What follows belongs to an exercise in optimizing a design on an open flow for small area; a production flow would make more cautious choices. RTL that was checked went through simulation tests only; none was proved equivalent to the original. Some runs may be left out. An edit can pass the tests and still lose a function that they never use. No functional check of the RTL was part of run 5. Power figures rest on the tool's default switching activity, not on a simulated workload.

<file path="design/flow/flow/run.sh">
#!/bin/bash
# Own layout flow: the standard ORFS flow, except that
#  * synthesis maps the combinational logic with an area-oriented ABC script
#    (flow/abc_area.script) instead of ORFS's delay-oriented one; every other
#    synthesis pass (register mapping, flattening, renaming) is the standard flow's own;
#  * the ORFS variables listed in flow/extra_args (one NAME=value per line) are
#    passed to make on top of the standard flow's settings; a line DONT_USE_ADD=cells adds
#    cells to the platform's DONT_USE_CELLS list.
# The rest (floorplan, placement, CTS, routing, final) is the standard flow,
# run through a copy of standard.sh. Each tool writes its full log under
# orfs/logs/ as usual; make's own output goes to flow.log.
set -euo pipefail
HERE=$(pwd)
FLOWDIR=$HERE/flow
mkdir -p $HERE/custom
# ORFS synth.tcl with the final technology-mapping abc call using our script
sed 's#^\(\s*\)log_cmd abc {\*}\$abc_args$#\1log_cmd abc {*}[lreplace $abc_args 1 1 '"$FLOWDIR"'/abc_area.script]#' \
    $FLOW_HOME/scripts/synth.tcl > $HERE/custom/synth.tcl
grep -q "abc_area.script\]" $HERE/custom/synth.tcl
# The standard flow's synthesis wrapper, sourcing the patched synth.tcl
sed 's#source \$::env(SCRIPTS_DIR)/synth.tcl#source '"$HERE"'/custom/synth.tcl#' synth_recipe.tcl > $HERE/custom/synth_recipe.tcl
grep -q "custom/synth.tcl" $HERE/custom/synth_recipe.tcl
# standard.sh with our synthesis script
sed 's#SYNTH_SCRIPT=[^ ]*synth_recipe.tcl#SYNTH_SCRIPT='"$HERE"'/custom/synth_recipe.tcl#' standard.sh > $HERE/custom/standard.sh
grep -q "custom/synth_recipe.tcl" $HERE/custom/standard.sh
EXTRA=()
if [[ -f $FLOWDIR/extra_args ]]; then
  while IFS= read -r line; do
    [[ -z "$line" || "$line" == \#* ]] && continue
    if [[ "$line" == DONT_USE_ADD=* ]]; then
      base=$(make --no-print-directory -C $FLOW_HOME DESIGN_CONFIG=$FLOW_CONFIG WORK_HOME=$HERE/orfs print-DONT_USE_CELLS 2>/dev/null | sed -n 's/^DONT_USE_CELLS: //p')
      [[ -n "$base" ]]
      EXTRA+=("DONT_USE_CELLS=$base ${line#DONT_USE_ADD=}")
    else
      EXTRA+=("$line")
    fi
  done < $FLOWDIR/extra_args
fi
printf '%s\n' "${EXTRA[@]}" > $HERE/custom/extra_args.used
bash $HERE/custom/standard.sh "${EXTRA[@]}" finish > $HERE/flow.log 2>&1
</file>
<file path="design/flow/flow/abc_area.script">
&get -n
&st
&dch
&nf -p -R 1000 -F 8 -A 4 -C 32
&put
</file>
<file path="design/flow/flow/extra_args">
CTS_ARGS=-sink_clustering_enable -repair_clock_nets -dont_use_dummy_load -sink_clustering_size 20 -sink_clustering_max_diameter 60
DONT_USE_ADD=sky130_fd_sc_hd__o21ai_0 sky130_fd_sc_hd__and2_0 sky130_fd_sc_hd__or2_0 sky130_fd_sc_hd__a21boi_0 sky130_fd_sc_hd__o311ai_0 sky130_fd_sc_hd__a2111oi_0 sky130_fd_sc_hd__a21bo_1 sky130_fd_sc_hd__a31o_1 sky130_fd_sc_hd__and4bb_1 sky130_fd_sc_hd__inv_1 sky130_fd_sc_hd__mux2_1 sky130_fd_sc_hd__mux4_1 sky130_fd_sc_hd__o211a_1 sky130_fd_sc_hd__o21ba_1 sky130_fd_sc_hd__o221a_1 sky130_fd_sc_hd__or2_1 sky130_fd_sc_hd__or3b_1 sky130_fd_sc_hd__or4b_1
BUFFER_PORTS_ARGS=-buffer_cell sky130_fd_sc_hd__buf_2
</file>
<file path="design/flow/standard.sh">
#!/bin/bash
# synth_recipe.tcl (not shown) runs the flow's synth.tcl, then flattens the netlist and writes it again
# the make line also repeats each setting of config.mk as NAME=value (left out here)
make -C /OpenROAD-flow-scripts/flow DESIGN_CONFIG=/design/flow/config.mk WORK_HOME=/design/flow/orfs CLKGATE_MAP_FILE= SYNTH_SCRIPT=/design/flow/synth_recipe.tcl "${@:-finish}"
</file>
<file path="design/flow/config.mk">
export PLATFORM = sky130hd
export DESIGN_NAME = Core
export DESIGN_NICKNAME = Core
export VERILOG_FILES = /design/flow/design.v
export SDC_FILE = /design/flow/constraint.sdc
export NUM_CORES = 8
export LEC_CHECK = 0
export CAP_MARGIN = 20
export CORE_MARGIN = 2
export CORE_UTILIZATION = 40
export PLACE_DENSITY = 0.8
export SLEW_MARGIN = 20
export SYNTH_HIERARCHICAL = 1
</file>
<file path="design/flow/constraint.sdc">
create_clock -name core_clock -period 10.0 [get_ports {clk}]
set_input_delay 2.0000 -clock core_clock [delete_from_list [all_inputs] [get_ports {clk}]]
set_output_delay 2.0000 -clock core_clock [all_outputs]
set_load 0.01 [all_outputs]
</file>
<file path="design/flow/design.v">
module O22AI(a1, a2, b1, b2, y);
	input a1, a2, b1, b2;
	output y;
	assign y = ~((a1 | a2) & (b1 | b2));
endmodule
module A22OI(a1, a2, b1, b2, y);
	input a1, a2, b1, b2;
	output y;
	assign y = ~((a1 & a2) | (b1 & b2));
endmodule
module NOR2(a, b, y);
	input a, b;
	output y;
	assign y = ~(a | b);
endmodule
module NAND2(a, b, y);
	input a, b;
	output y;
	assign y = ~(a & b);
endmodule
module NOR3B(a, b, cn, y);
	input a, b, cn;
	output y;
	assign y = ~a & ~b & cn;
endmodule
module NOR2B(a, bn, y);
	input a, bn;
	output y;
	assign y = ~a & bn;
endmodule
module NAND2B(an, b, y);
	input an, b;
	output y;
	assign y = an | ~b;
endmodule
module O2BB2AI(a1n, a2n, b1, b2, y);
	input a1n, a2n, b1, b2;
	output y;
	assign y = (a1n & a2n) | ~(b1 | b2);
endmodule
module A22O(a1, a2, b1, b2, y);
	input a1, a2, b1, b2;
	output y;
	assign y = (a1 & a2) | (b1 & b2);
endmodule
module O22A(a1, a2, b1, b2, y);
	input a1, a2, b1, b2;
	output y;
	assign y = (a1 | a2) & (b1 | b2);
endmodule
module A21OI(a1, a2, b1, y);
	input a1, a2, b1;
	output y;
	assign y = ~((a1 & a2) | b1);
endmodule
module A221OI(a1, a2, b1, b2, c1, y);
	input a1, a2, b1, b2, c1;
	output y;
	assign y = ~((a1 & a2) | (b1 & b2) | c1);
endmodule
module O221AI(a1, a2, b1, b2, c1, y);
	input a1, a2, b1, b2, c1;
	output y;
	assign y = ~((a1 | a2) & (b1 | b2) & c1);
endmodule
module CFGV(en, q, prev, y);
	parameter n = 16;
	input en;
	input [n-1:0] q, prev;
	output [n-1:0] y;
	wire enn = ~en;
	genvar i;
	generate for (i = 0; i < n; i = i + 1) begin : b
		A22O m(.a1(en), .a2(prev[i]), .b1(enn), .b2(q[i]), .y(y[i]));
	end endgenerate
endmodule
module NOR2V(a, b, y);
	input [15:0] a, b;
	output [15:0] y;
	genvar i;
	generate for (i = 0; i < 16; i = i + 1) begin : b_
		NOR2 g(.a(a[i]), .b(b[i]), .y(y[i]));
	end endgenerate
endmodule
module ANDNV(a, bn, y);
	input [15:0] a, bn;
	output [15:0] y;
	genvar i;
	generate for (i = 0; i < 16; i = i + 1) begin : b_
		NOR2B g(.a(bn[i]), .bn(a[i]), .y(y[i]));
	end endgenerate
endmodule
module PEOUT(s, alu, mem, yn);
	input s;
	input [15:0] alu, mem;
	output [15:0] yn;
	wire sn = ~s;
	genvar i;
	generate for (i = 0; i < 16; i = i + 1) begin : b_
		O22AI g(.a1(s), .a2(alu[i]), .b1(sn), .b2(mem[i]), .y(yn[i]));
	end endgenerate
endmodule
module IOSEL(pen, d, usepen, used, y);
	input [15:0] pen, d;
	input usepen, used;
	output [15:0] y;
	genvar i;
	generate for (i = 0; i < 16; i = i + 1) begin : b_
		O2BB2AI g(.a1n(d[i]), .a2n(used), .b1(pen[i]), .b2(usepen), .y(y[i]));
	end endgenerate
endmodule
module SW4(d0, d1, d2, d3, e0, e1, e2, e3, y);
	input [15:0] d0, d1, d2, d3;
	input e0, e1, e2, e3;
	output [15:0] y;
	genvar i;
	generate for (i = 0; i < 16; i = i + 1) begin : b_
		wire q;
		O22A g0(.a1(d0[i]), .a2(e0), .b1(d1[i]), .b2(e1), .y(q));
		O221AI g1(.a1(d2[i]), .a2(e2), .b1(d3[i]), .b2(e3), .c1(q), .y(y[i]));
	end endgenerate
endmodule
module SW5(d0, d1, d2, d3, d4, e0, e1, e2, e3, e4, y);
	input [15:0] d0, d1, d2, d3, d4;
	input e0, e1, e2, e3, e4;
	output [15:0] y;
	genvar i;
	generate for (i = 0; i < 16; i = i + 1) begin : b_
		wire p01, q;
		O22AI g0(.a1(d0[i]), .a2(e0), .b1(d1[i]), .b2(e1), .y(p01));
		A21OI g1(.a1(d4[i]), .a2(e4), .b1(p01), .y(q));
		O221AI g2(.a1(d2[i]), .a2(e2), .b1(d3[i]), .b2(e3), .c1(q), .y(y[i]));
	end endgenerate
endmodule
module SW6(d0, d1, d2, d3, d4, d5, e0, e1, e2, e3, e4, e5, y);
	input [15:0] d0, d1, d2, d3, d4, d5;
	input e0, e1, e2, e3, e4, e5;
	output [15:0] y;
	genvar i;
	generate for (i = 0; i < 16; i = i + 1) begin : b_
		wire p01, q;
		O22AI g0(.a1(d0[i]), .a2(e0), .b1(d1[i]), .b2(e1), .y(p01));
		A221OI g1(.a1(d4[i]), .a2(e4), .b1(d5[i]), .b2(e5), .c1(p01), .y(q));
		O221AI g2(.a1(d2[i]), .a2(e2), .b1(d3[i]), .b2(e3), .c1(q), .y(y[i]));
	end endgenerate
endmodule
module XBN(sw0, sw1, alu, mem, e0, e1, e2, e3, y);
	input [15:0] sw0, sw1, alu, mem;
	input e0, e1, e2, e3;
	output [15:0] y;
	genvar i;
	generate for (i = 0; i < 16; i = i + 1) begin : b_
		wire t23;
		A22O g0(.a1(alu[i]), .a2(e2), .b1(mem[i]), .b2(e3), .y(t23));
		A221OI g1(.a1(sw0[i]), .a2(e0), .b1(sw1[i]), .b2(e1), .c1(t23), .y(y[i]));
	end endgenerate
endmodule
module XBP(sw0, sw1, alu, mem, e0, e1, e2, e3, y);
	input [15:0] sw0, sw1, alu, mem;
	input e0, e1, e2, e3;
	output [15:0] y;
	genvar i;
	generate for (i = 0; i < 16; i = i + 1) begin : b_
		wire n01, n23;
		A22OI g0(.a1(sw0[i]), .a2(e0), .b1(sw1[i]), .b2(e1), .y(n01));
		A22OI g1(.a1(alu[i]), .a2(e2), .b1(mem[i]), .b2(e3), .y(n23));
		NAND2 g2(.a(n01), .b(n23), .y(y[i]));
	end endgenerate
endmodule
module FA(a, b, c, s, co);
	input a, b, c;
	output s, co;
	assign s = a ^ b ^ c;
	assign co = (a & b) | (a & c) | (b & c);
endmodule
module XNOR2(a, b, y);
	input a, b;
	output y;
	assign y = ~(a ^ b);
endmodule
module XOR2(a, b, y);
	input a, b;
	output y;
	assign y = a ^ b;
endmodule
module O21AI(a1, a2, b1, y);
	input a1, a2, b1;
	output y;
	assign y = ~((a1 | a2) & b1);
endmodule
module O211AI(a1, a2, b1, c1, y);
	input a1, a2, b1, c1;
	output y;
	assign y = ~((a1 | a2) & b1 & c1);
endmodule
module INV(a, y);
	input a;
	output y;
	assign y = ~a;
endmodule
module GI(gh, th, gl, y);
	input gh, th, gl;
	output y;
	assign y = ~(gh | (th & gl));
endmodule
module GP(gh, th, gl, y);
	input gh, th, gl;
	output y;
	assign y = ~(gh & (th | gl));
endmodule
module OR2(a, b, y);
	input a, b;
	output y;
	assign y = a | b;
endmodule
module ALU(op, an, bn, y);
	input [3:0] op;
	input [15:0] an, bn;
	output [15:0] y;
	wire o_add = (op == 4'd0);
	wire o_sub = (op == 4'd1);
	wire o_mul = (op == 4'd2);
	wire o_and = (op == 4'd3);
	wire o_or  = (op == 4'd4);
	wire o_xor = (op == 4'd5);
	wire o_shl = (op == 4'd6);
	wire o_shr = (op == 4'd7);
	wire o_pa  = (op == 4'd8);
	wire o_pb  = (op == 4'd9);
	wire o_sh = o_shl | o_shr;
	wire o_one = o_add | o_sub;
	wire big = ~&bn[15:4];
	wire t00 = o_sub;                               
	wire t01 = o_add | o_or | o_xor | o_pb;         
	wire t10 = o_or | o_xor | o_pa | o_sub;         
	wire t11 = o_add | o_and | o_or | o_pb | o_pa;  
	wire [3:0] lo = {bn[1:0] == 2'd0, bn[1:0] == 2'd1, bn[1:0] == 2'd2, bn[1:0] == 2'd3};
	wire [3:0] hi = {4{o_sh}} & {bn[3:2] == 2'd0, bn[3:2] == 2'd1, bn[3:2] == 2'd2, bn[3:2] == 2'd3};
	wire kill = o_sh & big;
	wire so1 = o_shr | kill;
	wire so2 = ~o_shr | kill;
	wire cinn = ~o_sub;
	wire [15:0] x, yv, w, rn, decn;
	wire shrn = ~o_shr;
	wire muln = ~o_mul;
	wire onen = ~o_one;
	genvar i;
	generate for (i = 0; i < 16; i = i + 1) begin : g
		O22AI xm(.a1(o_shr), .a2(an[i]), .b1(shrn), .b2(an[15 - i]), .y(x[i]));
		O22AI ym(.a1(so1), .a2(rn[i]), .b1(so2), .b2(rn[15 - i]), .y(y[i]));
		NAND2 dn(.a(lo[i % 4]), .b(hi[i / 4]), .y(decn[i]));
		if (i == 0) begin : y0
			O211AI yg(.a1(muln), .a2(bn[i]), .b1(decn[i]), .c1(onen), .y(yv[i]));
		end else begin : yi
			O21AI yg(.a1(muln), .a2(bn[i]), .b1(decn[i]), .y(yv[i]));
		end
		assign w[i] = an[i] ? (bn[i] ? t00 : t01) : (bn[i] ? t10 : t11);
	end endgenerate
	wire wn0 = ~w[0];
	wire [15:0] ppn0;
	wire [14:0] ppn1;
	wire [13:0] ppn2;
	wire [12:0] ppn3;
	wire [11:0] ppn4;
	wire [10:0] ppn5;
	wire [9:0] ppn6;
	wire [8:0] ppn7;
	wire [7:0] ppn8;
	wire [6:0] ppn9;
	wire [5:0] ppn10;
	wire [4:0] ppn11;
	wire [3:0] ppn12;
	wire [2:0] ppn13;
	wire [1:0] ppn14;
	wire [0:0] ppn15;
	assign ppn0[0] = ~(x[0] & yv[0]);
	assign ppn0[1] = ~(x[1] & yv[0]);
	assign ppn0[2] = ~(x[2] & yv[0]);
	assign ppn0[3] = ~(x[3] & yv[0]);
	assign ppn0[4] = ~(x[4] & yv[0]);
	assign ppn0[5] = ~(x[5] & yv[0]);
	assign ppn0[6] = ~(x[6] & yv[0]);
	assign ppn0[7] = ~(x[7] & yv[0]);
	assign ppn0[8] = ~(x[8] & yv[0]);
	assign ppn0[9] = ~(x[9] & yv[0]);
	assign ppn0[10] = ~(x[10] & yv[0]);
	assign ppn0[11] = ~(x[11] & yv[0]);
	assign ppn0[12] = ~(x[12] & yv[0]);
	assign ppn0[13] = ~(x[13] & yv[0]);
	assign ppn0[14] = ~(x[14] & yv[0]);
	assign ppn0[15] = ~(x[15] & yv[0]);
	assign ppn1[0] = ~((x[0] & yv[1]) | w[1]);
	assign ppn1[1] = ~((x[1] & yv[1]) | w[2]);
	assign ppn1[2] = ~((x[2] & yv[1]) | w[3]);
	assign ppn1[3] = ~((x[3] & yv[1]) | w[4]);
	assign ppn1[4] = ~((x[4] & yv[1]) | w[5]);
	assign ppn1[5] = ~((x[5] & yv[1]) | w[6]);
	assign ppn1[6] = ~((x[6] & yv[1]) | w[7]);
	assign ppn1[7] = ~((x[7] & yv[1]) | w[8]);
	assign ppn1[8] = ~((x[8] & yv[1]) | w[9]);
	assign ppn1[9] = ~((x[9] & yv[1]) | w[10]);
	assign ppn1[10] = ~((x[10] & yv[1]) | w[11]);
	assign ppn1[11] = ~((x[11] & yv[1]) | w[12]);
	assign ppn1[12] = ~((x[12] & yv[1]) | w[13]);
	assign ppn1[13] = ~((x[13] & yv[1]) | w[14]);
	assign ppn1[14] = ~((x[14] & yv[1]) | w[15]);
	assign ppn2[0] = ~(x[0] & yv[2]);
	assign ppn2[1] = ~(x[1] & yv[2]);
	assign ppn2[2] = ~(x[2] & yv[2]);
	assign ppn2[3] = ~(x[3] & yv[2]);
	assign ppn2[4] = ~(x[4] & yv[2]);
	assign ppn2[5] = ~(x[5] & yv[2]);
	assign ppn2[6] = ~(x[6] & yv[2]);
	assign ppn2[7] = ~(x[7] & yv[2]);
	assign ppn2[8] = ~(x[8] & yv[2]);
	assign ppn2[9] = ~(x[9] & yv[2]);
	assign ppn2[10] = ~(x[10] & yv[2]);
	assign ppn2[11] = ~(x[11] & yv[2]);
	assign ppn2[12] = ~(x[12] & yv[2]);
	assign ppn2[13] = ~(x[13] & yv[2]);
	assign ppn3[0] = ~(x[0] & yv[3]);
	assign ppn3[1] = ~(x[1] & yv[3]);
	assign ppn3[2] = ~(x[2] & yv[3]);
	assign ppn3[3] = ~(x[3] & yv[3]);
	assign ppn3[4] = ~(x[4] & yv[3]);
	assign ppn3[5] = ~(x[5] & yv[3]);
	assign ppn3[6] = ~(x[6] & yv[3]);
	assign ppn3[7] = ~(x[7] & yv[3]);
	assign ppn3[8] = ~(x[8] & yv[3]);
	assign ppn3[9] = ~(x[9] & yv[3]);
	assign ppn3[10] = ~(x[10] & yv[3]);
	assign ppn3[11] = ~(x[11] & yv[3]);
	assign ppn3[12] = ~(x[12] & yv[3]);
	assign ppn4[0] = ~(x[0] & yv[4]);
	assign ppn4[1] = ~(x[1] & yv[4]);
	assign ppn4[2] = ~(x[2] & yv[4]);
	assign ppn4[3] = ~(x[3] & yv[4]);
	assign ppn4[4] = ~(x[4] & yv[4]);
	assign ppn4[5] = ~(x[5] & yv[4]);
	assign ppn4[6] = ~(x[6] & yv[4]);
	assign ppn4[7] = ~(x[7] & yv[4]);
	assign ppn4[8] = ~(x[8] & yv[4]);
	assign ppn4[9] = ~(x[9] & yv[4]);
	assign ppn4[10] = ~(x[10] & yv[4]);
	assign ppn4[11] = ~(x[11] & yv[4]);
	assign ppn5[0] = ~(x[0] & yv[5]);
	assign ppn5[1] = ~(x[1] & yv[5]);
	assign ppn5[2] = ~(x[2] & yv[5]);
	assign ppn5[3] = ~(x[3] & yv[5]);
	assign ppn5[4] = ~(x[4] & yv[5]);
	assign ppn5[5] = ~(x[5] & yv[5]);
	assign ppn5[6] = ~(x[6] & yv[5]);
	assign ppn5[7] = ~(x[7] & yv[5]);
	assign ppn5[8] = ~(x[8] & yv[5]);
	assign ppn5[9] = ~(x[9] & yv[5]);
	assign ppn5[10] = ~(x[10] & yv[5]);
	assign ppn6[0] = ~(x[0] & yv[6]);
	assign ppn6[1] = ~(x[1] & yv[6]);
	assign ppn6[2] = ~(x[2] & yv[6]);
	assign ppn6[3] = ~(x[3] & yv[6]);
	assign ppn6[4] = ~(x[4] & yv[6]);
	assign ppn6[5] = ~(x[5] & yv[6]);
	assign ppn6[6] = ~(x[6] & yv[6]);
	assign ppn6[7] = ~(x[7] & yv[6]);
	assign ppn6[8] = ~(x[8] & yv[6]);
	assign ppn6[9] = ~(x[9] & yv[6]);
	assign ppn7[0] = ~(x[0] & yv[7]);
	assign ppn7[1] = ~(x[1] & yv[7]);
	assign ppn7[2] = ~(x[2] & yv[7]);
	assign ppn7[3] = ~(x[3] & yv[7]);
	assign ppn7[4] = ~(x[4] & yv[7]);
	assign ppn7[5] = ~(x[5] & yv[7]);
	assign ppn7[6] = ~(x[6] & yv[7]);
	assign ppn7[7] = ~(x[7] & yv[7]);
	assign ppn7[8] = ~(x[8] & yv[7]);
	assign ppn8[0] = ~(x[0] & yv[8]);
	assign ppn8[1] = ~(x[1] & yv[8]);
	assign ppn8[2] = ~(x[2] & yv[8]);
	assign ppn8[3] = ~(x[3] & yv[8]);
	assign ppn8[4] = ~(x[4] & yv[8]);
	assign ppn8[5] = ~(x[5] & yv[8]);
	assign ppn8[6] = ~(x[6] & yv[8]);
	assign ppn8[7] = ~(x[7] & yv[8]);
	assign ppn9[0] = ~(x[0] & yv[9]);
	assign ppn9[1] = ~(x[1] & yv[9]);
	assign ppn9[2] = ~(x[2] & yv[9]);
	assign ppn9[3] = ~(x[3] & yv[9]);
	assign ppn9[4] = ~(x[4] & yv[9]);
	assign ppn9[5] = ~(x[5] & yv[9]);
	assign ppn9[6] = ~(x[6] & yv[9]);
	assign ppn10[0] = ~(x[0] & yv[10]);
	assign ppn10[1] = ~(x[1] & yv[10]);
	assign ppn10[2] = ~(x[2] & yv[10]);
	assign ppn10[3] = ~(x[3] & yv[10]);
	assign ppn10[4] = ~(x[4] & yv[10]);
	assign ppn10[5] = ~(x[5] & yv[10]);
	assign ppn11[0] = ~(x[0] & yv[11]);
	assign ppn11[1] = ~(x[1] & yv[11]);
	assign ppn11[2] = ~(x[2] & yv[11]);
	assign ppn11[3] = ~(x[3] & yv[11]);
	assign ppn11[4] = ~(x[4] & yv[11]);
	assign ppn12[0] = ~(x[0] & yv[12]);
	assign ppn12[1] = ~(x[1] & yv[12]);
	assign ppn12[2] = ~(x[2] & yv[12]);
	assign ppn12[3] = ~(x[3] & yv[12]);
	assign ppn13[0] = ~(x[0] & yv[13]);
	assign ppn13[1] = ~(x[1] & yv[13]);
	assign ppn13[2] = ~(x[2] & yv[13]);
	assign ppn14[0] = ~(x[0] & yv[14]);
	assign ppn14[1] = ~(x[1] & yv[14]);
	assign ppn15[0] = ~(x[0] & yv[15]);
	wire n1;
	wire n2;
	XNOR2 hx2(.a(ppn0[13]), .b(ppn10[3]), .y(n1));
	OR2 ho2(.a(ppn0[13]), .b(ppn10[3]), .y(n2));
	wire n3;
	wire n4;
	FA fa4(.a(ppn0[14]), .b(ppn10[4]), .c(ppn11[3]), .s(n3), .co(n4));
	wire n5;
	wire n6;
	XNOR2 hx6(.a(ppn12[2]), .b(ppn13[1]), .y(n5));
	OR2 ho6(.a(ppn12[2]), .b(ppn13[1]), .y(n6));
	wire n7;
	wire n8;
	XNOR2 hx8(.a(ppn0[9]), .b(ppn2[7]), .y(n7));
	OR2 ho8(.a(ppn0[9]), .b(ppn2[7]), .y(n8));
	wire n9;
	wire n10;
	FA fa10(.a(ppn0[10]), .b(ppn10[0]), .c(ppn2[8]), .s(n9), .co(n10));
	wire n11;
	wire n12;
	XNOR2 hx12(.a(ppn3[7]), .b(ppn4[6]), .y(n11));
	OR2 ho12(.a(ppn3[7]), .b(ppn4[6]), .y(n12));
	wire n13;
	wire n14;
	FA fa14(.a(ppn0[11]), .b(ppn10[1]), .c(ppn11[0]), .s(n13), .co(n14));
	wire n15;
	wire n16;
	FA fa16(.a(ppn2[9]), .b(ppn3[8]), .c(ppn4[7]), .s(n15), .co(n16));
	wire n17;
	wire n18;
	XNOR2 hx18(.a(ppn5[6]), .b(ppn6[5]), .y(n17));
	OR2 ho18(.a(ppn5[6]), .b(ppn6[5]), .y(n18));
	wire n19;
	wire n20;
	FA fa20(.a(ppn0[12]), .b(ppn10[2]), .c(ppn11[1]), .s(n19), .co(n20));
	wire n21;
	wire n22;
	FA fa22(.a(ppn12[0]), .b(ppn2[10]), .c(ppn3[9]), .s(n21), .co(n22));
	wire n23;
	wire n24;
	FA fa24(.a(ppn4[8]), .b(ppn5[7]), .c(ppn6[6]), .s(n23), .co(n24));
	wire n25;
	wire n26;
	XNOR2 hx26(.a(ppn7[5]), .b(ppn8[4]), .y(n25));
	OR2 ho26(.a(ppn7[5]), .b(ppn8[4]), .y(n26));
	wire n27;
	wire n28;
	FA fa28(.a(ppn11[2]), .b(ppn12[1]), .c(ppn13[0]), .s(n27), .co(n28));
	wire n29;
	wire n30;
	FA fa30(.a(ppn2[11]), .b(ppn3[10]), .c(ppn4[9]), .s(n29), .co(n30));
	wire n31;
	wire n32;
	FA fa32(.a(ppn5[8]), .b(ppn6[7]), .c(ppn7[6]), .s(n31), .co(n32));
	wire n33;
	wire n34;
	FA fa34(.a(ppn8[5]), .b(ppn9[4]), .c(ppn1[12]), .s(n33), .co(n34));
	wire n35;
	wire n36;
	FA fa36(.a(ppn14[0]), .b(ppn2[12]), .c(ppn3[11]), .s(n35), .co(n36));
	wire n37;
	wire n38;
	FA fa38(.a(ppn4[10]), .b(ppn5[9]), .c(ppn6[8]), .s(n37), .co(n38));
	wire n39;
	wire n40;
	FA fa40(.a(ppn7[7]), .b(ppn8[6]), .c(ppn9[5]), .s(n39), .co(n40));
	wire n41;
	wire n42;
	FA fa42(.a(ppn1[13]), .b(n2), .c(n5), .s(n41), .co(n42));
	wire n43;
	wire n44;
	XNOR2 hx44(.a(ppn0[6]), .b(ppn2[4]), .y(n43));
	OR2 ho44(.a(ppn0[6]), .b(ppn2[4]), .y(n44));
	wire n45;
	wire n46;
	FA fa46(.a(ppn0[7]), .b(ppn2[5]), .c(ppn3[4]), .s(n45), .co(n46));
	wire n47;
	wire n48;
	XNOR2 hx48(.a(ppn4[3]), .b(ppn5[2]), .y(n47));
	OR2 ho48(.a(ppn4[3]), .b(ppn5[2]), .y(n48));
	wire n49;
	wire n50;
	FA fa50(.a(ppn0[8]), .b(ppn2[6]), .c(ppn3[5]), .s(n49), .co(n50));
	wire n51;
	wire n52;
	FA fa52(.a(ppn4[4]), .b(ppn5[3]), .c(ppn6[2]), .s(n51), .co(n52));
	wire n53;
	wire n54;
	XNOR2 hx54(.a(ppn7[1]), .b(ppn8[0]), .y(n53));
	OR2 ho54(.a(ppn7[1]), .b(ppn8[0]), .y(n54));
	wire n55;
	wire n56;
	FA fa56(.a(ppn3[6]), .b(ppn4[5]), .c(ppn5[4]), .s(n55), .co(n56));
	wire n57;
	wire n58;
	FA fa58(.a(ppn6[3]), .b(ppn7[2]), .c(ppn8[1]), .s(n57), .co(n58));
	wire n59;
	wire n60;
	FA fa60(.a(ppn9[0]), .b(ppn1[8]), .c(n7), .s(n59), .co(n60));
	wire n61;
	wire n62;
	FA fa62(.a(ppn5[5]), .b(ppn6[4]), .c(ppn7[3]), .s(n61), .co(n62));
	wire n63;
	wire n64;
	FA fa64(.a(ppn8[2]), .b(ppn9[1]), .c(ppn1[9]), .s(n63), .co(n64));
	wire n65;
	wire n66;
	FA fa66(.a(n8), .b(n11), .c(n9), .s(n65), .co(n66));
	wire n67;
	wire n68;
	FA fa68(.a(ppn7[4]), .b(ppn8[3]), .c(ppn9[2]), .s(n67), .co(n68));
	wire n69;
	wire n70;
	FA fa70(.a(ppn1[10]), .b(n12), .c(n17), .s(n69), .co(n70));
	wire n71;
	wire n72;
	FA fa72(.a(n10), .b(n13), .c(n15), .s(n71), .co(n72));
	wire n73;
	wire n74;
	FA fa74(.a(ppn9[3]), .b(ppn1[11]), .c(n18), .s(n73), .co(n74));
	wire n75;
	wire n76;
	FA fa76(.a(n25), .b(n14), .c(n16), .s(n75), .co(n76));
	wire n77;
	wire n78;
	FA fa78(.a(n19), .b(n21), .c(n23), .s(n77), .co(n78));
	wire n79;
	wire n80;
	FA fa80(.a(n26), .b(n1), .c(n20), .s(n79), .co(n80));
	wire n81;
	wire n82;
	FA fa82(.a(n22), .b(n24), .c(n27), .s(n81), .co(n82));
	wire n83;
	wire n84;
	FA fa84(.a(n29), .b(n31), .c(n33), .s(n83), .co(n84));
	wire n85;
	wire n86;
	FA fa86(.a(n28), .b(n30), .c(n32), .s(n85), .co(n86));
	wire n87;
	wire n88;
	FA fa88(.a(n3), .b(n35), .c(n37), .s(n87), .co(n88));
	wire n89;
	wire n90;
	FA fa90(.a(n39), .b(n34), .c(n41), .s(n89), .co(n90));
	wire n91;
	wire n92;
	XNOR2 hx92(.a(ppn0[4]), .b(ppn2[2]), .y(n91));
	OR2 ho92(.a(ppn0[4]), .b(ppn2[2]), .y(n92));
	wire n93;
	wire n94;
	FA fa94(.a(ppn0[5]), .b(ppn2[3]), .c(ppn3[2]), .s(n93), .co(n94));
	wire n95;
	wire n96;
	XNOR2 hx96(.a(ppn4[1]), .b(ppn5[0]), .y(n95));
	OR2 ho96(.a(ppn4[1]), .b(ppn5[0]), .y(n96));
	wire n97;
	wire n98;
	FA fa98(.a(ppn3[3]), .b(ppn4[2]), .c(ppn5[1]), .s(n97), .co(n98));
	wire n99;
	wire n100;
	FA fa100(.a(ppn6[0]), .b(ppn1[5]), .c(n43), .s(n99), .co(n100));
	wire n101;
	wire n102;
	FA fa102(.a(ppn6[1]), .b(ppn7[0]), .c(ppn1[6]), .s(n101), .co(n102));
	wire n103;
	wire n104;
	FA fa104(.a(n44), .b(n47), .c(n45), .s(n103), .co(n104));
	wire n105;
	wire n106;
	FA fa106(.a(ppn1[7]), .b(n48), .c(n53), .s(n105), .co(n106));
	wire n107;
	wire n108;
	FA fa108(.a(n46), .b(n49), .c(n51), .s(n107), .co(n108));
	wire n109;
	wire n110;
	FA fa110(.a(n54), .b(n50), .c(n52), .s(n109), .co(n110));
	wire n111;
	wire n112;
	FA fa112(.a(n55), .b(n57), .c(n59), .s(n111), .co(n112));
	wire n113;
	wire n114;
	FA fa114(.a(n56), .b(n58), .c(n61), .s(n113), .co(n114));
	wire n115;
	wire n116;
	FA fa116(.a(n63), .b(n60), .c(n65), .s(n115), .co(n116));
	wire n117;
	wire n118;
	FA fa118(.a(n62), .b(n67), .c(n64), .s(n117), .co(n118));
	wire n119;
	wire n120;
	FA fa120(.a(n69), .b(n66), .c(n71), .s(n119), .co(n120));
	wire n121;
	wire n122;
	FA fa122(.a(n68), .b(n70), .c(n73), .s(n121), .co(n122));
	wire n123;
	wire n124;
	FA fa124(.a(n72), .b(n75), .c(n77), .s(n123), .co(n124));
	wire n125;
	wire n126;
	FA fa126(.a(n74), .b(n76), .c(n78), .s(n125), .co(n126));
	wire n127;
	wire n128;
	FA fa128(.a(n79), .b(n81), .c(n83), .s(n127), .co(n128));
	wire n129;
	wire n130;
	FA fa130(.a(n80), .b(n82), .c(n85), .s(n129), .co(n130));
	wire n131;
	wire n132;
	FA fa132(.a(n84), .b(n87), .c(n89), .s(n131), .co(n132));
	wire n133;
	wire n134;
	XNOR2 hx134(.a(ppn0[3]), .b(ppn2[1]), .y(n133));
	OR2 ho134(.a(ppn0[3]), .b(ppn2[1]), .y(n134));
	wire n135;
	wire n136;
	FA fa136(.a(ppn3[1]), .b(ppn4[0]), .c(ppn1[3]), .s(n135), .co(n136));
	wire n137;
	wire n138;
	FA fa138(.a(ppn1[4]), .b(n92), .c(n95), .s(n137), .co(n138));
	wire n139;
	wire n140;
	FA fa140(.a(n96), .b(n94), .c(n97), .s(n139), .co(n140));
	wire n141;
	wire n142;
	FA fa142(.a(n98), .b(n101), .c(n100), .s(n141), .co(n142));
	wire n143;
	wire n144;
	FA fa144(.a(n102), .b(n105), .c(n104), .s(n143), .co(n144));
	wire n145;
	wire n146;
	FA fa146(.a(n106), .b(n108), .c(n109), .s(n145), .co(n146));
	wire n147;
	wire n148;
	FA fa148(.a(n110), .b(n113), .c(n112), .s(n147), .co(n148));
	wire n149;
	wire n150;
	FA fa150(.a(n114), .b(n117), .c(n116), .s(n149), .co(n150));
	wire n151;
	wire n152;
	FA fa152(.a(n118), .b(n121), .c(n120), .s(n151), .co(n152));
	wire n153;
	wire n154;
	FA fa154(.a(n122), .b(n124), .c(n125), .s(n153), .co(n154));
	wire n155;
	wire n156;
	FA fa156(.a(n126), .b(n129), .c(n128), .s(n155), .co(n156));
	wire n157;
	wire n158;
	XNOR2 hx158(.a(cinn), .b(ppn0[0]), .y(n157));
	OR2 ho158(.a(cinn), .b(ppn0[0]), .y(n158));
	wire n159;
	wire n160;
	XNOR2 hx160(.a(ppn0[1]), .b(ppn1[0]), .y(n159));
	OR2 ho160(.a(ppn0[1]), .b(ppn1[0]), .y(n160));
	wire n161;
	wire n162;
	FA fa162(.a(ppn0[2]), .b(ppn2[0]), .c(ppn1[1]), .s(n161), .co(n162));
	wire n163;
	wire n164;
	FA fa164(.a(ppn3[0]), .b(ppn1[2]), .c(n133), .s(n163), .co(n164));
	wire n165;
	wire n166;
	FA fa166(.a(n134), .b(n91), .c(n135), .s(n165), .co(n166));
	wire n167;
	wire n168;
	FA fa168(.a(n93), .b(n136), .c(n137), .s(n167), .co(n168));
	wire n169;
	wire n170;
	FA fa170(.a(n138), .b(n99), .c(n139), .s(n169), .co(n170));
	wire n171;
	wire n172;
	FA fa172(.a(n140), .b(n103), .c(n141), .s(n171), .co(n172));
	wire n173;
	wire n174;
	FA fa174(.a(n107), .b(n142), .c(n143), .s(n173), .co(n174));
	wire n175;
	wire n176;
	FA fa176(.a(n111), .b(n144), .c(n145), .s(n175), .co(n176));
	wire n177;
	wire n178;
	FA fa178(.a(n146), .b(n115), .c(n147), .s(n177), .co(n178));
	wire n179;
	wire n180;
	FA fa180(.a(n119), .b(n148), .c(n149), .s(n179), .co(n180));
	wire n181;
	wire n182;
	FA fa182(.a(n123), .b(n150), .c(n151), .s(n181), .co(n182));
	wire n183;
	wire n184;
	FA fa184(.a(n127), .b(n152), .c(n153), .s(n183), .co(n184));
	wire n185;
	wire n186;
	FA fa186(.a(n131), .b(n154), .c(n155), .s(n185), .co(n186));
	wire n187;
	wire n188;
	XNOR2 hx188(.a(wn0), .b(n157), .y(n187));
	OR2 ho188(.a(wn0), .b(n157), .y(n188));
	wire n189;
	wire n190;
	FA fa190(.a(n158), .b(n159), .c(n188), .s(n189), .co(n190));
	wire n191;
	wire n192;
	FA fa192(.a(n160), .b(n161), .c(n190), .s(n191), .co(n192));
	wire n193;
	wire n194;
	FA fa194(.a(n162), .b(n163), .c(n192), .s(n193), .co(n194));
	wire n195;
	wire n196;
	FA fa196(.a(n164), .b(n165), .c(n194), .s(n195), .co(n196));
	wire n197;
	wire n198;
	FA fa198(.a(n166), .b(n167), .c(n196), .s(n197), .co(n198));
	wire n199;
	wire n200;
	FA fa200(.a(n168), .b(n169), .c(n198), .s(n199), .co(n200));
	wire n201;
	wire n202;
	FA fa202(.a(n170), .b(n171), .c(n200), .s(n201), .co(n202));
	wire g8 = ~(n172 | n173);
	wire tp8 = ~(n172 & n173);
	wire h8 = n172 ^ n173;
	wire g9 = ~(n174 | n175);
	wire tp9 = ~(n174 & n175);
	wire h9 = n174 ^ n175;
	wire g10 = ~(n176 | n177);
	wire tp10 = ~(n176 & n177);
	wire h10 = n176 ^ n177;
	wire g11 = ~(n178 | n179);
	wire tp11 = ~(n178 & n179);
	wire h11 = n178 ^ n179;
	wire g12 = ~(n180 | n181);
	wire tp12 = ~(n180 & n181);
	wire h12 = n180 ^ n181;
	wire g13 = ~(n182 | n183);
	wire tp13 = ~(n182 & n183);
	wire h13 = n182 ^ n183;
	wire g14 = ~(n184 | n185);
	wire tp14 = ~(n184 & n185);
	wire h14 = n184 ^ n185;
	wire n203;
	INV iv203(.a(n202), .y(n203));
	wire n204;
	GI gi204(.gh(g8), .th(tp8), .gl(n203), .y(n204));
	wire n205;
	GI gi205(.gh(g10), .th(tp10), .gl(g9), .y(n205));
	wire n206;
	assign n206 = ~(tp10 & tp9);
	wire n207;
	GI gi207(.gh(g12), .th(tp12), .gl(g11), .y(n207));
	wire n208;
	assign n208 = ~(tp12 & tp11);
	wire n209;
	GI gi209(.gh(g14), .th(tp14), .gl(g13), .y(n209));
	wire n210;
	assign n210 = ~(tp14 & tp13);
	wire n211;
	INV iv211(.a(n204), .y(n211));
	wire n212;
	GI gi212(.gh(g9), .th(tp9), .gl(n211), .y(n212));
	wire n213;
	GP gp213(.gh(n205), .th(n206), .gl(n204), .y(n213));
	wire n214;
	INV iv214(.a(n207), .y(n214));
	wire n215;
	INV iv215(.a(n208), .y(n215));
	wire n216;
	GI gi216(.gh(g13), .th(tp13), .gl(n214), .y(n216));
	wire n217;
	assign n217 = ~(tp13 & n215);
	wire n218;
	GP gp218(.gh(n209), .th(n210), .gl(n207), .y(n218));
	wire n219;
	assign n219 = ~(n210 | n208);
	wire n220;
	GI gi220(.gh(g11), .th(tp11), .gl(n213), .y(n220));
	wire n221;
	INV iv221(.a(n213), .y(n221));
	wire n222;
	GP gp222(.gh(n207), .th(n208), .gl(n221), .y(n222));
	wire n223;
	GP gp223(.gh(n216), .th(n217), .gl(n221), .y(n223));
	wire n224;
	GI gi224(.gh(n218), .th(n219), .gl(n213), .y(n224));
	wire n225;
	XOR2 xo225(.a(ppn0[15]), .b(ppn10[5]), .y(n225));
	wire n226;
	XOR2 xo226(.a(ppn11[4]), .b(ppn12[3]), .y(n226));
	wire n227;
	XOR2 xo227(.a(ppn13[2]), .b(ppn14[1]), .y(n227));
	wire n228;
	XOR2 xo228(.a(ppn15[0]), .b(ppn2[13]), .y(n228));
	wire n229;
	XOR2 xo229(.a(ppn3[12]), .b(ppn4[11]), .y(n229));
	wire n230;
	XOR2 xo230(.a(ppn5[10]), .b(ppn6[9]), .y(n230));
	wire n231;
	XOR2 xo231(.a(ppn7[8]), .b(ppn8[7]), .y(n231));
	wire n232;
	XOR2 xo232(.a(ppn9[6]), .b(ppn1[14]), .y(n232));
	wire n233;
	XOR2 xo233(.a(n225), .b(n226), .y(n233));
	wire n234;
	XOR2 xo234(.a(n227), .b(n228), .y(n234));
	wire n235;
	XOR2 xo235(.a(n229), .b(n230), .y(n235));
	wire n236;
	XOR2 xo236(.a(n231), .b(n6), .y(n236));
	wire n237;
	XOR2 xo237(.a(n232), .b(n233), .y(n237));
	wire n238;
	XOR2 xo238(.a(n234), .b(n235), .y(n238));
	wire n239;
	XOR2 xo239(.a(n236), .b(n36), .y(n239));
	wire n240;
	XOR2 xo240(.a(n38), .b(n4), .y(n240));
	wire n241;
	XOR2 xo241(.a(n40), .b(n237), .y(n241));
	wire n242;
	XOR2 xo242(.a(n238), .b(n239), .y(n242));
	wire n243;
	XOR2 xo243(.a(n240), .b(n42), .y(n243));
	wire n244;
	XOR2 xo244(.a(n241), .b(n242), .y(n244));
	wire n245;
	XOR2 xo245(.a(n86), .b(n243), .y(n245));
	wire n246;
	XOR2 xo246(.a(n88), .b(n244), .y(n246));
	wire n247;
	XOR2 xo247(.a(n245), .b(n90), .y(n247));
	wire n248;
	XOR2 xo248(.a(n246), .b(n130), .y(n248));
	wire n249;
	XOR2 xo249(.a(n247), .b(n248), .y(n249));
	wire n250;
	XOR2 xo250(.a(n132), .b(n249), .y(n250));
	wire n251;
	XOR2 xo251(.a(n250), .b(n156), .y(n251));
	wire n252;
	XOR2 xo252(.a(n251), .b(n186), .y(n252));
	assign rn[0] = n187;
	assign rn[1] = n189;
	assign rn[2] = n191;
	assign rn[3] = n193;
	assign rn[4] = n195;
	assign rn[5] = n197;
	assign rn[6] = n199;
	assign rn[7] = n201;
	assign rn[8] = (h8 ^ n202);
	assign rn[9] = (h9 ^ n204);
	assign rn[10] = (h10 ^ n212);
	assign rn[11] = ~(h11 ^ n213);
	assign rn[12] = (h12 ^ n220);
	assign rn[13] = ~(h13 ^ n222);
	assign rn[14] = ~(h14 ^ n223);
	assign rn[15] = (n252 ^ ~n224);
endmodule
module Core(clk, reset, config_en, config_in, config_out, in0, in1, in2, in3, in4, in5, in6, in7, out0, out1, out2, out3, out4, out5, out6, out7);
	parameter size = 16;
	input clk, reset, config_en, config_in;
	output config_out;
	input [size-1:0] in0, in1, in2, in3, in4, in5, in6, in7;
	output [size-1:0] out0, out1, out2, out3, out4, out5, out6, out7;
	reg [367:0] cfg;
	wire [367:0] cfg_d;
	CFGV #(368) cfg_mux(.en(config_en), .q(cfg), .prev({cfg[366:0], config_in}), .y(cfg_d));
	always @(posedge clk, posedge reset)
		if (reset) cfg <= 0;
		else cfg <= cfg_d;
	assign config_out = cfg[367];
	reg [size-1:0] io_q0, io_q1, io_q2, io_q3, io_q4, io_q5, io_q6, io_q7, bm_q0, bm_q1, bm_q2, bm_q3, bm_q4, bm_q5, bm_q6, bm_q7, alu_q0, alu_q1, alu_q10, alu_q11, alu_q12, alu_q13, alu_q14, alu_q15, alu_q2, alu_q3, alu_q4, alu_q5, alu_q6, alu_q7, alu_q8, alu_q9, mem_q0, mem_q1, mem_q10, mem_q11, mem_q12, mem_q13, mem_q14, mem_q15, mem_q2, mem_q3, mem_q4, mem_q5, mem_q6, mem_q7, mem_q8, mem_q9;
	wire [size-1:0] pe_n0, pe_n1, pe_n10, pe_n11, pe_n12, pe_n13, pe_n14, pe_n15, pe_n2, pe_n3, pe_n4, pe_n5, pe_n6, pe_n7, pe_n8, pe_n9;
	PEOUT pe_o0(.s(cfg[21]), .alu(alu_q0), .mem(mem_q0), .yn(pe_n0));
	PEOUT pe_o1(.s(cfg[35]), .alu(alu_q1), .mem(mem_q1), .yn(pe_n1));
	PEOUT pe_o10(.s(cfg[49]), .alu(alu_q10), .mem(mem_q10), .yn(pe_n10));
	PEOUT pe_o11(.s(cfg[63]), .alu(alu_q11), .mem(mem_q11), .yn(pe_n11));
	PEOUT pe_o12(.s(cfg[77]), .alu(alu_q12), .mem(mem_q12), .yn(pe_n12));
	PEOUT pe_o13(.s(cfg[91]), .alu(alu_q13), .mem(mem_q13), .yn(pe_n13));
	PEOUT pe_o14(.s(cfg[105]), .alu(alu_q14), .mem(mem_q14), .yn(pe_n14));
	PEOUT pe_o15(.s(cfg[119]), .alu(alu_q15), .mem(mem_q15), .yn(pe_n15));
	PEOUT pe_o2(.s(cfg[133]), .alu(alu_q2), .mem(mem_q2), .yn(pe_n2));
	PEOUT pe_o3(.s(cfg[147]), .alu(alu_q3), .mem(mem_q3), .yn(pe_n3));
	PEOUT pe_o4(.s(cfg[161]), .alu(alu_q4), .mem(mem_q4), .yn(pe_n4));
	PEOUT pe_o5(.s(cfg[175]), .alu(alu_q5), .mem(mem_q5), .yn(pe_n5));
	PEOUT pe_o6(.s(cfg[189]), .alu(alu_q6), .mem(mem_q6), .yn(pe_n6));
	PEOUT pe_o7(.s(cfg[203]), .alu(alu_q7), .mem(mem_q7), .yn(pe_n7));
	PEOUT pe_o8(.s(cfg[217]), .alu(alu_q8), .mem(mem_q8), .yn(pe_n8));
	PEOUT pe_o9(.s(cfg[231]), .alu(alu_q9), .mem(mem_q9), .yn(pe_n9));
	wire [size-1:0] sw0_0;
	SW6 sw0_0_m(.d0(pe_n1), .d1(pe_n3), .d2(pe_n4), .d3(pe_n12), .d4(io_q0), .d5(bm_q0), .e0(~(~cfg[344] & ~cfg[345] & ~cfg[346])), .e1(~(~cfg[344] & ~cfg[345] & cfg[346])), .e2(~(~cfg[344] & cfg[345] & ~cfg[346])), .e3(~(~cfg[344] & cfg[345] & cfg[346])), .e4((cfg[344] & ~cfg[345] & ~cfg[346])), .e5((cfg[344] & ~cfg[345] & cfg[346])), .y(sw0_0));
	wire [size-1:0] sw0_1;
	SW6 sw0_1_m(.d0(pe_n1), .d1(pe_n3), .d2(pe_n4), .d3(pe_n12), .d4(io_q0), .d5(bm_q0), .e0(~(~cfg[347] & ~cfg[348] & ~cfg[349])), .e1(~(~cfg[347] & ~cfg[348] & cfg[349])), .e2(~(~cfg[347] & cfg[348] & ~cfg[349])), .e3(~(~cfg[347] & cfg[348] & cfg[349])), .e4((cfg[347] & ~cfg[348] & ~cfg[349])), .e5((cfg[347] & ~cfg[348] & cfg[349])), .y(sw0_1));
	wire [size-1:0] an0;
	XBN an0_m(.sw0(sw0_0), .sw1(sw0_1), .alu(alu_q0), .mem(mem_q0), .e0((~cfg[22] & ~cfg[23])), .e1((~cfg[22] & cfg[23])), .e2((cfg[22] & ~cfg[23])), .e3((cfg[22] & cfg[23])), .y(an0));
	wire [size-1:0] bn0;
	XBN bn0_m(.sw0(sw0_0), .sw1(sw0_1), .alu(alu_q0), .mem(mem_q0), .e0((~cfg[24] & ~cfg[25])), .e1((~cfg[24] & cfg[25])), .e2((cfg[24] & ~cfg[25])), .e3((cfg[24] & cfg[25])), .y(bn0));
	wire [size-1:0] md0;
	XBP md0_m(.sw0(sw0_0), .sw1(sw0_1), .alu(alu_q0), .mem(mem_q0), .e0((~(cfg[20] ? cfg[28] : cfg[26]) & ~(cfg[20] ? cfg[29] : cfg[27]))), .e1((~(cfg[20] ? cfg[28] : cfg[26]) & (cfg[20] ? cfg[29] : cfg[27]))), .e2(((cfg[20] ? cfg[28] : cfg[26]) & ~(cfg[20] ? cfg[29] : cfg[27]))), .e3(((cfg[20] ? cfg[28] : cfg[26]) & (cfg[20] ? cfg[29] : cfg[27]))), .y(md0));
	wire [size-1:0] alu_d0;
	ALU ALU0(.op({cfg[16], cfg[17], cfg[18], cfg[19]}), .an(an0), .bn(bn0), .y(alu_d0));
	always @(posedge clk, posedge reset)
		if (reset) begin alu_q0 <= 0; mem_q0 <= 0; end
		else begin alu_q0 <= alu_d0; mem_q0 <= md0; end
	wire [size-1:0] sw1_0;
	SW5 sw1_0_m(.d0(pe_n0), .d1(pe_n2), .d2(pe_n5), .d3(pe_n13), .d4(io_q1), .e0(~(~cfg[314] & ~cfg[315] & ~cfg[316])), .e1(~(~cfg[314] & ~cfg[315] & cfg[316])), .e2(~(~cfg[314] & cfg[315] & ~cfg[316])), .e3(~(~cfg[314] & cfg[315] & cfg[316])), .e4((cfg[314] & ~cfg[315] & ~cfg[316])), .y(sw1_0));
	wire [size-1:0] sw1_1;
	SW5 sw1_1_m(.d0(pe_n0), .d1(pe_n2), .d2(pe_n5), .d3(pe_n13), .d4(io_q1), .e0(~(~cfg[317] & ~cfg[318] & ~cfg[319])), .e1(~(~cfg[317] & ~cfg[318] & cfg[319])), .e2(~(~cfg[317] & cfg[318] & ~cfg[319])), .e3(~(~cfg[317] & cfg[318] & cfg[319])), .e4((cfg[317] & ~cfg[318] & ~cfg[319])), .y(sw1_1));
	wire [size-1:0] an1;
	XBN an1_m(.sw0(sw1_0), .sw1(sw1_1), .alu(alu_q1), .mem(mem_q1), .e0((~cfg[36] & ~cfg[37])), .e1((~cfg[36] & cfg[37])), .e2((cfg[36] & ~cfg[37])), .e3((cfg[36] & cfg[37])), .y(an1));
	wire [size-1:0] bn1;
	XBN bn1_m(.sw0(sw1_0), .sw1(sw1_1), .alu(alu_q1), .mem(mem_q1), .e0((~cfg[38] & ~cfg[39])), .e1((~cfg[38] & cfg[39])), .e2((cfg[38] & ~cfg[39])), .e3((cfg[38] & cfg[39])), .y(bn1));
	wire [size-1:0] md1;
	XBP md1_m(.sw0(sw1_0), .sw1(sw1_1), .alu(alu_q1), .mem(mem_q1), .e0((~(cfg[34] ? cfg[42] : cfg[40]) & ~(cfg[34] ? cfg[43] : cfg[41]))), .e1((~(cfg[34] ? cfg[42] : cfg[40]) & (cfg[34] ? cfg[43] : cfg[41]))), .e2(((cfg[34] ? cfg[42] : cfg[40]) & ~(cfg[34] ? cfg[43] : cfg[41]))), .e3(((cfg[34] ? cfg[42] : cfg[40]) & (cfg[34] ? cfg[43] : cfg[41]))), .y(md1));
	wire [size-1:0] alu_d1;
	ALU ALU1(.op({cfg[30], cfg[31], cfg[32], cfg[33]}), .an(an1), .bn(bn1), .y(alu_d1));
	always @(posedge clk, posedge reset)
		if (reset) begin alu_q1 <= 0; mem_q1 <= 0; end
		else begin alu_q1 <= alu_d1; mem_q1 <= md1; end
	wire [size-1:0] sw10_0;
	SW4 sw10_0_m(.d0(pe_n6), .d1(pe_n9), .d2(pe_n11), .d3(pe_n14), .e0(~(~cfg[280] & ~cfg[281])), .e1(~(~cfg[280] & cfg[281])), .e2(~(cfg[280] & ~cfg[281])), .e3(~(cfg[280] & cfg[281])), .y(sw10_0));
	wire [size-1:0] sw10_1;
	SW4 sw10_1_m(.d0(pe_n6), .d1(pe_n9), .d2(pe_n11), .d3(pe_n14), .e0(~(~cfg[282] & ~cfg[283])), .e1(~(~cfg[282] & cfg[283])), .e2(~(cfg[282] & ~cfg[283])), .e3(~(cfg[282] & cfg[283])), .y(sw10_1));
	wire [size-1:0] an10;
	XBN an10_m(.sw0(sw10_0), .sw1(sw10_1), .alu(alu_q10), .mem(mem_q10), .e0((~cfg[50] & ~cfg[51])), .e1((~cfg[50] & cfg[51])), .e2((cfg[50] & ~cfg[51])), .e3((cfg[50] & cfg[51])), .y(an10));
	wire [size-1:0] bn10;
	XBN bn10_m(.sw0(sw10_0), .sw1(sw10_1), .alu(alu_q10), .mem(mem_q10), .e0((~cfg[52] & ~cfg[53])), .e1((~cfg[52] & cfg[53])), .e2((cfg[52] & ~cfg[53])), .e3((cfg[52] & cfg[53])), .y(bn10));
	wire [size-1:0] md10;
	XBP md10_m(.sw0(sw10_0), .sw1(sw10_1), .alu(alu_q10), .mem(mem_q10), .e0((~(cfg[48] ? cfg[56] : cfg[54]) & ~(cfg[48] ? cfg[57] : cfg[55]))), .e1((~(cfg[48] ? cfg[56] : cfg[54]) & (cfg[48] ? cfg[57] : cfg[55]))), .e2(((cfg[48] ? cfg[56] : cfg[54]) & ~(cfg[48] ? cfg[57] : cfg[55]))), .e3(((cfg[48] ? cfg[56] : cfg[54]) & (cfg[48] ? cfg[57] : cfg[55]))), .y(md10));
	wire [size-1:0] alu_d10;
	ALU ALU10(.op({cfg[44], cfg[45], cfg[46], cfg[47]}), .an(an10), .bn(bn10), .y(alu_d10));
	always @(posedge clk, posedge reset)
		if (reset) begin alu_q10 <= 0; mem_q10 <= 0; end
		else begin alu_q10 <= alu_d10; mem_q10 <= md10; end
	wire [size-1:0] sw11_0;
	SW5 sw11_0_m(.d0(pe_n7), .d1(pe_n8), .d2(pe_n10), .d3(pe_n15), .d4(bm_q6), .e0(~(~cfg[296] & ~cfg[297] & ~cfg[298])), .e1(~(~cfg[296] & ~cfg[297] & cfg[298])), .e2(~(~cfg[296] & cfg[297] & ~cfg[298])), .e3(~(~cfg[296] & cfg[297] & cfg[298])), .e4((cfg[296] & ~cfg[297] & ~cfg[298])), .y(sw11_0));
	wire [size-1:0] sw11_1;
	SW5 sw11_1_m(.d0(pe_n7), .d1(pe_n8), .d2(pe_n10), .d3(pe_n15), .d4(bm_q6), .e0(~(~cfg[299] & ~cfg[300] & ~cfg[301])), .e1(~(~cfg[299] & ~cfg[300] & cfg[301])), .e2(~(~cfg[299] & cfg[300] & ~cfg[301])), .e3(~(~cfg[299] & cfg[300] & cfg[301])), .e4((cfg[299] & ~cfg[300] & ~cfg[301])), .y(sw11_1));
	wire [size-1:0] an11;
	XBN an11_m(.sw0(sw11_0), .sw1(sw11_1), .alu(alu_q11), .mem(mem_q11), .e0((~cfg[64] & ~cfg[65])), .e1((~cfg[64] & cfg[65])), .e2((cfg[64] & ~cfg[65])), .e3((cfg[64] & cfg[65])), .y(an11));
	wire [size-1:0] bn11;
	XBN bn11_m(.sw0(sw11_0), .sw1(sw11_1), .alu(alu_q11), .mem(mem_q11), .e0((~cfg[66] & ~cfg[67])), .e1((~cfg[66] & cfg[67])), .e2((cfg[66] & ~cfg[67])), .e3((cfg[66] & cfg[67])), .y(bn11));
	wire [size-1:0] md11;
	XBP md11_m(.sw0(sw11_0), .sw1(sw11_1), .alu(alu_q11), .mem(mem_q11), .e0((~(cfg[62] ? cfg[70] : cfg[68]) & ~(cfg[62] ? cfg[71] : cfg[69]))), .e1((~(cfg[62] ? cfg[70] : cfg[68]) & (cfg[62] ? cfg[71] : cfg[69]))), .e2(((cfg[62] ? cfg[70] : cfg[68]) & ~(cfg[62] ? cfg[71] : cfg[69]))), .e3(((cfg[62] ? cfg[70] : cfg[68]) & (cfg[62] ? cfg[71] : cfg[69]))), .y(md11));
	wire [size-1:0] alu_d11;
	ALU ALU11(.op({cfg[58], cfg[59], cfg[60], cfg[61]}), .an(an11), .bn(bn11), .y(alu_d11));
	always @(posedge clk, posedge reset)
		if (reset) begin alu_q11 <= 0; mem_q11 <= 0; end
		else begin alu_q11 <= alu_d11; mem_q11 <= md11; end
	wire [size-1:0] sw12_0;
	SW6 sw12_0_m(.d0(pe_n0), .d1(pe_n8), .d2(pe_n13), .d3(pe_n15), .d4(io_q4), .d5(bm_q3), .e0(~(~cfg[350] & ~cfg[351] & ~cfg[352])), .e1(~(~cfg[350] & ~cfg[351] & cfg[352])), .e2(~(~cfg[350] & cfg[351] & ~cfg[352])), .e3(~(~cfg[350] & cfg[351] & cfg[352])), .e4((cfg[350] & ~cfg[351] & ~cfg[352])), .e5((cfg[350] & ~cfg[351] & cfg[352])), .y(sw12_0));
	wire [size-1:0] sw12_1;
	SW6 sw12_1_m(.d0(pe_n0), .d1(pe_n8), .d2(pe_n13), .d3(pe_n15), .d4(io_q4), .d5(bm_q3), .e0(~(~cfg[353] & ~cfg[354] & ~cfg[355])), .e1(~(~cfg[353] & ~cfg[354] & cfg[355])), .e2(~(~cfg[353] & cfg[354] & ~cfg[355])), .e3(~(~cfg[353] & cfg[354] & cfg[355])), .e4((cfg[353] & ~cfg[354] & ~cfg[355])), .e5((cfg[353] & ~cfg[354] & cfg[355])), .y(sw12_1));
	wire [size-1:0] an12;
	XBN an12_m(.sw0(sw12_0), .sw1(sw12_1), .alu(alu_q12), .mem(mem_q12), .e0((~cfg[78] & ~cfg[79])), .e1((~cfg[78] & cfg[79])), .e2((cfg[78] & ~cfg[79])), .e3((cfg[78] & cfg[79])), .y(an12));
	wire [size-1:0] bn12;
	XBN bn12_m(.sw0(sw12_0), .sw1(sw12_1), .alu(alu_q12), .mem(mem_q12), .e0((~cfg[80] & ~cfg[81])), .e1((~cfg[80] & cfg[81])), .e2((cfg[80] & ~cfg[81])), .e3((cfg[80] & cfg[81])), .y(bn12));
	wire [size-1:0] md12;
	XBP md12_m(.sw0(sw12_0), .sw1(sw12_1), .alu(alu_q12), .mem(mem_q12), .e0((~(cfg[76] ? cfg[84] : cfg[82]) & ~(cfg[76] ? cfg[85] : cfg[83]))), .e1((~(cfg[76] ? cfg[84] : cfg[82]) & (cfg[76] ? cfg[85] : cfg[83]))), .e2(((cfg[76] ? cfg[84] : cfg[82]) & ~(cfg[76] ? cfg[85] : cfg[83]))), .e3(((cfg[76] ? cfg[84] : cfg[82]) & (cfg[76] ? cfg[85] : cfg[83]))), .y(md12));
	wire [size-1:0] alu_d12;
	ALU ALU12(.op({cfg[72], cfg[73], cfg[74], cfg[75]}), .an(an12), .bn(bn12), .y(alu_d12));
	always @(posedge clk, posedge reset)
		if (reset) begin alu_q12 <= 0; mem_q12 <= 0; end
		else begin alu_q12 <= alu_d12; mem_q12 <= md12; end
	wire [size-1:0] sw13_0;
	SW5 sw13_0_m(.d0(pe_n1), .d1(pe_n9), .d2(pe_n12), .d3(pe_n14), .d4(io_q5), .e0(~(~cfg[302] & ~cfg[303] & ~cfg[304])), .e1(~(~cfg[302] & ~cfg[303] & cfg[304])), .e2(~(~cfg[302] & cfg[303] & ~cfg[304])), .e3(~(~cfg[302] & cfg[303] & cfg[304])), .e4((cfg[302] & ~cfg[303] & ~cfg[304])), .y(sw13_0));
	wire [size-1:0] sw13_1;
	SW5 sw13_1_m(.d0(pe_n1), .d1(pe_n9), .d2(pe_n12), .d3(pe_n14), .d4(io_q5), .e0(~(~cfg[305] & ~cfg[306] & ~cfg[307])), .e1(~(~cfg[305] & ~cfg[306] & cfg[307])), .e2(~(~cfg[305] & cfg[306] & ~cfg[307])), .e3(~(~cfg[305] & cfg[306] & cfg[307])), .e4((cfg[305] & ~cfg[306] & ~cfg[307])), .y(sw13_1));
	wire [size-1:0] an13;
	XBN an13_m(.sw0(sw13_0), .sw1(sw13_1), .alu(alu_q13), .mem(mem_q13), .e0((~cfg[92] & ~cfg[93])), .e1((~cfg[92] & cfg[93])), .e2((cfg[92] & ~cfg[93])), .e3((cfg[92] & cfg[93])), .y(an13));
	wire [size-1:0] bn13;
	XBN bn13_m(.sw0(sw13_0), .sw1(sw13_1), .alu(alu_q13), .mem(mem_q13), .e0((~cfg[94] & ~cfg[95])), .e1((~cfg[94] & cfg[95])), .e2((cfg[94] & ~cfg[95])), .e3((cfg[94] & cfg[95])), .y(bn13));
	wire [size-1:0] md13;
	XBP md13_m(.sw0(sw13_0), .sw1(sw13_1), .alu(alu_q13), .mem(mem_q13), .e0((~(cfg[90] ? cfg[98] : cfg[96]) & ~(cfg[90] ? cfg[99] : cfg[97]))), .e1((~(cfg[90] ? cfg[98] : cfg[96]) & (cfg[90] ? cfg[99] : cfg[97]))), .e2(((cfg[90] ? cfg[98] : cfg[96]) & ~(cfg[90] ? cfg[99] : cfg[97]))), .e3(((cfg[90] ? cfg[98] : cfg[96]) & (cfg[90] ? cfg[99] : cfg[97]))), .y(md13));
	wire [size-1:0] alu_d13;
	ALU ALU13(.op({cfg[86], cfg[87], cfg[88], cfg[89]}), .an(an13), .bn(bn13), .y(alu_d13));
	always @(posedge clk, posedge reset)
		if (reset) begin alu_q13 <= 0; mem_q13 <= 0; end
		else begin alu_q13 <= alu_d13; mem_q13 <= md13; end
	wire [size-1:0] sw14_0;
	SW5 sw14_0_m(.d0(pe_n2), .d1(pe_n10), .d2(pe_n13), .d3(pe_n15), .d4(io_q6), .e0(~(~cfg[308] & ~cfg[309] & ~cfg[310])), .e1(~(~cfg[308] & ~cfg[309] & cfg[310])), .e2(~(~cfg[308] & cfg[309] & ~cfg[310])), .e3(~(~cfg[308] & cfg[309] & cfg[310])), .e4((cfg[308] & ~cfg[309] & ~cfg[310])), .y(sw14_0));
	wire [size-1:0] sw14_1;
	SW5 sw14_1_m(.d0(pe_n2), .d1(pe_n10), .d2(pe_n13), .d3(pe_n15), .d4(io_q6), .e0(~(~cfg[311] & ~cfg[312] & ~cfg[313])), .e1(~(~cfg[311] & ~cfg[312] & cfg[313])), .e2(~(~cfg[311] & cfg[312] & ~cfg[313])), .e3(~(~cfg[311] & cfg[312] & cfg[313])), .e4((cfg[311] & ~cfg[312] & ~cfg[313])), .y(sw14_1));
	wire [size-1:0] an14;
	XBN an14_m(.sw0(sw14_0), .sw1(sw14_1), .alu(alu_q14), .mem(mem_q14), .e0((~cfg[106] & ~cfg[107])), .e1((~cfg[106] & cfg[107])), .e2((cfg[106] & ~cfg[107])), .e3((cfg[106] & cfg[107])), .y(an14));
	wire [size-1:0] bn14;
	XBN bn14_m(.sw0(sw14_0), .sw1(sw14_1), .alu(alu_q14), .mem(mem_q14), .e0((~cfg[108] & ~cfg[109])), .e1((~cfg[108] & cfg[109])), .e2((cfg[108] & ~cfg[109])), .e3((cfg[108] & cfg[109])), .y(bn14));
	wire [size-1:0] md14;
	XBP md14_m(.sw0(sw14_0), .sw1(sw14_1), .alu(alu_q14), .mem(mem_q14), .e0((~(cfg[104] ? cfg[112] : cfg[110]) & ~(cfg[104] ? cfg[113] : cfg[111]))), .e1((~(cfg[104] ? cfg[112] : cfg[110]) & (cfg[104] ? cfg[113] : cfg[111]))), .e2(((cfg[104] ? cfg[112] : cfg[110]) & ~(cfg[104] ? cfg[113] : cfg[111]))), .e3(((cfg[104] ? cfg[112] : cfg[110]) & (cfg[104] ? cfg[113] : cfg[111]))), .y(md14));
	wire [size-1:0] alu_d14;
	ALU ALU14(.op({cfg[100], cfg[101], cfg[102], cfg[103]}), .an(an14), .bn(bn14), .y(alu_d14));
	always @(posedge clk, posedge reset)
		if (reset) begin alu_q14 <= 0; mem_q14 <= 0; end
		else begin alu_q14 <= alu_d14; mem_q14 <= md14; end
	wire [size-1:0] sw15_0;
	SW6 sw15_0_m(.d0(pe_n3), .d1(pe_n11), .d2(pe_n12), .d3(pe_n14), .d4(io_q7), .d5(bm_q7), .e0(~(~cfg[356] & ~cfg[357] & ~cfg[358])), .e1(~(~cfg[356] & ~cfg[357] & cfg[358])), .e2(~(~cfg[356] & cfg[357] & ~cfg[358])), .e3(~(~cfg[356] & cfg[357] & cfg[358])), .e4((cfg[356] & ~cfg[357] & ~cfg[358])), .e5((cfg[356] & ~cfg[357] & cfg[358])), .y(sw15_0));
	wire [size-1:0] sw15_1;
	SW6 sw15_1_m(.d0(pe_n3), .d1(pe_n11), .d2(pe_n12), .d3(pe_n14), .d4(io_q7), .d5(bm_q7), .e0(~(~cfg[359] & ~cfg[360] & ~cfg[361])), .e1(~(~cfg[359] & ~cfg[360] & cfg[361])), .e2(~(~cfg[359] & cfg[360] & ~cfg[361])), .e3(~(~cfg[359] & cfg[360] & cfg[361])), .e4((cfg[359] & ~cfg[360] & ~cfg[361])), .e5((cfg[359] & ~cfg[360] & cfg[361])), .y(sw15_1));
	wire [size-1:0] an15;
	XBN an15_m(.sw0(sw15_0), .sw1(sw15_1), .alu(alu_q15), .mem(mem_q15), .e0((~cfg[120] & ~cfg[121])), .e1((~cfg[120] & cfg[121])), .e2((cfg[120] & ~cfg[121])), .e3((cfg[120] & cfg[121])), .y(an15));
	wire [size-1:0] bn15;
	XBN bn15_m(.sw0(sw15_0), .sw1(sw15_1), .alu(alu_q15), .mem(mem_q15), .e0((~cfg[122] & ~cfg[123])), .e1((~cfg[122] & cfg[123])), .e2((cfg[122] & ~cfg[123])), .e3((cfg[122] & cfg[123])), .y(bn15));
	wire [size-1:0] md15;
	XBP md15_m(.sw0(sw15_0), .sw1(sw15_1), .alu(alu_q15), .mem(mem_q15), .e0((~(cfg[118] ? cfg[126] : cfg[124]) & ~(cfg[118] ? cfg[127] : cfg[125]))), .e1((~(cfg[118] ? cfg[126] : cfg[124]) & (cfg[118] ? cfg[127] : cfg[125]))), .e2(((cfg[118] ? cfg[126] : cfg[124]) & ~(cfg[118] ? cfg[127] : cfg[125]))), .e3(((cfg[118] ? cfg[126] : cfg[124]) & (cfg[118] ? cfg[127] : cfg[125]))), .y(md15));
	wire [size-1:0] alu_d15;
	ALU ALU15(.op({cfg[114], cfg[115], cfg[116], cfg[117]}), .an(an15), .bn(bn15), .y(alu_d15));
	always @(posedge clk, posedge reset)
		if (reset) begin alu_q15 <= 0; mem_q15 <= 0; end
		else begin alu_q15 <= alu_d15; mem_q15 <= md15; end
	wire [size-1:0] sw2_0;
	SW5 sw2_0_m(.d0(pe_n1), .d1(pe_n3), .d2(pe_n6), .d3(pe_n14), .d4(io_q2), .e0(~(~cfg[320] & ~cfg[321] & ~cfg[322])), .e1(~(~cfg[320] & ~cfg[321] & cfg[322])), .e2(~(~cfg[320] & cfg[321] & ~cfg[322])), .e3(~(~cfg[320] & cfg[321] & cfg[322])), .e4((cfg[320] & ~cfg[321] & ~cfg[322])), .y(sw2_0));
	wire [size-1:0] sw2_1;
	SW5 sw2_1_m(.d0(pe_n1), .d1(pe_n3), .d2(pe_n6), .d3(pe_n14), .d4(io_q2), .e0(~(~cfg[323] & ~cfg[324] & ~cfg[325])), .e1(~(~cfg[323] & ~cfg[324] & cfg[325])), .e2(~(~cfg[323] & cfg[324] & ~cfg[325])), .e3(~(~cfg[323] & cfg[324] & cfg[325])), .e4((cfg[323] & ~cfg[324] & ~cfg[325])), .y(sw2_1));
	wire [size-1:0] an2;
	XBN an2_m(.sw0(sw2_0), .sw1(sw2_1), .alu(alu_q2), .mem(mem_q2), .e0((~cfg[134] & ~cfg[135])), .e1((~cfg[134] & cfg[135])), .e2((cfg[134] & ~cfg[135])), .e3((cfg[134] & cfg[135])), .y(an2));
	wire [size-1:0] bn2;
	XBN bn2_m(.sw0(sw2_0), .sw1(sw2_1), .alu(alu_q2), .mem(mem_q2), .e0((~cfg[136] & ~cfg[137])), .e1((~cfg[136] & cfg[137])), .e2((cfg[136] & ~cfg[137])), .e3((cfg[136] & cfg[137])), .y(bn2));
	wire [size-1:0] md2;
	XBP md2_m(.sw0(sw2_0), .sw1(sw2_1), .alu(alu_q2), .mem(mem_q2), .e0((~(cfg[132] ? cfg[140] : cfg[138]) & ~(cfg[132] ? cfg[141] : cfg[139]))), .e1((~(cfg[132] ? cfg[140] : cfg[138]) & (cfg[132] ? cfg[141] : cfg[139]))), .e2(((cfg[132] ? cfg[140] : cfg[138]) & ~(cfg[132] ? cfg[141] : cfg[139]))), .e3(((cfg[132] ? cfg[140] : cfg[138]) & (cfg[132] ? cfg[141] : cfg[139]))), .y(md2));
	wire [size-1:0] alu_d2;
	ALU ALU2(.op({cfg[128], cfg[129], cfg[130], cfg[131]}), .an(an2), .bn(bn2), .y(alu_d2));
	always @(posedge clk, posedge reset)
		if (reset) begin alu_q2 <= 0; mem_q2 <= 0; end
		else begin alu_q2 <= alu_d2; mem_q2 <= md2; end
	wire [size-1:0] sw3_0;
	SW6 sw3_0_m(.d0(pe_n0), .d1(pe_n2), .d2(pe_n7), .d3(pe_n15), .d4(io_q3), .d5(bm_q4), .e0(~(~cfg[362] & ~cfg[363] & ~cfg[364])), .e1(~(~cfg[362] & ~cfg[363] & cfg[364])), .e2(~(~cfg[362] & cfg[363] & ~cfg[364])), .e3(~(~cfg[362] & cfg[363] & cfg[364])), .e4((cfg[362] & ~cfg[363] & ~cfg[364])), .e5((cfg[362] & ~cfg[363] & cfg[364])), .y(sw3_0));
	wire [size-1:0] sw3_1;
	SW6 sw3_1_m(.d0(pe_n0), .d1(pe_n2), .d2(pe_n7), .d3(pe_n15), .d4(io_q3), .d5(bm_q4), .e0(~(~cfg[365] & ~cfg[366] & ~cfg[367])), .e1(~(~cfg[365] & ~cfg[366] & cfg[367])), .e2(~(~cfg[365] & cfg[366] & ~cfg[367])), .e3(~(~cfg[365] & cfg[366] & cfg[367])), .e4((cfg[365] & ~cfg[366] & ~cfg[367])), .e5((cfg[365] & ~cfg[366] & cfg[367])), .y(sw3_1));
	wire [size-1:0] an3;
	XBN an3_m(.sw0(sw3_0), .sw1(sw3_1), .alu(alu_q3), .mem(mem_q3), .e0((~cfg[148] & ~cfg[149])), .e1((~cfg[148] & cfg[149])), .e2((cfg[148] & ~cfg[149])), .e3((cfg[148] & cfg[149])), .y(an3));
	wire [size-1:0] bn3;
	XBN bn3_m(.sw0(sw3_0), .sw1(sw3_1), .alu(alu_q3), .mem(mem_q3), .e0((~cfg[150] & ~cfg[151])), .e1((~cfg[150] & cfg[151])), .e2((cfg[150] & ~cfg[151])), .e3((cfg[150] & cfg[151])), .y(bn3));
	wire [size-1:0] md3;
	XBP md3_m(.sw0(sw3_0), .sw1(sw3_1), .alu(alu_q3), .mem(mem_q3), .e0((~(cfg[146] ? cfg[154] : cfg[152]) & ~(cfg[146] ? cfg[155] : cfg[153]))), .e1((~(cfg[146] ? cfg[154] : cfg[152]) & (cfg[146] ? cfg[155] : cfg[153]))), .e2(((cfg[146] ? cfg[154] : cfg[152]) & ~(cfg[146] ? cfg[155] : cfg[153]))), .e3(((cfg[146] ? cfg[154] : cfg[152]) & (cfg[146] ? cfg[155] : cfg[153]))), .y(md3));
	wire [size-1:0] alu_d3;
	ALU ALU3(.op({cfg[142], cfg[143], cfg[144], cfg[145]}), .an(an3), .bn(bn3), .y(alu_d3));
	always @(posedge clk, posedge reset)
		if (reset) begin alu_q3 <= 0; mem_q3 <= 0; end
		else begin alu_q3 <= alu_d3; mem_q3 <= md3; end
	wire [size-1:0] sw4_0;
	SW5 sw4_0_m(.d0(pe_n0), .d1(pe_n5), .d2(pe_n7), .d3(pe_n8), .d4(bm_q1), .e0(~(~cfg[326] & ~cfg[327] & ~cfg[328])), .e1(~(~cfg[326] & ~cfg[327] & cfg[328])), .e2(~(~cfg[326] & cfg[327] & ~cfg[328])), .e3(~(~cfg[326] & cfg[327] & cfg[328])), .e4((cfg[326] & ~cfg[327] & ~cfg[328])), .y(sw4_0));
	wire [size-1:0] sw4_1;
	SW5 sw4_1_m(.d0(pe_n0), .d1(pe_n5), .d2(pe_n7), .d3(pe_n8), .d4(bm_q1), .e0(~(~cfg[329] & ~cfg[330] & ~cfg[331])), .e1(~(~cfg[329] & ~cfg[330] & cfg[331])), .e2(~(~cfg[329] & cfg[330] & ~cfg[331])), .e3(~(~cfg[329] & cfg[330] & cfg[331])), .e4((cfg[329] & ~cfg[330] & ~cfg[331])), .y(sw4_1));
	wire [size-1:0] an4;
	XBN an4_m(.sw0(sw4_0), .sw1(sw4_1), .alu(alu_q4), .mem(mem_q4), .e0((~cfg[162] & ~cfg[163])), .e1((~cfg[162] & cfg[163])), .e2((cfg[162] & ~cfg[163])), .e3((cfg[162] & cfg[163])), .y(an4));
	wire [size-1:0] bn4;
	XBN bn4_m(.sw0(sw4_0), .sw1(sw4_1), .alu(alu_q4), .mem(mem_q4), .e0((~cfg[164] & ~cfg[165])), .e1((~cfg[164] & cfg[165])), .e2((cfg[164] & ~cfg[165])), .e3((cfg[164] & cfg[165])), .y(bn4));
	wire [size-1:0] md4;
	XBP md4_m(.sw0(sw4_0), .sw1(sw4_1), .alu(alu_q4), .mem(mem_q4), .e0((~(cfg[160] ? cfg[168] : cfg[166]) & ~(cfg[160] ? cfg[169] : cfg[167]))), .e1((~(cfg[160] ? cfg[168] : cfg[166]) & (cfg[160] ? cfg[169] : cfg[167]))), .e2(((cfg[160] ? cfg[168] : cfg[166]) & ~(cfg[160] ? cfg[169] : cfg[167]))), .e3(((cfg[160] ? cfg[168] : cfg[166]) & (cfg[160] ? cfg[169] : cfg[167]))), .y(md4));
	wire [size-1:0] alu_d4;
	ALU ALU4(.op({cfg[156], cfg[157], cfg[158], cfg[159]}), .an(an4), .bn(bn4), .y(alu_d4));
	always @(posedge clk, posedge reset)
		if (reset) begin alu_q4 <= 0; mem_q4 <= 0; end
		else begin alu_q4 <= alu_d4; mem_q4 <= md4; end
	wire [size-1:0] sw5_0;
	SW4 sw5_0_m(.d0(pe_n1), .d1(pe_n4), .d2(pe_n6), .d3(pe_n9), .e0(~(~cfg[284] & ~cfg[285])), .e1(~(~cfg[284] & cfg[285])), .e2(~(cfg[284] & ~cfg[285])), .e3(~(cfg[284] & cfg[285])), .y(sw5_0));
	wire [size-1:0] sw5_1;
	SW4 sw5_1_m(.d0(pe_n1), .d1(pe_n4), .d2(pe_n6), .d3(pe_n9), .e0(~(~cfg[286] & ~cfg[287])), .e1(~(~cfg[286] & cfg[287])), .e2(~(cfg[286] & ~cfg[287])), .e3(~(cfg[286] & cfg[287])), .y(sw5_1));
	wire [size-1:0] an5;
	XBN an5_m(.sw0(sw5_0), .sw1(sw5_1), .alu(alu_q5), .mem(mem_q5), .e0((~cfg[176] & ~cfg[177])), .e1((~cfg[176] & cfg[177])), .e2((cfg[176] & ~cfg[177])), .e3((cfg[176] & cfg[177])), .y(an5));
	wire [size-1:0] bn5;
	XBN bn5_m(.sw0(sw5_0), .sw1(sw5_1), .alu(alu_q5), .mem(mem_q5), .e0((~cfg[178] & ~cfg[179])), .e1((~cfg[178] & cfg[179])), .e2((cfg[178] & ~cfg[179])), .e3((cfg[178] & cfg[179])), .y(bn5));
	wire [size-1:0] md5;
	XBP md5_m(.sw0(sw5_0), .sw1(sw5_1), .alu(alu_q5), .mem(mem_q5), .e0((~(cfg[174] ? cfg[182] : cfg[180]) & ~(cfg[174] ? cfg[183] : cfg[181]))), .e1((~(cfg[174] ? cfg[182] : cfg[180]) & (cfg[174] ? cfg[183] : cfg[181]))), .e2(((cfg[174] ? cfg[182] : cfg[180]) & ~(cfg[174] ? cfg[183] : cfg[181]))), .e3(((cfg[174] ? cfg[182] : cfg[180]) & (cfg[174] ? cfg[183] : cfg[181]))), .y(md5));
	wire [size-1:0] alu_d5;
	ALU ALU5(.op({cfg[170], cfg[171], cfg[172], cfg[173]}), .an(an5), .bn(bn5), .y(alu_d5));
	always @(posedge clk, posedge reset)
		if (reset) begin alu_q5 <= 0; mem_q5 <= 0; end
		else begin alu_q5 <= alu_d5; mem_q5 <= md5; end
	wire [size-1:0] sw6_0;
	SW4 sw6_0_m(.d0(pe_n2), .d1(pe_n5), .d2(pe_n7), .d3(pe_n10), .e0(~(~cfg[288] & ~cfg[289])), .e1(~(~cfg[288] & cfg[289])), .e2(~(cfg[288] & ~cfg[289])), .e3(~(cfg[288] & cfg[289])), .y(sw6_0));
	wire [size-1:0] sw6_1;
	SW4 sw6_1_m(.d0(pe_n2), .d1(pe_n5), .d2(pe_n7), .d3(pe_n10), .e0(~(~cfg[290] & ~cfg[291])), .e1(~(~cfg[290] & cfg[291])), .e2(~(cfg[290] & ~cfg[291])), .e3(~(cfg[290] & cfg[291])), .y(sw6_1));
	wire [size-1:0] an6;
	XBN an6_m(.sw0(sw6_0), .sw1(sw6_1), .alu(alu_q6), .mem(mem_q6), .e0((~cfg[190] & ~cfg[191])), .e1((~cfg[190] & cfg[191])), .e2((cfg[190] & ~cfg[191])), .e3((cfg[190] & cfg[191])), .y(an6));
	wire [size-1:0] bn6;
	XBN bn6_m(.sw0(sw6_0), .sw1(sw6_1), .alu(alu_q6), .mem(mem_q6), .e0((~cfg[192] & ~cfg[193])), .e1((~cfg[192] & cfg[193])), .e2((cfg[192] & ~cfg[193])), .e3((cfg[192] & cfg[193])), .y(bn6));
	wire [size-1:0] md6;
	XBP md6_m(.sw0(sw6_0), .sw1(sw6_1), .alu(alu_q6), .mem(mem_q6), .e0((~(cfg[188] ? cfg[196] : cfg[194]) & ~(cfg[188] ? cfg[197] : cfg[195]))), .e1((~(cfg[188] ? cfg[196] : cfg[194]) & (cfg[188] ? cfg[197] : cfg[195]))), .e2(((cfg[188] ? cfg[196] : cfg[194]) & ~(cfg[188] ? cfg[197] : cfg[195]))), .e3(((cfg[188] ? cfg[196] : cfg[194]) & (cfg[188] ? cfg[197] : cfg[195]))), .y(md6));
	wire [size-1:0] alu_d6;
	ALU ALU6(.op({cfg[184], cfg[185], cfg[186], cfg[187]}), .an(an6), .bn(bn6), .y(alu_d6));
	always @(posedge clk, posedge reset)
		if (reset) begin alu_q6 <= 0; mem_q6 <= 0; end
		else begin alu_q6 <= alu_d6; mem_q6 <= md6; end
	wire [size-1:0] sw7_0;
	SW5 sw7_0_m(.d0(pe_n3), .d1(pe_n4), .d2(pe_n6), .d3(pe_n11), .d4(bm_q5), .e0(~(~cfg[332] & ~cfg[333] & ~cfg[334])), .e1(~(~cfg[332] & ~cfg[333] & cfg[334])), .e2(~(~cfg[332] & cfg[333] & ~cfg[334])), .e3(~(~cfg[332] & cfg[333] & cfg[334])), .e4((cfg[332] & ~cfg[333] & ~cfg[334])), .y(sw7_0));
	wire [size-1:0] sw7_1;
	SW5 sw7_1_m(.d0(pe_n3), .d1(pe_n4), .d2(pe_n6), .d3(pe_n11), .d4(bm_q5), .e0(~(~cfg[335] & ~cfg[336] & ~cfg[337])), .e1(~(~cfg[335] & ~cfg[336] & cfg[337])), .e2(~(~cfg[335] & cfg[336] & ~cfg[337])), .e3(~(~cfg[335] & cfg[336] & cfg[337])), .e4((cfg[335] & ~cfg[336] & ~cfg[337])), .y(sw7_1));
	wire [size-1:0] an7;
	XBN an7_m(.sw0(sw7_0), .sw1(sw7_1), .alu(alu_q7), .mem(mem_q7), .e0((~cfg[204] & ~cfg[205])), .e1((~cfg[204] & cfg[205])), .e2((cfg[204] & ~cfg[205])), .e3((cfg[204] & cfg[205])), .y(an7));
	wire [size-1:0] bn7;
	XBN bn7_m(.sw0(sw7_0), .sw1(sw7_1), .alu(alu_q7), .mem(mem_q7), .e0((~cfg[206] & ~cfg[207])), .e1((~cfg[206] & cfg[207])), .e2((cfg[206] & ~cfg[207])), .e3((cfg[206] & cfg[207])), .y(bn7));
	wire [size-1:0] md7;
	XBP md7_m(.sw0(sw7_0), .sw1(sw7_1), .alu(alu_q7), .mem(mem_q7), .e0((~(cfg[202] ? cfg[210] : cfg[208]) & ~(cfg[202] ? cfg[211] : cfg[209]))), .e1((~(cfg[202] ? cfg[210] : cfg[208]) & (cfg[202] ? cfg[211] : cfg[209]))), .e2(((cfg[202] ? cfg[210] : cfg[208]) & ~(cfg[202] ? cfg[211] : cfg[209]))), .e3(((cfg[202] ? cfg[210] : cfg[208]) & (cfg[202] ? cfg[211] : cfg[209]))), .y(md7));
	wire [size-1:0] alu_d7;
	ALU ALU7(.op({cfg[198], cfg[199], cfg[200], cfg[201]}), .an(an7), .bn(bn7), .y(alu_d7));
	always @(posedge clk, posedge reset)
		if (reset) begin alu_q7 <= 0; mem_q7 <= 0; end
		else begin alu_q7 <= alu_d7; mem_q7 <= md7; end
	wire [size-1:0] sw8_0;
	SW5 sw8_0_m(.d0(pe_n4), .d1(pe_n9), .d2(pe_n11), .d3(pe_n12), .d4(bm_q2), .e0(~(~cfg[338] & ~cfg[339] & ~cfg[340])), .e1(~(~cfg[338] & ~cfg[339] & cfg[340])), .e2(~(~cfg[338] & cfg[339] & ~cfg[340])), .e3(~(~cfg[338] & cfg[339] & cfg[340])), .e4((cfg[338] & ~cfg[339] & ~cfg[340])), .y(sw8_0));
	wire [size-1:0] sw8_1;
	SW5 sw8_1_m(.d0(pe_n4), .d1(pe_n9), .d2(pe_n11), .d3(pe_n12), .d4(bm_q2), .e0(~(~cfg[341] & ~cfg[342] & ~cfg[343])), .e1(~(~cfg[341] & ~cfg[342] & cfg[343])), .e2(~(~cfg[341] & cfg[342] & ~cfg[343])), .e3(~(~cfg[341] & cfg[342] & cfg[343])), .e4((cfg[341] & ~cfg[342] & ~cfg[343])), .y(sw8_1));
	wire [size-1:0] an8;
	XBN an8_m(.sw0(sw8_0), .sw1(sw8_1), .alu(alu_q8), .mem(mem_q8), .e0((~cfg[218] & ~cfg[219])), .e1((~cfg[218] & cfg[219])), .e2((cfg[218] & ~cfg[219])), .e3((cfg[218] & cfg[219])), .y(an8));
	wire [size-1:0] bn8;
	XBN bn8_m(.sw0(sw8_0), .sw1(sw8_1), .alu(alu_q8), .mem(mem_q8), .e0((~cfg[220] & ~cfg[221])), .e1((~cfg[220] & cfg[221])), .e2((cfg[220] & ~cfg[221])), .e3((cfg[220] & cfg[221])), .y(bn8));
	wire [size-1:0] md8;
	XBP md8_m(.sw0(sw8_0), .sw1(sw8_1), .alu(alu_q8), .mem(mem_q8), .e0((~(cfg[216] ? cfg[224] : cfg[222]) & ~(cfg[216] ? cfg[225] : cfg[223]))), .e1((~(cfg[216] ? cfg[224] : cfg[222]) & (cfg[216] ? cfg[225] : cfg[223]))), .e2(((cfg[216] ? cfg[224] : cfg[222]) & ~(cfg[216] ? cfg[225] : cfg[223]))), .e3(((cfg[216] ? cfg[224] : cfg[222]) & (cfg[216] ? cfg[225] : cfg[223]))), .y(md8));
	wire [size-1:0] alu_d8;
	ALU ALU8(.op({cfg[212], cfg[213], cfg[214], cfg[215]}), .an(an8), .bn(bn8), .y(alu_d8));
	always @(posedge clk, posedge reset)
		if (reset) begin alu_q8 <= 0; mem_q8 <= 0; end
		else begin alu_q8 <= alu_d8; mem_q8 <= md8; end
	wire [size-1:0] sw9_0;
	SW4 sw9_0_m(.d0(pe_n5), .d1(pe_n8), .d2(pe_n10), .d3(pe_n13), .e0(~(~cfg[292] & ~cfg[293])), .e1(~(~cfg[292] & cfg[293])), .e2(~(cfg[292] & ~cfg[293])), .e3(~(cfg[292] & cfg[293])), .y(sw9_0));
	wire [size-1:0] sw9_1;
	SW4 sw9_1_m(.d0(pe_n5), .d1(pe_n8), .d2(pe_n10), .d3(pe_n13), .e0(~(~cfg[294] & ~cfg[295])), .e1(~(~cfg[294] & cfg[295])), .e2(~(cfg[294] & ~cfg[295])), .e3(~(cfg[294] & cfg[295])), .y(sw9_1));
	wire [size-1:0] an9;
	XBN an9_m(.sw0(sw9_0), .sw1(sw9_1), .alu(alu_q9), .mem(mem_q9), .e0((~cfg[232] & ~cfg[233])), .e1((~cfg[232] & cfg[233])), .e2((cfg[232] & ~cfg[233])), .e3((cfg[232] & cfg[233])), .y(an9));
	wire [size-1:0] bn9;
	XBN bn9_m(.sw0(sw9_0), .sw1(sw9_1), .alu(alu_q9), .mem(mem_q9), .e0((~cfg[234] & ~cfg[235])), .e1((~cfg[234] & cfg[235])), .e2((cfg[234] & ~cfg[235])), .e3((cfg[234] & cfg[235])), .y(bn9));
	wire [size-1:0] md9;
	XBP md9_m(.sw0(sw9_0), .sw1(sw9_1), .alu(alu_q9), .mem(mem_q9), .e0((~(cfg[230] ? cfg[238] : cfg[236]) & ~(cfg[230] ? cfg[239] : cfg[237]))), .e1((~(cfg[230] ? cfg[238] : cfg[236]) & (cfg[230] ? cfg[239] : cfg[237]))), .e2(((cfg[230] ? cfg[238] : cfg[236]) & ~(cfg[230] ? cfg[239] : cfg[237]))), .e3(((cfg[230] ? cfg[238] : cfg[236]) & (cfg[230] ? cfg[239] : cfg[237]))), .y(md9));
	wire [size-1:0] alu_d9;
	ALU ALU9(.op({cfg[226], cfg[227], cfg[228], cfg[229]}), .an(an9), .bn(bn9), .y(alu_d9));
	always @(posedge clk, posedge reset)
		if (reset) begin alu_q9 <= 0; mem_q9 <= 0; end
		else begin alu_q9 <= alu_d9; mem_q9 <= md9; end
	wire [size-1:0] io_d0;
	IOSEL io_m0(.pen(pe_n0), .d(in0), .usepen(~(cfg[0] ? ~cfg[240] : ~cfg[272])), .used(~cfg[0] & cfg[272]), .y(io_d0));
	always @(posedge clk, posedge reset)
		if (reset) io_q0 <= 0;
		else io_q0 <= io_d0;
	wire [size-1:0] io_d1;
	IOSEL io_m1(.pen(pe_n1), .d(in1), .usepen(~(cfg[1] ? ~cfg[241] : ~cfg[273])), .used(~cfg[1] & cfg[273]), .y(io_d1));
	always @(posedge clk, posedge reset)
		if (reset) io_q1 <= 0;
		else io_q1 <= io_d1;
	wire [size-1:0] io_d2;
	IOSEL io_m2(.pen(pe_n2), .d(in2), .usepen(~(cfg[2] ? ~cfg[242] : ~cfg[274])), .used(~cfg[2] & cfg[274]), .y(io_d2));
	always @(posedge clk, posedge reset)
		if (reset) io_q2 <= 0;
		else io_q2 <= io_d2;
	wire [size-1:0] io_d3;
	IOSEL io_m3(.pen(pe_n3), .d(in3), .usepen(~(cfg[3] ? ~cfg[243] : ~cfg[275])), .used(~cfg[3] & cfg[275]), .y(io_d3));
	always @(posedge clk, posedge reset)
		if (reset) io_q3 <= 0;
		else io_q3 <= io_d3;
	wire [size-1:0] io_d4;
	IOSEL io_m4(.pen(pe_n12), .d(in4), .usepen(~(cfg[4] ? ~cfg[244] : ~cfg[276])), .used(~cfg[4] & cfg[276]), .y(io_d4));
	always @(posedge clk, posedge reset)
		if (reset) io_q4 <= 0;
		else io_q4 <= io_d4;
	wire [size-1:0] io_d5;
	IOSEL io_m5(.pen(pe_n13), .d(in5), .usepen(~(cfg[5] ? ~cfg[245] : ~cfg[277])), .used(~cfg[5] & cfg[277]), .y(io_d5));
	always @(posedge clk, posedge reset)
		if (reset) io_q5 <= 0;
		else io_q5 <= io_d5;
	wire [size-1:0] io_d6;
	IOSEL io_m6(.pen(pe_n14), .d(in6), .usepen(~(cfg[6] ? ~cfg[246] : ~cfg[278])), .used(~cfg[6] & cfg[278]), .y(io_d6));
	always @(posedge clk, posedge reset)
		if (reset) io_q6 <= 0;
		else io_q6 <= io_d6;
	wire [size-1:0] io_d7;
	IOSEL io_m7(.pen(pe_n15), .d(in7), .usepen(~(cfg[7] ? ~cfg[247] : ~cfg[279])), .used(~cfg[7] & cfg[279]), .y(io_d7));
	always @(posedge clk, posedge reset)
		if (reset) io_q7 <= 0;
		else io_q7 <= io_d7;
	wire [size-1:0] bm_d0;
	NOR2V bm_m0(.a(pe_n0), .b({size{cfg[8] ? cfg[249] : cfg[248]}}), .y(bm_d0));
	always @(posedge clk, posedge reset)
		if (reset) bm_q0 <= 0;
		else bm_q0 <= bm_d0;
	wire [size-1:0] bm_d1;
	NOR2V bm_m1(.a(pe_n4), .b({size{cfg[9] ? cfg[251] : cfg[250]}}), .y(bm_d1));
	always @(posedge clk, posedge reset)
		if (reset) bm_q1 <= 0;
		else bm_q1 <= bm_d1;
	wire [size-1:0] bm_d2;
	NOR2V bm_m2(.a(pe_n8), .b({size{cfg[10] ? cfg[253] : cfg[252]}}), .y(bm_d2));
	always @(posedge clk, posedge reset)
		if (reset) bm_q2 <= 0;
		else bm_q2 <= bm_d2;
	wire [size-1:0] bm_d3;
	NOR2V bm_m3(.a(pe_n12), .b({size{cfg[11] ? cfg[255] : cfg[254]}}), .y(bm_d3));
	always @(posedge clk, posedge reset)
		if (reset) bm_q3 <= 0;
		else bm_q3 <= bm_d3;
	wire [size-1:0] bm_d4;
	NOR2V bm_m4(.a(pe_n3), .b({size{cfg[12] ? cfg[257] : cfg[256]}}), .y(bm_d4));
	always @(posedge clk, posedge reset)
		if (reset) bm_q4 <= 0;
		else bm_q4 <= bm_d4;
	wire [size-1:0] bm_d5;
	NOR2V bm_m5(.a(pe_n7), .b({size{cfg[13] ? cfg[259] : cfg[258]}}), .y(bm_d5));
	always @(posedge clk, posedge reset)
		if (reset) bm_q5 <= 0;
		else bm_q5 <= bm_d5;
	wire [size-1:0] bm_d6;
	NOR2V bm_m6(.a(pe_n11), .b({size{cfg[14] ? cfg[261] : cfg[260]}}), .y(bm_d6));
	always @(posedge clk, posedge reset)
		if (reset) bm_q6 <= 0;
		else bm_q6 <= bm_d6;
	wire [size-1:0] bm_d7;
	NOR2V bm_m7(.a(pe_n15), .b({size{cfg[15] ? cfg[263] : cfg[262]}}), .y(bm_d7));
	always @(posedge clk, posedge reset)
		if (reset) bm_q7 <= 0;
		else bm_q7 <= bm_d7;
	ANDNV out_m0(.a(io_q0), .bn({size{cfg[264]}}), .y(out0));
	ANDNV out_m1(.a(io_q1), .bn({size{cfg[265]}}), .y(out1));
	ANDNV out_m2(.a(io_q2), .bn({size{cfg[266]}}), .y(out2));
	ANDNV out_m3(.a(io_q3), .bn({size{cfg[267]}}), .y(out3));
	ANDNV out_m4(.a(io_q4), .bn({size{cfg[268]}}), .y(out4));
	ANDNV out_m5(.a(io_q5), .bn({size{cfg[269]}}), .y(out5));
	ANDNV out_m6(.a(io_q6), .bn({size{cfg[270]}}), .y(out6));
	ANDNV out_m7(.a(io_q7), .bn({size{cfg[271]}}), .y(out7));
endmodule
</file>
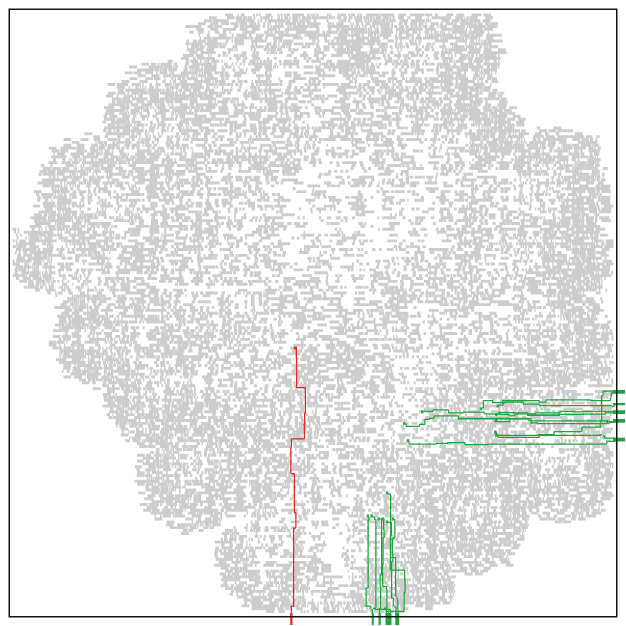
**Above:** run 1 (nets reached from selected ports).
Red stands for `config_in`, direction input, edge south, end cells 1, buffers 1, wire 283 µm. Green stands for `out4`, direction output, edge 9 east, 7 south, end cells 16, buffers 16, wire 2,150 µm.
IO Count: 261
port bufs: 260

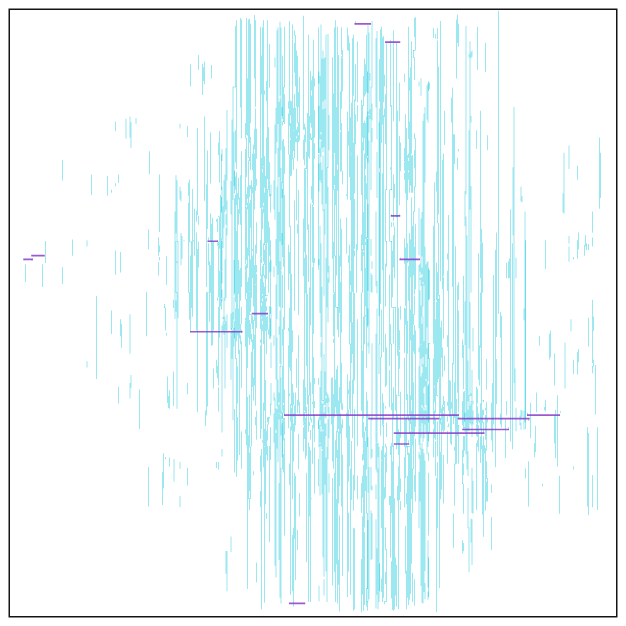
**Above:** run 1 (metal layers overlaid).
Two of the layers only.
Cyan stands for metal 4, wire length 60.3 mm. Purple stands for metal 5, wire length 616 µm.
WL/cell: 32.7 µm
Total Wirelength: 640,000 µm
total track usage: 38.2%

==> flow_metrics.py, run 1 <==
metrics = {
    "outcome": {
        "outcome": "no timing/DRC/antenna violations",
    },
    "synth": {
        "synth_area_leaders": "dfrtp_1 (22%), fa_1 (22%), nand2_1 (8.5%)",
        "ys_types": 35,
        "synth_top_family_by_area": "compound AO/OA/AOI/OAI gates",
        "yosys.area.top_type": "dfrtp_1",
        "ys_seq_area_share_pct": 22.3,
        "yosys_warnings": 7,
        "synth_flop_cell": "dfrtp_1",
        "synth.most_common_cell": "nand2_1",
        "synthCells": 14100,
        "ys_seq_elements": 1136,
        "netlist_area_mm2": 0.128,
        "synth_top_area_share_pct": 22.3,
        "synthSimpleGateAreaFrac_pct": 14.3,
        "synth-edff-count": 0,
        "synth_commonest_cells": "nand2_1 (2,880), fa_1 (1,376), o22ai_1 (1,152), dfrtp_1 (1,136), a22o_1 (880)",
        "syn_nets": 15800,
    },
    "clock_tree": {
        "clk-insertion-delay-late_ps": 840,
        "clk_pin_slew_ps": 80,
        "cts_setup_buffers": 0,
        "root_buffer": "clkbuf_16",
    },
    "worst_setup_path": {
        "cp-end-kind": "flip-flop",
        "r2r_end": "alu_q13[2]",
        "critical_path.top_delay_family": "compound AO/OA/AOI/OAI gates",
        "r2r_start": "cfg[231]",
        "path_buf_inv": 5,
        "reg2reg_setup_slack_ps": 920,
        "crit_cells": 26,
    },
    "power": {
        "p_comb_share_pct": 76.8,
        "power_frac_clock_pct": 6.7,
        "p_leak_nw": 48.6,
        "power_frac_seq_pct": 16.5,
        "maxPowerGroup": "combinational logic",
        "p_total_mw": 56.8,
        "p_int_mw": 24.4,
        "peakVddDrop_uv": 326,
        "p_per_area_mw_per_mm2": 392,
    },
    "cells_and_area": {
        "layout_commonest_cell": "nand2_1",
        "post-route-cell-area_mm2": 0.145,
        "regArea_mm2": 0.0284,
        "seq_cells": 1136,
        "num_antenna_cells": 36,
        "fillers": 30400,
        "clock_buffer_count": 109,
        "fin_util_pct": 45.7,
        "multi_input_area_mm2": 0.0988,
        "num-multi-input-gates": 12500,
        "largest_register_ffs": 368,
        "largest_cell_class": "multi-input combinational cells",
        "sh_seq_area_pct": 19.6,
        "fin_cells": 19600,
        "synthToLayoutAreaGrowth_pct": 13.6,
    },
    "drt": {
        "first_iter_violations": 26200,
        "ant_nets": 0,
        "route.met2.wl_um": 250000,
    },
    "global_route": {
        "grt_max_degree": 208,
        "met2_usage_pct": 51.5,
        "grt_pass1_vias": 129000,
        "grt_use_met3_pct": 16.3,
        "grt_use_met1_pct": 48.2,
        "grt_overflow": 0,
    },
    "placed_design": {
        "dp_hpwl_um": 477000,
        "gp_congestion": 1.09,
        "dp.cells": 19400,
        "place_area_mm2": 0.142,
        "preCtsSetupSlack_ps": 1450,
    },
    "floorplan": {
        "initial_core_util_pct": 40.2,
        "die_width_um": 569,
        "rows": 207,
        "design.core.area_mm2": 0.318,
        "die_y_um": 569,
    },
    "sta": {
        "worst_pin_slew_ps": 1400,
        "finalHoldViolations": 0,
        "fin_crit_sh_pct": 90.8,
        "holdWs_ps": 500,
        "relSlewSlack_pct": 6.92,
        "tns_ps": 0,
        "rsz0062_at_grt": "false",
        "period_needed_ps": 9080,
    },
    "worst_hold_path": {
        "worstHoldStart": "cfg[84]",
        "hold_depth": 1,
    },
}
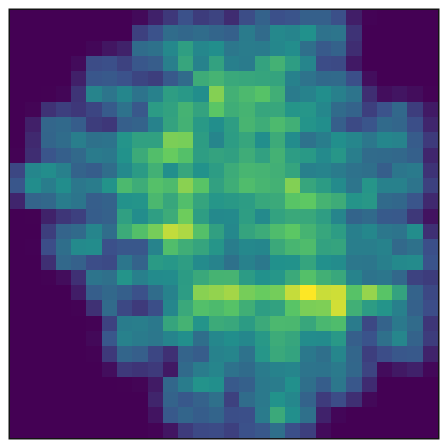
**Above:** run 1 (routed metal per tile).
The die is cut into 28 by 28 equal tiles; dark purple is low, yellow is high, scaled to the fullest tile. Values are wire area over tile area, all layers added.
21% of the tiles are nearly empty. The densest ninth of the die: center. The emptiest ninth of the die: south-west.
Vias: 138,000

--- run 2 (diff from run 1) ---
==> design/flow/flow/extra_args (replaced) <==
CTS_ARGS=-sink_clustering_enable -repair_clock_nets -dont_use_dummy_load -sink_clustering_size 20 -sink_clustering_max_diameter 60
DONT_USE_ADD=sky130_fd_sc_hd__o21ai_0 sky130_fd_sc_hd__and2_0 sky130_fd_sc_hd__or2_0 sky130_fd_sc_hd__a21boi_0 sky130_fd_sc_hd__o311ai_0 sky130_fd_sc_hd__a2111oi_0 sky130_fd_sc_hd__a21bo_1 sky130_fd_sc_hd__a31o_1 sky130_fd_sc_hd__and4bb_1 sky130_fd_sc_hd__inv_1 sky130_fd_sc_hd__mux2_1 sky130_fd_sc_hd__mux4_1 sky130_fd_sc_hd__o211a_1 sky130_fd_sc_hd__o21ba_1 sky130_fd_sc_hd__o221a_1 sky130_fd_sc_hd__or2_1 sky130_fd_sc_hd__or3b_1 sky130_fd_sc_hd__or4b_1
BUFFER_PORTS_ARGS=-buffer_cell sky130_fd_sc_hd__buf_1
--- a/design/flow/config.mk
+++ b/design/flow/config.mk
@@ -9,5 +9,4 @@
 export CORE_MARGIN = 2
 export CORE_UTILIZATION = 40
-export PLACE_DENSITY = 0.8
 export SLEW_MARGIN = 20
 export SYNTH_HIERARCHICAL = 1
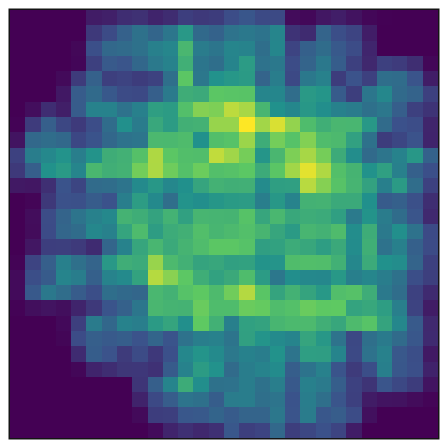
**Above:** run 2 (routed metal per tile).
The die is cut into 28 by 28 equal tiles; dark purple is low, yellow is high, scaled to the fullest tile. Values are wire area over tile area, all layers added.
The densest ninth of the die: center. 14% of the tiles are nearly empty. The emptiest ninth of the die: south-west. The mean over all tiles is 0.36.
Vias: 136,000
total track usage: 38.5%
Total Wirelength: 643,000 µm

==> run 2 against run 1 <==
Effect of this change:
- the layout now fails its checks (capacitance limit, slew limit)
- non-clock buffer count shrank 24
- highest routed layer unchanged
- setup slack lost 450 ps
- count of clock-buffer cells in the layout grew 36
- fmax shrank 4.8%
- register-to-register slack lost 450 ps
- sequential share of layout area shrank 0.17 points
==> flow_metrics.py, run 2 <==
metrics = {
    "floorplan": {
        "rows": 207,
        "die_width_um": 569,
        "design.core.area_mm2": 0.318,
        "pin_count": 261,
        "die_y_um": 569,
        "initial_core_util_pct": 40.2,
    },
    "cells_and_area": {
        "layout_commonest_cell": "nand2_1",
        "largest_cell_class": "multi-input combinational cells",
        "fin_cells": 19600,
        "fin_util_pct": 46.1,
        "multi_input_area_mm2": 0.0995,
        "num_antenna_cells": 60,
        "synthToLayoutAreaGrowth_pct": 14.6,
        "post-route-cell-area_mm2": 0.146,
        "num-multi-input-gates": 12500,
        "regArea_mm2": 0.0284,
        "largest_register_ffs": 368,
        "sh_seq_area_pct": 19.4,
    },
    "sta": {
        "tns_ps": 0,
        "holdWs_ps": 448,
        "worst_pin_slew_ps": 1510,
        "period_needed_ps": 9530,
        "finalMaxSlewViolations": 5,
        "setup_slack_ps": 470,
        "finalHoldViolations": 0,
        "fin_crit_sh_pct": 95.3,
        "relSlewSlack_pct": -0.799,
        "fin_skew_ps": 154,
    },
    "synth": {
        "synthSimpleGateAreaFrac_pct": 14.3,
        "syn_nets": 15800,
        "ys_seq_area_share_pct": 22.3,
        "netlist_area_mm2": 0.128,
        "synth_area_leaders": "dfrtp_1 (22%), fa_1 (22%), nand2_1 (8.5%)",
        "synth-edff-count": 0,
        "ys_seq_elements": 1136,
        "ys_types": 35,
        "yosys_warnings": 7,
        "synthCells": 14100,
        "synth_top_family_by_area": "compound AO/OA/AOI/OAI gates",
        "synth_flop_cell": "dfrtp_1",
        "synth.most_common_cell": "nand2_1",
        "synth_commonest_cells": "nand2_1 (2,880), fa_1 (1,376), o22ai_1 (1,152), dfrtp_1 (1,136), a22o_1 (880)",
    },
    "power": {
        "p_leak_nw": 48.4,
        "maxPowerGroup": "combinational logic",
        "p_int_mw": 25.0,
        "p_sw_mw": 32.6,
        "power_frac_seq_pct": 16.4,
        "peakVddDrop_uv": 324,
        "power_frac_clock_pct": 8.1,
        "p_comb_share_pct": 75.5,
        "p_per_area_mw_per_mm2": 393,
    },
    "worst_setup_path": {
        "crit_cells": 25,
        "r2r_start": "cfg[203]",
        "cp-startpoint": "cfg[203]",
        "path_max_fanout": 19,
        "critical_path.top_delay_family": "compound AO/OA/AOI/OAI gates",
        "cp-end-kind": "flip-flop",
        "path_buf_inv": 5,
        "r2r_end": "alu_q11[2]",
    },
    "placed_design": {
        "preCtsSetupSlack_ps": 780,
        "dp_hpwl_um": 476000,
        "place_area_mm2": 0.142,
        "io_buffer_count": 260,
        "dp.cells": 19400,
    },
    "drt": {
        "route.met2.wl_um": 259000,
        "first_iter_violations": 21800,
        "wl_per_cell_um": 32.8,
        "wl_met1_um": 238000,
        "ant_nets": 0,
    },
    "global_route": {
        "grt_overflow": 0,
        "grt_max_degree": 194,
        "met2_usage_pct": 53.1,
        "grt_pass1_wl_um": 919000,
        "grt_use_met3_pct": 14.4,
        "grt_use_met1_pct": 48.7,
    },
    "outcome": {
        "so_faults": "capacitance limit, slew limit",
        "outcome": "failed layout checks",
    },
    "clock_tree": {
        "root_buffer": "clkbuf_16",
        "clk-insertion-delay-late_ps": 930,
        "cts_setup_buffers": 0,
        "cts_buffers": 145,
        "clk_pin_slew_ps": 80,
    },
    "worst_hold_path": {
        "hold_depth": 1,
        "worstHoldStart": "cfg[250]",
    },
    "run": {
        "max-cap-violations": 1,
    },
}
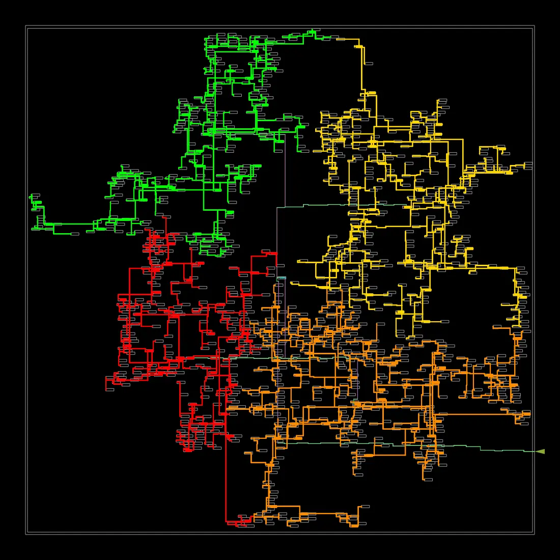
**Above:** run 2 (the clock tree on the layout).
CTS sink count: 1,136
num sequential: 1,136

--- run 3 (diff from run 2) ---
--- a/design/flow/design.v
+++ b/design/flow/design.v
@@ -730,23 +730,30 @@
 	wire g8 = ~(n172 | n173);
 	wire tp8 = ~(n172 & n173);
-	wire h8 = n172 ^ n173;
+	wire h8;
+	XOR2 px8(.a(n172), .b(n173), .y(h8));
 	wire g9 = ~(n174 | n175);
 	wire tp9 = ~(n174 & n175);
-	wire h9 = n174 ^ n175;
+	wire h9;
+	XOR2 px9(.a(n174), .b(n175), .y(h9));
 	wire g10 = ~(n176 | n177);
 	wire tp10 = ~(n176 & n177);
-	wire h10 = n176 ^ n177;
+	wire h10;
+	XOR2 px10(.a(n176), .b(n177), .y(h10));
 	wire g11 = ~(n178 | n179);
 	wire tp11 = ~(n178 & n179);
-	wire h11 = n178 ^ n179;
+	wire h11;
+	XOR2 px11(.a(n178), .b(n179), .y(h11));
 	wire g12 = ~(n180 | n181);
 	wire tp12 = ~(n180 & n181);
-	wire h12 = n180 ^ n181;
+	wire h12;
+	XOR2 px12(.a(n180), .b(n181), .y(h12));
 	wire g13 = ~(n182 | n183);
 	wire tp13 = ~(n182 & n183);
-	wire h13 = n182 ^ n183;
+	wire h13;
+	XOR2 px13(.a(n182), .b(n183), .y(h13));
 	wire g14 = ~(n184 | n185);
 	wire tp14 = ~(n184 & n185);
-	wire h14 = n184 ^ n185;
+	wire h14;
+	XOR2 px14(.a(n184), .b(n185), .y(h14));
 	wire n203;
 	INV iv203(.a(n202), .y(n203));
--- a/design/flow/config.mk
+++ b/design/flow/config.mk
@@ -6,7 +6,7 @@
 export NUM_CORES = 8
 export LEC_CHECK = 0
-export CAP_MARGIN = 20
+export CAP_MARGIN = 30
 export CORE_MARGIN = 2
 export CORE_UTILIZATION = 40
-export SLEW_MARGIN = 20
+export SLEW_MARGIN = 30
 export SYNTH_HIERARCHICAL = 1
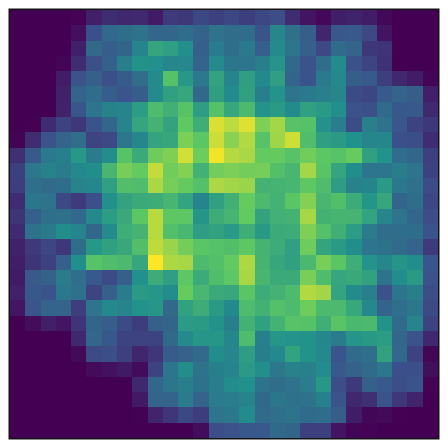
**Above:** run 3 (routed metal per tile).
The die is cut into 28 by 28 equal tiles; dark purple is low, yellow is high, scaled to the fullest tile. Values are wire area over tile area, all layers added.
The fullest tile reaches 1.0. 14% of the tiles are nearly empty. 34% of the tiles are over half the peak. The mean over all tiles is 0.38. The emptiest ninth of the die: south-west.
Total Wirelength: 658,000 µm
Vias: 137,000
total track usage: 40.2%

==> run 3 against run 2 <==
Effect of this change:
- fmax grew 4.0%
- clock power grew 6.0%
- non-clock buffer count rose by 81
- combinational power shrank 0.9%
- highest routed layer unchanged
- the run now finishes clean
- first-iteration DRC count increased by 10%
- critical path depth is 1 higher
- global-route usage up 1.6 points
- critical endpoint is now alu_q12[13]
- largest cell class unchanged
==> flow_metrics.py, run 3 <==
metrics = {
    "outcome": {
        "outcome": "no timing/DRC/antenna violations",
    },
    "synth": {
        "synthCells": 13900,
        "ys_types": 34,
        "synthSimpleGateAreaFrac_pct": 15.4,
        "synth_top_family_by_area": "compound AO/OA/AOI/OAI gates",
        "synth-edff-count": 0,
        "yosys_warnings": 7,
        "ys_seq_elements": 1136,
        "netlist_area_mm2": 0.126,
        "synth_flop_cell": "dfrtp_1",
        "ys_seq_area_share_pct": 22.6,
        "synth_area_leaders": "dfrtp_1 (23%), fa_1 (22%), nand2_1 (9.0%)",
        "syn_nets": 15400,
        "synth_commonest_cells": "nand2_1 (3,008), fa_1 (1,376), o22ai_1 (1,152), dfrtp_1 (1,136), a22o_1 (880)",
        "synth.most_common_cell": "nand2_1",
    },
    "floorplan": {
        "die_width_um": 564,
        "rows": 205,
        "die_y_um": 564,
        "design.core.area_mm2": 0.312,
        "pin_count": 261,
        "initial_core_util_pct": 40.2,
    },
    "cells_and_area": {
        "layout_commonest_cell": "nand2_1",
        "synthToLayoutAreaGrowth_pct": 15.7,
        "sh_seq_area_pct": 19.6,
        "multi_input_area_mm2": 0.0990,
        "num_antenna_cells": 46,
        "fin_cells": 19500,
        "largest_register_ffs": 368,
        "largest_cell_class": "multi-input combinational cells",
        "seq_cells": 1136,
        "post-route-cell-area_mm2": 0.145,
        "fin_util_pct": 46.5,
        "regArea_mm2": 0.0284,
        "num-multi-input-gates": 12700,
        "largest_register": "cfg",
    },
    "worst_setup_path": {
        "reg2reg_setup_slack_ps": 840,
        "r2r_start": "cfg[21]",
        "path_max_fanout": 19,
        "cp-end-kind": "flip-flop",
        "crit_cells": 26,
        "critical_path.top_delay_family": "compound AO/OA/AOI/OAI gates",
        "path_buf_inv": 5,
        "worst_setup_path_start_kind": "flip-flop",
        "r2r_end": "alu_q12[13]",
    },
    "power": {
        "p_leak_nw": 47.6,
        "power_frac_clock_pct": 8.6,
        "maxPowerGroup": "combinational logic",
        "p_int_mw": 24.9,
        "peakVddDrop_uv": 274,
        "p_per_area_mw_per_mm2": 397,
        "p_sw_mw": 32.8,
        "power_frac_seq_pct": 16.7,
        "swShare_pct": 56.8,
        "p_comb_share_pct": 74.7,
    },
    "placed_design": {
        "dp_hpwl_um": 485000,
        "preCtsSetupSlack_ps": 1170,
        "io_buffer_count": 260,
        "place_area_mm2": 0.141,
        "dp.cells": 19200,
        "gp_congestion": 1.07,
    },
    "drt": {
        "first_iter_violations": 24000,
        "highest_layer": "met5",
        "route.met2.wl_um": 261000,
        "ant_nets": 0,
    },
    "sta": {
        "fin_crit_sh_pct": 91.6,
        "fin_skew_ps": 181,
        "relSlewSlack_pct": 19.1,
        "holdWs_ps": 458,
        "finalMaxSlewViolations": 0,
        "setup_slack_ps": 839,
        "tns_ps": 0,
        "finalHoldViolations": 0,
        "period_needed_ps": 9160,
        "worst_pin_slew_ps": 1210,
    },
    "global_route": {
        "grt_use_met3_pct": 17.0,
        "grt_overflow": 0,
        "met2_usage_pct": 55.2,
        "grt_use_met1_pct": 49.9,
        "grt_max_degree": 165,
        "grt_pass1_wl_um": 935000,
    },
    "clock_tree": {
        "clock-sinks": 1136,
        "clk_pin_slew_ps": 80,
        "postCtsHoldBufs": 0,
        "cts_buffers": 158,
        "cts_setup_buffers": 0,
        "root_buffer": "clkbuf_16",
    },
    "worst_hold_path": {
        "hold_depth": 1,
    },
}
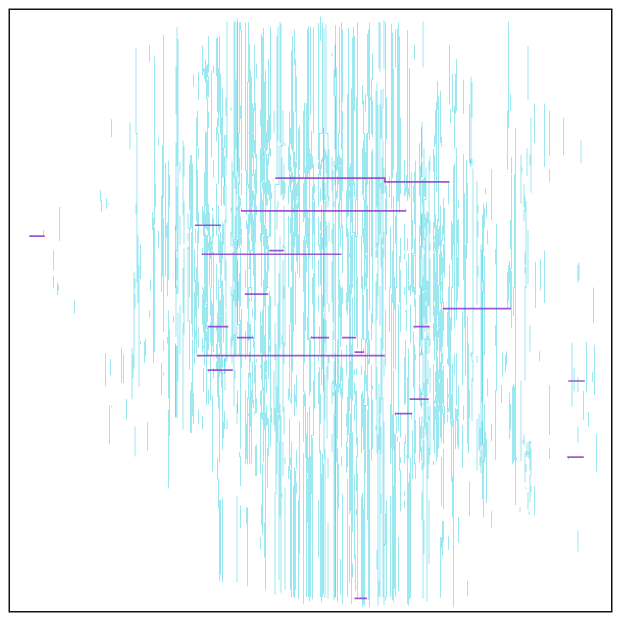
**Above:** run 3 (metal layers overlaid).
Two of the layers only.
Cyan stands for metal 4, wire length 60.9 mm. Purple stands for metal 5, wire length 925 µm.
WL/cell: 33.8 µm

--- run 4 (diff from run 3) ---
--- a/design/flow/config.mk
+++ b/design/flow/config.mk
@@ -6,7 +6,7 @@
 export NUM_CORES = 8
 export LEC_CHECK = 0
-export CAP_MARGIN = 30
+export CAP_MARGIN = 20
 export CORE_MARGIN = 2
 export CORE_UTILIZATION = 40
-export SLEW_MARGIN = 30
+export SLEW_MARGIN = 20
 export SYNTH_HIERARCHICAL = 1
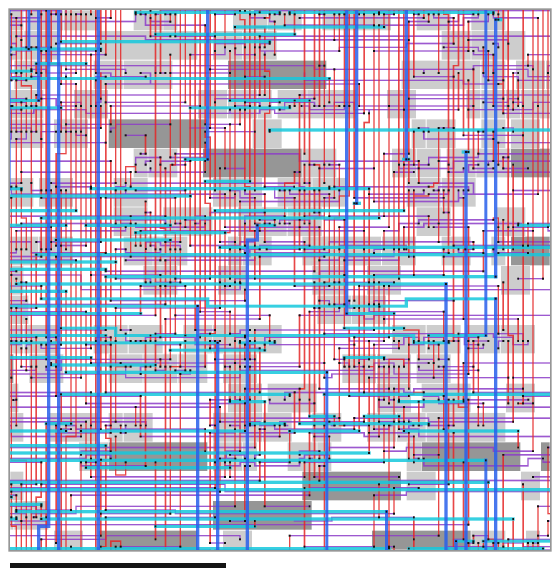
**Above:** run 4 (close-up of the layout).
Scale bar: 20 µm. Window x 398 to 448, y 398 to 448 µm. Cells in gray, sequential cells in the stronger gray; small squares are vias.
Cyan stands for metal 3. Red stands for metal 2. Purple stands for metal 1. Blue stands for metal 4.
Most frequent: a221oi_1 (29), a22o_1 (27), a22oi_1 (19). Netlist names of flops here include `mem_q10` (7), `mem_q3` (2). Sequential cells in the window: 9. 135 logic cells have their middle in the window.

==> run 4 against run 3 <==
Effect of this change:
- synthesized cell count is the same
- first-iteration DRC count increased by 0.46%
- register-to-register slack lost 150 ps
- largest cell class unchanged
- die area did not move
- setup slack worse by 150 ps
- count of clock-buffer cells in the layout fell by 5
- global-route usage is essentially flat
- still clean on timing, DRC and antenna
==> flow_metrics.py, run 4 <==
metrics = {
    "cells_and_area": {
        "fin_util_pct": 46.2,
        "sh_seq_area_pct": 19.7,
        "largest_cell_class": "multi-input combinational cells",
        "post-route-cell-area_mm2": 0.144,
        "num-multi-input-gates": 12700,
        "regArea_mm2": 0.0284,
        "synthToLayoutAreaGrowth_pct": 15.0,
        "fin_cells": 19400,
        "num_antenna_cells": 42,
        "multi_input_area_mm2": 0.0985,
        "seq_cells": 1136,
        "largest_register_ffs": 368,
        "largest_register": "cfg",
    },
    "synth": {
        "synth_commonest_cells": "nand2_1 (3,008), fa_1 (1,376), o22ai_1 (1,152), dfrtp_1 (1,136), a22o_1 (880)",
        "synthSimpleGateAreaFrac_pct": 15.4,
        "ys_types": 34,
        "synth.most_common_cell": "nand2_1",
        "syn_nets": 15400,
        "ys_seq_elements": 1136,
        "synthCells": 13900,
        "synth-edff-count": 0,
        "yosys_warnings": 7,
        "ys_seq_area_share_pct": 22.6,
        "netlist_area_mm2": 0.126,
        "synth_flop_cell": "dfrtp_1",
        "synth_area_leaders": "dfrtp_1 (23%), fa_1 (22%), nand2_1 (9.0%)",
        "synth_top_family_by_area": "compound AO/OA/AOI/OAI gates",
    },
    "power": {
        "peakVddDrop_uv": 292,
        "p_leak_nw": 47.2,
        "swShare_pct": 57.0,
        "power_frac_clock_pct": 8.5,
        "p_comb_share_pct": 74.8,
        "p_sw_mw": 32.6,
        "p_per_area_mw_per_mm2": 397,
        "maxPowerGroup": "combinational logic",
        "power_frac_seq_pct": 16.7,
        "p_total_mw": 57.2,
    },
    "worst_setup_path": {
        "path_buf_inv": 6,
        "reg2reg_setup_slack_ps": 690,
        "worst_setup_path_start_kind": "flip-flop",
        "critical_path.top_delay_family": "adder cells",
        "crit_cells": 29,
        "path_max_fanout": 19,
        "cp-end-kind": "flip-flop",
        "r2r_start": "cfg[231]",
    },
    "clock_tree": {
        "postCtsHoldBufs": 0,
        "cts_buffers": 153,
        "cts_setup_buffers": 0,
        "clk_pin_slew_ps": 90,
        "clock-sinks": 1136,
    },
    "global_route": {
        "grt_max_degree": 165,
        "grt_use_met3_pct": 16.6,
        "met2_usage_pct": 55.2,
        "grt_overflow": 0,
        "grt_use_met1_pct": 49.9,
    },
    "placed_design": {
        "dp_hpwl_um": 485000,
        "dp.cells": 19200,
        "gp_congestion": 1.07,
        "preCtsSetupSlack_ps": 980,
    },
    "floorplan": {
        "die_y_um": 564,
        "die_width_um": 564,
        "rows": 205,
        "pin_count": 261,
        "initial_core_util_pct": 40.2,
        "design.core.area_mm2": 0.312,
    },
    "sta": {
        "rsz0062_at_grt": "false",
        "worst_pin_slew_ps": 1420,
        "tns_ps": 0,
        "fin_skew_ps": 173,
        "finalHoldViolations": 0,
        "fin_crit_sh_pct": 93.1,
        "period_needed_ps": 9310,
        "setup_slack_ps": 688,
        "holdWs_ps": 456,
        "relSlewSlack_pct": 5.14,
    },
    "drt": {
        "highest_layer": "met5",
        "route.met2.wl_um": 261000,
        "ant_nets": 0,
        "first_iter_violations": 24100,
    },
    "worst_hold_path": {
        "hold_depth": 1,
        "hold_class": "reg -> reg",
    },
    "outcome": {
        "outcome": "no timing/DRC/antenna violations",
    },
}
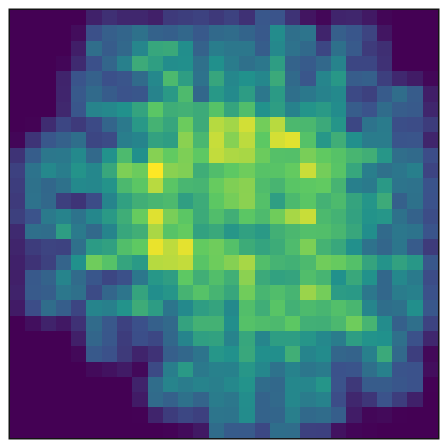
**Above:** run 4 (routed metal per tile).
The die is cut into 28 by 28 equal tiles; dark purple is low, yellow is high, scaled to the fullest tile. Values are wire area over tile area, all layers added.
The mean over all tiles is 0.38. 35% of the tiles are over half the peak. The emptiest ninth of the die: south-west. The densest ninth of the die: center. 14% of the tiles are nearly empty.
Total Wirelength: 657,000 µm
WL/cell: 33.8 µm
Vias: 137,000
total track usage: 40.1%

--- run 5 (diff from run 4) ---
--- a/design/flow/design.v
+++ b/design/flow/design.v
@@ -728,132 +728,105 @@
 	wire n202;
 	FA fa202(.a(n170), .b(n171), .c(n200), .s(n201), .co(n202));
-	wire g8 = ~(n172 | n173);
-	wire tp8 = ~(n172 & n173);
-	wire h8;
-	XOR2 px8(.a(n172), .b(n173), .y(h8));
-	wire g9 = ~(n174 | n175);
-	wire tp9 = ~(n174 & n175);
-	wire h9;
-	XOR2 px9(.a(n174), .b(n175), .y(h9));
+	wire n203;
+	wire n204;
+	FA fa204(.a(n172), .b(n173), .c(n202), .s(n203), .co(n204));
+	wire n205;
+	wire n206;
+	FA fa206(.a(n174), .b(n175), .c(n204), .s(n205), .co(n206));
 	wire g10 = ~(n176 | n177);
 	wire tp10 = ~(n176 & n177);
-	wire h10;
-	XOR2 px10(.a(n176), .b(n177), .y(h10));
+	wire h10 = n176 ^ n177;
 	wire g11 = ~(n178 | n179);
 	wire tp11 = ~(n178 & n179);
-	wire h11;
-	XOR2 px11(.a(n178), .b(n179), .y(h11));
+	wire h11 = n178 ^ n179;
 	wire g12 = ~(n180 | n181);
 	wire tp12 = ~(n180 & n181);
-	wire h12;
-	XOR2 px12(.a(n180), .b(n181), .y(h12));
+	wire h12 = n180 ^ n181;
 	wire g13 = ~(n182 | n183);
 	wire tp13 = ~(n182 & n183);
-	wire h13;
-	XOR2 px13(.a(n182), .b(n183), .y(h13));
+	wire h13 = n182 ^ n183;
 	wire g14 = ~(n184 | n185);
 	wire tp14 = ~(n184 & n185);
-	wire h14;
-	XOR2 px14(.a(n184), .b(n185), .y(h14));
-	wire n203;
-	INV iv203(.a(n202), .y(n203));
-	wire n204;
-	GI gi204(.gh(g8), .th(tp8), .gl(n203), .y(n204));
-	wire n205;
-	GI gi205(.gh(g10), .th(tp10), .gl(g9), .y(n205));
-	wire n206;
-	assign n206 = ~(tp10 & tp9);
+	wire h14 = n184 ^ n185;
 	wire n207;
-	GI gi207(.gh(g12), .th(tp12), .gl(g11), .y(n207));
+	INV iv207(.a(n206), .y(n207));
 	wire n208;
-	assign n208 = ~(tp12 & tp11);
+	GI gi208(.gh(g10), .th(tp10), .gl(n207), .y(n208));
 	wire n209;
-	GI gi209(.gh(g14), .th(tp14), .gl(g13), .y(n209));
+	GI gi209(.gh(g12), .th(tp12), .gl(g11), .y(n209));
 	wire n210;
-	assign n210 = ~(tp14 & tp13);
+	assign n210 = ~(tp12 & tp11);
 	wire n211;
-	INV iv211(.a(n204), .y(n211));
+	GI gi211(.gh(g14), .th(tp14), .gl(g13), .y(n211));
 	wire n212;
-	GI gi212(.gh(g9), .th(tp9), .gl(n211), .y(n212));
+	assign n212 = ~(tp14 & tp13);
 	wire n213;
-	GP gp213(.gh(n205), .th(n206), .gl(n204), .y(n213));
+	INV iv213(.a(n208), .y(n213));
 	wire n214;
-	INV iv214(.a(n207), .y(n214));
+	GI gi214(.gh(g11), .th(tp11), .gl(n213), .y(n214));
 	wire n215;
-	INV iv215(.a(n208), .y(n215));
+	GP gp215(.gh(n209), .th(n210), .gl(n208), .y(n215));
 	wire n216;
-	GI gi216(.gh(g13), .th(tp13), .gl(n214), .y(n216));
+	GI gi216(.gh(g13), .th(tp13), .gl(n215), .y(n216));
 	wire n217;
-	assign n217 = ~(tp13 & n215);
+	INV iv217(.a(n215), .y(n217));
 	wire n218;
-	GP gp218(.gh(n209), .th(n210), .gl(n207), .y(n218));
+	GP gp218(.gh(n211), .th(n212), .gl(n217), .y(n218));
 	wire n219;
-	assign n219 = ~(n210 | n208);
+	XOR2 xo219(.a(ppn0[15]), .b(ppn10[5]), .y(n219));
 	wire n220;
-	GI gi220(.gh(g11), .th(tp11), .gl(n213), .y(n220));
+	XOR2 xo220(.a(ppn11[4]), .b(ppn12[3]), .y(n220));
 	wire n221;
-	INV iv221(.a(n213), .y(n221));
+	XOR2 xo221(.a(ppn13[2]), .b(ppn14[1]), .y(n221));
 	wire n222;
-	GP gp222(.gh(n207), .th(n208), .gl(n221), .y(n222));
+	XOR2 xo222(.a(ppn15[0]), .b(ppn2[13]), .y(n222));
 	wire n223;
-	GP gp223(.gh(n216), .th(n217), .gl(n221), .y(n223));
+	XOR2 xo223(.a(ppn3[12]), .b(ppn4[11]), .y(n223));
 	wire n224;
-	GI gi224(.gh(n218), .th(n219), .gl(n213), .y(n224));
+	XOR2 xo224(.a(ppn5[10]), .b(ppn6[9]), .y(n224));
 	wire n225;
-	XOR2 xo225(.a(ppn0[15]), .b(ppn10[5]), .y(n225));
+	XOR2 xo225(.a(ppn7[8]), .b(ppn8[7]), .y(n225));
 	wire n226;
-	XOR2 xo226(.a(ppn11[4]), .b(ppn12[3]), .y(n226));
+	XOR2 xo226(.a(ppn9[6]), .b(ppn1[14]), .y(n226));
 	wire n227;
-	XOR2 xo227(.a(ppn13[2]), .b(ppn14[1]), .y(n227));
+	XOR2 xo227(.a(n219), .b(n220), .y(n227));
 	wire n228;
-	XOR2 xo228(.a(ppn15[0]), .b(ppn2[13]), .y(n228));
+	XOR2 xo228(.a(n221), .b(n222), .y(n228));
 	wire n229;
-	XOR2 xo229(.a(ppn3[12]), .b(ppn4[11]), .y(n229));
+	XOR2 xo229(.a(n223), .b(n224), .y(n229));
 	wire n230;
-	XOR2 xo230(.a(ppn5[10]), .b(ppn6[9]), .y(n230));
+	XOR2 xo230(.a(n225), .b(n6), .y(n230));
 	wire n231;
-	XOR2 xo231(.a(ppn7[8]), .b(ppn8[7]), .y(n231));
+	XOR2 xo231(.a(n226), .b(n227), .y(n231));
 	wire n232;
-	XOR2 xo232(.a(ppn9[6]), .b(ppn1[14]), .y(n232));
+	XOR2 xo232(.a(n228), .b(n229), .y(n232));
 	wire n233;
-	XOR2 xo233(.a(n225), .b(n226), .y(n233));
+	XOR2 xo233(.a(n230), .b(n36), .y(n233));
 	wire n234;
-	XOR2 xo234(.a(n227), .b(n228), .y(n234));
+	XOR2 xo234(.a(n38), .b(n4), .y(n234));
 	wire n235;
-	XOR2 xo235(.a(n229), .b(n230), .y(n235));
+	XOR2 xo235(.a(n40), .b(n231), .y(n235));
 	wire n236;
-	XOR2 xo236(.a(n231), .b(n6), .y(n236));
+	XOR2 xo236(.a(n232), .b(n233), .y(n236));
 	wire n237;
-	XOR2 xo237(.a(n232), .b(n233), .y(n237));
+	XOR2 xo237(.a(n234), .b(n42), .y(n237));
 	wire n238;
-	XOR2 xo238(.a(n234), .b(n235), .y(n238));
+	XOR2 xo238(.a(n235), .b(n236), .y(n238));
 	wire n239;
-	XOR2 xo239(.a(n236), .b(n36), .y(n239));
+	XOR2 xo239(.a(n86), .b(n237), .y(n239));
 	wire n240;
-	XOR2 xo240(.a(n38), .b(n4), .y(n240));
+	XOR2 xo240(.a(n88), .b(n238), .y(n240));
 	wire n241;
-	XOR2 xo241(.a(n40), .b(n237), .y(n241));
+	XOR2 xo241(.a(n239), .b(n90), .y(n241));
 	wire n242;
-	XOR2 xo242(.a(n238), .b(n239), .y(n242));
+	XOR2 xo242(.a(n240), .b(n130), .y(n242));
 	wire n243;
-	XOR2 xo243(.a(n240), .b(n42), .y(n243));
+	XOR2 xo243(.a(n241), .b(n242), .y(n243));
 	wire n244;
-	XOR2 xo244(.a(n241), .b(n242), .y(n244));
+	XOR2 xo244(.a(n132), .b(n243), .y(n244));
 	wire n245;
-	XOR2 xo245(.a(n86), .b(n243), .y(n245));
+	XOR2 xo245(.a(n244), .b(n156), .y(n245));
 	wire n246;
-	XOR2 xo246(.a(n88), .b(n244), .y(n246));
-	wire n247;
-	XOR2 xo247(.a(n245), .b(n90), .y(n247));
-	wire n248;
-	XOR2 xo248(.a(n246), .b(n130), .y(n248));
-	wire n249;
-	XOR2 xo249(.a(n247), .b(n248), .y(n249));
-	wire n250;
-	XOR2 xo250(.a(n132), .b(n249), .y(n250));
-	wire n251;
-	XOR2 xo251(.a(n250), .b(n156), .y(n251));
-	wire n252;
-	XOR2 xo252(.a(n251), .b(n186), .y(n252));
+	XOR2 xo246(.a(n245), .b(n186), .y(n246));
 	assign rn[0] = n187;
 	assign rn[1] = n189;
@@ -864,12 +837,12 @@
 	assign rn[6] = n199;
 	assign rn[7] = n201;
-	assign rn[8] = (h8 ^ n202);
-	assign rn[9] = (h9 ^ n204);
-	assign rn[10] = (h10 ^ n212);
-	assign rn[11] = ~(h11 ^ n213);
-	assign rn[12] = (h12 ^ n220);
-	assign rn[13] = ~(h13 ^ n222);
-	assign rn[14] = ~(h14 ^ n223);
-	assign rn[15] = (n252 ^ ~n224);
+	assign rn[8] = n203;
+	assign rn[9] = n205;
+	assign rn[10] = (h10 ^ n206);
+	assign rn[11] = (h11 ^ n208);
+	assign rn[12] = (h12 ^ n214);
+	assign rn[13] = ~(h13 ^ n215);
+	assign rn[14] = (h14 ^ n216);
+	assign rn[15] = (n246 ^ n218);
 endmodule
 module Core(clk, reset, config_en, config_in, config_out, in0, in1, in2, in3, in4, in5, in6, in7, out0, out1, out2, out3, out4, out5, out6, out7);
--- a/design/flow/config.mk
+++ b/design/flow/config.mk
@@ -9,4 +9,5 @@
 export CORE_MARGIN = 2
 export CORE_UTILIZATION = 40
+export PLACE_DENSITY = 0.8
 export SLEW_MARGIN = 20
 export SYNTH_HIERARCHICAL = 1
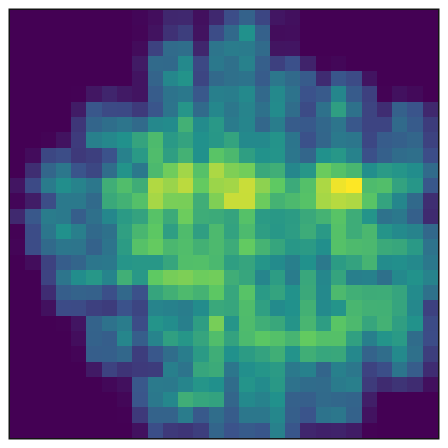
**Above:** run 5 (routed metal per tile).
The die is cut into 28 by 28 equal tiles; dark purple is low, yellow is high, scaled to the fullest tile. Values are wire area over tile area, all layers added.
The densest ninth of the die: center. The mean over all tiles is 0.38. 22% of the tiles are nearly empty. The emptiest ninth of the die: north-west. The fullest tile reaches 1.1. 30% of the tiles are over half the peak.
WL/cell: 32.9 µm
Vias: 138,000
Total Wirelength: 638,000 µm
total track usage: 38.6%

==> run 5 against run 4 <==
Effect of this change:
- clock power fell by 17%
- register-to-register slack lost 370 ps
- global-route usage down 1.6 points
- fmax fell by 3.9%
==> flow_metrics.py, run 5 <==
metrics = {
    "outcome": {
        "outcome": "no timing/DRC/antenna violations",
    },
    "drt": {
        "ant_nets": 0,
        "route.met2.wl_um": 255000,
        "drc": 0,
        "first_iter_violations": 26100,
        "viasPerCell": 7.14,
        "highest_layer": "met5",
    },
    "cells_and_area": {
        "drive_gt1_share_pct": 10.3,
        "sh_seq_area_pct": 19.7,
        "num-multi-input-gates": 12400,
        "seq_cells": 1136,
        "multi_input_area_mm2": 0.0980,
        "largest_register_ffs": 368,
        "fillers": 30000,
        "num_antenna_cells": 86,
        "post-route-cell-area_mm2": 0.144,
        "fin_cells": 19400,
        "largest_register": "cfg",
        "largest_cell_class": "multi-input combinational cells",
        "fin_nets": 16800,
        "fin_util_pct": 45.8,
        "regArea_mm2": 0.0284,
    },
    "synth": {
        "synth_area_leaders": "dfrtp_1 (23%), fa_1 (22%), nand2_1 (8.7%)",
        "yosys_warnings": 7,
        "synthSimpleGateAreaFrac_pct": 14.5,
        "ys_seq_area_share_pct": 22.5,
        "ys_types": 36,
        "yosys.area.top_type": "dfrtp_1",
        "synth_top_family_by_area": "compound AO/OA/AOI/OAI gates",
        "synth_flop_cell": "dfrtp_1",
        "synth.most_common_cell": "nand2_1",
        "synthMuxAreaShare_pct": 0.610,
        "synth-edff-count": 0,
        "synthCells": 13900,
        "synth-compound-area-share_pct": 31.9,
        "syn_nets": 15600,
        "netlist_area_mm2": 0.126,
    },
    "clock_tree": {
        "clock-sinks": 1136,
        "cts_setup_buffers": 0,
        "clk_pin_slew_ps": 70,
        "postCtsHoldBufs": 0,
    },
    "worst_setup_path": {
        "cp-end-kind": "flip-flop",
        "critical_path.top_delay_family": "adder cells",
        "path_buf_inv": 5,
        "worst_setup_path_start_kind": "flip-flop",
        "r2r_start": "cfg[21]",
        "reg2reg_setup_slack_ps": 310,
        "path_max_fanout": 16,
    },
    "global_route": {
        "met2_usage_pct": 53.4,
        "grt_max_degree": 177,
        "grt_use_met3_pct": 17.1,
        "grt_overflow": 0,
        "grt_use_met1_pct": 45.2,
    },
    "power": {
        "p_total_mw": 55.3,
        "p_sw_mw": 31.3,
        "power_frac_clock_pct": 7.3,
        "p_comb_share_pct": 76.1,
        "p_leak_nw": 47.6,
        "p_per_area_mw_per_mm2": 384,
        "peakVddDrop_uv": 268,
        "maxPowerGroup": "combinational logic",
        "power_frac_seq_pct": 16.7,
    },
    "sta": {
        "period_needed_ps": 9690,
        "rsz0062_at_grt": "false",
        "tns_ps": 0,
        "finalHoldViolations": 0,
        "worst_pin_slew_ps": 1430,
        "setup_slack_ps": 314,
        "finalMaxSlewViolations": 0,
        "fin_crit_sh_pct": 96.9,
        "fin_skew_ps": 154,
        "holdWs_ps": 518,
    },
    "placed_design": {
        "dp.cells": 19200,
        "preCtsSetupSlack_ps": 556,
        "gp_congestion": 1.11,
    },
    "floorplan": {
        "design.core.area_mm2": 0.314,
        "die-area_mm2": 0.320,
        "rows": 206,
        "initial_core_util_pct": 40.2,
        "die_y_um": 566,
        "pin_count": 261,
        "die_width_um": 566,
    },
    "worst_hold_path": {
        "hold_class": "reg -> reg",
        "hold_depth": 1,
    },
}
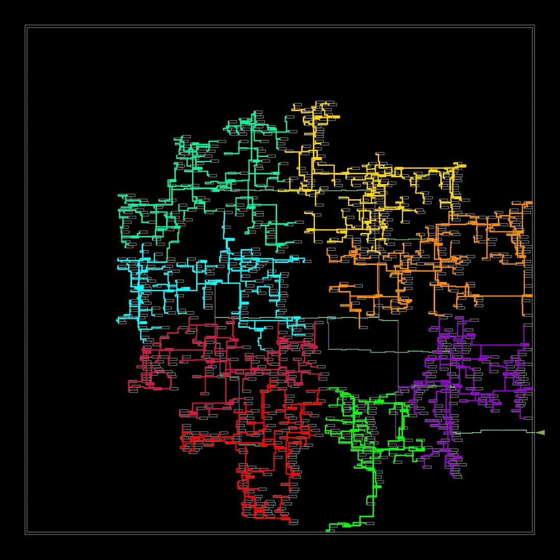
**Above:** run 5 (the clock tree on the layout).
htree depth: 3
CTS Buf Count: 120

--- run 6 (diff from run 5) ---
--- a/design/flow/design.v
+++ b/design/flow/design.v
@@ -736,17 +736,22 @@
 	wire g10 = ~(n176 | n177);
 	wire tp10 = ~(n176 & n177);
-	wire h10 = n176 ^ n177;
+	wire h10;
+	XOR2 px10(.a(n176), .b(n177), .y(h10));
 	wire g11 = ~(n178 | n179);
 	wire tp11 = ~(n178 & n179);
-	wire h11 = n178 ^ n179;
+	wire h11;
+	XOR2 px11(.a(n178), .b(n179), .y(h11));
 	wire g12 = ~(n180 | n181);
 	wire tp12 = ~(n180 & n181);
-	wire h12 = n180 ^ n181;
+	wire h12;
+	XOR2 px12(.a(n180), .b(n181), .y(h12));
 	wire g13 = ~(n182 | n183);
 	wire tp13 = ~(n182 & n183);
-	wire h13 = n182 ^ n183;
+	wire h13;
+	XOR2 px13(.a(n182), .b(n183), .y(h13));
 	wire g14 = ~(n184 | n185);
 	wire tp14 = ~(n184 & n185);
-	wire h14 = n184 ^ n185;
+	wire h14;
+	XOR2 px14(.a(n184), .b(n185), .y(h14));
 	wire n207;
 	INV iv207(.a(n206), .y(n207));
--- a/design/flow/config.mk
+++ b/design/flow/config.mk
@@ -9,5 +9,4 @@
 export CORE_MARGIN = 2
 export CORE_UTILIZATION = 40
-export PLACE_DENSITY = 0.8
 export SLEW_MARGIN = 20
 export SYNTH_HIERARCHICAL = 1
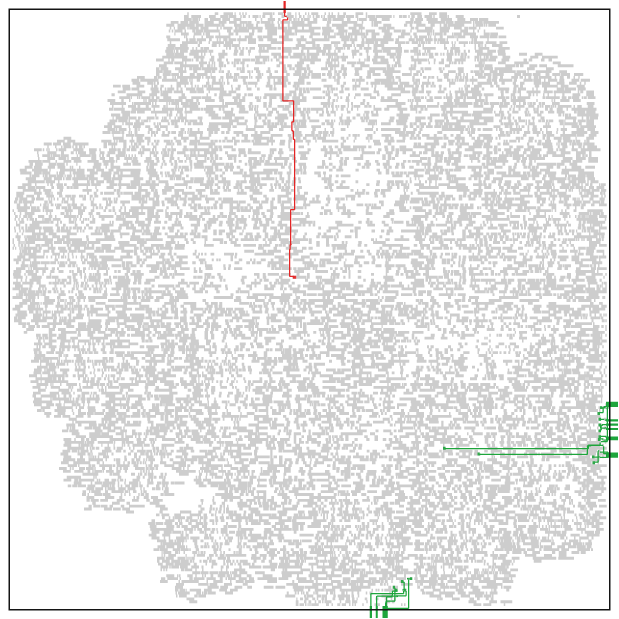
**Above:** run 6 (nets reached from selected ports).
Red stands for `config_in`, direction input, edge north, end cells 1, buffers 1, wire 279 µm. Green stands for `out4`, direction output, edge 11 east, 5 south, end cells 16, buffers 16, wire 649 µm.

==> run 6 against run 5 <==
Effect of this change:
- still clean
- worst hold slack lost 21 ps
- sequential cell count is the same
- clock skew grew 5.0 ps
- fmax grew 0.36%
- die area shrank 1.2%
- sequential power grew 1%
- critical path type unchanged
- largest power group unchanged
==> flow_metrics.py, run 6 <==
metrics = {
    "power": {
        "p_leak_nw": 47.2,
        "power_frac_seq_pct": 16.9,
        "p_total_mw": 55.4,
        "peakVddDrop_uv": 279,
        "p_per_area_mw_per_mm2": 386,
    },
    "cells_and_area": {
        "largest_cell_class": "multi-input combinational cells",
        "num-multi-input-gates": 12500,
        "num_antenna_cells": 70,
        "post-route-cell-area_mm2": 0.143,
        "multi_input_area_mm2": 0.0977,
    },
    "sta": {
        "finalHoldViolations": 0,
        "holdWs_ps": 497,
        "fin_skew_ps": 159,
        "worst_pin_slew_ps": 1410,
        "finalMaxSlewViolations": 0,
        "rsz0062_at_grt": "false",
    },
    "worst_setup_path": {
        "critical_path.top_delay_family": "adder cells",
        "cp-end-kind": "flip-flop",
    },
    "placed_design": {
        "gp_congestion": 1.08,
        "dp.cells": 19000,
    },
    "floorplan": {
        "die_width_um": 562,
        "rows": 205,
        "die-area_mm2": 0.316,
        "design.core.area_mm2": 0.311,
        "initial_core_util_pct": 40.1,
        "die_y_um": 562,
    },
    "synth": {
        "ys_types": 35,
        "synthSimpleGateAreaFrac_pct": 15.2,
        "synth_area_leaders": "dfrtp_1 (23%), fa_1 (23%), nand2_1 (9.2%)",
        "synth.most_common_cell": "nand2_1",
        "synth_flop_cell": "dfrtp_1",
        "synth-edff-count": 0,
        "yosys.area.top_type": "dfrtp_1",
    },
    "drt": {
        "drc": 0,
    },
    "global_route": {
        "grt_max_degree": 173,
        "grt_overflow": 0,
        "met2_usage_pct": 54.5,
        "grt_use_met1_pct": 50.3,
    },
    "clock_tree": {
        "cts_setup_buffers": 0,
        "clock-sinks": 1136,
        "cts_buffers": 143,
    },
    "outcome": {
        "outcome": "no timing/DRC/antenna violations",
    },
}
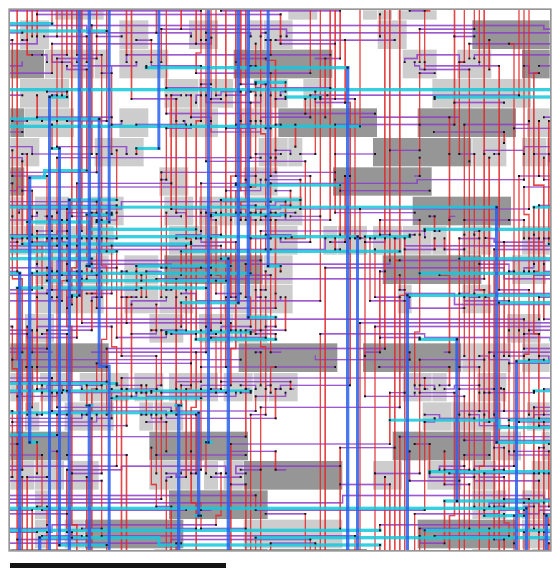
**Above:** run 6 (close-up of the layout).
Scale bar: 20 µm. Window x 397 to 447, y 397 to 447 µm. Cells in gray, sequential cells in the stronger gray; small squares are vias.
Cyan stands for metal 3. Red stands for metal 2. Blue stands for metal 4. Purple stands for metal 1.
Netlist names of flops here include `mem_q10` (6), `cfg` (5), `mem_q3` (3). 123 logic cells have their middle in the window. Sequential cells in the window: 19. Most frequent: a22o_1 (22), a22oi_1 (19), dfrtp_1 (19).

--- run 7 (diff from run 6) ---
--- a/design/flow/config.mk
+++ b/design/flow/config.mk
@@ -9,4 +9,5 @@
 export CORE_MARGIN = 2
 export CORE_UTILIZATION = 40
+export PLACE_DENSITY = 0.7
 export SLEW_MARGIN = 20
 export SYNTH_HIERARCHICAL = 1
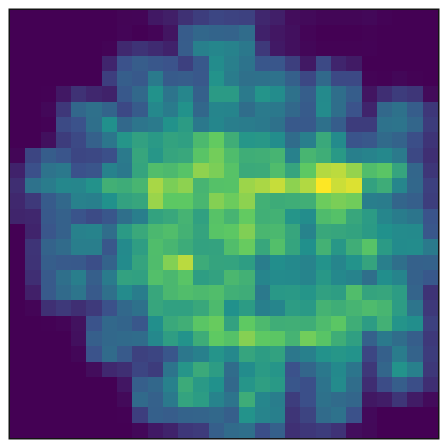
**Above:** run 7 (routed metal per tile).
The die is cut into 28 by 28 equal tiles; dark purple is low, yellow is high, scaled to the fullest tile. Values are wire area over tile area, all layers added.
19% of the tiles are nearly empty. The emptiest ninth of the die: south-west. The fullest tile reaches 1.1. The densest ninth of the die: center. 30% of the tiles are over half the peak. The mean over all tiles is 0.38.
Total Wirelength: 638,000 µm
total track usage: 39.3%

==> run 7 against run 6 <==
Effect of this change:
- die area unchanged
- global-route usage down 0.26 points
- worst hold slack better by 19 ps
- sequential cell count unchanged
- non-clock buffer count down 56
- clock power down 4%
- register-to-register slack better by 60 ps
- setup slack better by 57 ps
- count of clock-buffer cells in the layout down 9
==> flow_metrics.py, run 7 <==
metrics = {
    "outcome": {
        "outcome": "no timing/DRC/antenna violations",
    },
    "floorplan": {
        "die-area_mm2": 0.316,
        "rows": 205,
        "die_width_um": 562,
        "initial_core_util_pct": 40.1,
        "die_y_um": 562,
    },
    "worst_setup_path": {
        "slowest_delay_ps": 910,
        "r2r_end": "alu_q1[15]",
        "slowest_stage": "a221oi_1",
        "critical_path.top_delay_family": "adder cells",
        "cp-end-kind": "flip-flop",
    },
    "power": {
        "power_frac_seq_pct": 16.9,
        "power_frac_clock_pct": 8.1,
        "peakVddDrop_uv": 260,
        "p_per_area_mw_per_mm2": 385,
        "p_total_mw": 54.9,
        "p_leak_nw": 46.7,
    },
    "global_route": {
        "grt_overflow": 0,
        "grt_max_degree": 166,
        "met2_usage_pct": 52.9,
    },
    "synth": {
        "yosys.area.top_type": "dfrtp_1",
        "ys_types": 35,
        "synthSimpleGateAreaFrac_pct": 15.2,
        "synth-edff-count": 0,
        "synth_flop_cell": "dfrtp_1",
        "synth_area_leaders": "dfrtp_1 (23%), fa_1 (23%), nand2_1 (9.2%)",
    },
    "sta": {
        "rsz0062_at_grt": "false",
        "fin_skew_ps": 99.2,
        "finalMaxSlewViolations": 0,
        "holdWs_ps": 516,
        "worst_pin_slew_ps": 1410,
        "finalHoldViolations": 0,
    },
    "cells_and_area": {
        "multi_input_area_mm2": 0.0973,
        "num_antenna_cells": 91,
        "largest_cell_class": "multi-input combinational cells",
        "largest_register": "cfg",
        "inverters": 98,
        "num-multi-input-gates": 12500,
        "post-route-cell-area_mm2": 0.142,
    },
    "placed_design": {
        "dp_hpwl_um": 466000,
        "gp_congestion": 1.08,
        "dp.cells": 19000,
    },
    "clock_tree": {
        "cts_buffers": 134,
        "clock-sinks": 1136,
    },
    "drt": {
        "drc": 0,
        "wl_met1_um": 223000,
    },
}
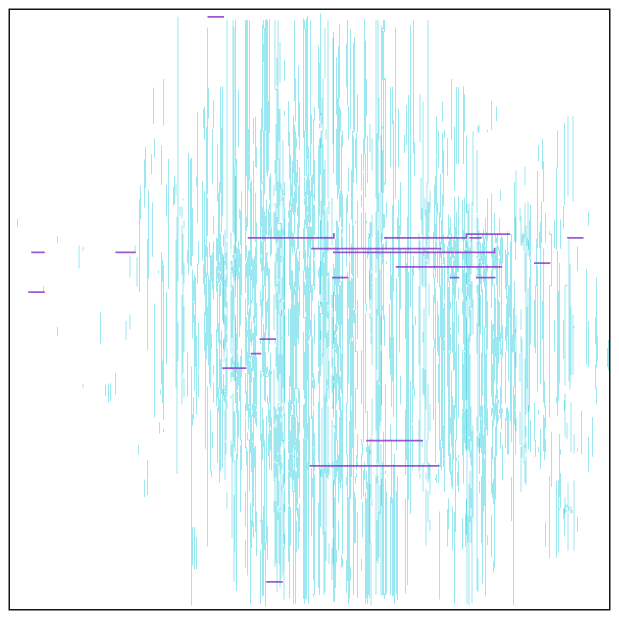
**Above:** run 7 (metal layers overlaid).
Two of the layers only.
Cyan stands for metal 4, wire length 69.1 mm. Purple stands for metal 5, wire length 938 µm.
WL/cell: 33.2 µm
Vias: 136,000

--- run 8 (diff from run 7) ---
==> design/flow/flow/extra_args (replaced) <==
CTS_ARGS=-sink_clustering_enable -repair_clock_nets -dont_use_dummy_load -sink_clustering_size 22 -sink_clustering_max_diameter 80
DONT_USE_ADD=sky130_fd_sc_hd__o21ai_0 sky130_fd_sc_hd__and2_0 sky130_fd_sc_hd__or2_0 sky130_fd_sc_hd__a21boi_0 sky130_fd_sc_hd__o311ai_0 sky130_fd_sc_hd__a2111oi_0 sky130_fd_sc_hd__a21bo_1 sky130_fd_sc_hd__a31o_1 sky130_fd_sc_hd__and4bb_1 sky130_fd_sc_hd__inv_1 sky130_fd_sc_hd__mux2_1 sky130_fd_sc_hd__mux4_1 sky130_fd_sc_hd__o211a_1 sky130_fd_sc_hd__o21ba_1 sky130_fd_sc_hd__o221a_1 sky130_fd_sc_hd__or2_1 sky130_fd_sc_hd__or3b_1 sky130_fd_sc_hd__or4b_1
BUFFER_PORTS_ARGS=-buffer_cell sky130_fd_sc_hd__buf_1
--- a/design/flow/config.mk
+++ b/design/flow/config.mk
@@ -6,8 +6,7 @@
 export NUM_CORES = 8
 export LEC_CHECK = 0
-export CAP_MARGIN = 20
+export CAP_MARGIN = 25
 export CORE_MARGIN = 2
 export CORE_UTILIZATION = 40
-export PLACE_DENSITY = 0.7
-export SLEW_MARGIN = 20
+export SLEW_MARGIN = 25
 export SYNTH_HIERARCHICAL = 1
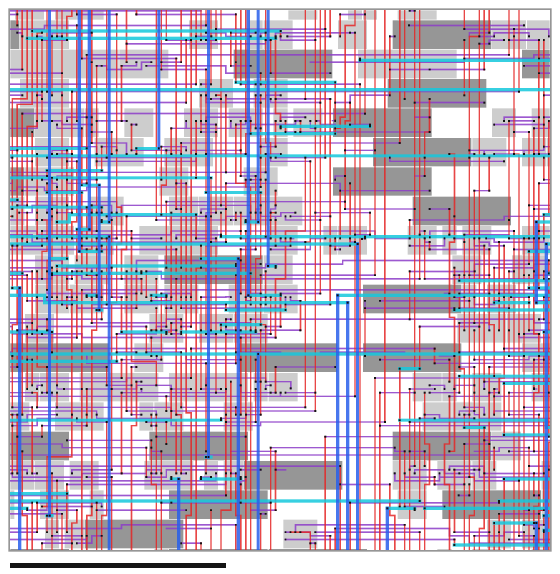
**Above:** run 8 (close-up of the layout).
Scale bar: 20 µm. Window x 397 to 447, y 397 to 447 µm. Cells in gray, sequential cells in the stronger gray; small squares are vias.
Cyan stands for metal 3. Blue stands for metal 4. Purple stands for metal 1. Red stands for metal 2.
123 logic cells have their middle in the window. Netlist names of flops here include `mem_q10` (6), `cfg` (5), `mem_q3` (3). Sequential cells in the window: 19. Most frequent: a22o_1 (22), dfrtp_1 (19), a22oi_1 (18).

==> run 8 against run 7 <==
Effect of this change:
- still clean
- sequential share of layout area barely moved
- worst hold slack got worse by 81 ps
- die area unchanged
- sequential cell count is the same
- first-iteration DRC count fell by 11%
- setup slack improved by 28 ps
- fmax rose by 0.30%
- critical endpoint is now alu_q4[15]
==> flow_metrics.py, run 8 <==
metrics = {
    "outcome": {
        "outcome": "no timing/DRC/antenna violations",
    },
    "global_route": {
        "grt_use_total_pct": 39.6,
        "grt_max_degree": 173,
        "met2_usage_pct": 54.3,
        "grt_overflow": 0,
    },
    "placed_design": {
        "dp.cells": 19000,
        "preCtsSetupSlack_ps": 900,
        "gp_congestion": 1.08,
        "dp_hpwl_um": 481000,
    },
    "power": {
        "p_sw_mw": 31.2,
        "p_leak_nw": 46.8,
        "p_total_mw": 54.6,
        "power_frac_clock_pct": 6.8,
        "p_per_area_mw_per_mm2": 382,
        "power_frac_seq_pct": 17.1,
        "peakVddDrop_uv": 261,
    },
    "cells_and_area": {
        "inverters": 98,
        "nNonClkBuffers": 1199,
        "synthToLayoutAreaGrowth_pct": 14.5,
        "num-multi-input-gates": 12500,
        "fin_cells": 19200,
        "num_antenna_cells": 64,
        "area_share_clock_buf_inv_pct": 1.79,
        "post-route-cell-area_mm2": 0.143,
        "largest_cell_class": "multi-input combinational cells",
        "multi_input_area_mm2": 0.0979,
        "largest_register": "cfg",
    },
    "sta": {
        "rsz0062_at_grt": "false",
        "finalMaxSlewViolations": 0,
        "worst_pin_slew_ps": 1340,
        "finalHoldViolations": 0,
        "setup_slack_ps": 433,
        "holdWs_ps": 435,
        "tns_ps": 0,
        "fin_skew_ps": 172,
    },
    "floorplan": {
        "die_width_um": 562,
        "initial_core_util_pct": 40.1,
        "design.core.area_mm2": 0.311,
        "die_y_um": 562,
        "pin_count": 261,
        "die-area_mm2": 0.316,
    },
    "synth": {
        "synthAdderAreaFrac_pct": 22.6,
        "synth_flop_cell": "dfrtp_1",
        "yosys.area.top_type": "dfrtp_1",
        "ys_types": 35,
        "synthSimpleGateAreaFrac_pct": 15.2,
        "synth-edff-count": 0,
        "synth_commonest_cells": "nand2_1 (3,056), fa_1 (1,408), o22ai_1 (1,152), dfrtp_1 (1,136), a22o_1 (880)",
        "synth_area_leaders": "dfrtp_1 (23%), fa_1 (23%), nand2_1 (9.2%)",
    },
    "drt": {
        "first_iter_violations": 21800,
        "wl_per_cell_um": 33.5,
        "drt-total-wl_um": 644000,
        "wl_met1_um": 241000,
        "vias": 134000,
        "drc": 0,
    },
    "worst_hold_path": {
        "hold_depth": 1,
    },
    "worst_setup_path": {
        "r2r_end": "alu_q4[15]",
        "cp-endpoint": "alu_q4[15]",
        "slowest_delay_ps": 900,
        "r2r_start": "cfg[217]",
        "cp-end-kind": "flip-flop",
        "slowest_stage": "a221oi_1",
        "critical_path.top_delay_family": "adder cells",
    },
    "clock_tree": {
        "clock-sinks": 1136,
        "cts_tree": "done",
    },
}
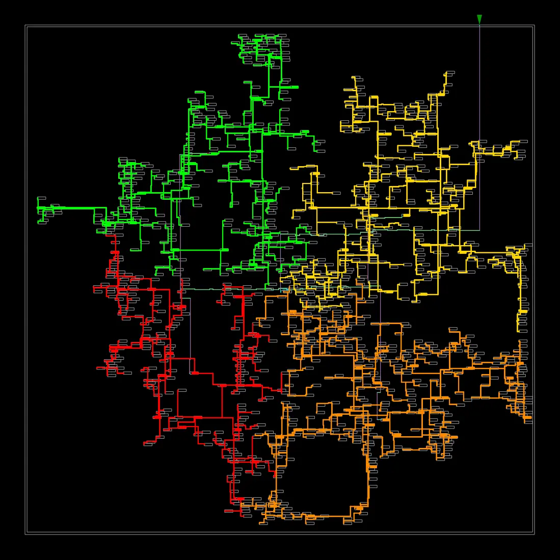
**Above:** run 8 (the clock tree on the layout).
CTS Buf Count: 102
CTS Root Cell: clkbuf_16

--- run 9 (diff from run 8) ---
--- a/design/flow/config.mk
+++ b/design/flow/config.mk
@@ -9,4 +9,5 @@
 export CORE_MARGIN = 2
 export CORE_UTILIZATION = 40
+export PLACE_DENSITY = 0.7
 export SLEW_MARGIN = 25
 export SYNTH_HIERARCHICAL = 1
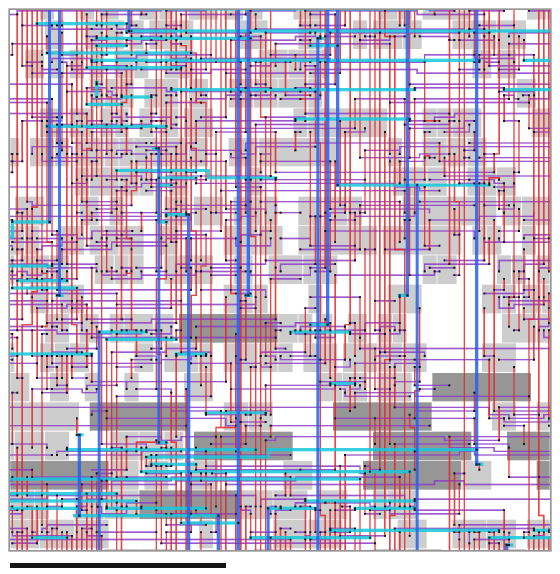
**Above:** run 9 (close-up of the layout).
Scale bar: 20 µm. Window x 397 to 447, y 397 to 447 µm. Cells in gray, sequential cells in the stronger gray; small squares are vias.
Purple stands for metal 1. Cyan stands for metal 3. Red stands for metal 2. Blue stands for metal 4.
202 logic cells have their middle in the window. Most frequent: nand2_1 (44), o21ai_1 (25), o22ai_1 (16). Netlist names of flops here include `alu_q3` (6), `mem_q3` (3). Sequential cells in the window: 9.

==> run 9 against run 8 <==
Effect of this change:
- wire length fell by 1.2%
- critical path type unchanged
- sequential share of layout area rose by 0.15 points
- fmax is essentially flat
- highest routed layer unchanged
- largest power group unchanged
- still clean
- power decreased by 0.84%
- die area unchanged
- worst hold slack gained 84 ps
==> flow_metrics.py, run 9 <==
metrics = {
    "sta": {
        "setup_slack_ps": 426,
        "fin_skew_ps": 105,
        "finalMaxSlewViolations": 0,
        "tns_ps": 0,
        "holdWs_ps": 519,
        "rsz0062_at_grt": "false",
        "setup_viol": 0,
        "worst_pin_slew_ps": 1320,
        "finalHoldViolations": 0,
        "relSlewSlack_pct": 12.1,
    },
    "cells_and_area": {
        "drive_gt1_share_pct": 10.2,
        "post-route-cell-area_mm2": 0.142,
        "num_antenna_cells": 78,
        "largest_cell_class": "multi-input combinational cells",
        "num-multi-input-gates": 12500,
        "layout_commonest_cell": "nand2_1",
        "multi_input_area_mm2": 0.0974,
        "inverters": 98,
        "regArea_mm2": 0.0284,
        "synthToLayoutAreaGrowth_pct": 13.6,
        "largest_register_ffs": 368,
        "fin_cells": 19200,
        "sh_seq_area_pct": 20.1,
        "fin_util_pct": 45.6,
        "area_share_clock_buf_inv_pct": 1.68,
        "nNonClkBuffers": 1141,
        "largest_register": "cfg",
    },
    "floorplan": {
        "die_width_um": 562,
        "die_y_um": 562,
        "die-area_mm2": 0.316,
        "design.core.area_mm2": 0.311,
        "initial_core_util_pct": 40.1,
        "pin_count": 261,
    },
    "power": {
        "peakVddDrop_uv": 251,
        "p_per_area_mw_per_mm2": 382,
        "p_leak_nw": 46.3,
        "p_int_mw": 23.2,
        "p_sw_mw": 30.9,
        "power_frac_seq_pct": 17.2,
        "power_frac_clock_pct": 6.5,
        "p_total_mw": 54.1,
    },
    "global_route": {
        "antenna_found_initial": 42,
        "top_usage_layer": "met2",
        "grt_overflow": 0,
        "met2_usage_pct": 53.0,
        "grt_use_total_pct": 39.1,
        "grt_max_degree": 166,
    },
    "outcome": {
        "outcome": "no timing/DRC/antenna violations",
    },
    "drt": {
        "viasPerCell": 7.08,
        "wl_per_cell_um": 33.2,
        "drt-pass1-iter-count": 14,
        "wl_met1_um": 224000,
        "drt-total-wl_um": 636000,
        "vias": 136000,
        "ant_nets": 0,
        "first_iter_violations": 24600,
        "drc": 0,
        "route.met2.wl_um": 250000,
    },
    "clock_tree": {
        "root_buffer": "clkbuf_16",
        "cts_buffers": 95,
        "clk_pin_slew_ps": 100,
        "clock-sinks": 1136,
        "cts_setup_buffers": 0,
        "cts_tree": "done",
        "clk-insertion-delay-late_ps": 930,
        "cts_resized": 0,
    },
    "synth": {
        "synth_area_leaders": "dfrtp_1 (23%), fa_1 (23%), nand2_1 (9.2%)",
        "synth.most_common_cell": "nand2_1",
        "synth_flop_cell": "dfrtp_1",
        "ys_types": 35,
        "synthMuxAreaShare_pct": 0.618,
        "ys_seq_elements": 1136,
        "synthSimpleGateAreaFrac_pct": 15.2,
        "synthArstFlopShare_pct": 100,
        "synthAdderAreaFrac_pct": 22.6,
        "yosys.area.top_type": "dfrtp_1",
        "synth_commonest_cells": "nand2_1 (3,056), fa_1 (1,408), o22ai_1 (1,152), dfrtp_1 (1,136), a22o_1 (880)",
        "synth-edff-count": 0,
    },
    "worst_setup_path": {
        "cp.arrival_ps": 10310,
        "critical_path.top_delay_family": "adder cells",
        "slowest_delay_ps": 910,
        "reg2reg_setup_slack_ps": 430,
        "cp-endpoint": "alu_q3[15]",
        "cp-end-kind": "flip-flop",
        "cp-startpoint": "cfg[21]",
        "r2r_end": "alu_q3[15]",
        "r2r_start": "cfg[21]",
        "r2r_cells": 31,
        "slowest_stage": "o22ai_4",
    },
    "worst_hold_path": {
        "hold_depth": 1,
        "whs_endpoint": "cfg[278]",
    },
    "placed_design": {
        "dp_hpwl_um": 466000,
        "gp_congestion": 1.08,
        "preCtsSetupSlack_ps": 574,
        "dp.cells": 19000,
    },
}
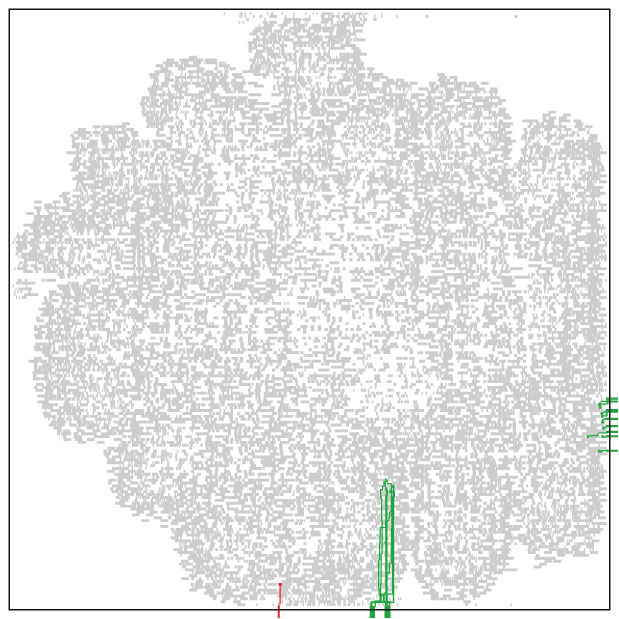
**Above:** run 9 (nets reached from selected ports).
Green stands for `out4`, direction output, edge 9 east, 7 south, end cells 16, buffers 16, wire 980 µm. Red stands for `config_in`, direction input, edge south, end cells 1, buffers 1, wire 22.4 µm.

--- run 10 (diff from run 9) ---
--- a/design/flow/design.v
+++ b/design/flow/design.v
@@ -734,12 +734,10 @@
 	wire n206;
 	FA fa206(.a(n174), .b(n175), .c(n204), .s(n205), .co(n206));
-	wire g10 = ~(n176 | n177);
-	wire tp10 = ~(n176 & n177);
-	wire h10;
-	XOR2 px10(.a(n176), .b(n177), .y(h10));
-	wire g11 = ~(n178 | n179);
-	wire tp11 = ~(n178 & n179);
-	wire h11;
-	XOR2 px11(.a(n178), .b(n179), .y(h11));
+	wire n207;
+	wire n208;
+	FA fa208(.a(n176), .b(n177), .c(n206), .s(n207), .co(n208));
+	wire n209;
+	wire n210;
+	FA fa210(.a(n178), .b(n179), .c(n208), .s(n209), .co(n210));
 	wire g12 = ~(n180 | n181);
 	wire tp12 = ~(n180 & n181);
@@ -754,84 +752,74 @@
 	wire h14;
 	XOR2 px14(.a(n184), .b(n185), .y(h14));
-	wire n207;
-	INV iv207(.a(n206), .y(n207));
-	wire n208;
-	GI gi208(.gh(g10), .th(tp10), .gl(n207), .y(n208));
-	wire n209;
-	GI gi209(.gh(g12), .th(tp12), .gl(g11), .y(n209));
-	wire n210;
-	assign n210 = ~(tp12 & tp11);
 	wire n211;
-	GI gi211(.gh(g14), .th(tp14), .gl(g13), .y(n211));
+	INV iv211(.a(n210), .y(n211));
 	wire n212;
-	assign n212 = ~(tp14 & tp13);
+	GI gi212(.gh(g12), .th(tp12), .gl(n211), .y(n212));
 	wire n213;
-	INV iv213(.a(n208), .y(n213));
+	GI gi213(.gh(g14), .th(tp14), .gl(g13), .y(n213));
 	wire n214;
-	GI gi214(.gh(g11), .th(tp11), .gl(n213), .y(n214));
+	assign n214 = ~(tp14 & tp13);
 	wire n215;
-	GP gp215(.gh(n209), .th(n210), .gl(n208), .y(n215));
+	INV iv215(.a(n212), .y(n215));
 	wire n216;
 	GI gi216(.gh(g13), .th(tp13), .gl(n215), .y(n216));
 	wire n217;
-	INV iv217(.a(n215), .y(n217));
+	GP gp217(.gh(n213), .th(n214), .gl(n212), .y(n217));
 	wire n218;
-	GP gp218(.gh(n211), .th(n212), .gl(n217), .y(n218));
+	XOR2 xo218(.a(ppn0[15]), .b(ppn10[5]), .y(n218));
 	wire n219;
-	XOR2 xo219(.a(ppn0[15]), .b(ppn10[5]), .y(n219));
+	XOR2 xo219(.a(ppn11[4]), .b(ppn12[3]), .y(n219));
 	wire n220;
-	XOR2 xo220(.a(ppn11[4]), .b(ppn12[3]), .y(n220));
+	XOR2 xo220(.a(ppn13[2]), .b(ppn14[1]), .y(n220));
 	wire n221;
-	XOR2 xo221(.a(ppn13[2]), .b(ppn14[1]), .y(n221));
+	XOR2 xo221(.a(ppn15[0]), .b(ppn2[13]), .y(n221));
 	wire n222;
-	XOR2 xo222(.a(ppn15[0]), .b(ppn2[13]), .y(n222));
+	XOR2 xo222(.a(ppn3[12]), .b(ppn4[11]), .y(n222));
 	wire n223;
-	XOR2 xo223(.a(ppn3[12]), .b(ppn4[11]), .y(n223));
+	XOR2 xo223(.a(ppn5[10]), .b(ppn6[9]), .y(n223));
 	wire n224;
-	XOR2 xo224(.a(ppn5[10]), .b(ppn6[9]), .y(n224));
+	XOR2 xo224(.a(ppn7[8]), .b(ppn8[7]), .y(n224));
 	wire n225;
-	XOR2 xo225(.a(ppn7[8]), .b(ppn8[7]), .y(n225));
+	XOR2 xo225(.a(ppn9[6]), .b(ppn1[14]), .y(n225));
 	wire n226;
-	XOR2 xo226(.a(ppn9[6]), .b(ppn1[14]), .y(n226));
+	XOR2 xo226(.a(n218), .b(n219), .y(n226));
 	wire n227;
-	XOR2 xo227(.a(n219), .b(n220), .y(n227));
+	XOR2 xo227(.a(n220), .b(n221), .y(n227));
 	wire n228;
-	XOR2 xo228(.a(n221), .b(n222), .y(n228));
+	XOR2 xo228(.a(n222), .b(n223), .y(n228));
 	wire n229;
-	XOR2 xo229(.a(n223), .b(n224), .y(n229));
+	XOR2 xo229(.a(n224), .b(n6), .y(n229));
 	wire n230;
-	XOR2 xo230(.a(n225), .b(n6), .y(n230));
+	XOR2 xo230(.a(n225), .b(n226), .y(n230));
 	wire n231;
-	XOR2 xo231(.a(n226), .b(n227), .y(n231));
+	XOR2 xo231(.a(n227), .b(n228), .y(n231));
 	wire n232;
-	XOR2 xo232(.a(n228), .b(n229), .y(n232));
+	XOR2 xo232(.a(n229), .b(n36), .y(n232));
 	wire n233;
-	XOR2 xo233(.a(n230), .b(n36), .y(n233));
+	XOR2 xo233(.a(n38), .b(n4), .y(n233));
 	wire n234;
-	XOR2 xo234(.a(n38), .b(n4), .y(n234));
+	XOR2 xo234(.a(n40), .b(n230), .y(n234));
 	wire n235;
-	XOR2 xo235(.a(n40), .b(n231), .y(n235));
+	XOR2 xo235(.a(n231), .b(n232), .y(n235));
 	wire n236;
-	XOR2 xo236(.a(n232), .b(n233), .y(n236));
+	XOR2 xo236(.a(n233), .b(n42), .y(n236));
 	wire n237;
-	XOR2 xo237(.a(n234), .b(n42), .y(n237));
+	XOR2 xo237(.a(n234), .b(n235), .y(n237));
 	wire n238;
-	XOR2 xo238(.a(n235), .b(n236), .y(n238));
+	XOR2 xo238(.a(n86), .b(n236), .y(n238));
 	wire n239;
-	XOR2 xo239(.a(n86), .b(n237), .y(n239));
+	XOR2 xo239(.a(n88), .b(n237), .y(n239));
 	wire n240;
-	XOR2 xo240(.a(n88), .b(n238), .y(n240));
+	XOR2 xo240(.a(n238), .b(n90), .y(n240));
 	wire n241;
-	XOR2 xo241(.a(n239), .b(n90), .y(n241));
+	XOR2 xo241(.a(n239), .b(n130), .y(n241));
 	wire n242;
-	XOR2 xo242(.a(n240), .b(n130), .y(n242));
+	XOR2 xo242(.a(n240), .b(n241), .y(n242));
 	wire n243;
-	XOR2 xo243(.a(n241), .b(n242), .y(n243));
+	XOR2 xo243(.a(n132), .b(n242), .y(n243));
 	wire n244;
-	XOR2 xo244(.a(n132), .b(n243), .y(n244));
+	XOR2 xo244(.a(n243), .b(n156), .y(n244));
 	wire n245;
-	XOR2 xo245(.a(n244), .b(n156), .y(n245));
-	wire n246;
-	XOR2 xo246(.a(n245), .b(n186), .y(n246));
+	XOR2 xo245(.a(n244), .b(n186), .y(n245));
 	assign rn[0] = n187;
 	assign rn[1] = n189;
@@ -844,10 +832,10 @@
 	assign rn[8] = n203;
 	assign rn[9] = n205;
-	assign rn[10] = (h10 ^ n206);
-	assign rn[11] = (h11 ^ n208);
-	assign rn[12] = (h12 ^ n214);
-	assign rn[13] = ~(h13 ^ n215);
+	assign rn[10] = n207;
+	assign rn[11] = n209;
+	assign rn[12] = (h12 ^ n210);
+	assign rn[13] = (h13 ^ n212);
 	assign rn[14] = (h14 ^ n216);
-	assign rn[15] = (n246 ^ n218);
+	assign rn[15] = (n245 ^ n217);
 endmodule
 module Core(clk, reset, config_en, config_in, config_out, in0, in1, in2, in3, in4, in5, in6, in7, out0, out1, out2, out3, out4, out5, out6, out7);
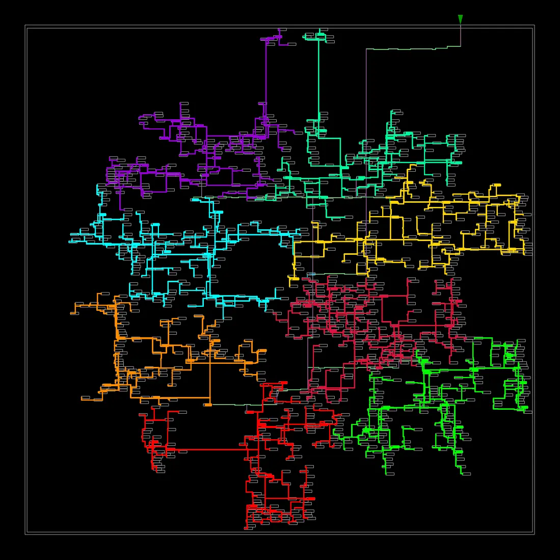
**Above:** run 10 (the clock tree on the layout).
CTS Buf Count: 95

==> run 10 against run 9 <==
Effect of this change:
- critical path depth is 5 lower
- final cell count down 0.99%
- sequential power fell by 2.9%
- combinational power shrank 1%
- critical path type unchanged
- critical endpoint is now alu_q10[0]
- highest routed layer unchanged
==> flow_metrics.py, run 10 <==
metrics = {
    "global_route": {
        "antenna_found_initial": 47,
        "grt_overflow": 0,
        "grt_use_total_pct": 39.6,
        "top_usage_layer": "met2",
        "met2_usage_pct": 55.9,
        "grt_max_degree": 184,
    },
    "cells_and_area": {
        "inverters": 82,
        "fin_cells": 19000,
        "layout_commonest_cell": "nand2_1",
        "num_antenna_cells": 30,
        "largest_cell_class": "multi-input combinational cells",
        "num-multi-input-gates": 12300,
        "drive_gt1_share_pct": 10.9,
        "multi_input_area_mm2": 0.0969,
        "largest_register_ffs": 368,
        "area_share_clock_buf_inv_pct": 1.68,
        "fin_util_pct": 45.9,
        "synthToLayoutAreaGrowth_pct": 14.1,
    },
    "sta": {
        "finalMaxSlewViolations": 0,
        "rsz0062_at_grt": "false",
        "finalHoldViolations": 0,
        "tns_ps": 0,
        "setup_viol": 0,
        "relSlewSlack_pct": 12.6,
        "setup_slack_ps": 249,
        "fin_skew_ps": 83.4,
    },
    "clock_tree": {
        "cts_tree": "done",
        "cts_resized": 0,
        "clk_pin_slew_ps": 80,
        "clk-insertion-delay-late_ps": 800,
        "cts_setup_buffers": 0,
        "clock-sinks": 1136,
        "root_buffer": "clkbuf_16",
    },
    "drt": {
        "drc": 0,
        "drt-pass1-iter-count": 14,
        "wl_met1_um": 228000,
        "first_iter_violations": 24100,
        "viasPerCell": 7.07,
    },
    "worst_hold_path": {
        "whs_endpoint": "cfg[274]",
        "hold_depth": 1,
    },
    "power": {
        "p_seq_mw": 9.03,
        "p_sw_mw": 30.4,
        "peakVddDrop_uv": 213,
        "power_frac_seq_pct": 16.9,
        "power_frac_clock_pct": 6.6,
        "p_per_area_mw_per_mm2": 377,
        "comb_power_mw": 40.9,
        "p_total_mw": 53.4,
        "p_int_mw": 23.0,
    },
    "placed_design": {
        "gp_congestion": 1.07,
        "preCtsSetupSlack_ps": 307,
        "dp_hpwl_um": 478000,
        "dp.cells": 18800,
    },
    "worst_setup_path": {
        "cp-endpoint": "alu_q10[0]",
        "cp.arrival_ps": 10350,
        "critical_path.top_delay_family": "adder cells",
        "reg2reg_setup_slack_ps": 250,
        "cp-startpoint": "cfg[63]",
        "slowest_stage": "o22ai_2",
        "r2r_start": "cfg[63]",
        "r2r_end": "alu_q10[0]",
        "slowest_delay_ps": 1060,
        "cp-end-kind": "flip-flop",
        "r2r_cells": 26,
    },
    "synth": {
        "synthMuxAreaShare_pct": 0.621,
        "synth_flop_cell": "dfrtp_1",
        "yosys.area.top_type": "fa_1",
        "synth_area_leaders": "fa_1 (23%), dfrtp_1 (23%), nand2_1 (8.9%)",
        "synth_commonest_cells": "nand2_1 (2,944), fa_1 (1,440), o22ai_1 (1,152), dfrtp_1 (1,136), a22o_1 (880)",
        "synthAdderAreaFrac_pct": 23.2,
        "synth.most_common_cell": "nand2_1",
        "synthArstFlopShare_pct": 100,
        "ys_types": 35,
        "ys_seq_elements": 1136,
    },
    "outcome": {
        "outcome": "no timing/DRC/antenna violations",
    },
    "floorplan": {
        "design.core.area_mm2": 0.309,
        "pin_count": 261,
        "die_width_um": 561,
        "initial_core_util_pct": 40.2,
        "die_y_um": 561,
        "die-area_mm2": 0.315,
    },
}
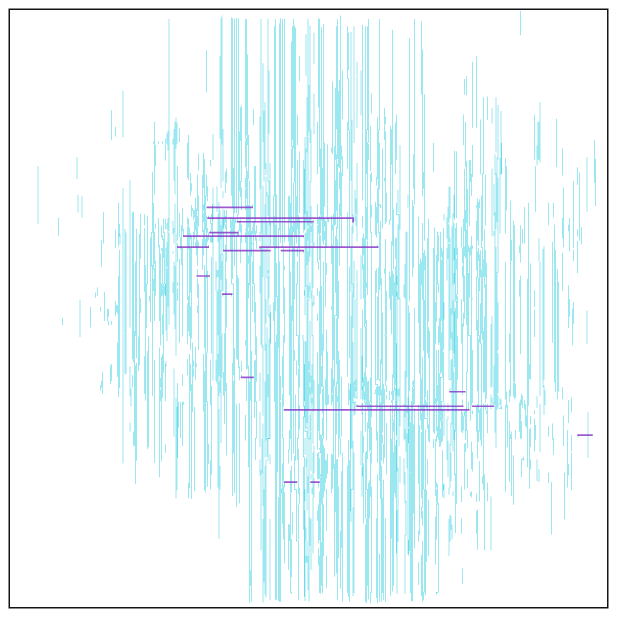
**Above:** run 10 (metal layers overlaid).
Two of the layers only.
Purple stands for metal 5, wire length 960 µm. Cyan stands for metal 4, wire length 65.3 mm.
Vias: 134,000
WL/cell: 33.9 µm
Total Wirelength: 643,000 µm

-- separate check: timing with driven ports --
The flow's constraints put no driver on any port. The routed layouts listed below were extracted and timed again, unchanged, in two steps. Step 1: set_driving_cell puts a clkbuf_16 on clk and a buf_2 on each other input, an assumption about the parent block. Step 2, shift: input delay + t, output delay - t, t = (earliest + latest rising clock arrival at the registers) / 2. This alone moves slack from input paths to output paths. Three values: ideal, step 1, step 2; two values: the first two.
run | t, ns | setup WS [ns] | worst hold slack (ns) | worst data-port slew with drivers (ns)
run 1 | 0.871 | 0.924 / 0.924 / 0.924 | 0.500 / 0.500 / 0.500 | 0.08
run 2 | 0.973 | 0.470 / 0.470 / 0.470 | 0.448 / 0.448 / 0.448 | 0.06
run 3 | 1.008 | 0.839 / 0.839 / 0.839 | 0.458 / 0.458 / 0.458 | 0.05
run 4 | 1.008 | 0.688 / 0.688 / 0.688 | 0.456 / 0.456 / 0.456 | 0.06
run 5 | 0.913 | 0.314 / 0.314 / 0.314 | 0.518 / 0.518 / 0.518 | 0.21
run 6 | 0.973 | 0.348 / 0.348 / 0.348 | 0.497 / 0.497 / 0.497 | 0.10
run 7 | 0.961 | 0.405 / 0.405 / 0.405 | 0.516 / 0.516 / 0.516 | 0.12
run 8 | 1.009 | 0.433 / 0.433 / 0.433 | 0.435 / 0.435 / 0.435 | 0.10
run 9 | 0.980 | 0.426 / 0.426 / 0.426 | 0.519 / 0.519 / 0.519 | 0.12
run 10 | 0.857 | 0.249 / 0.249 / 0.249 | 0.523 / 0.523 / 0.523 | 0.08
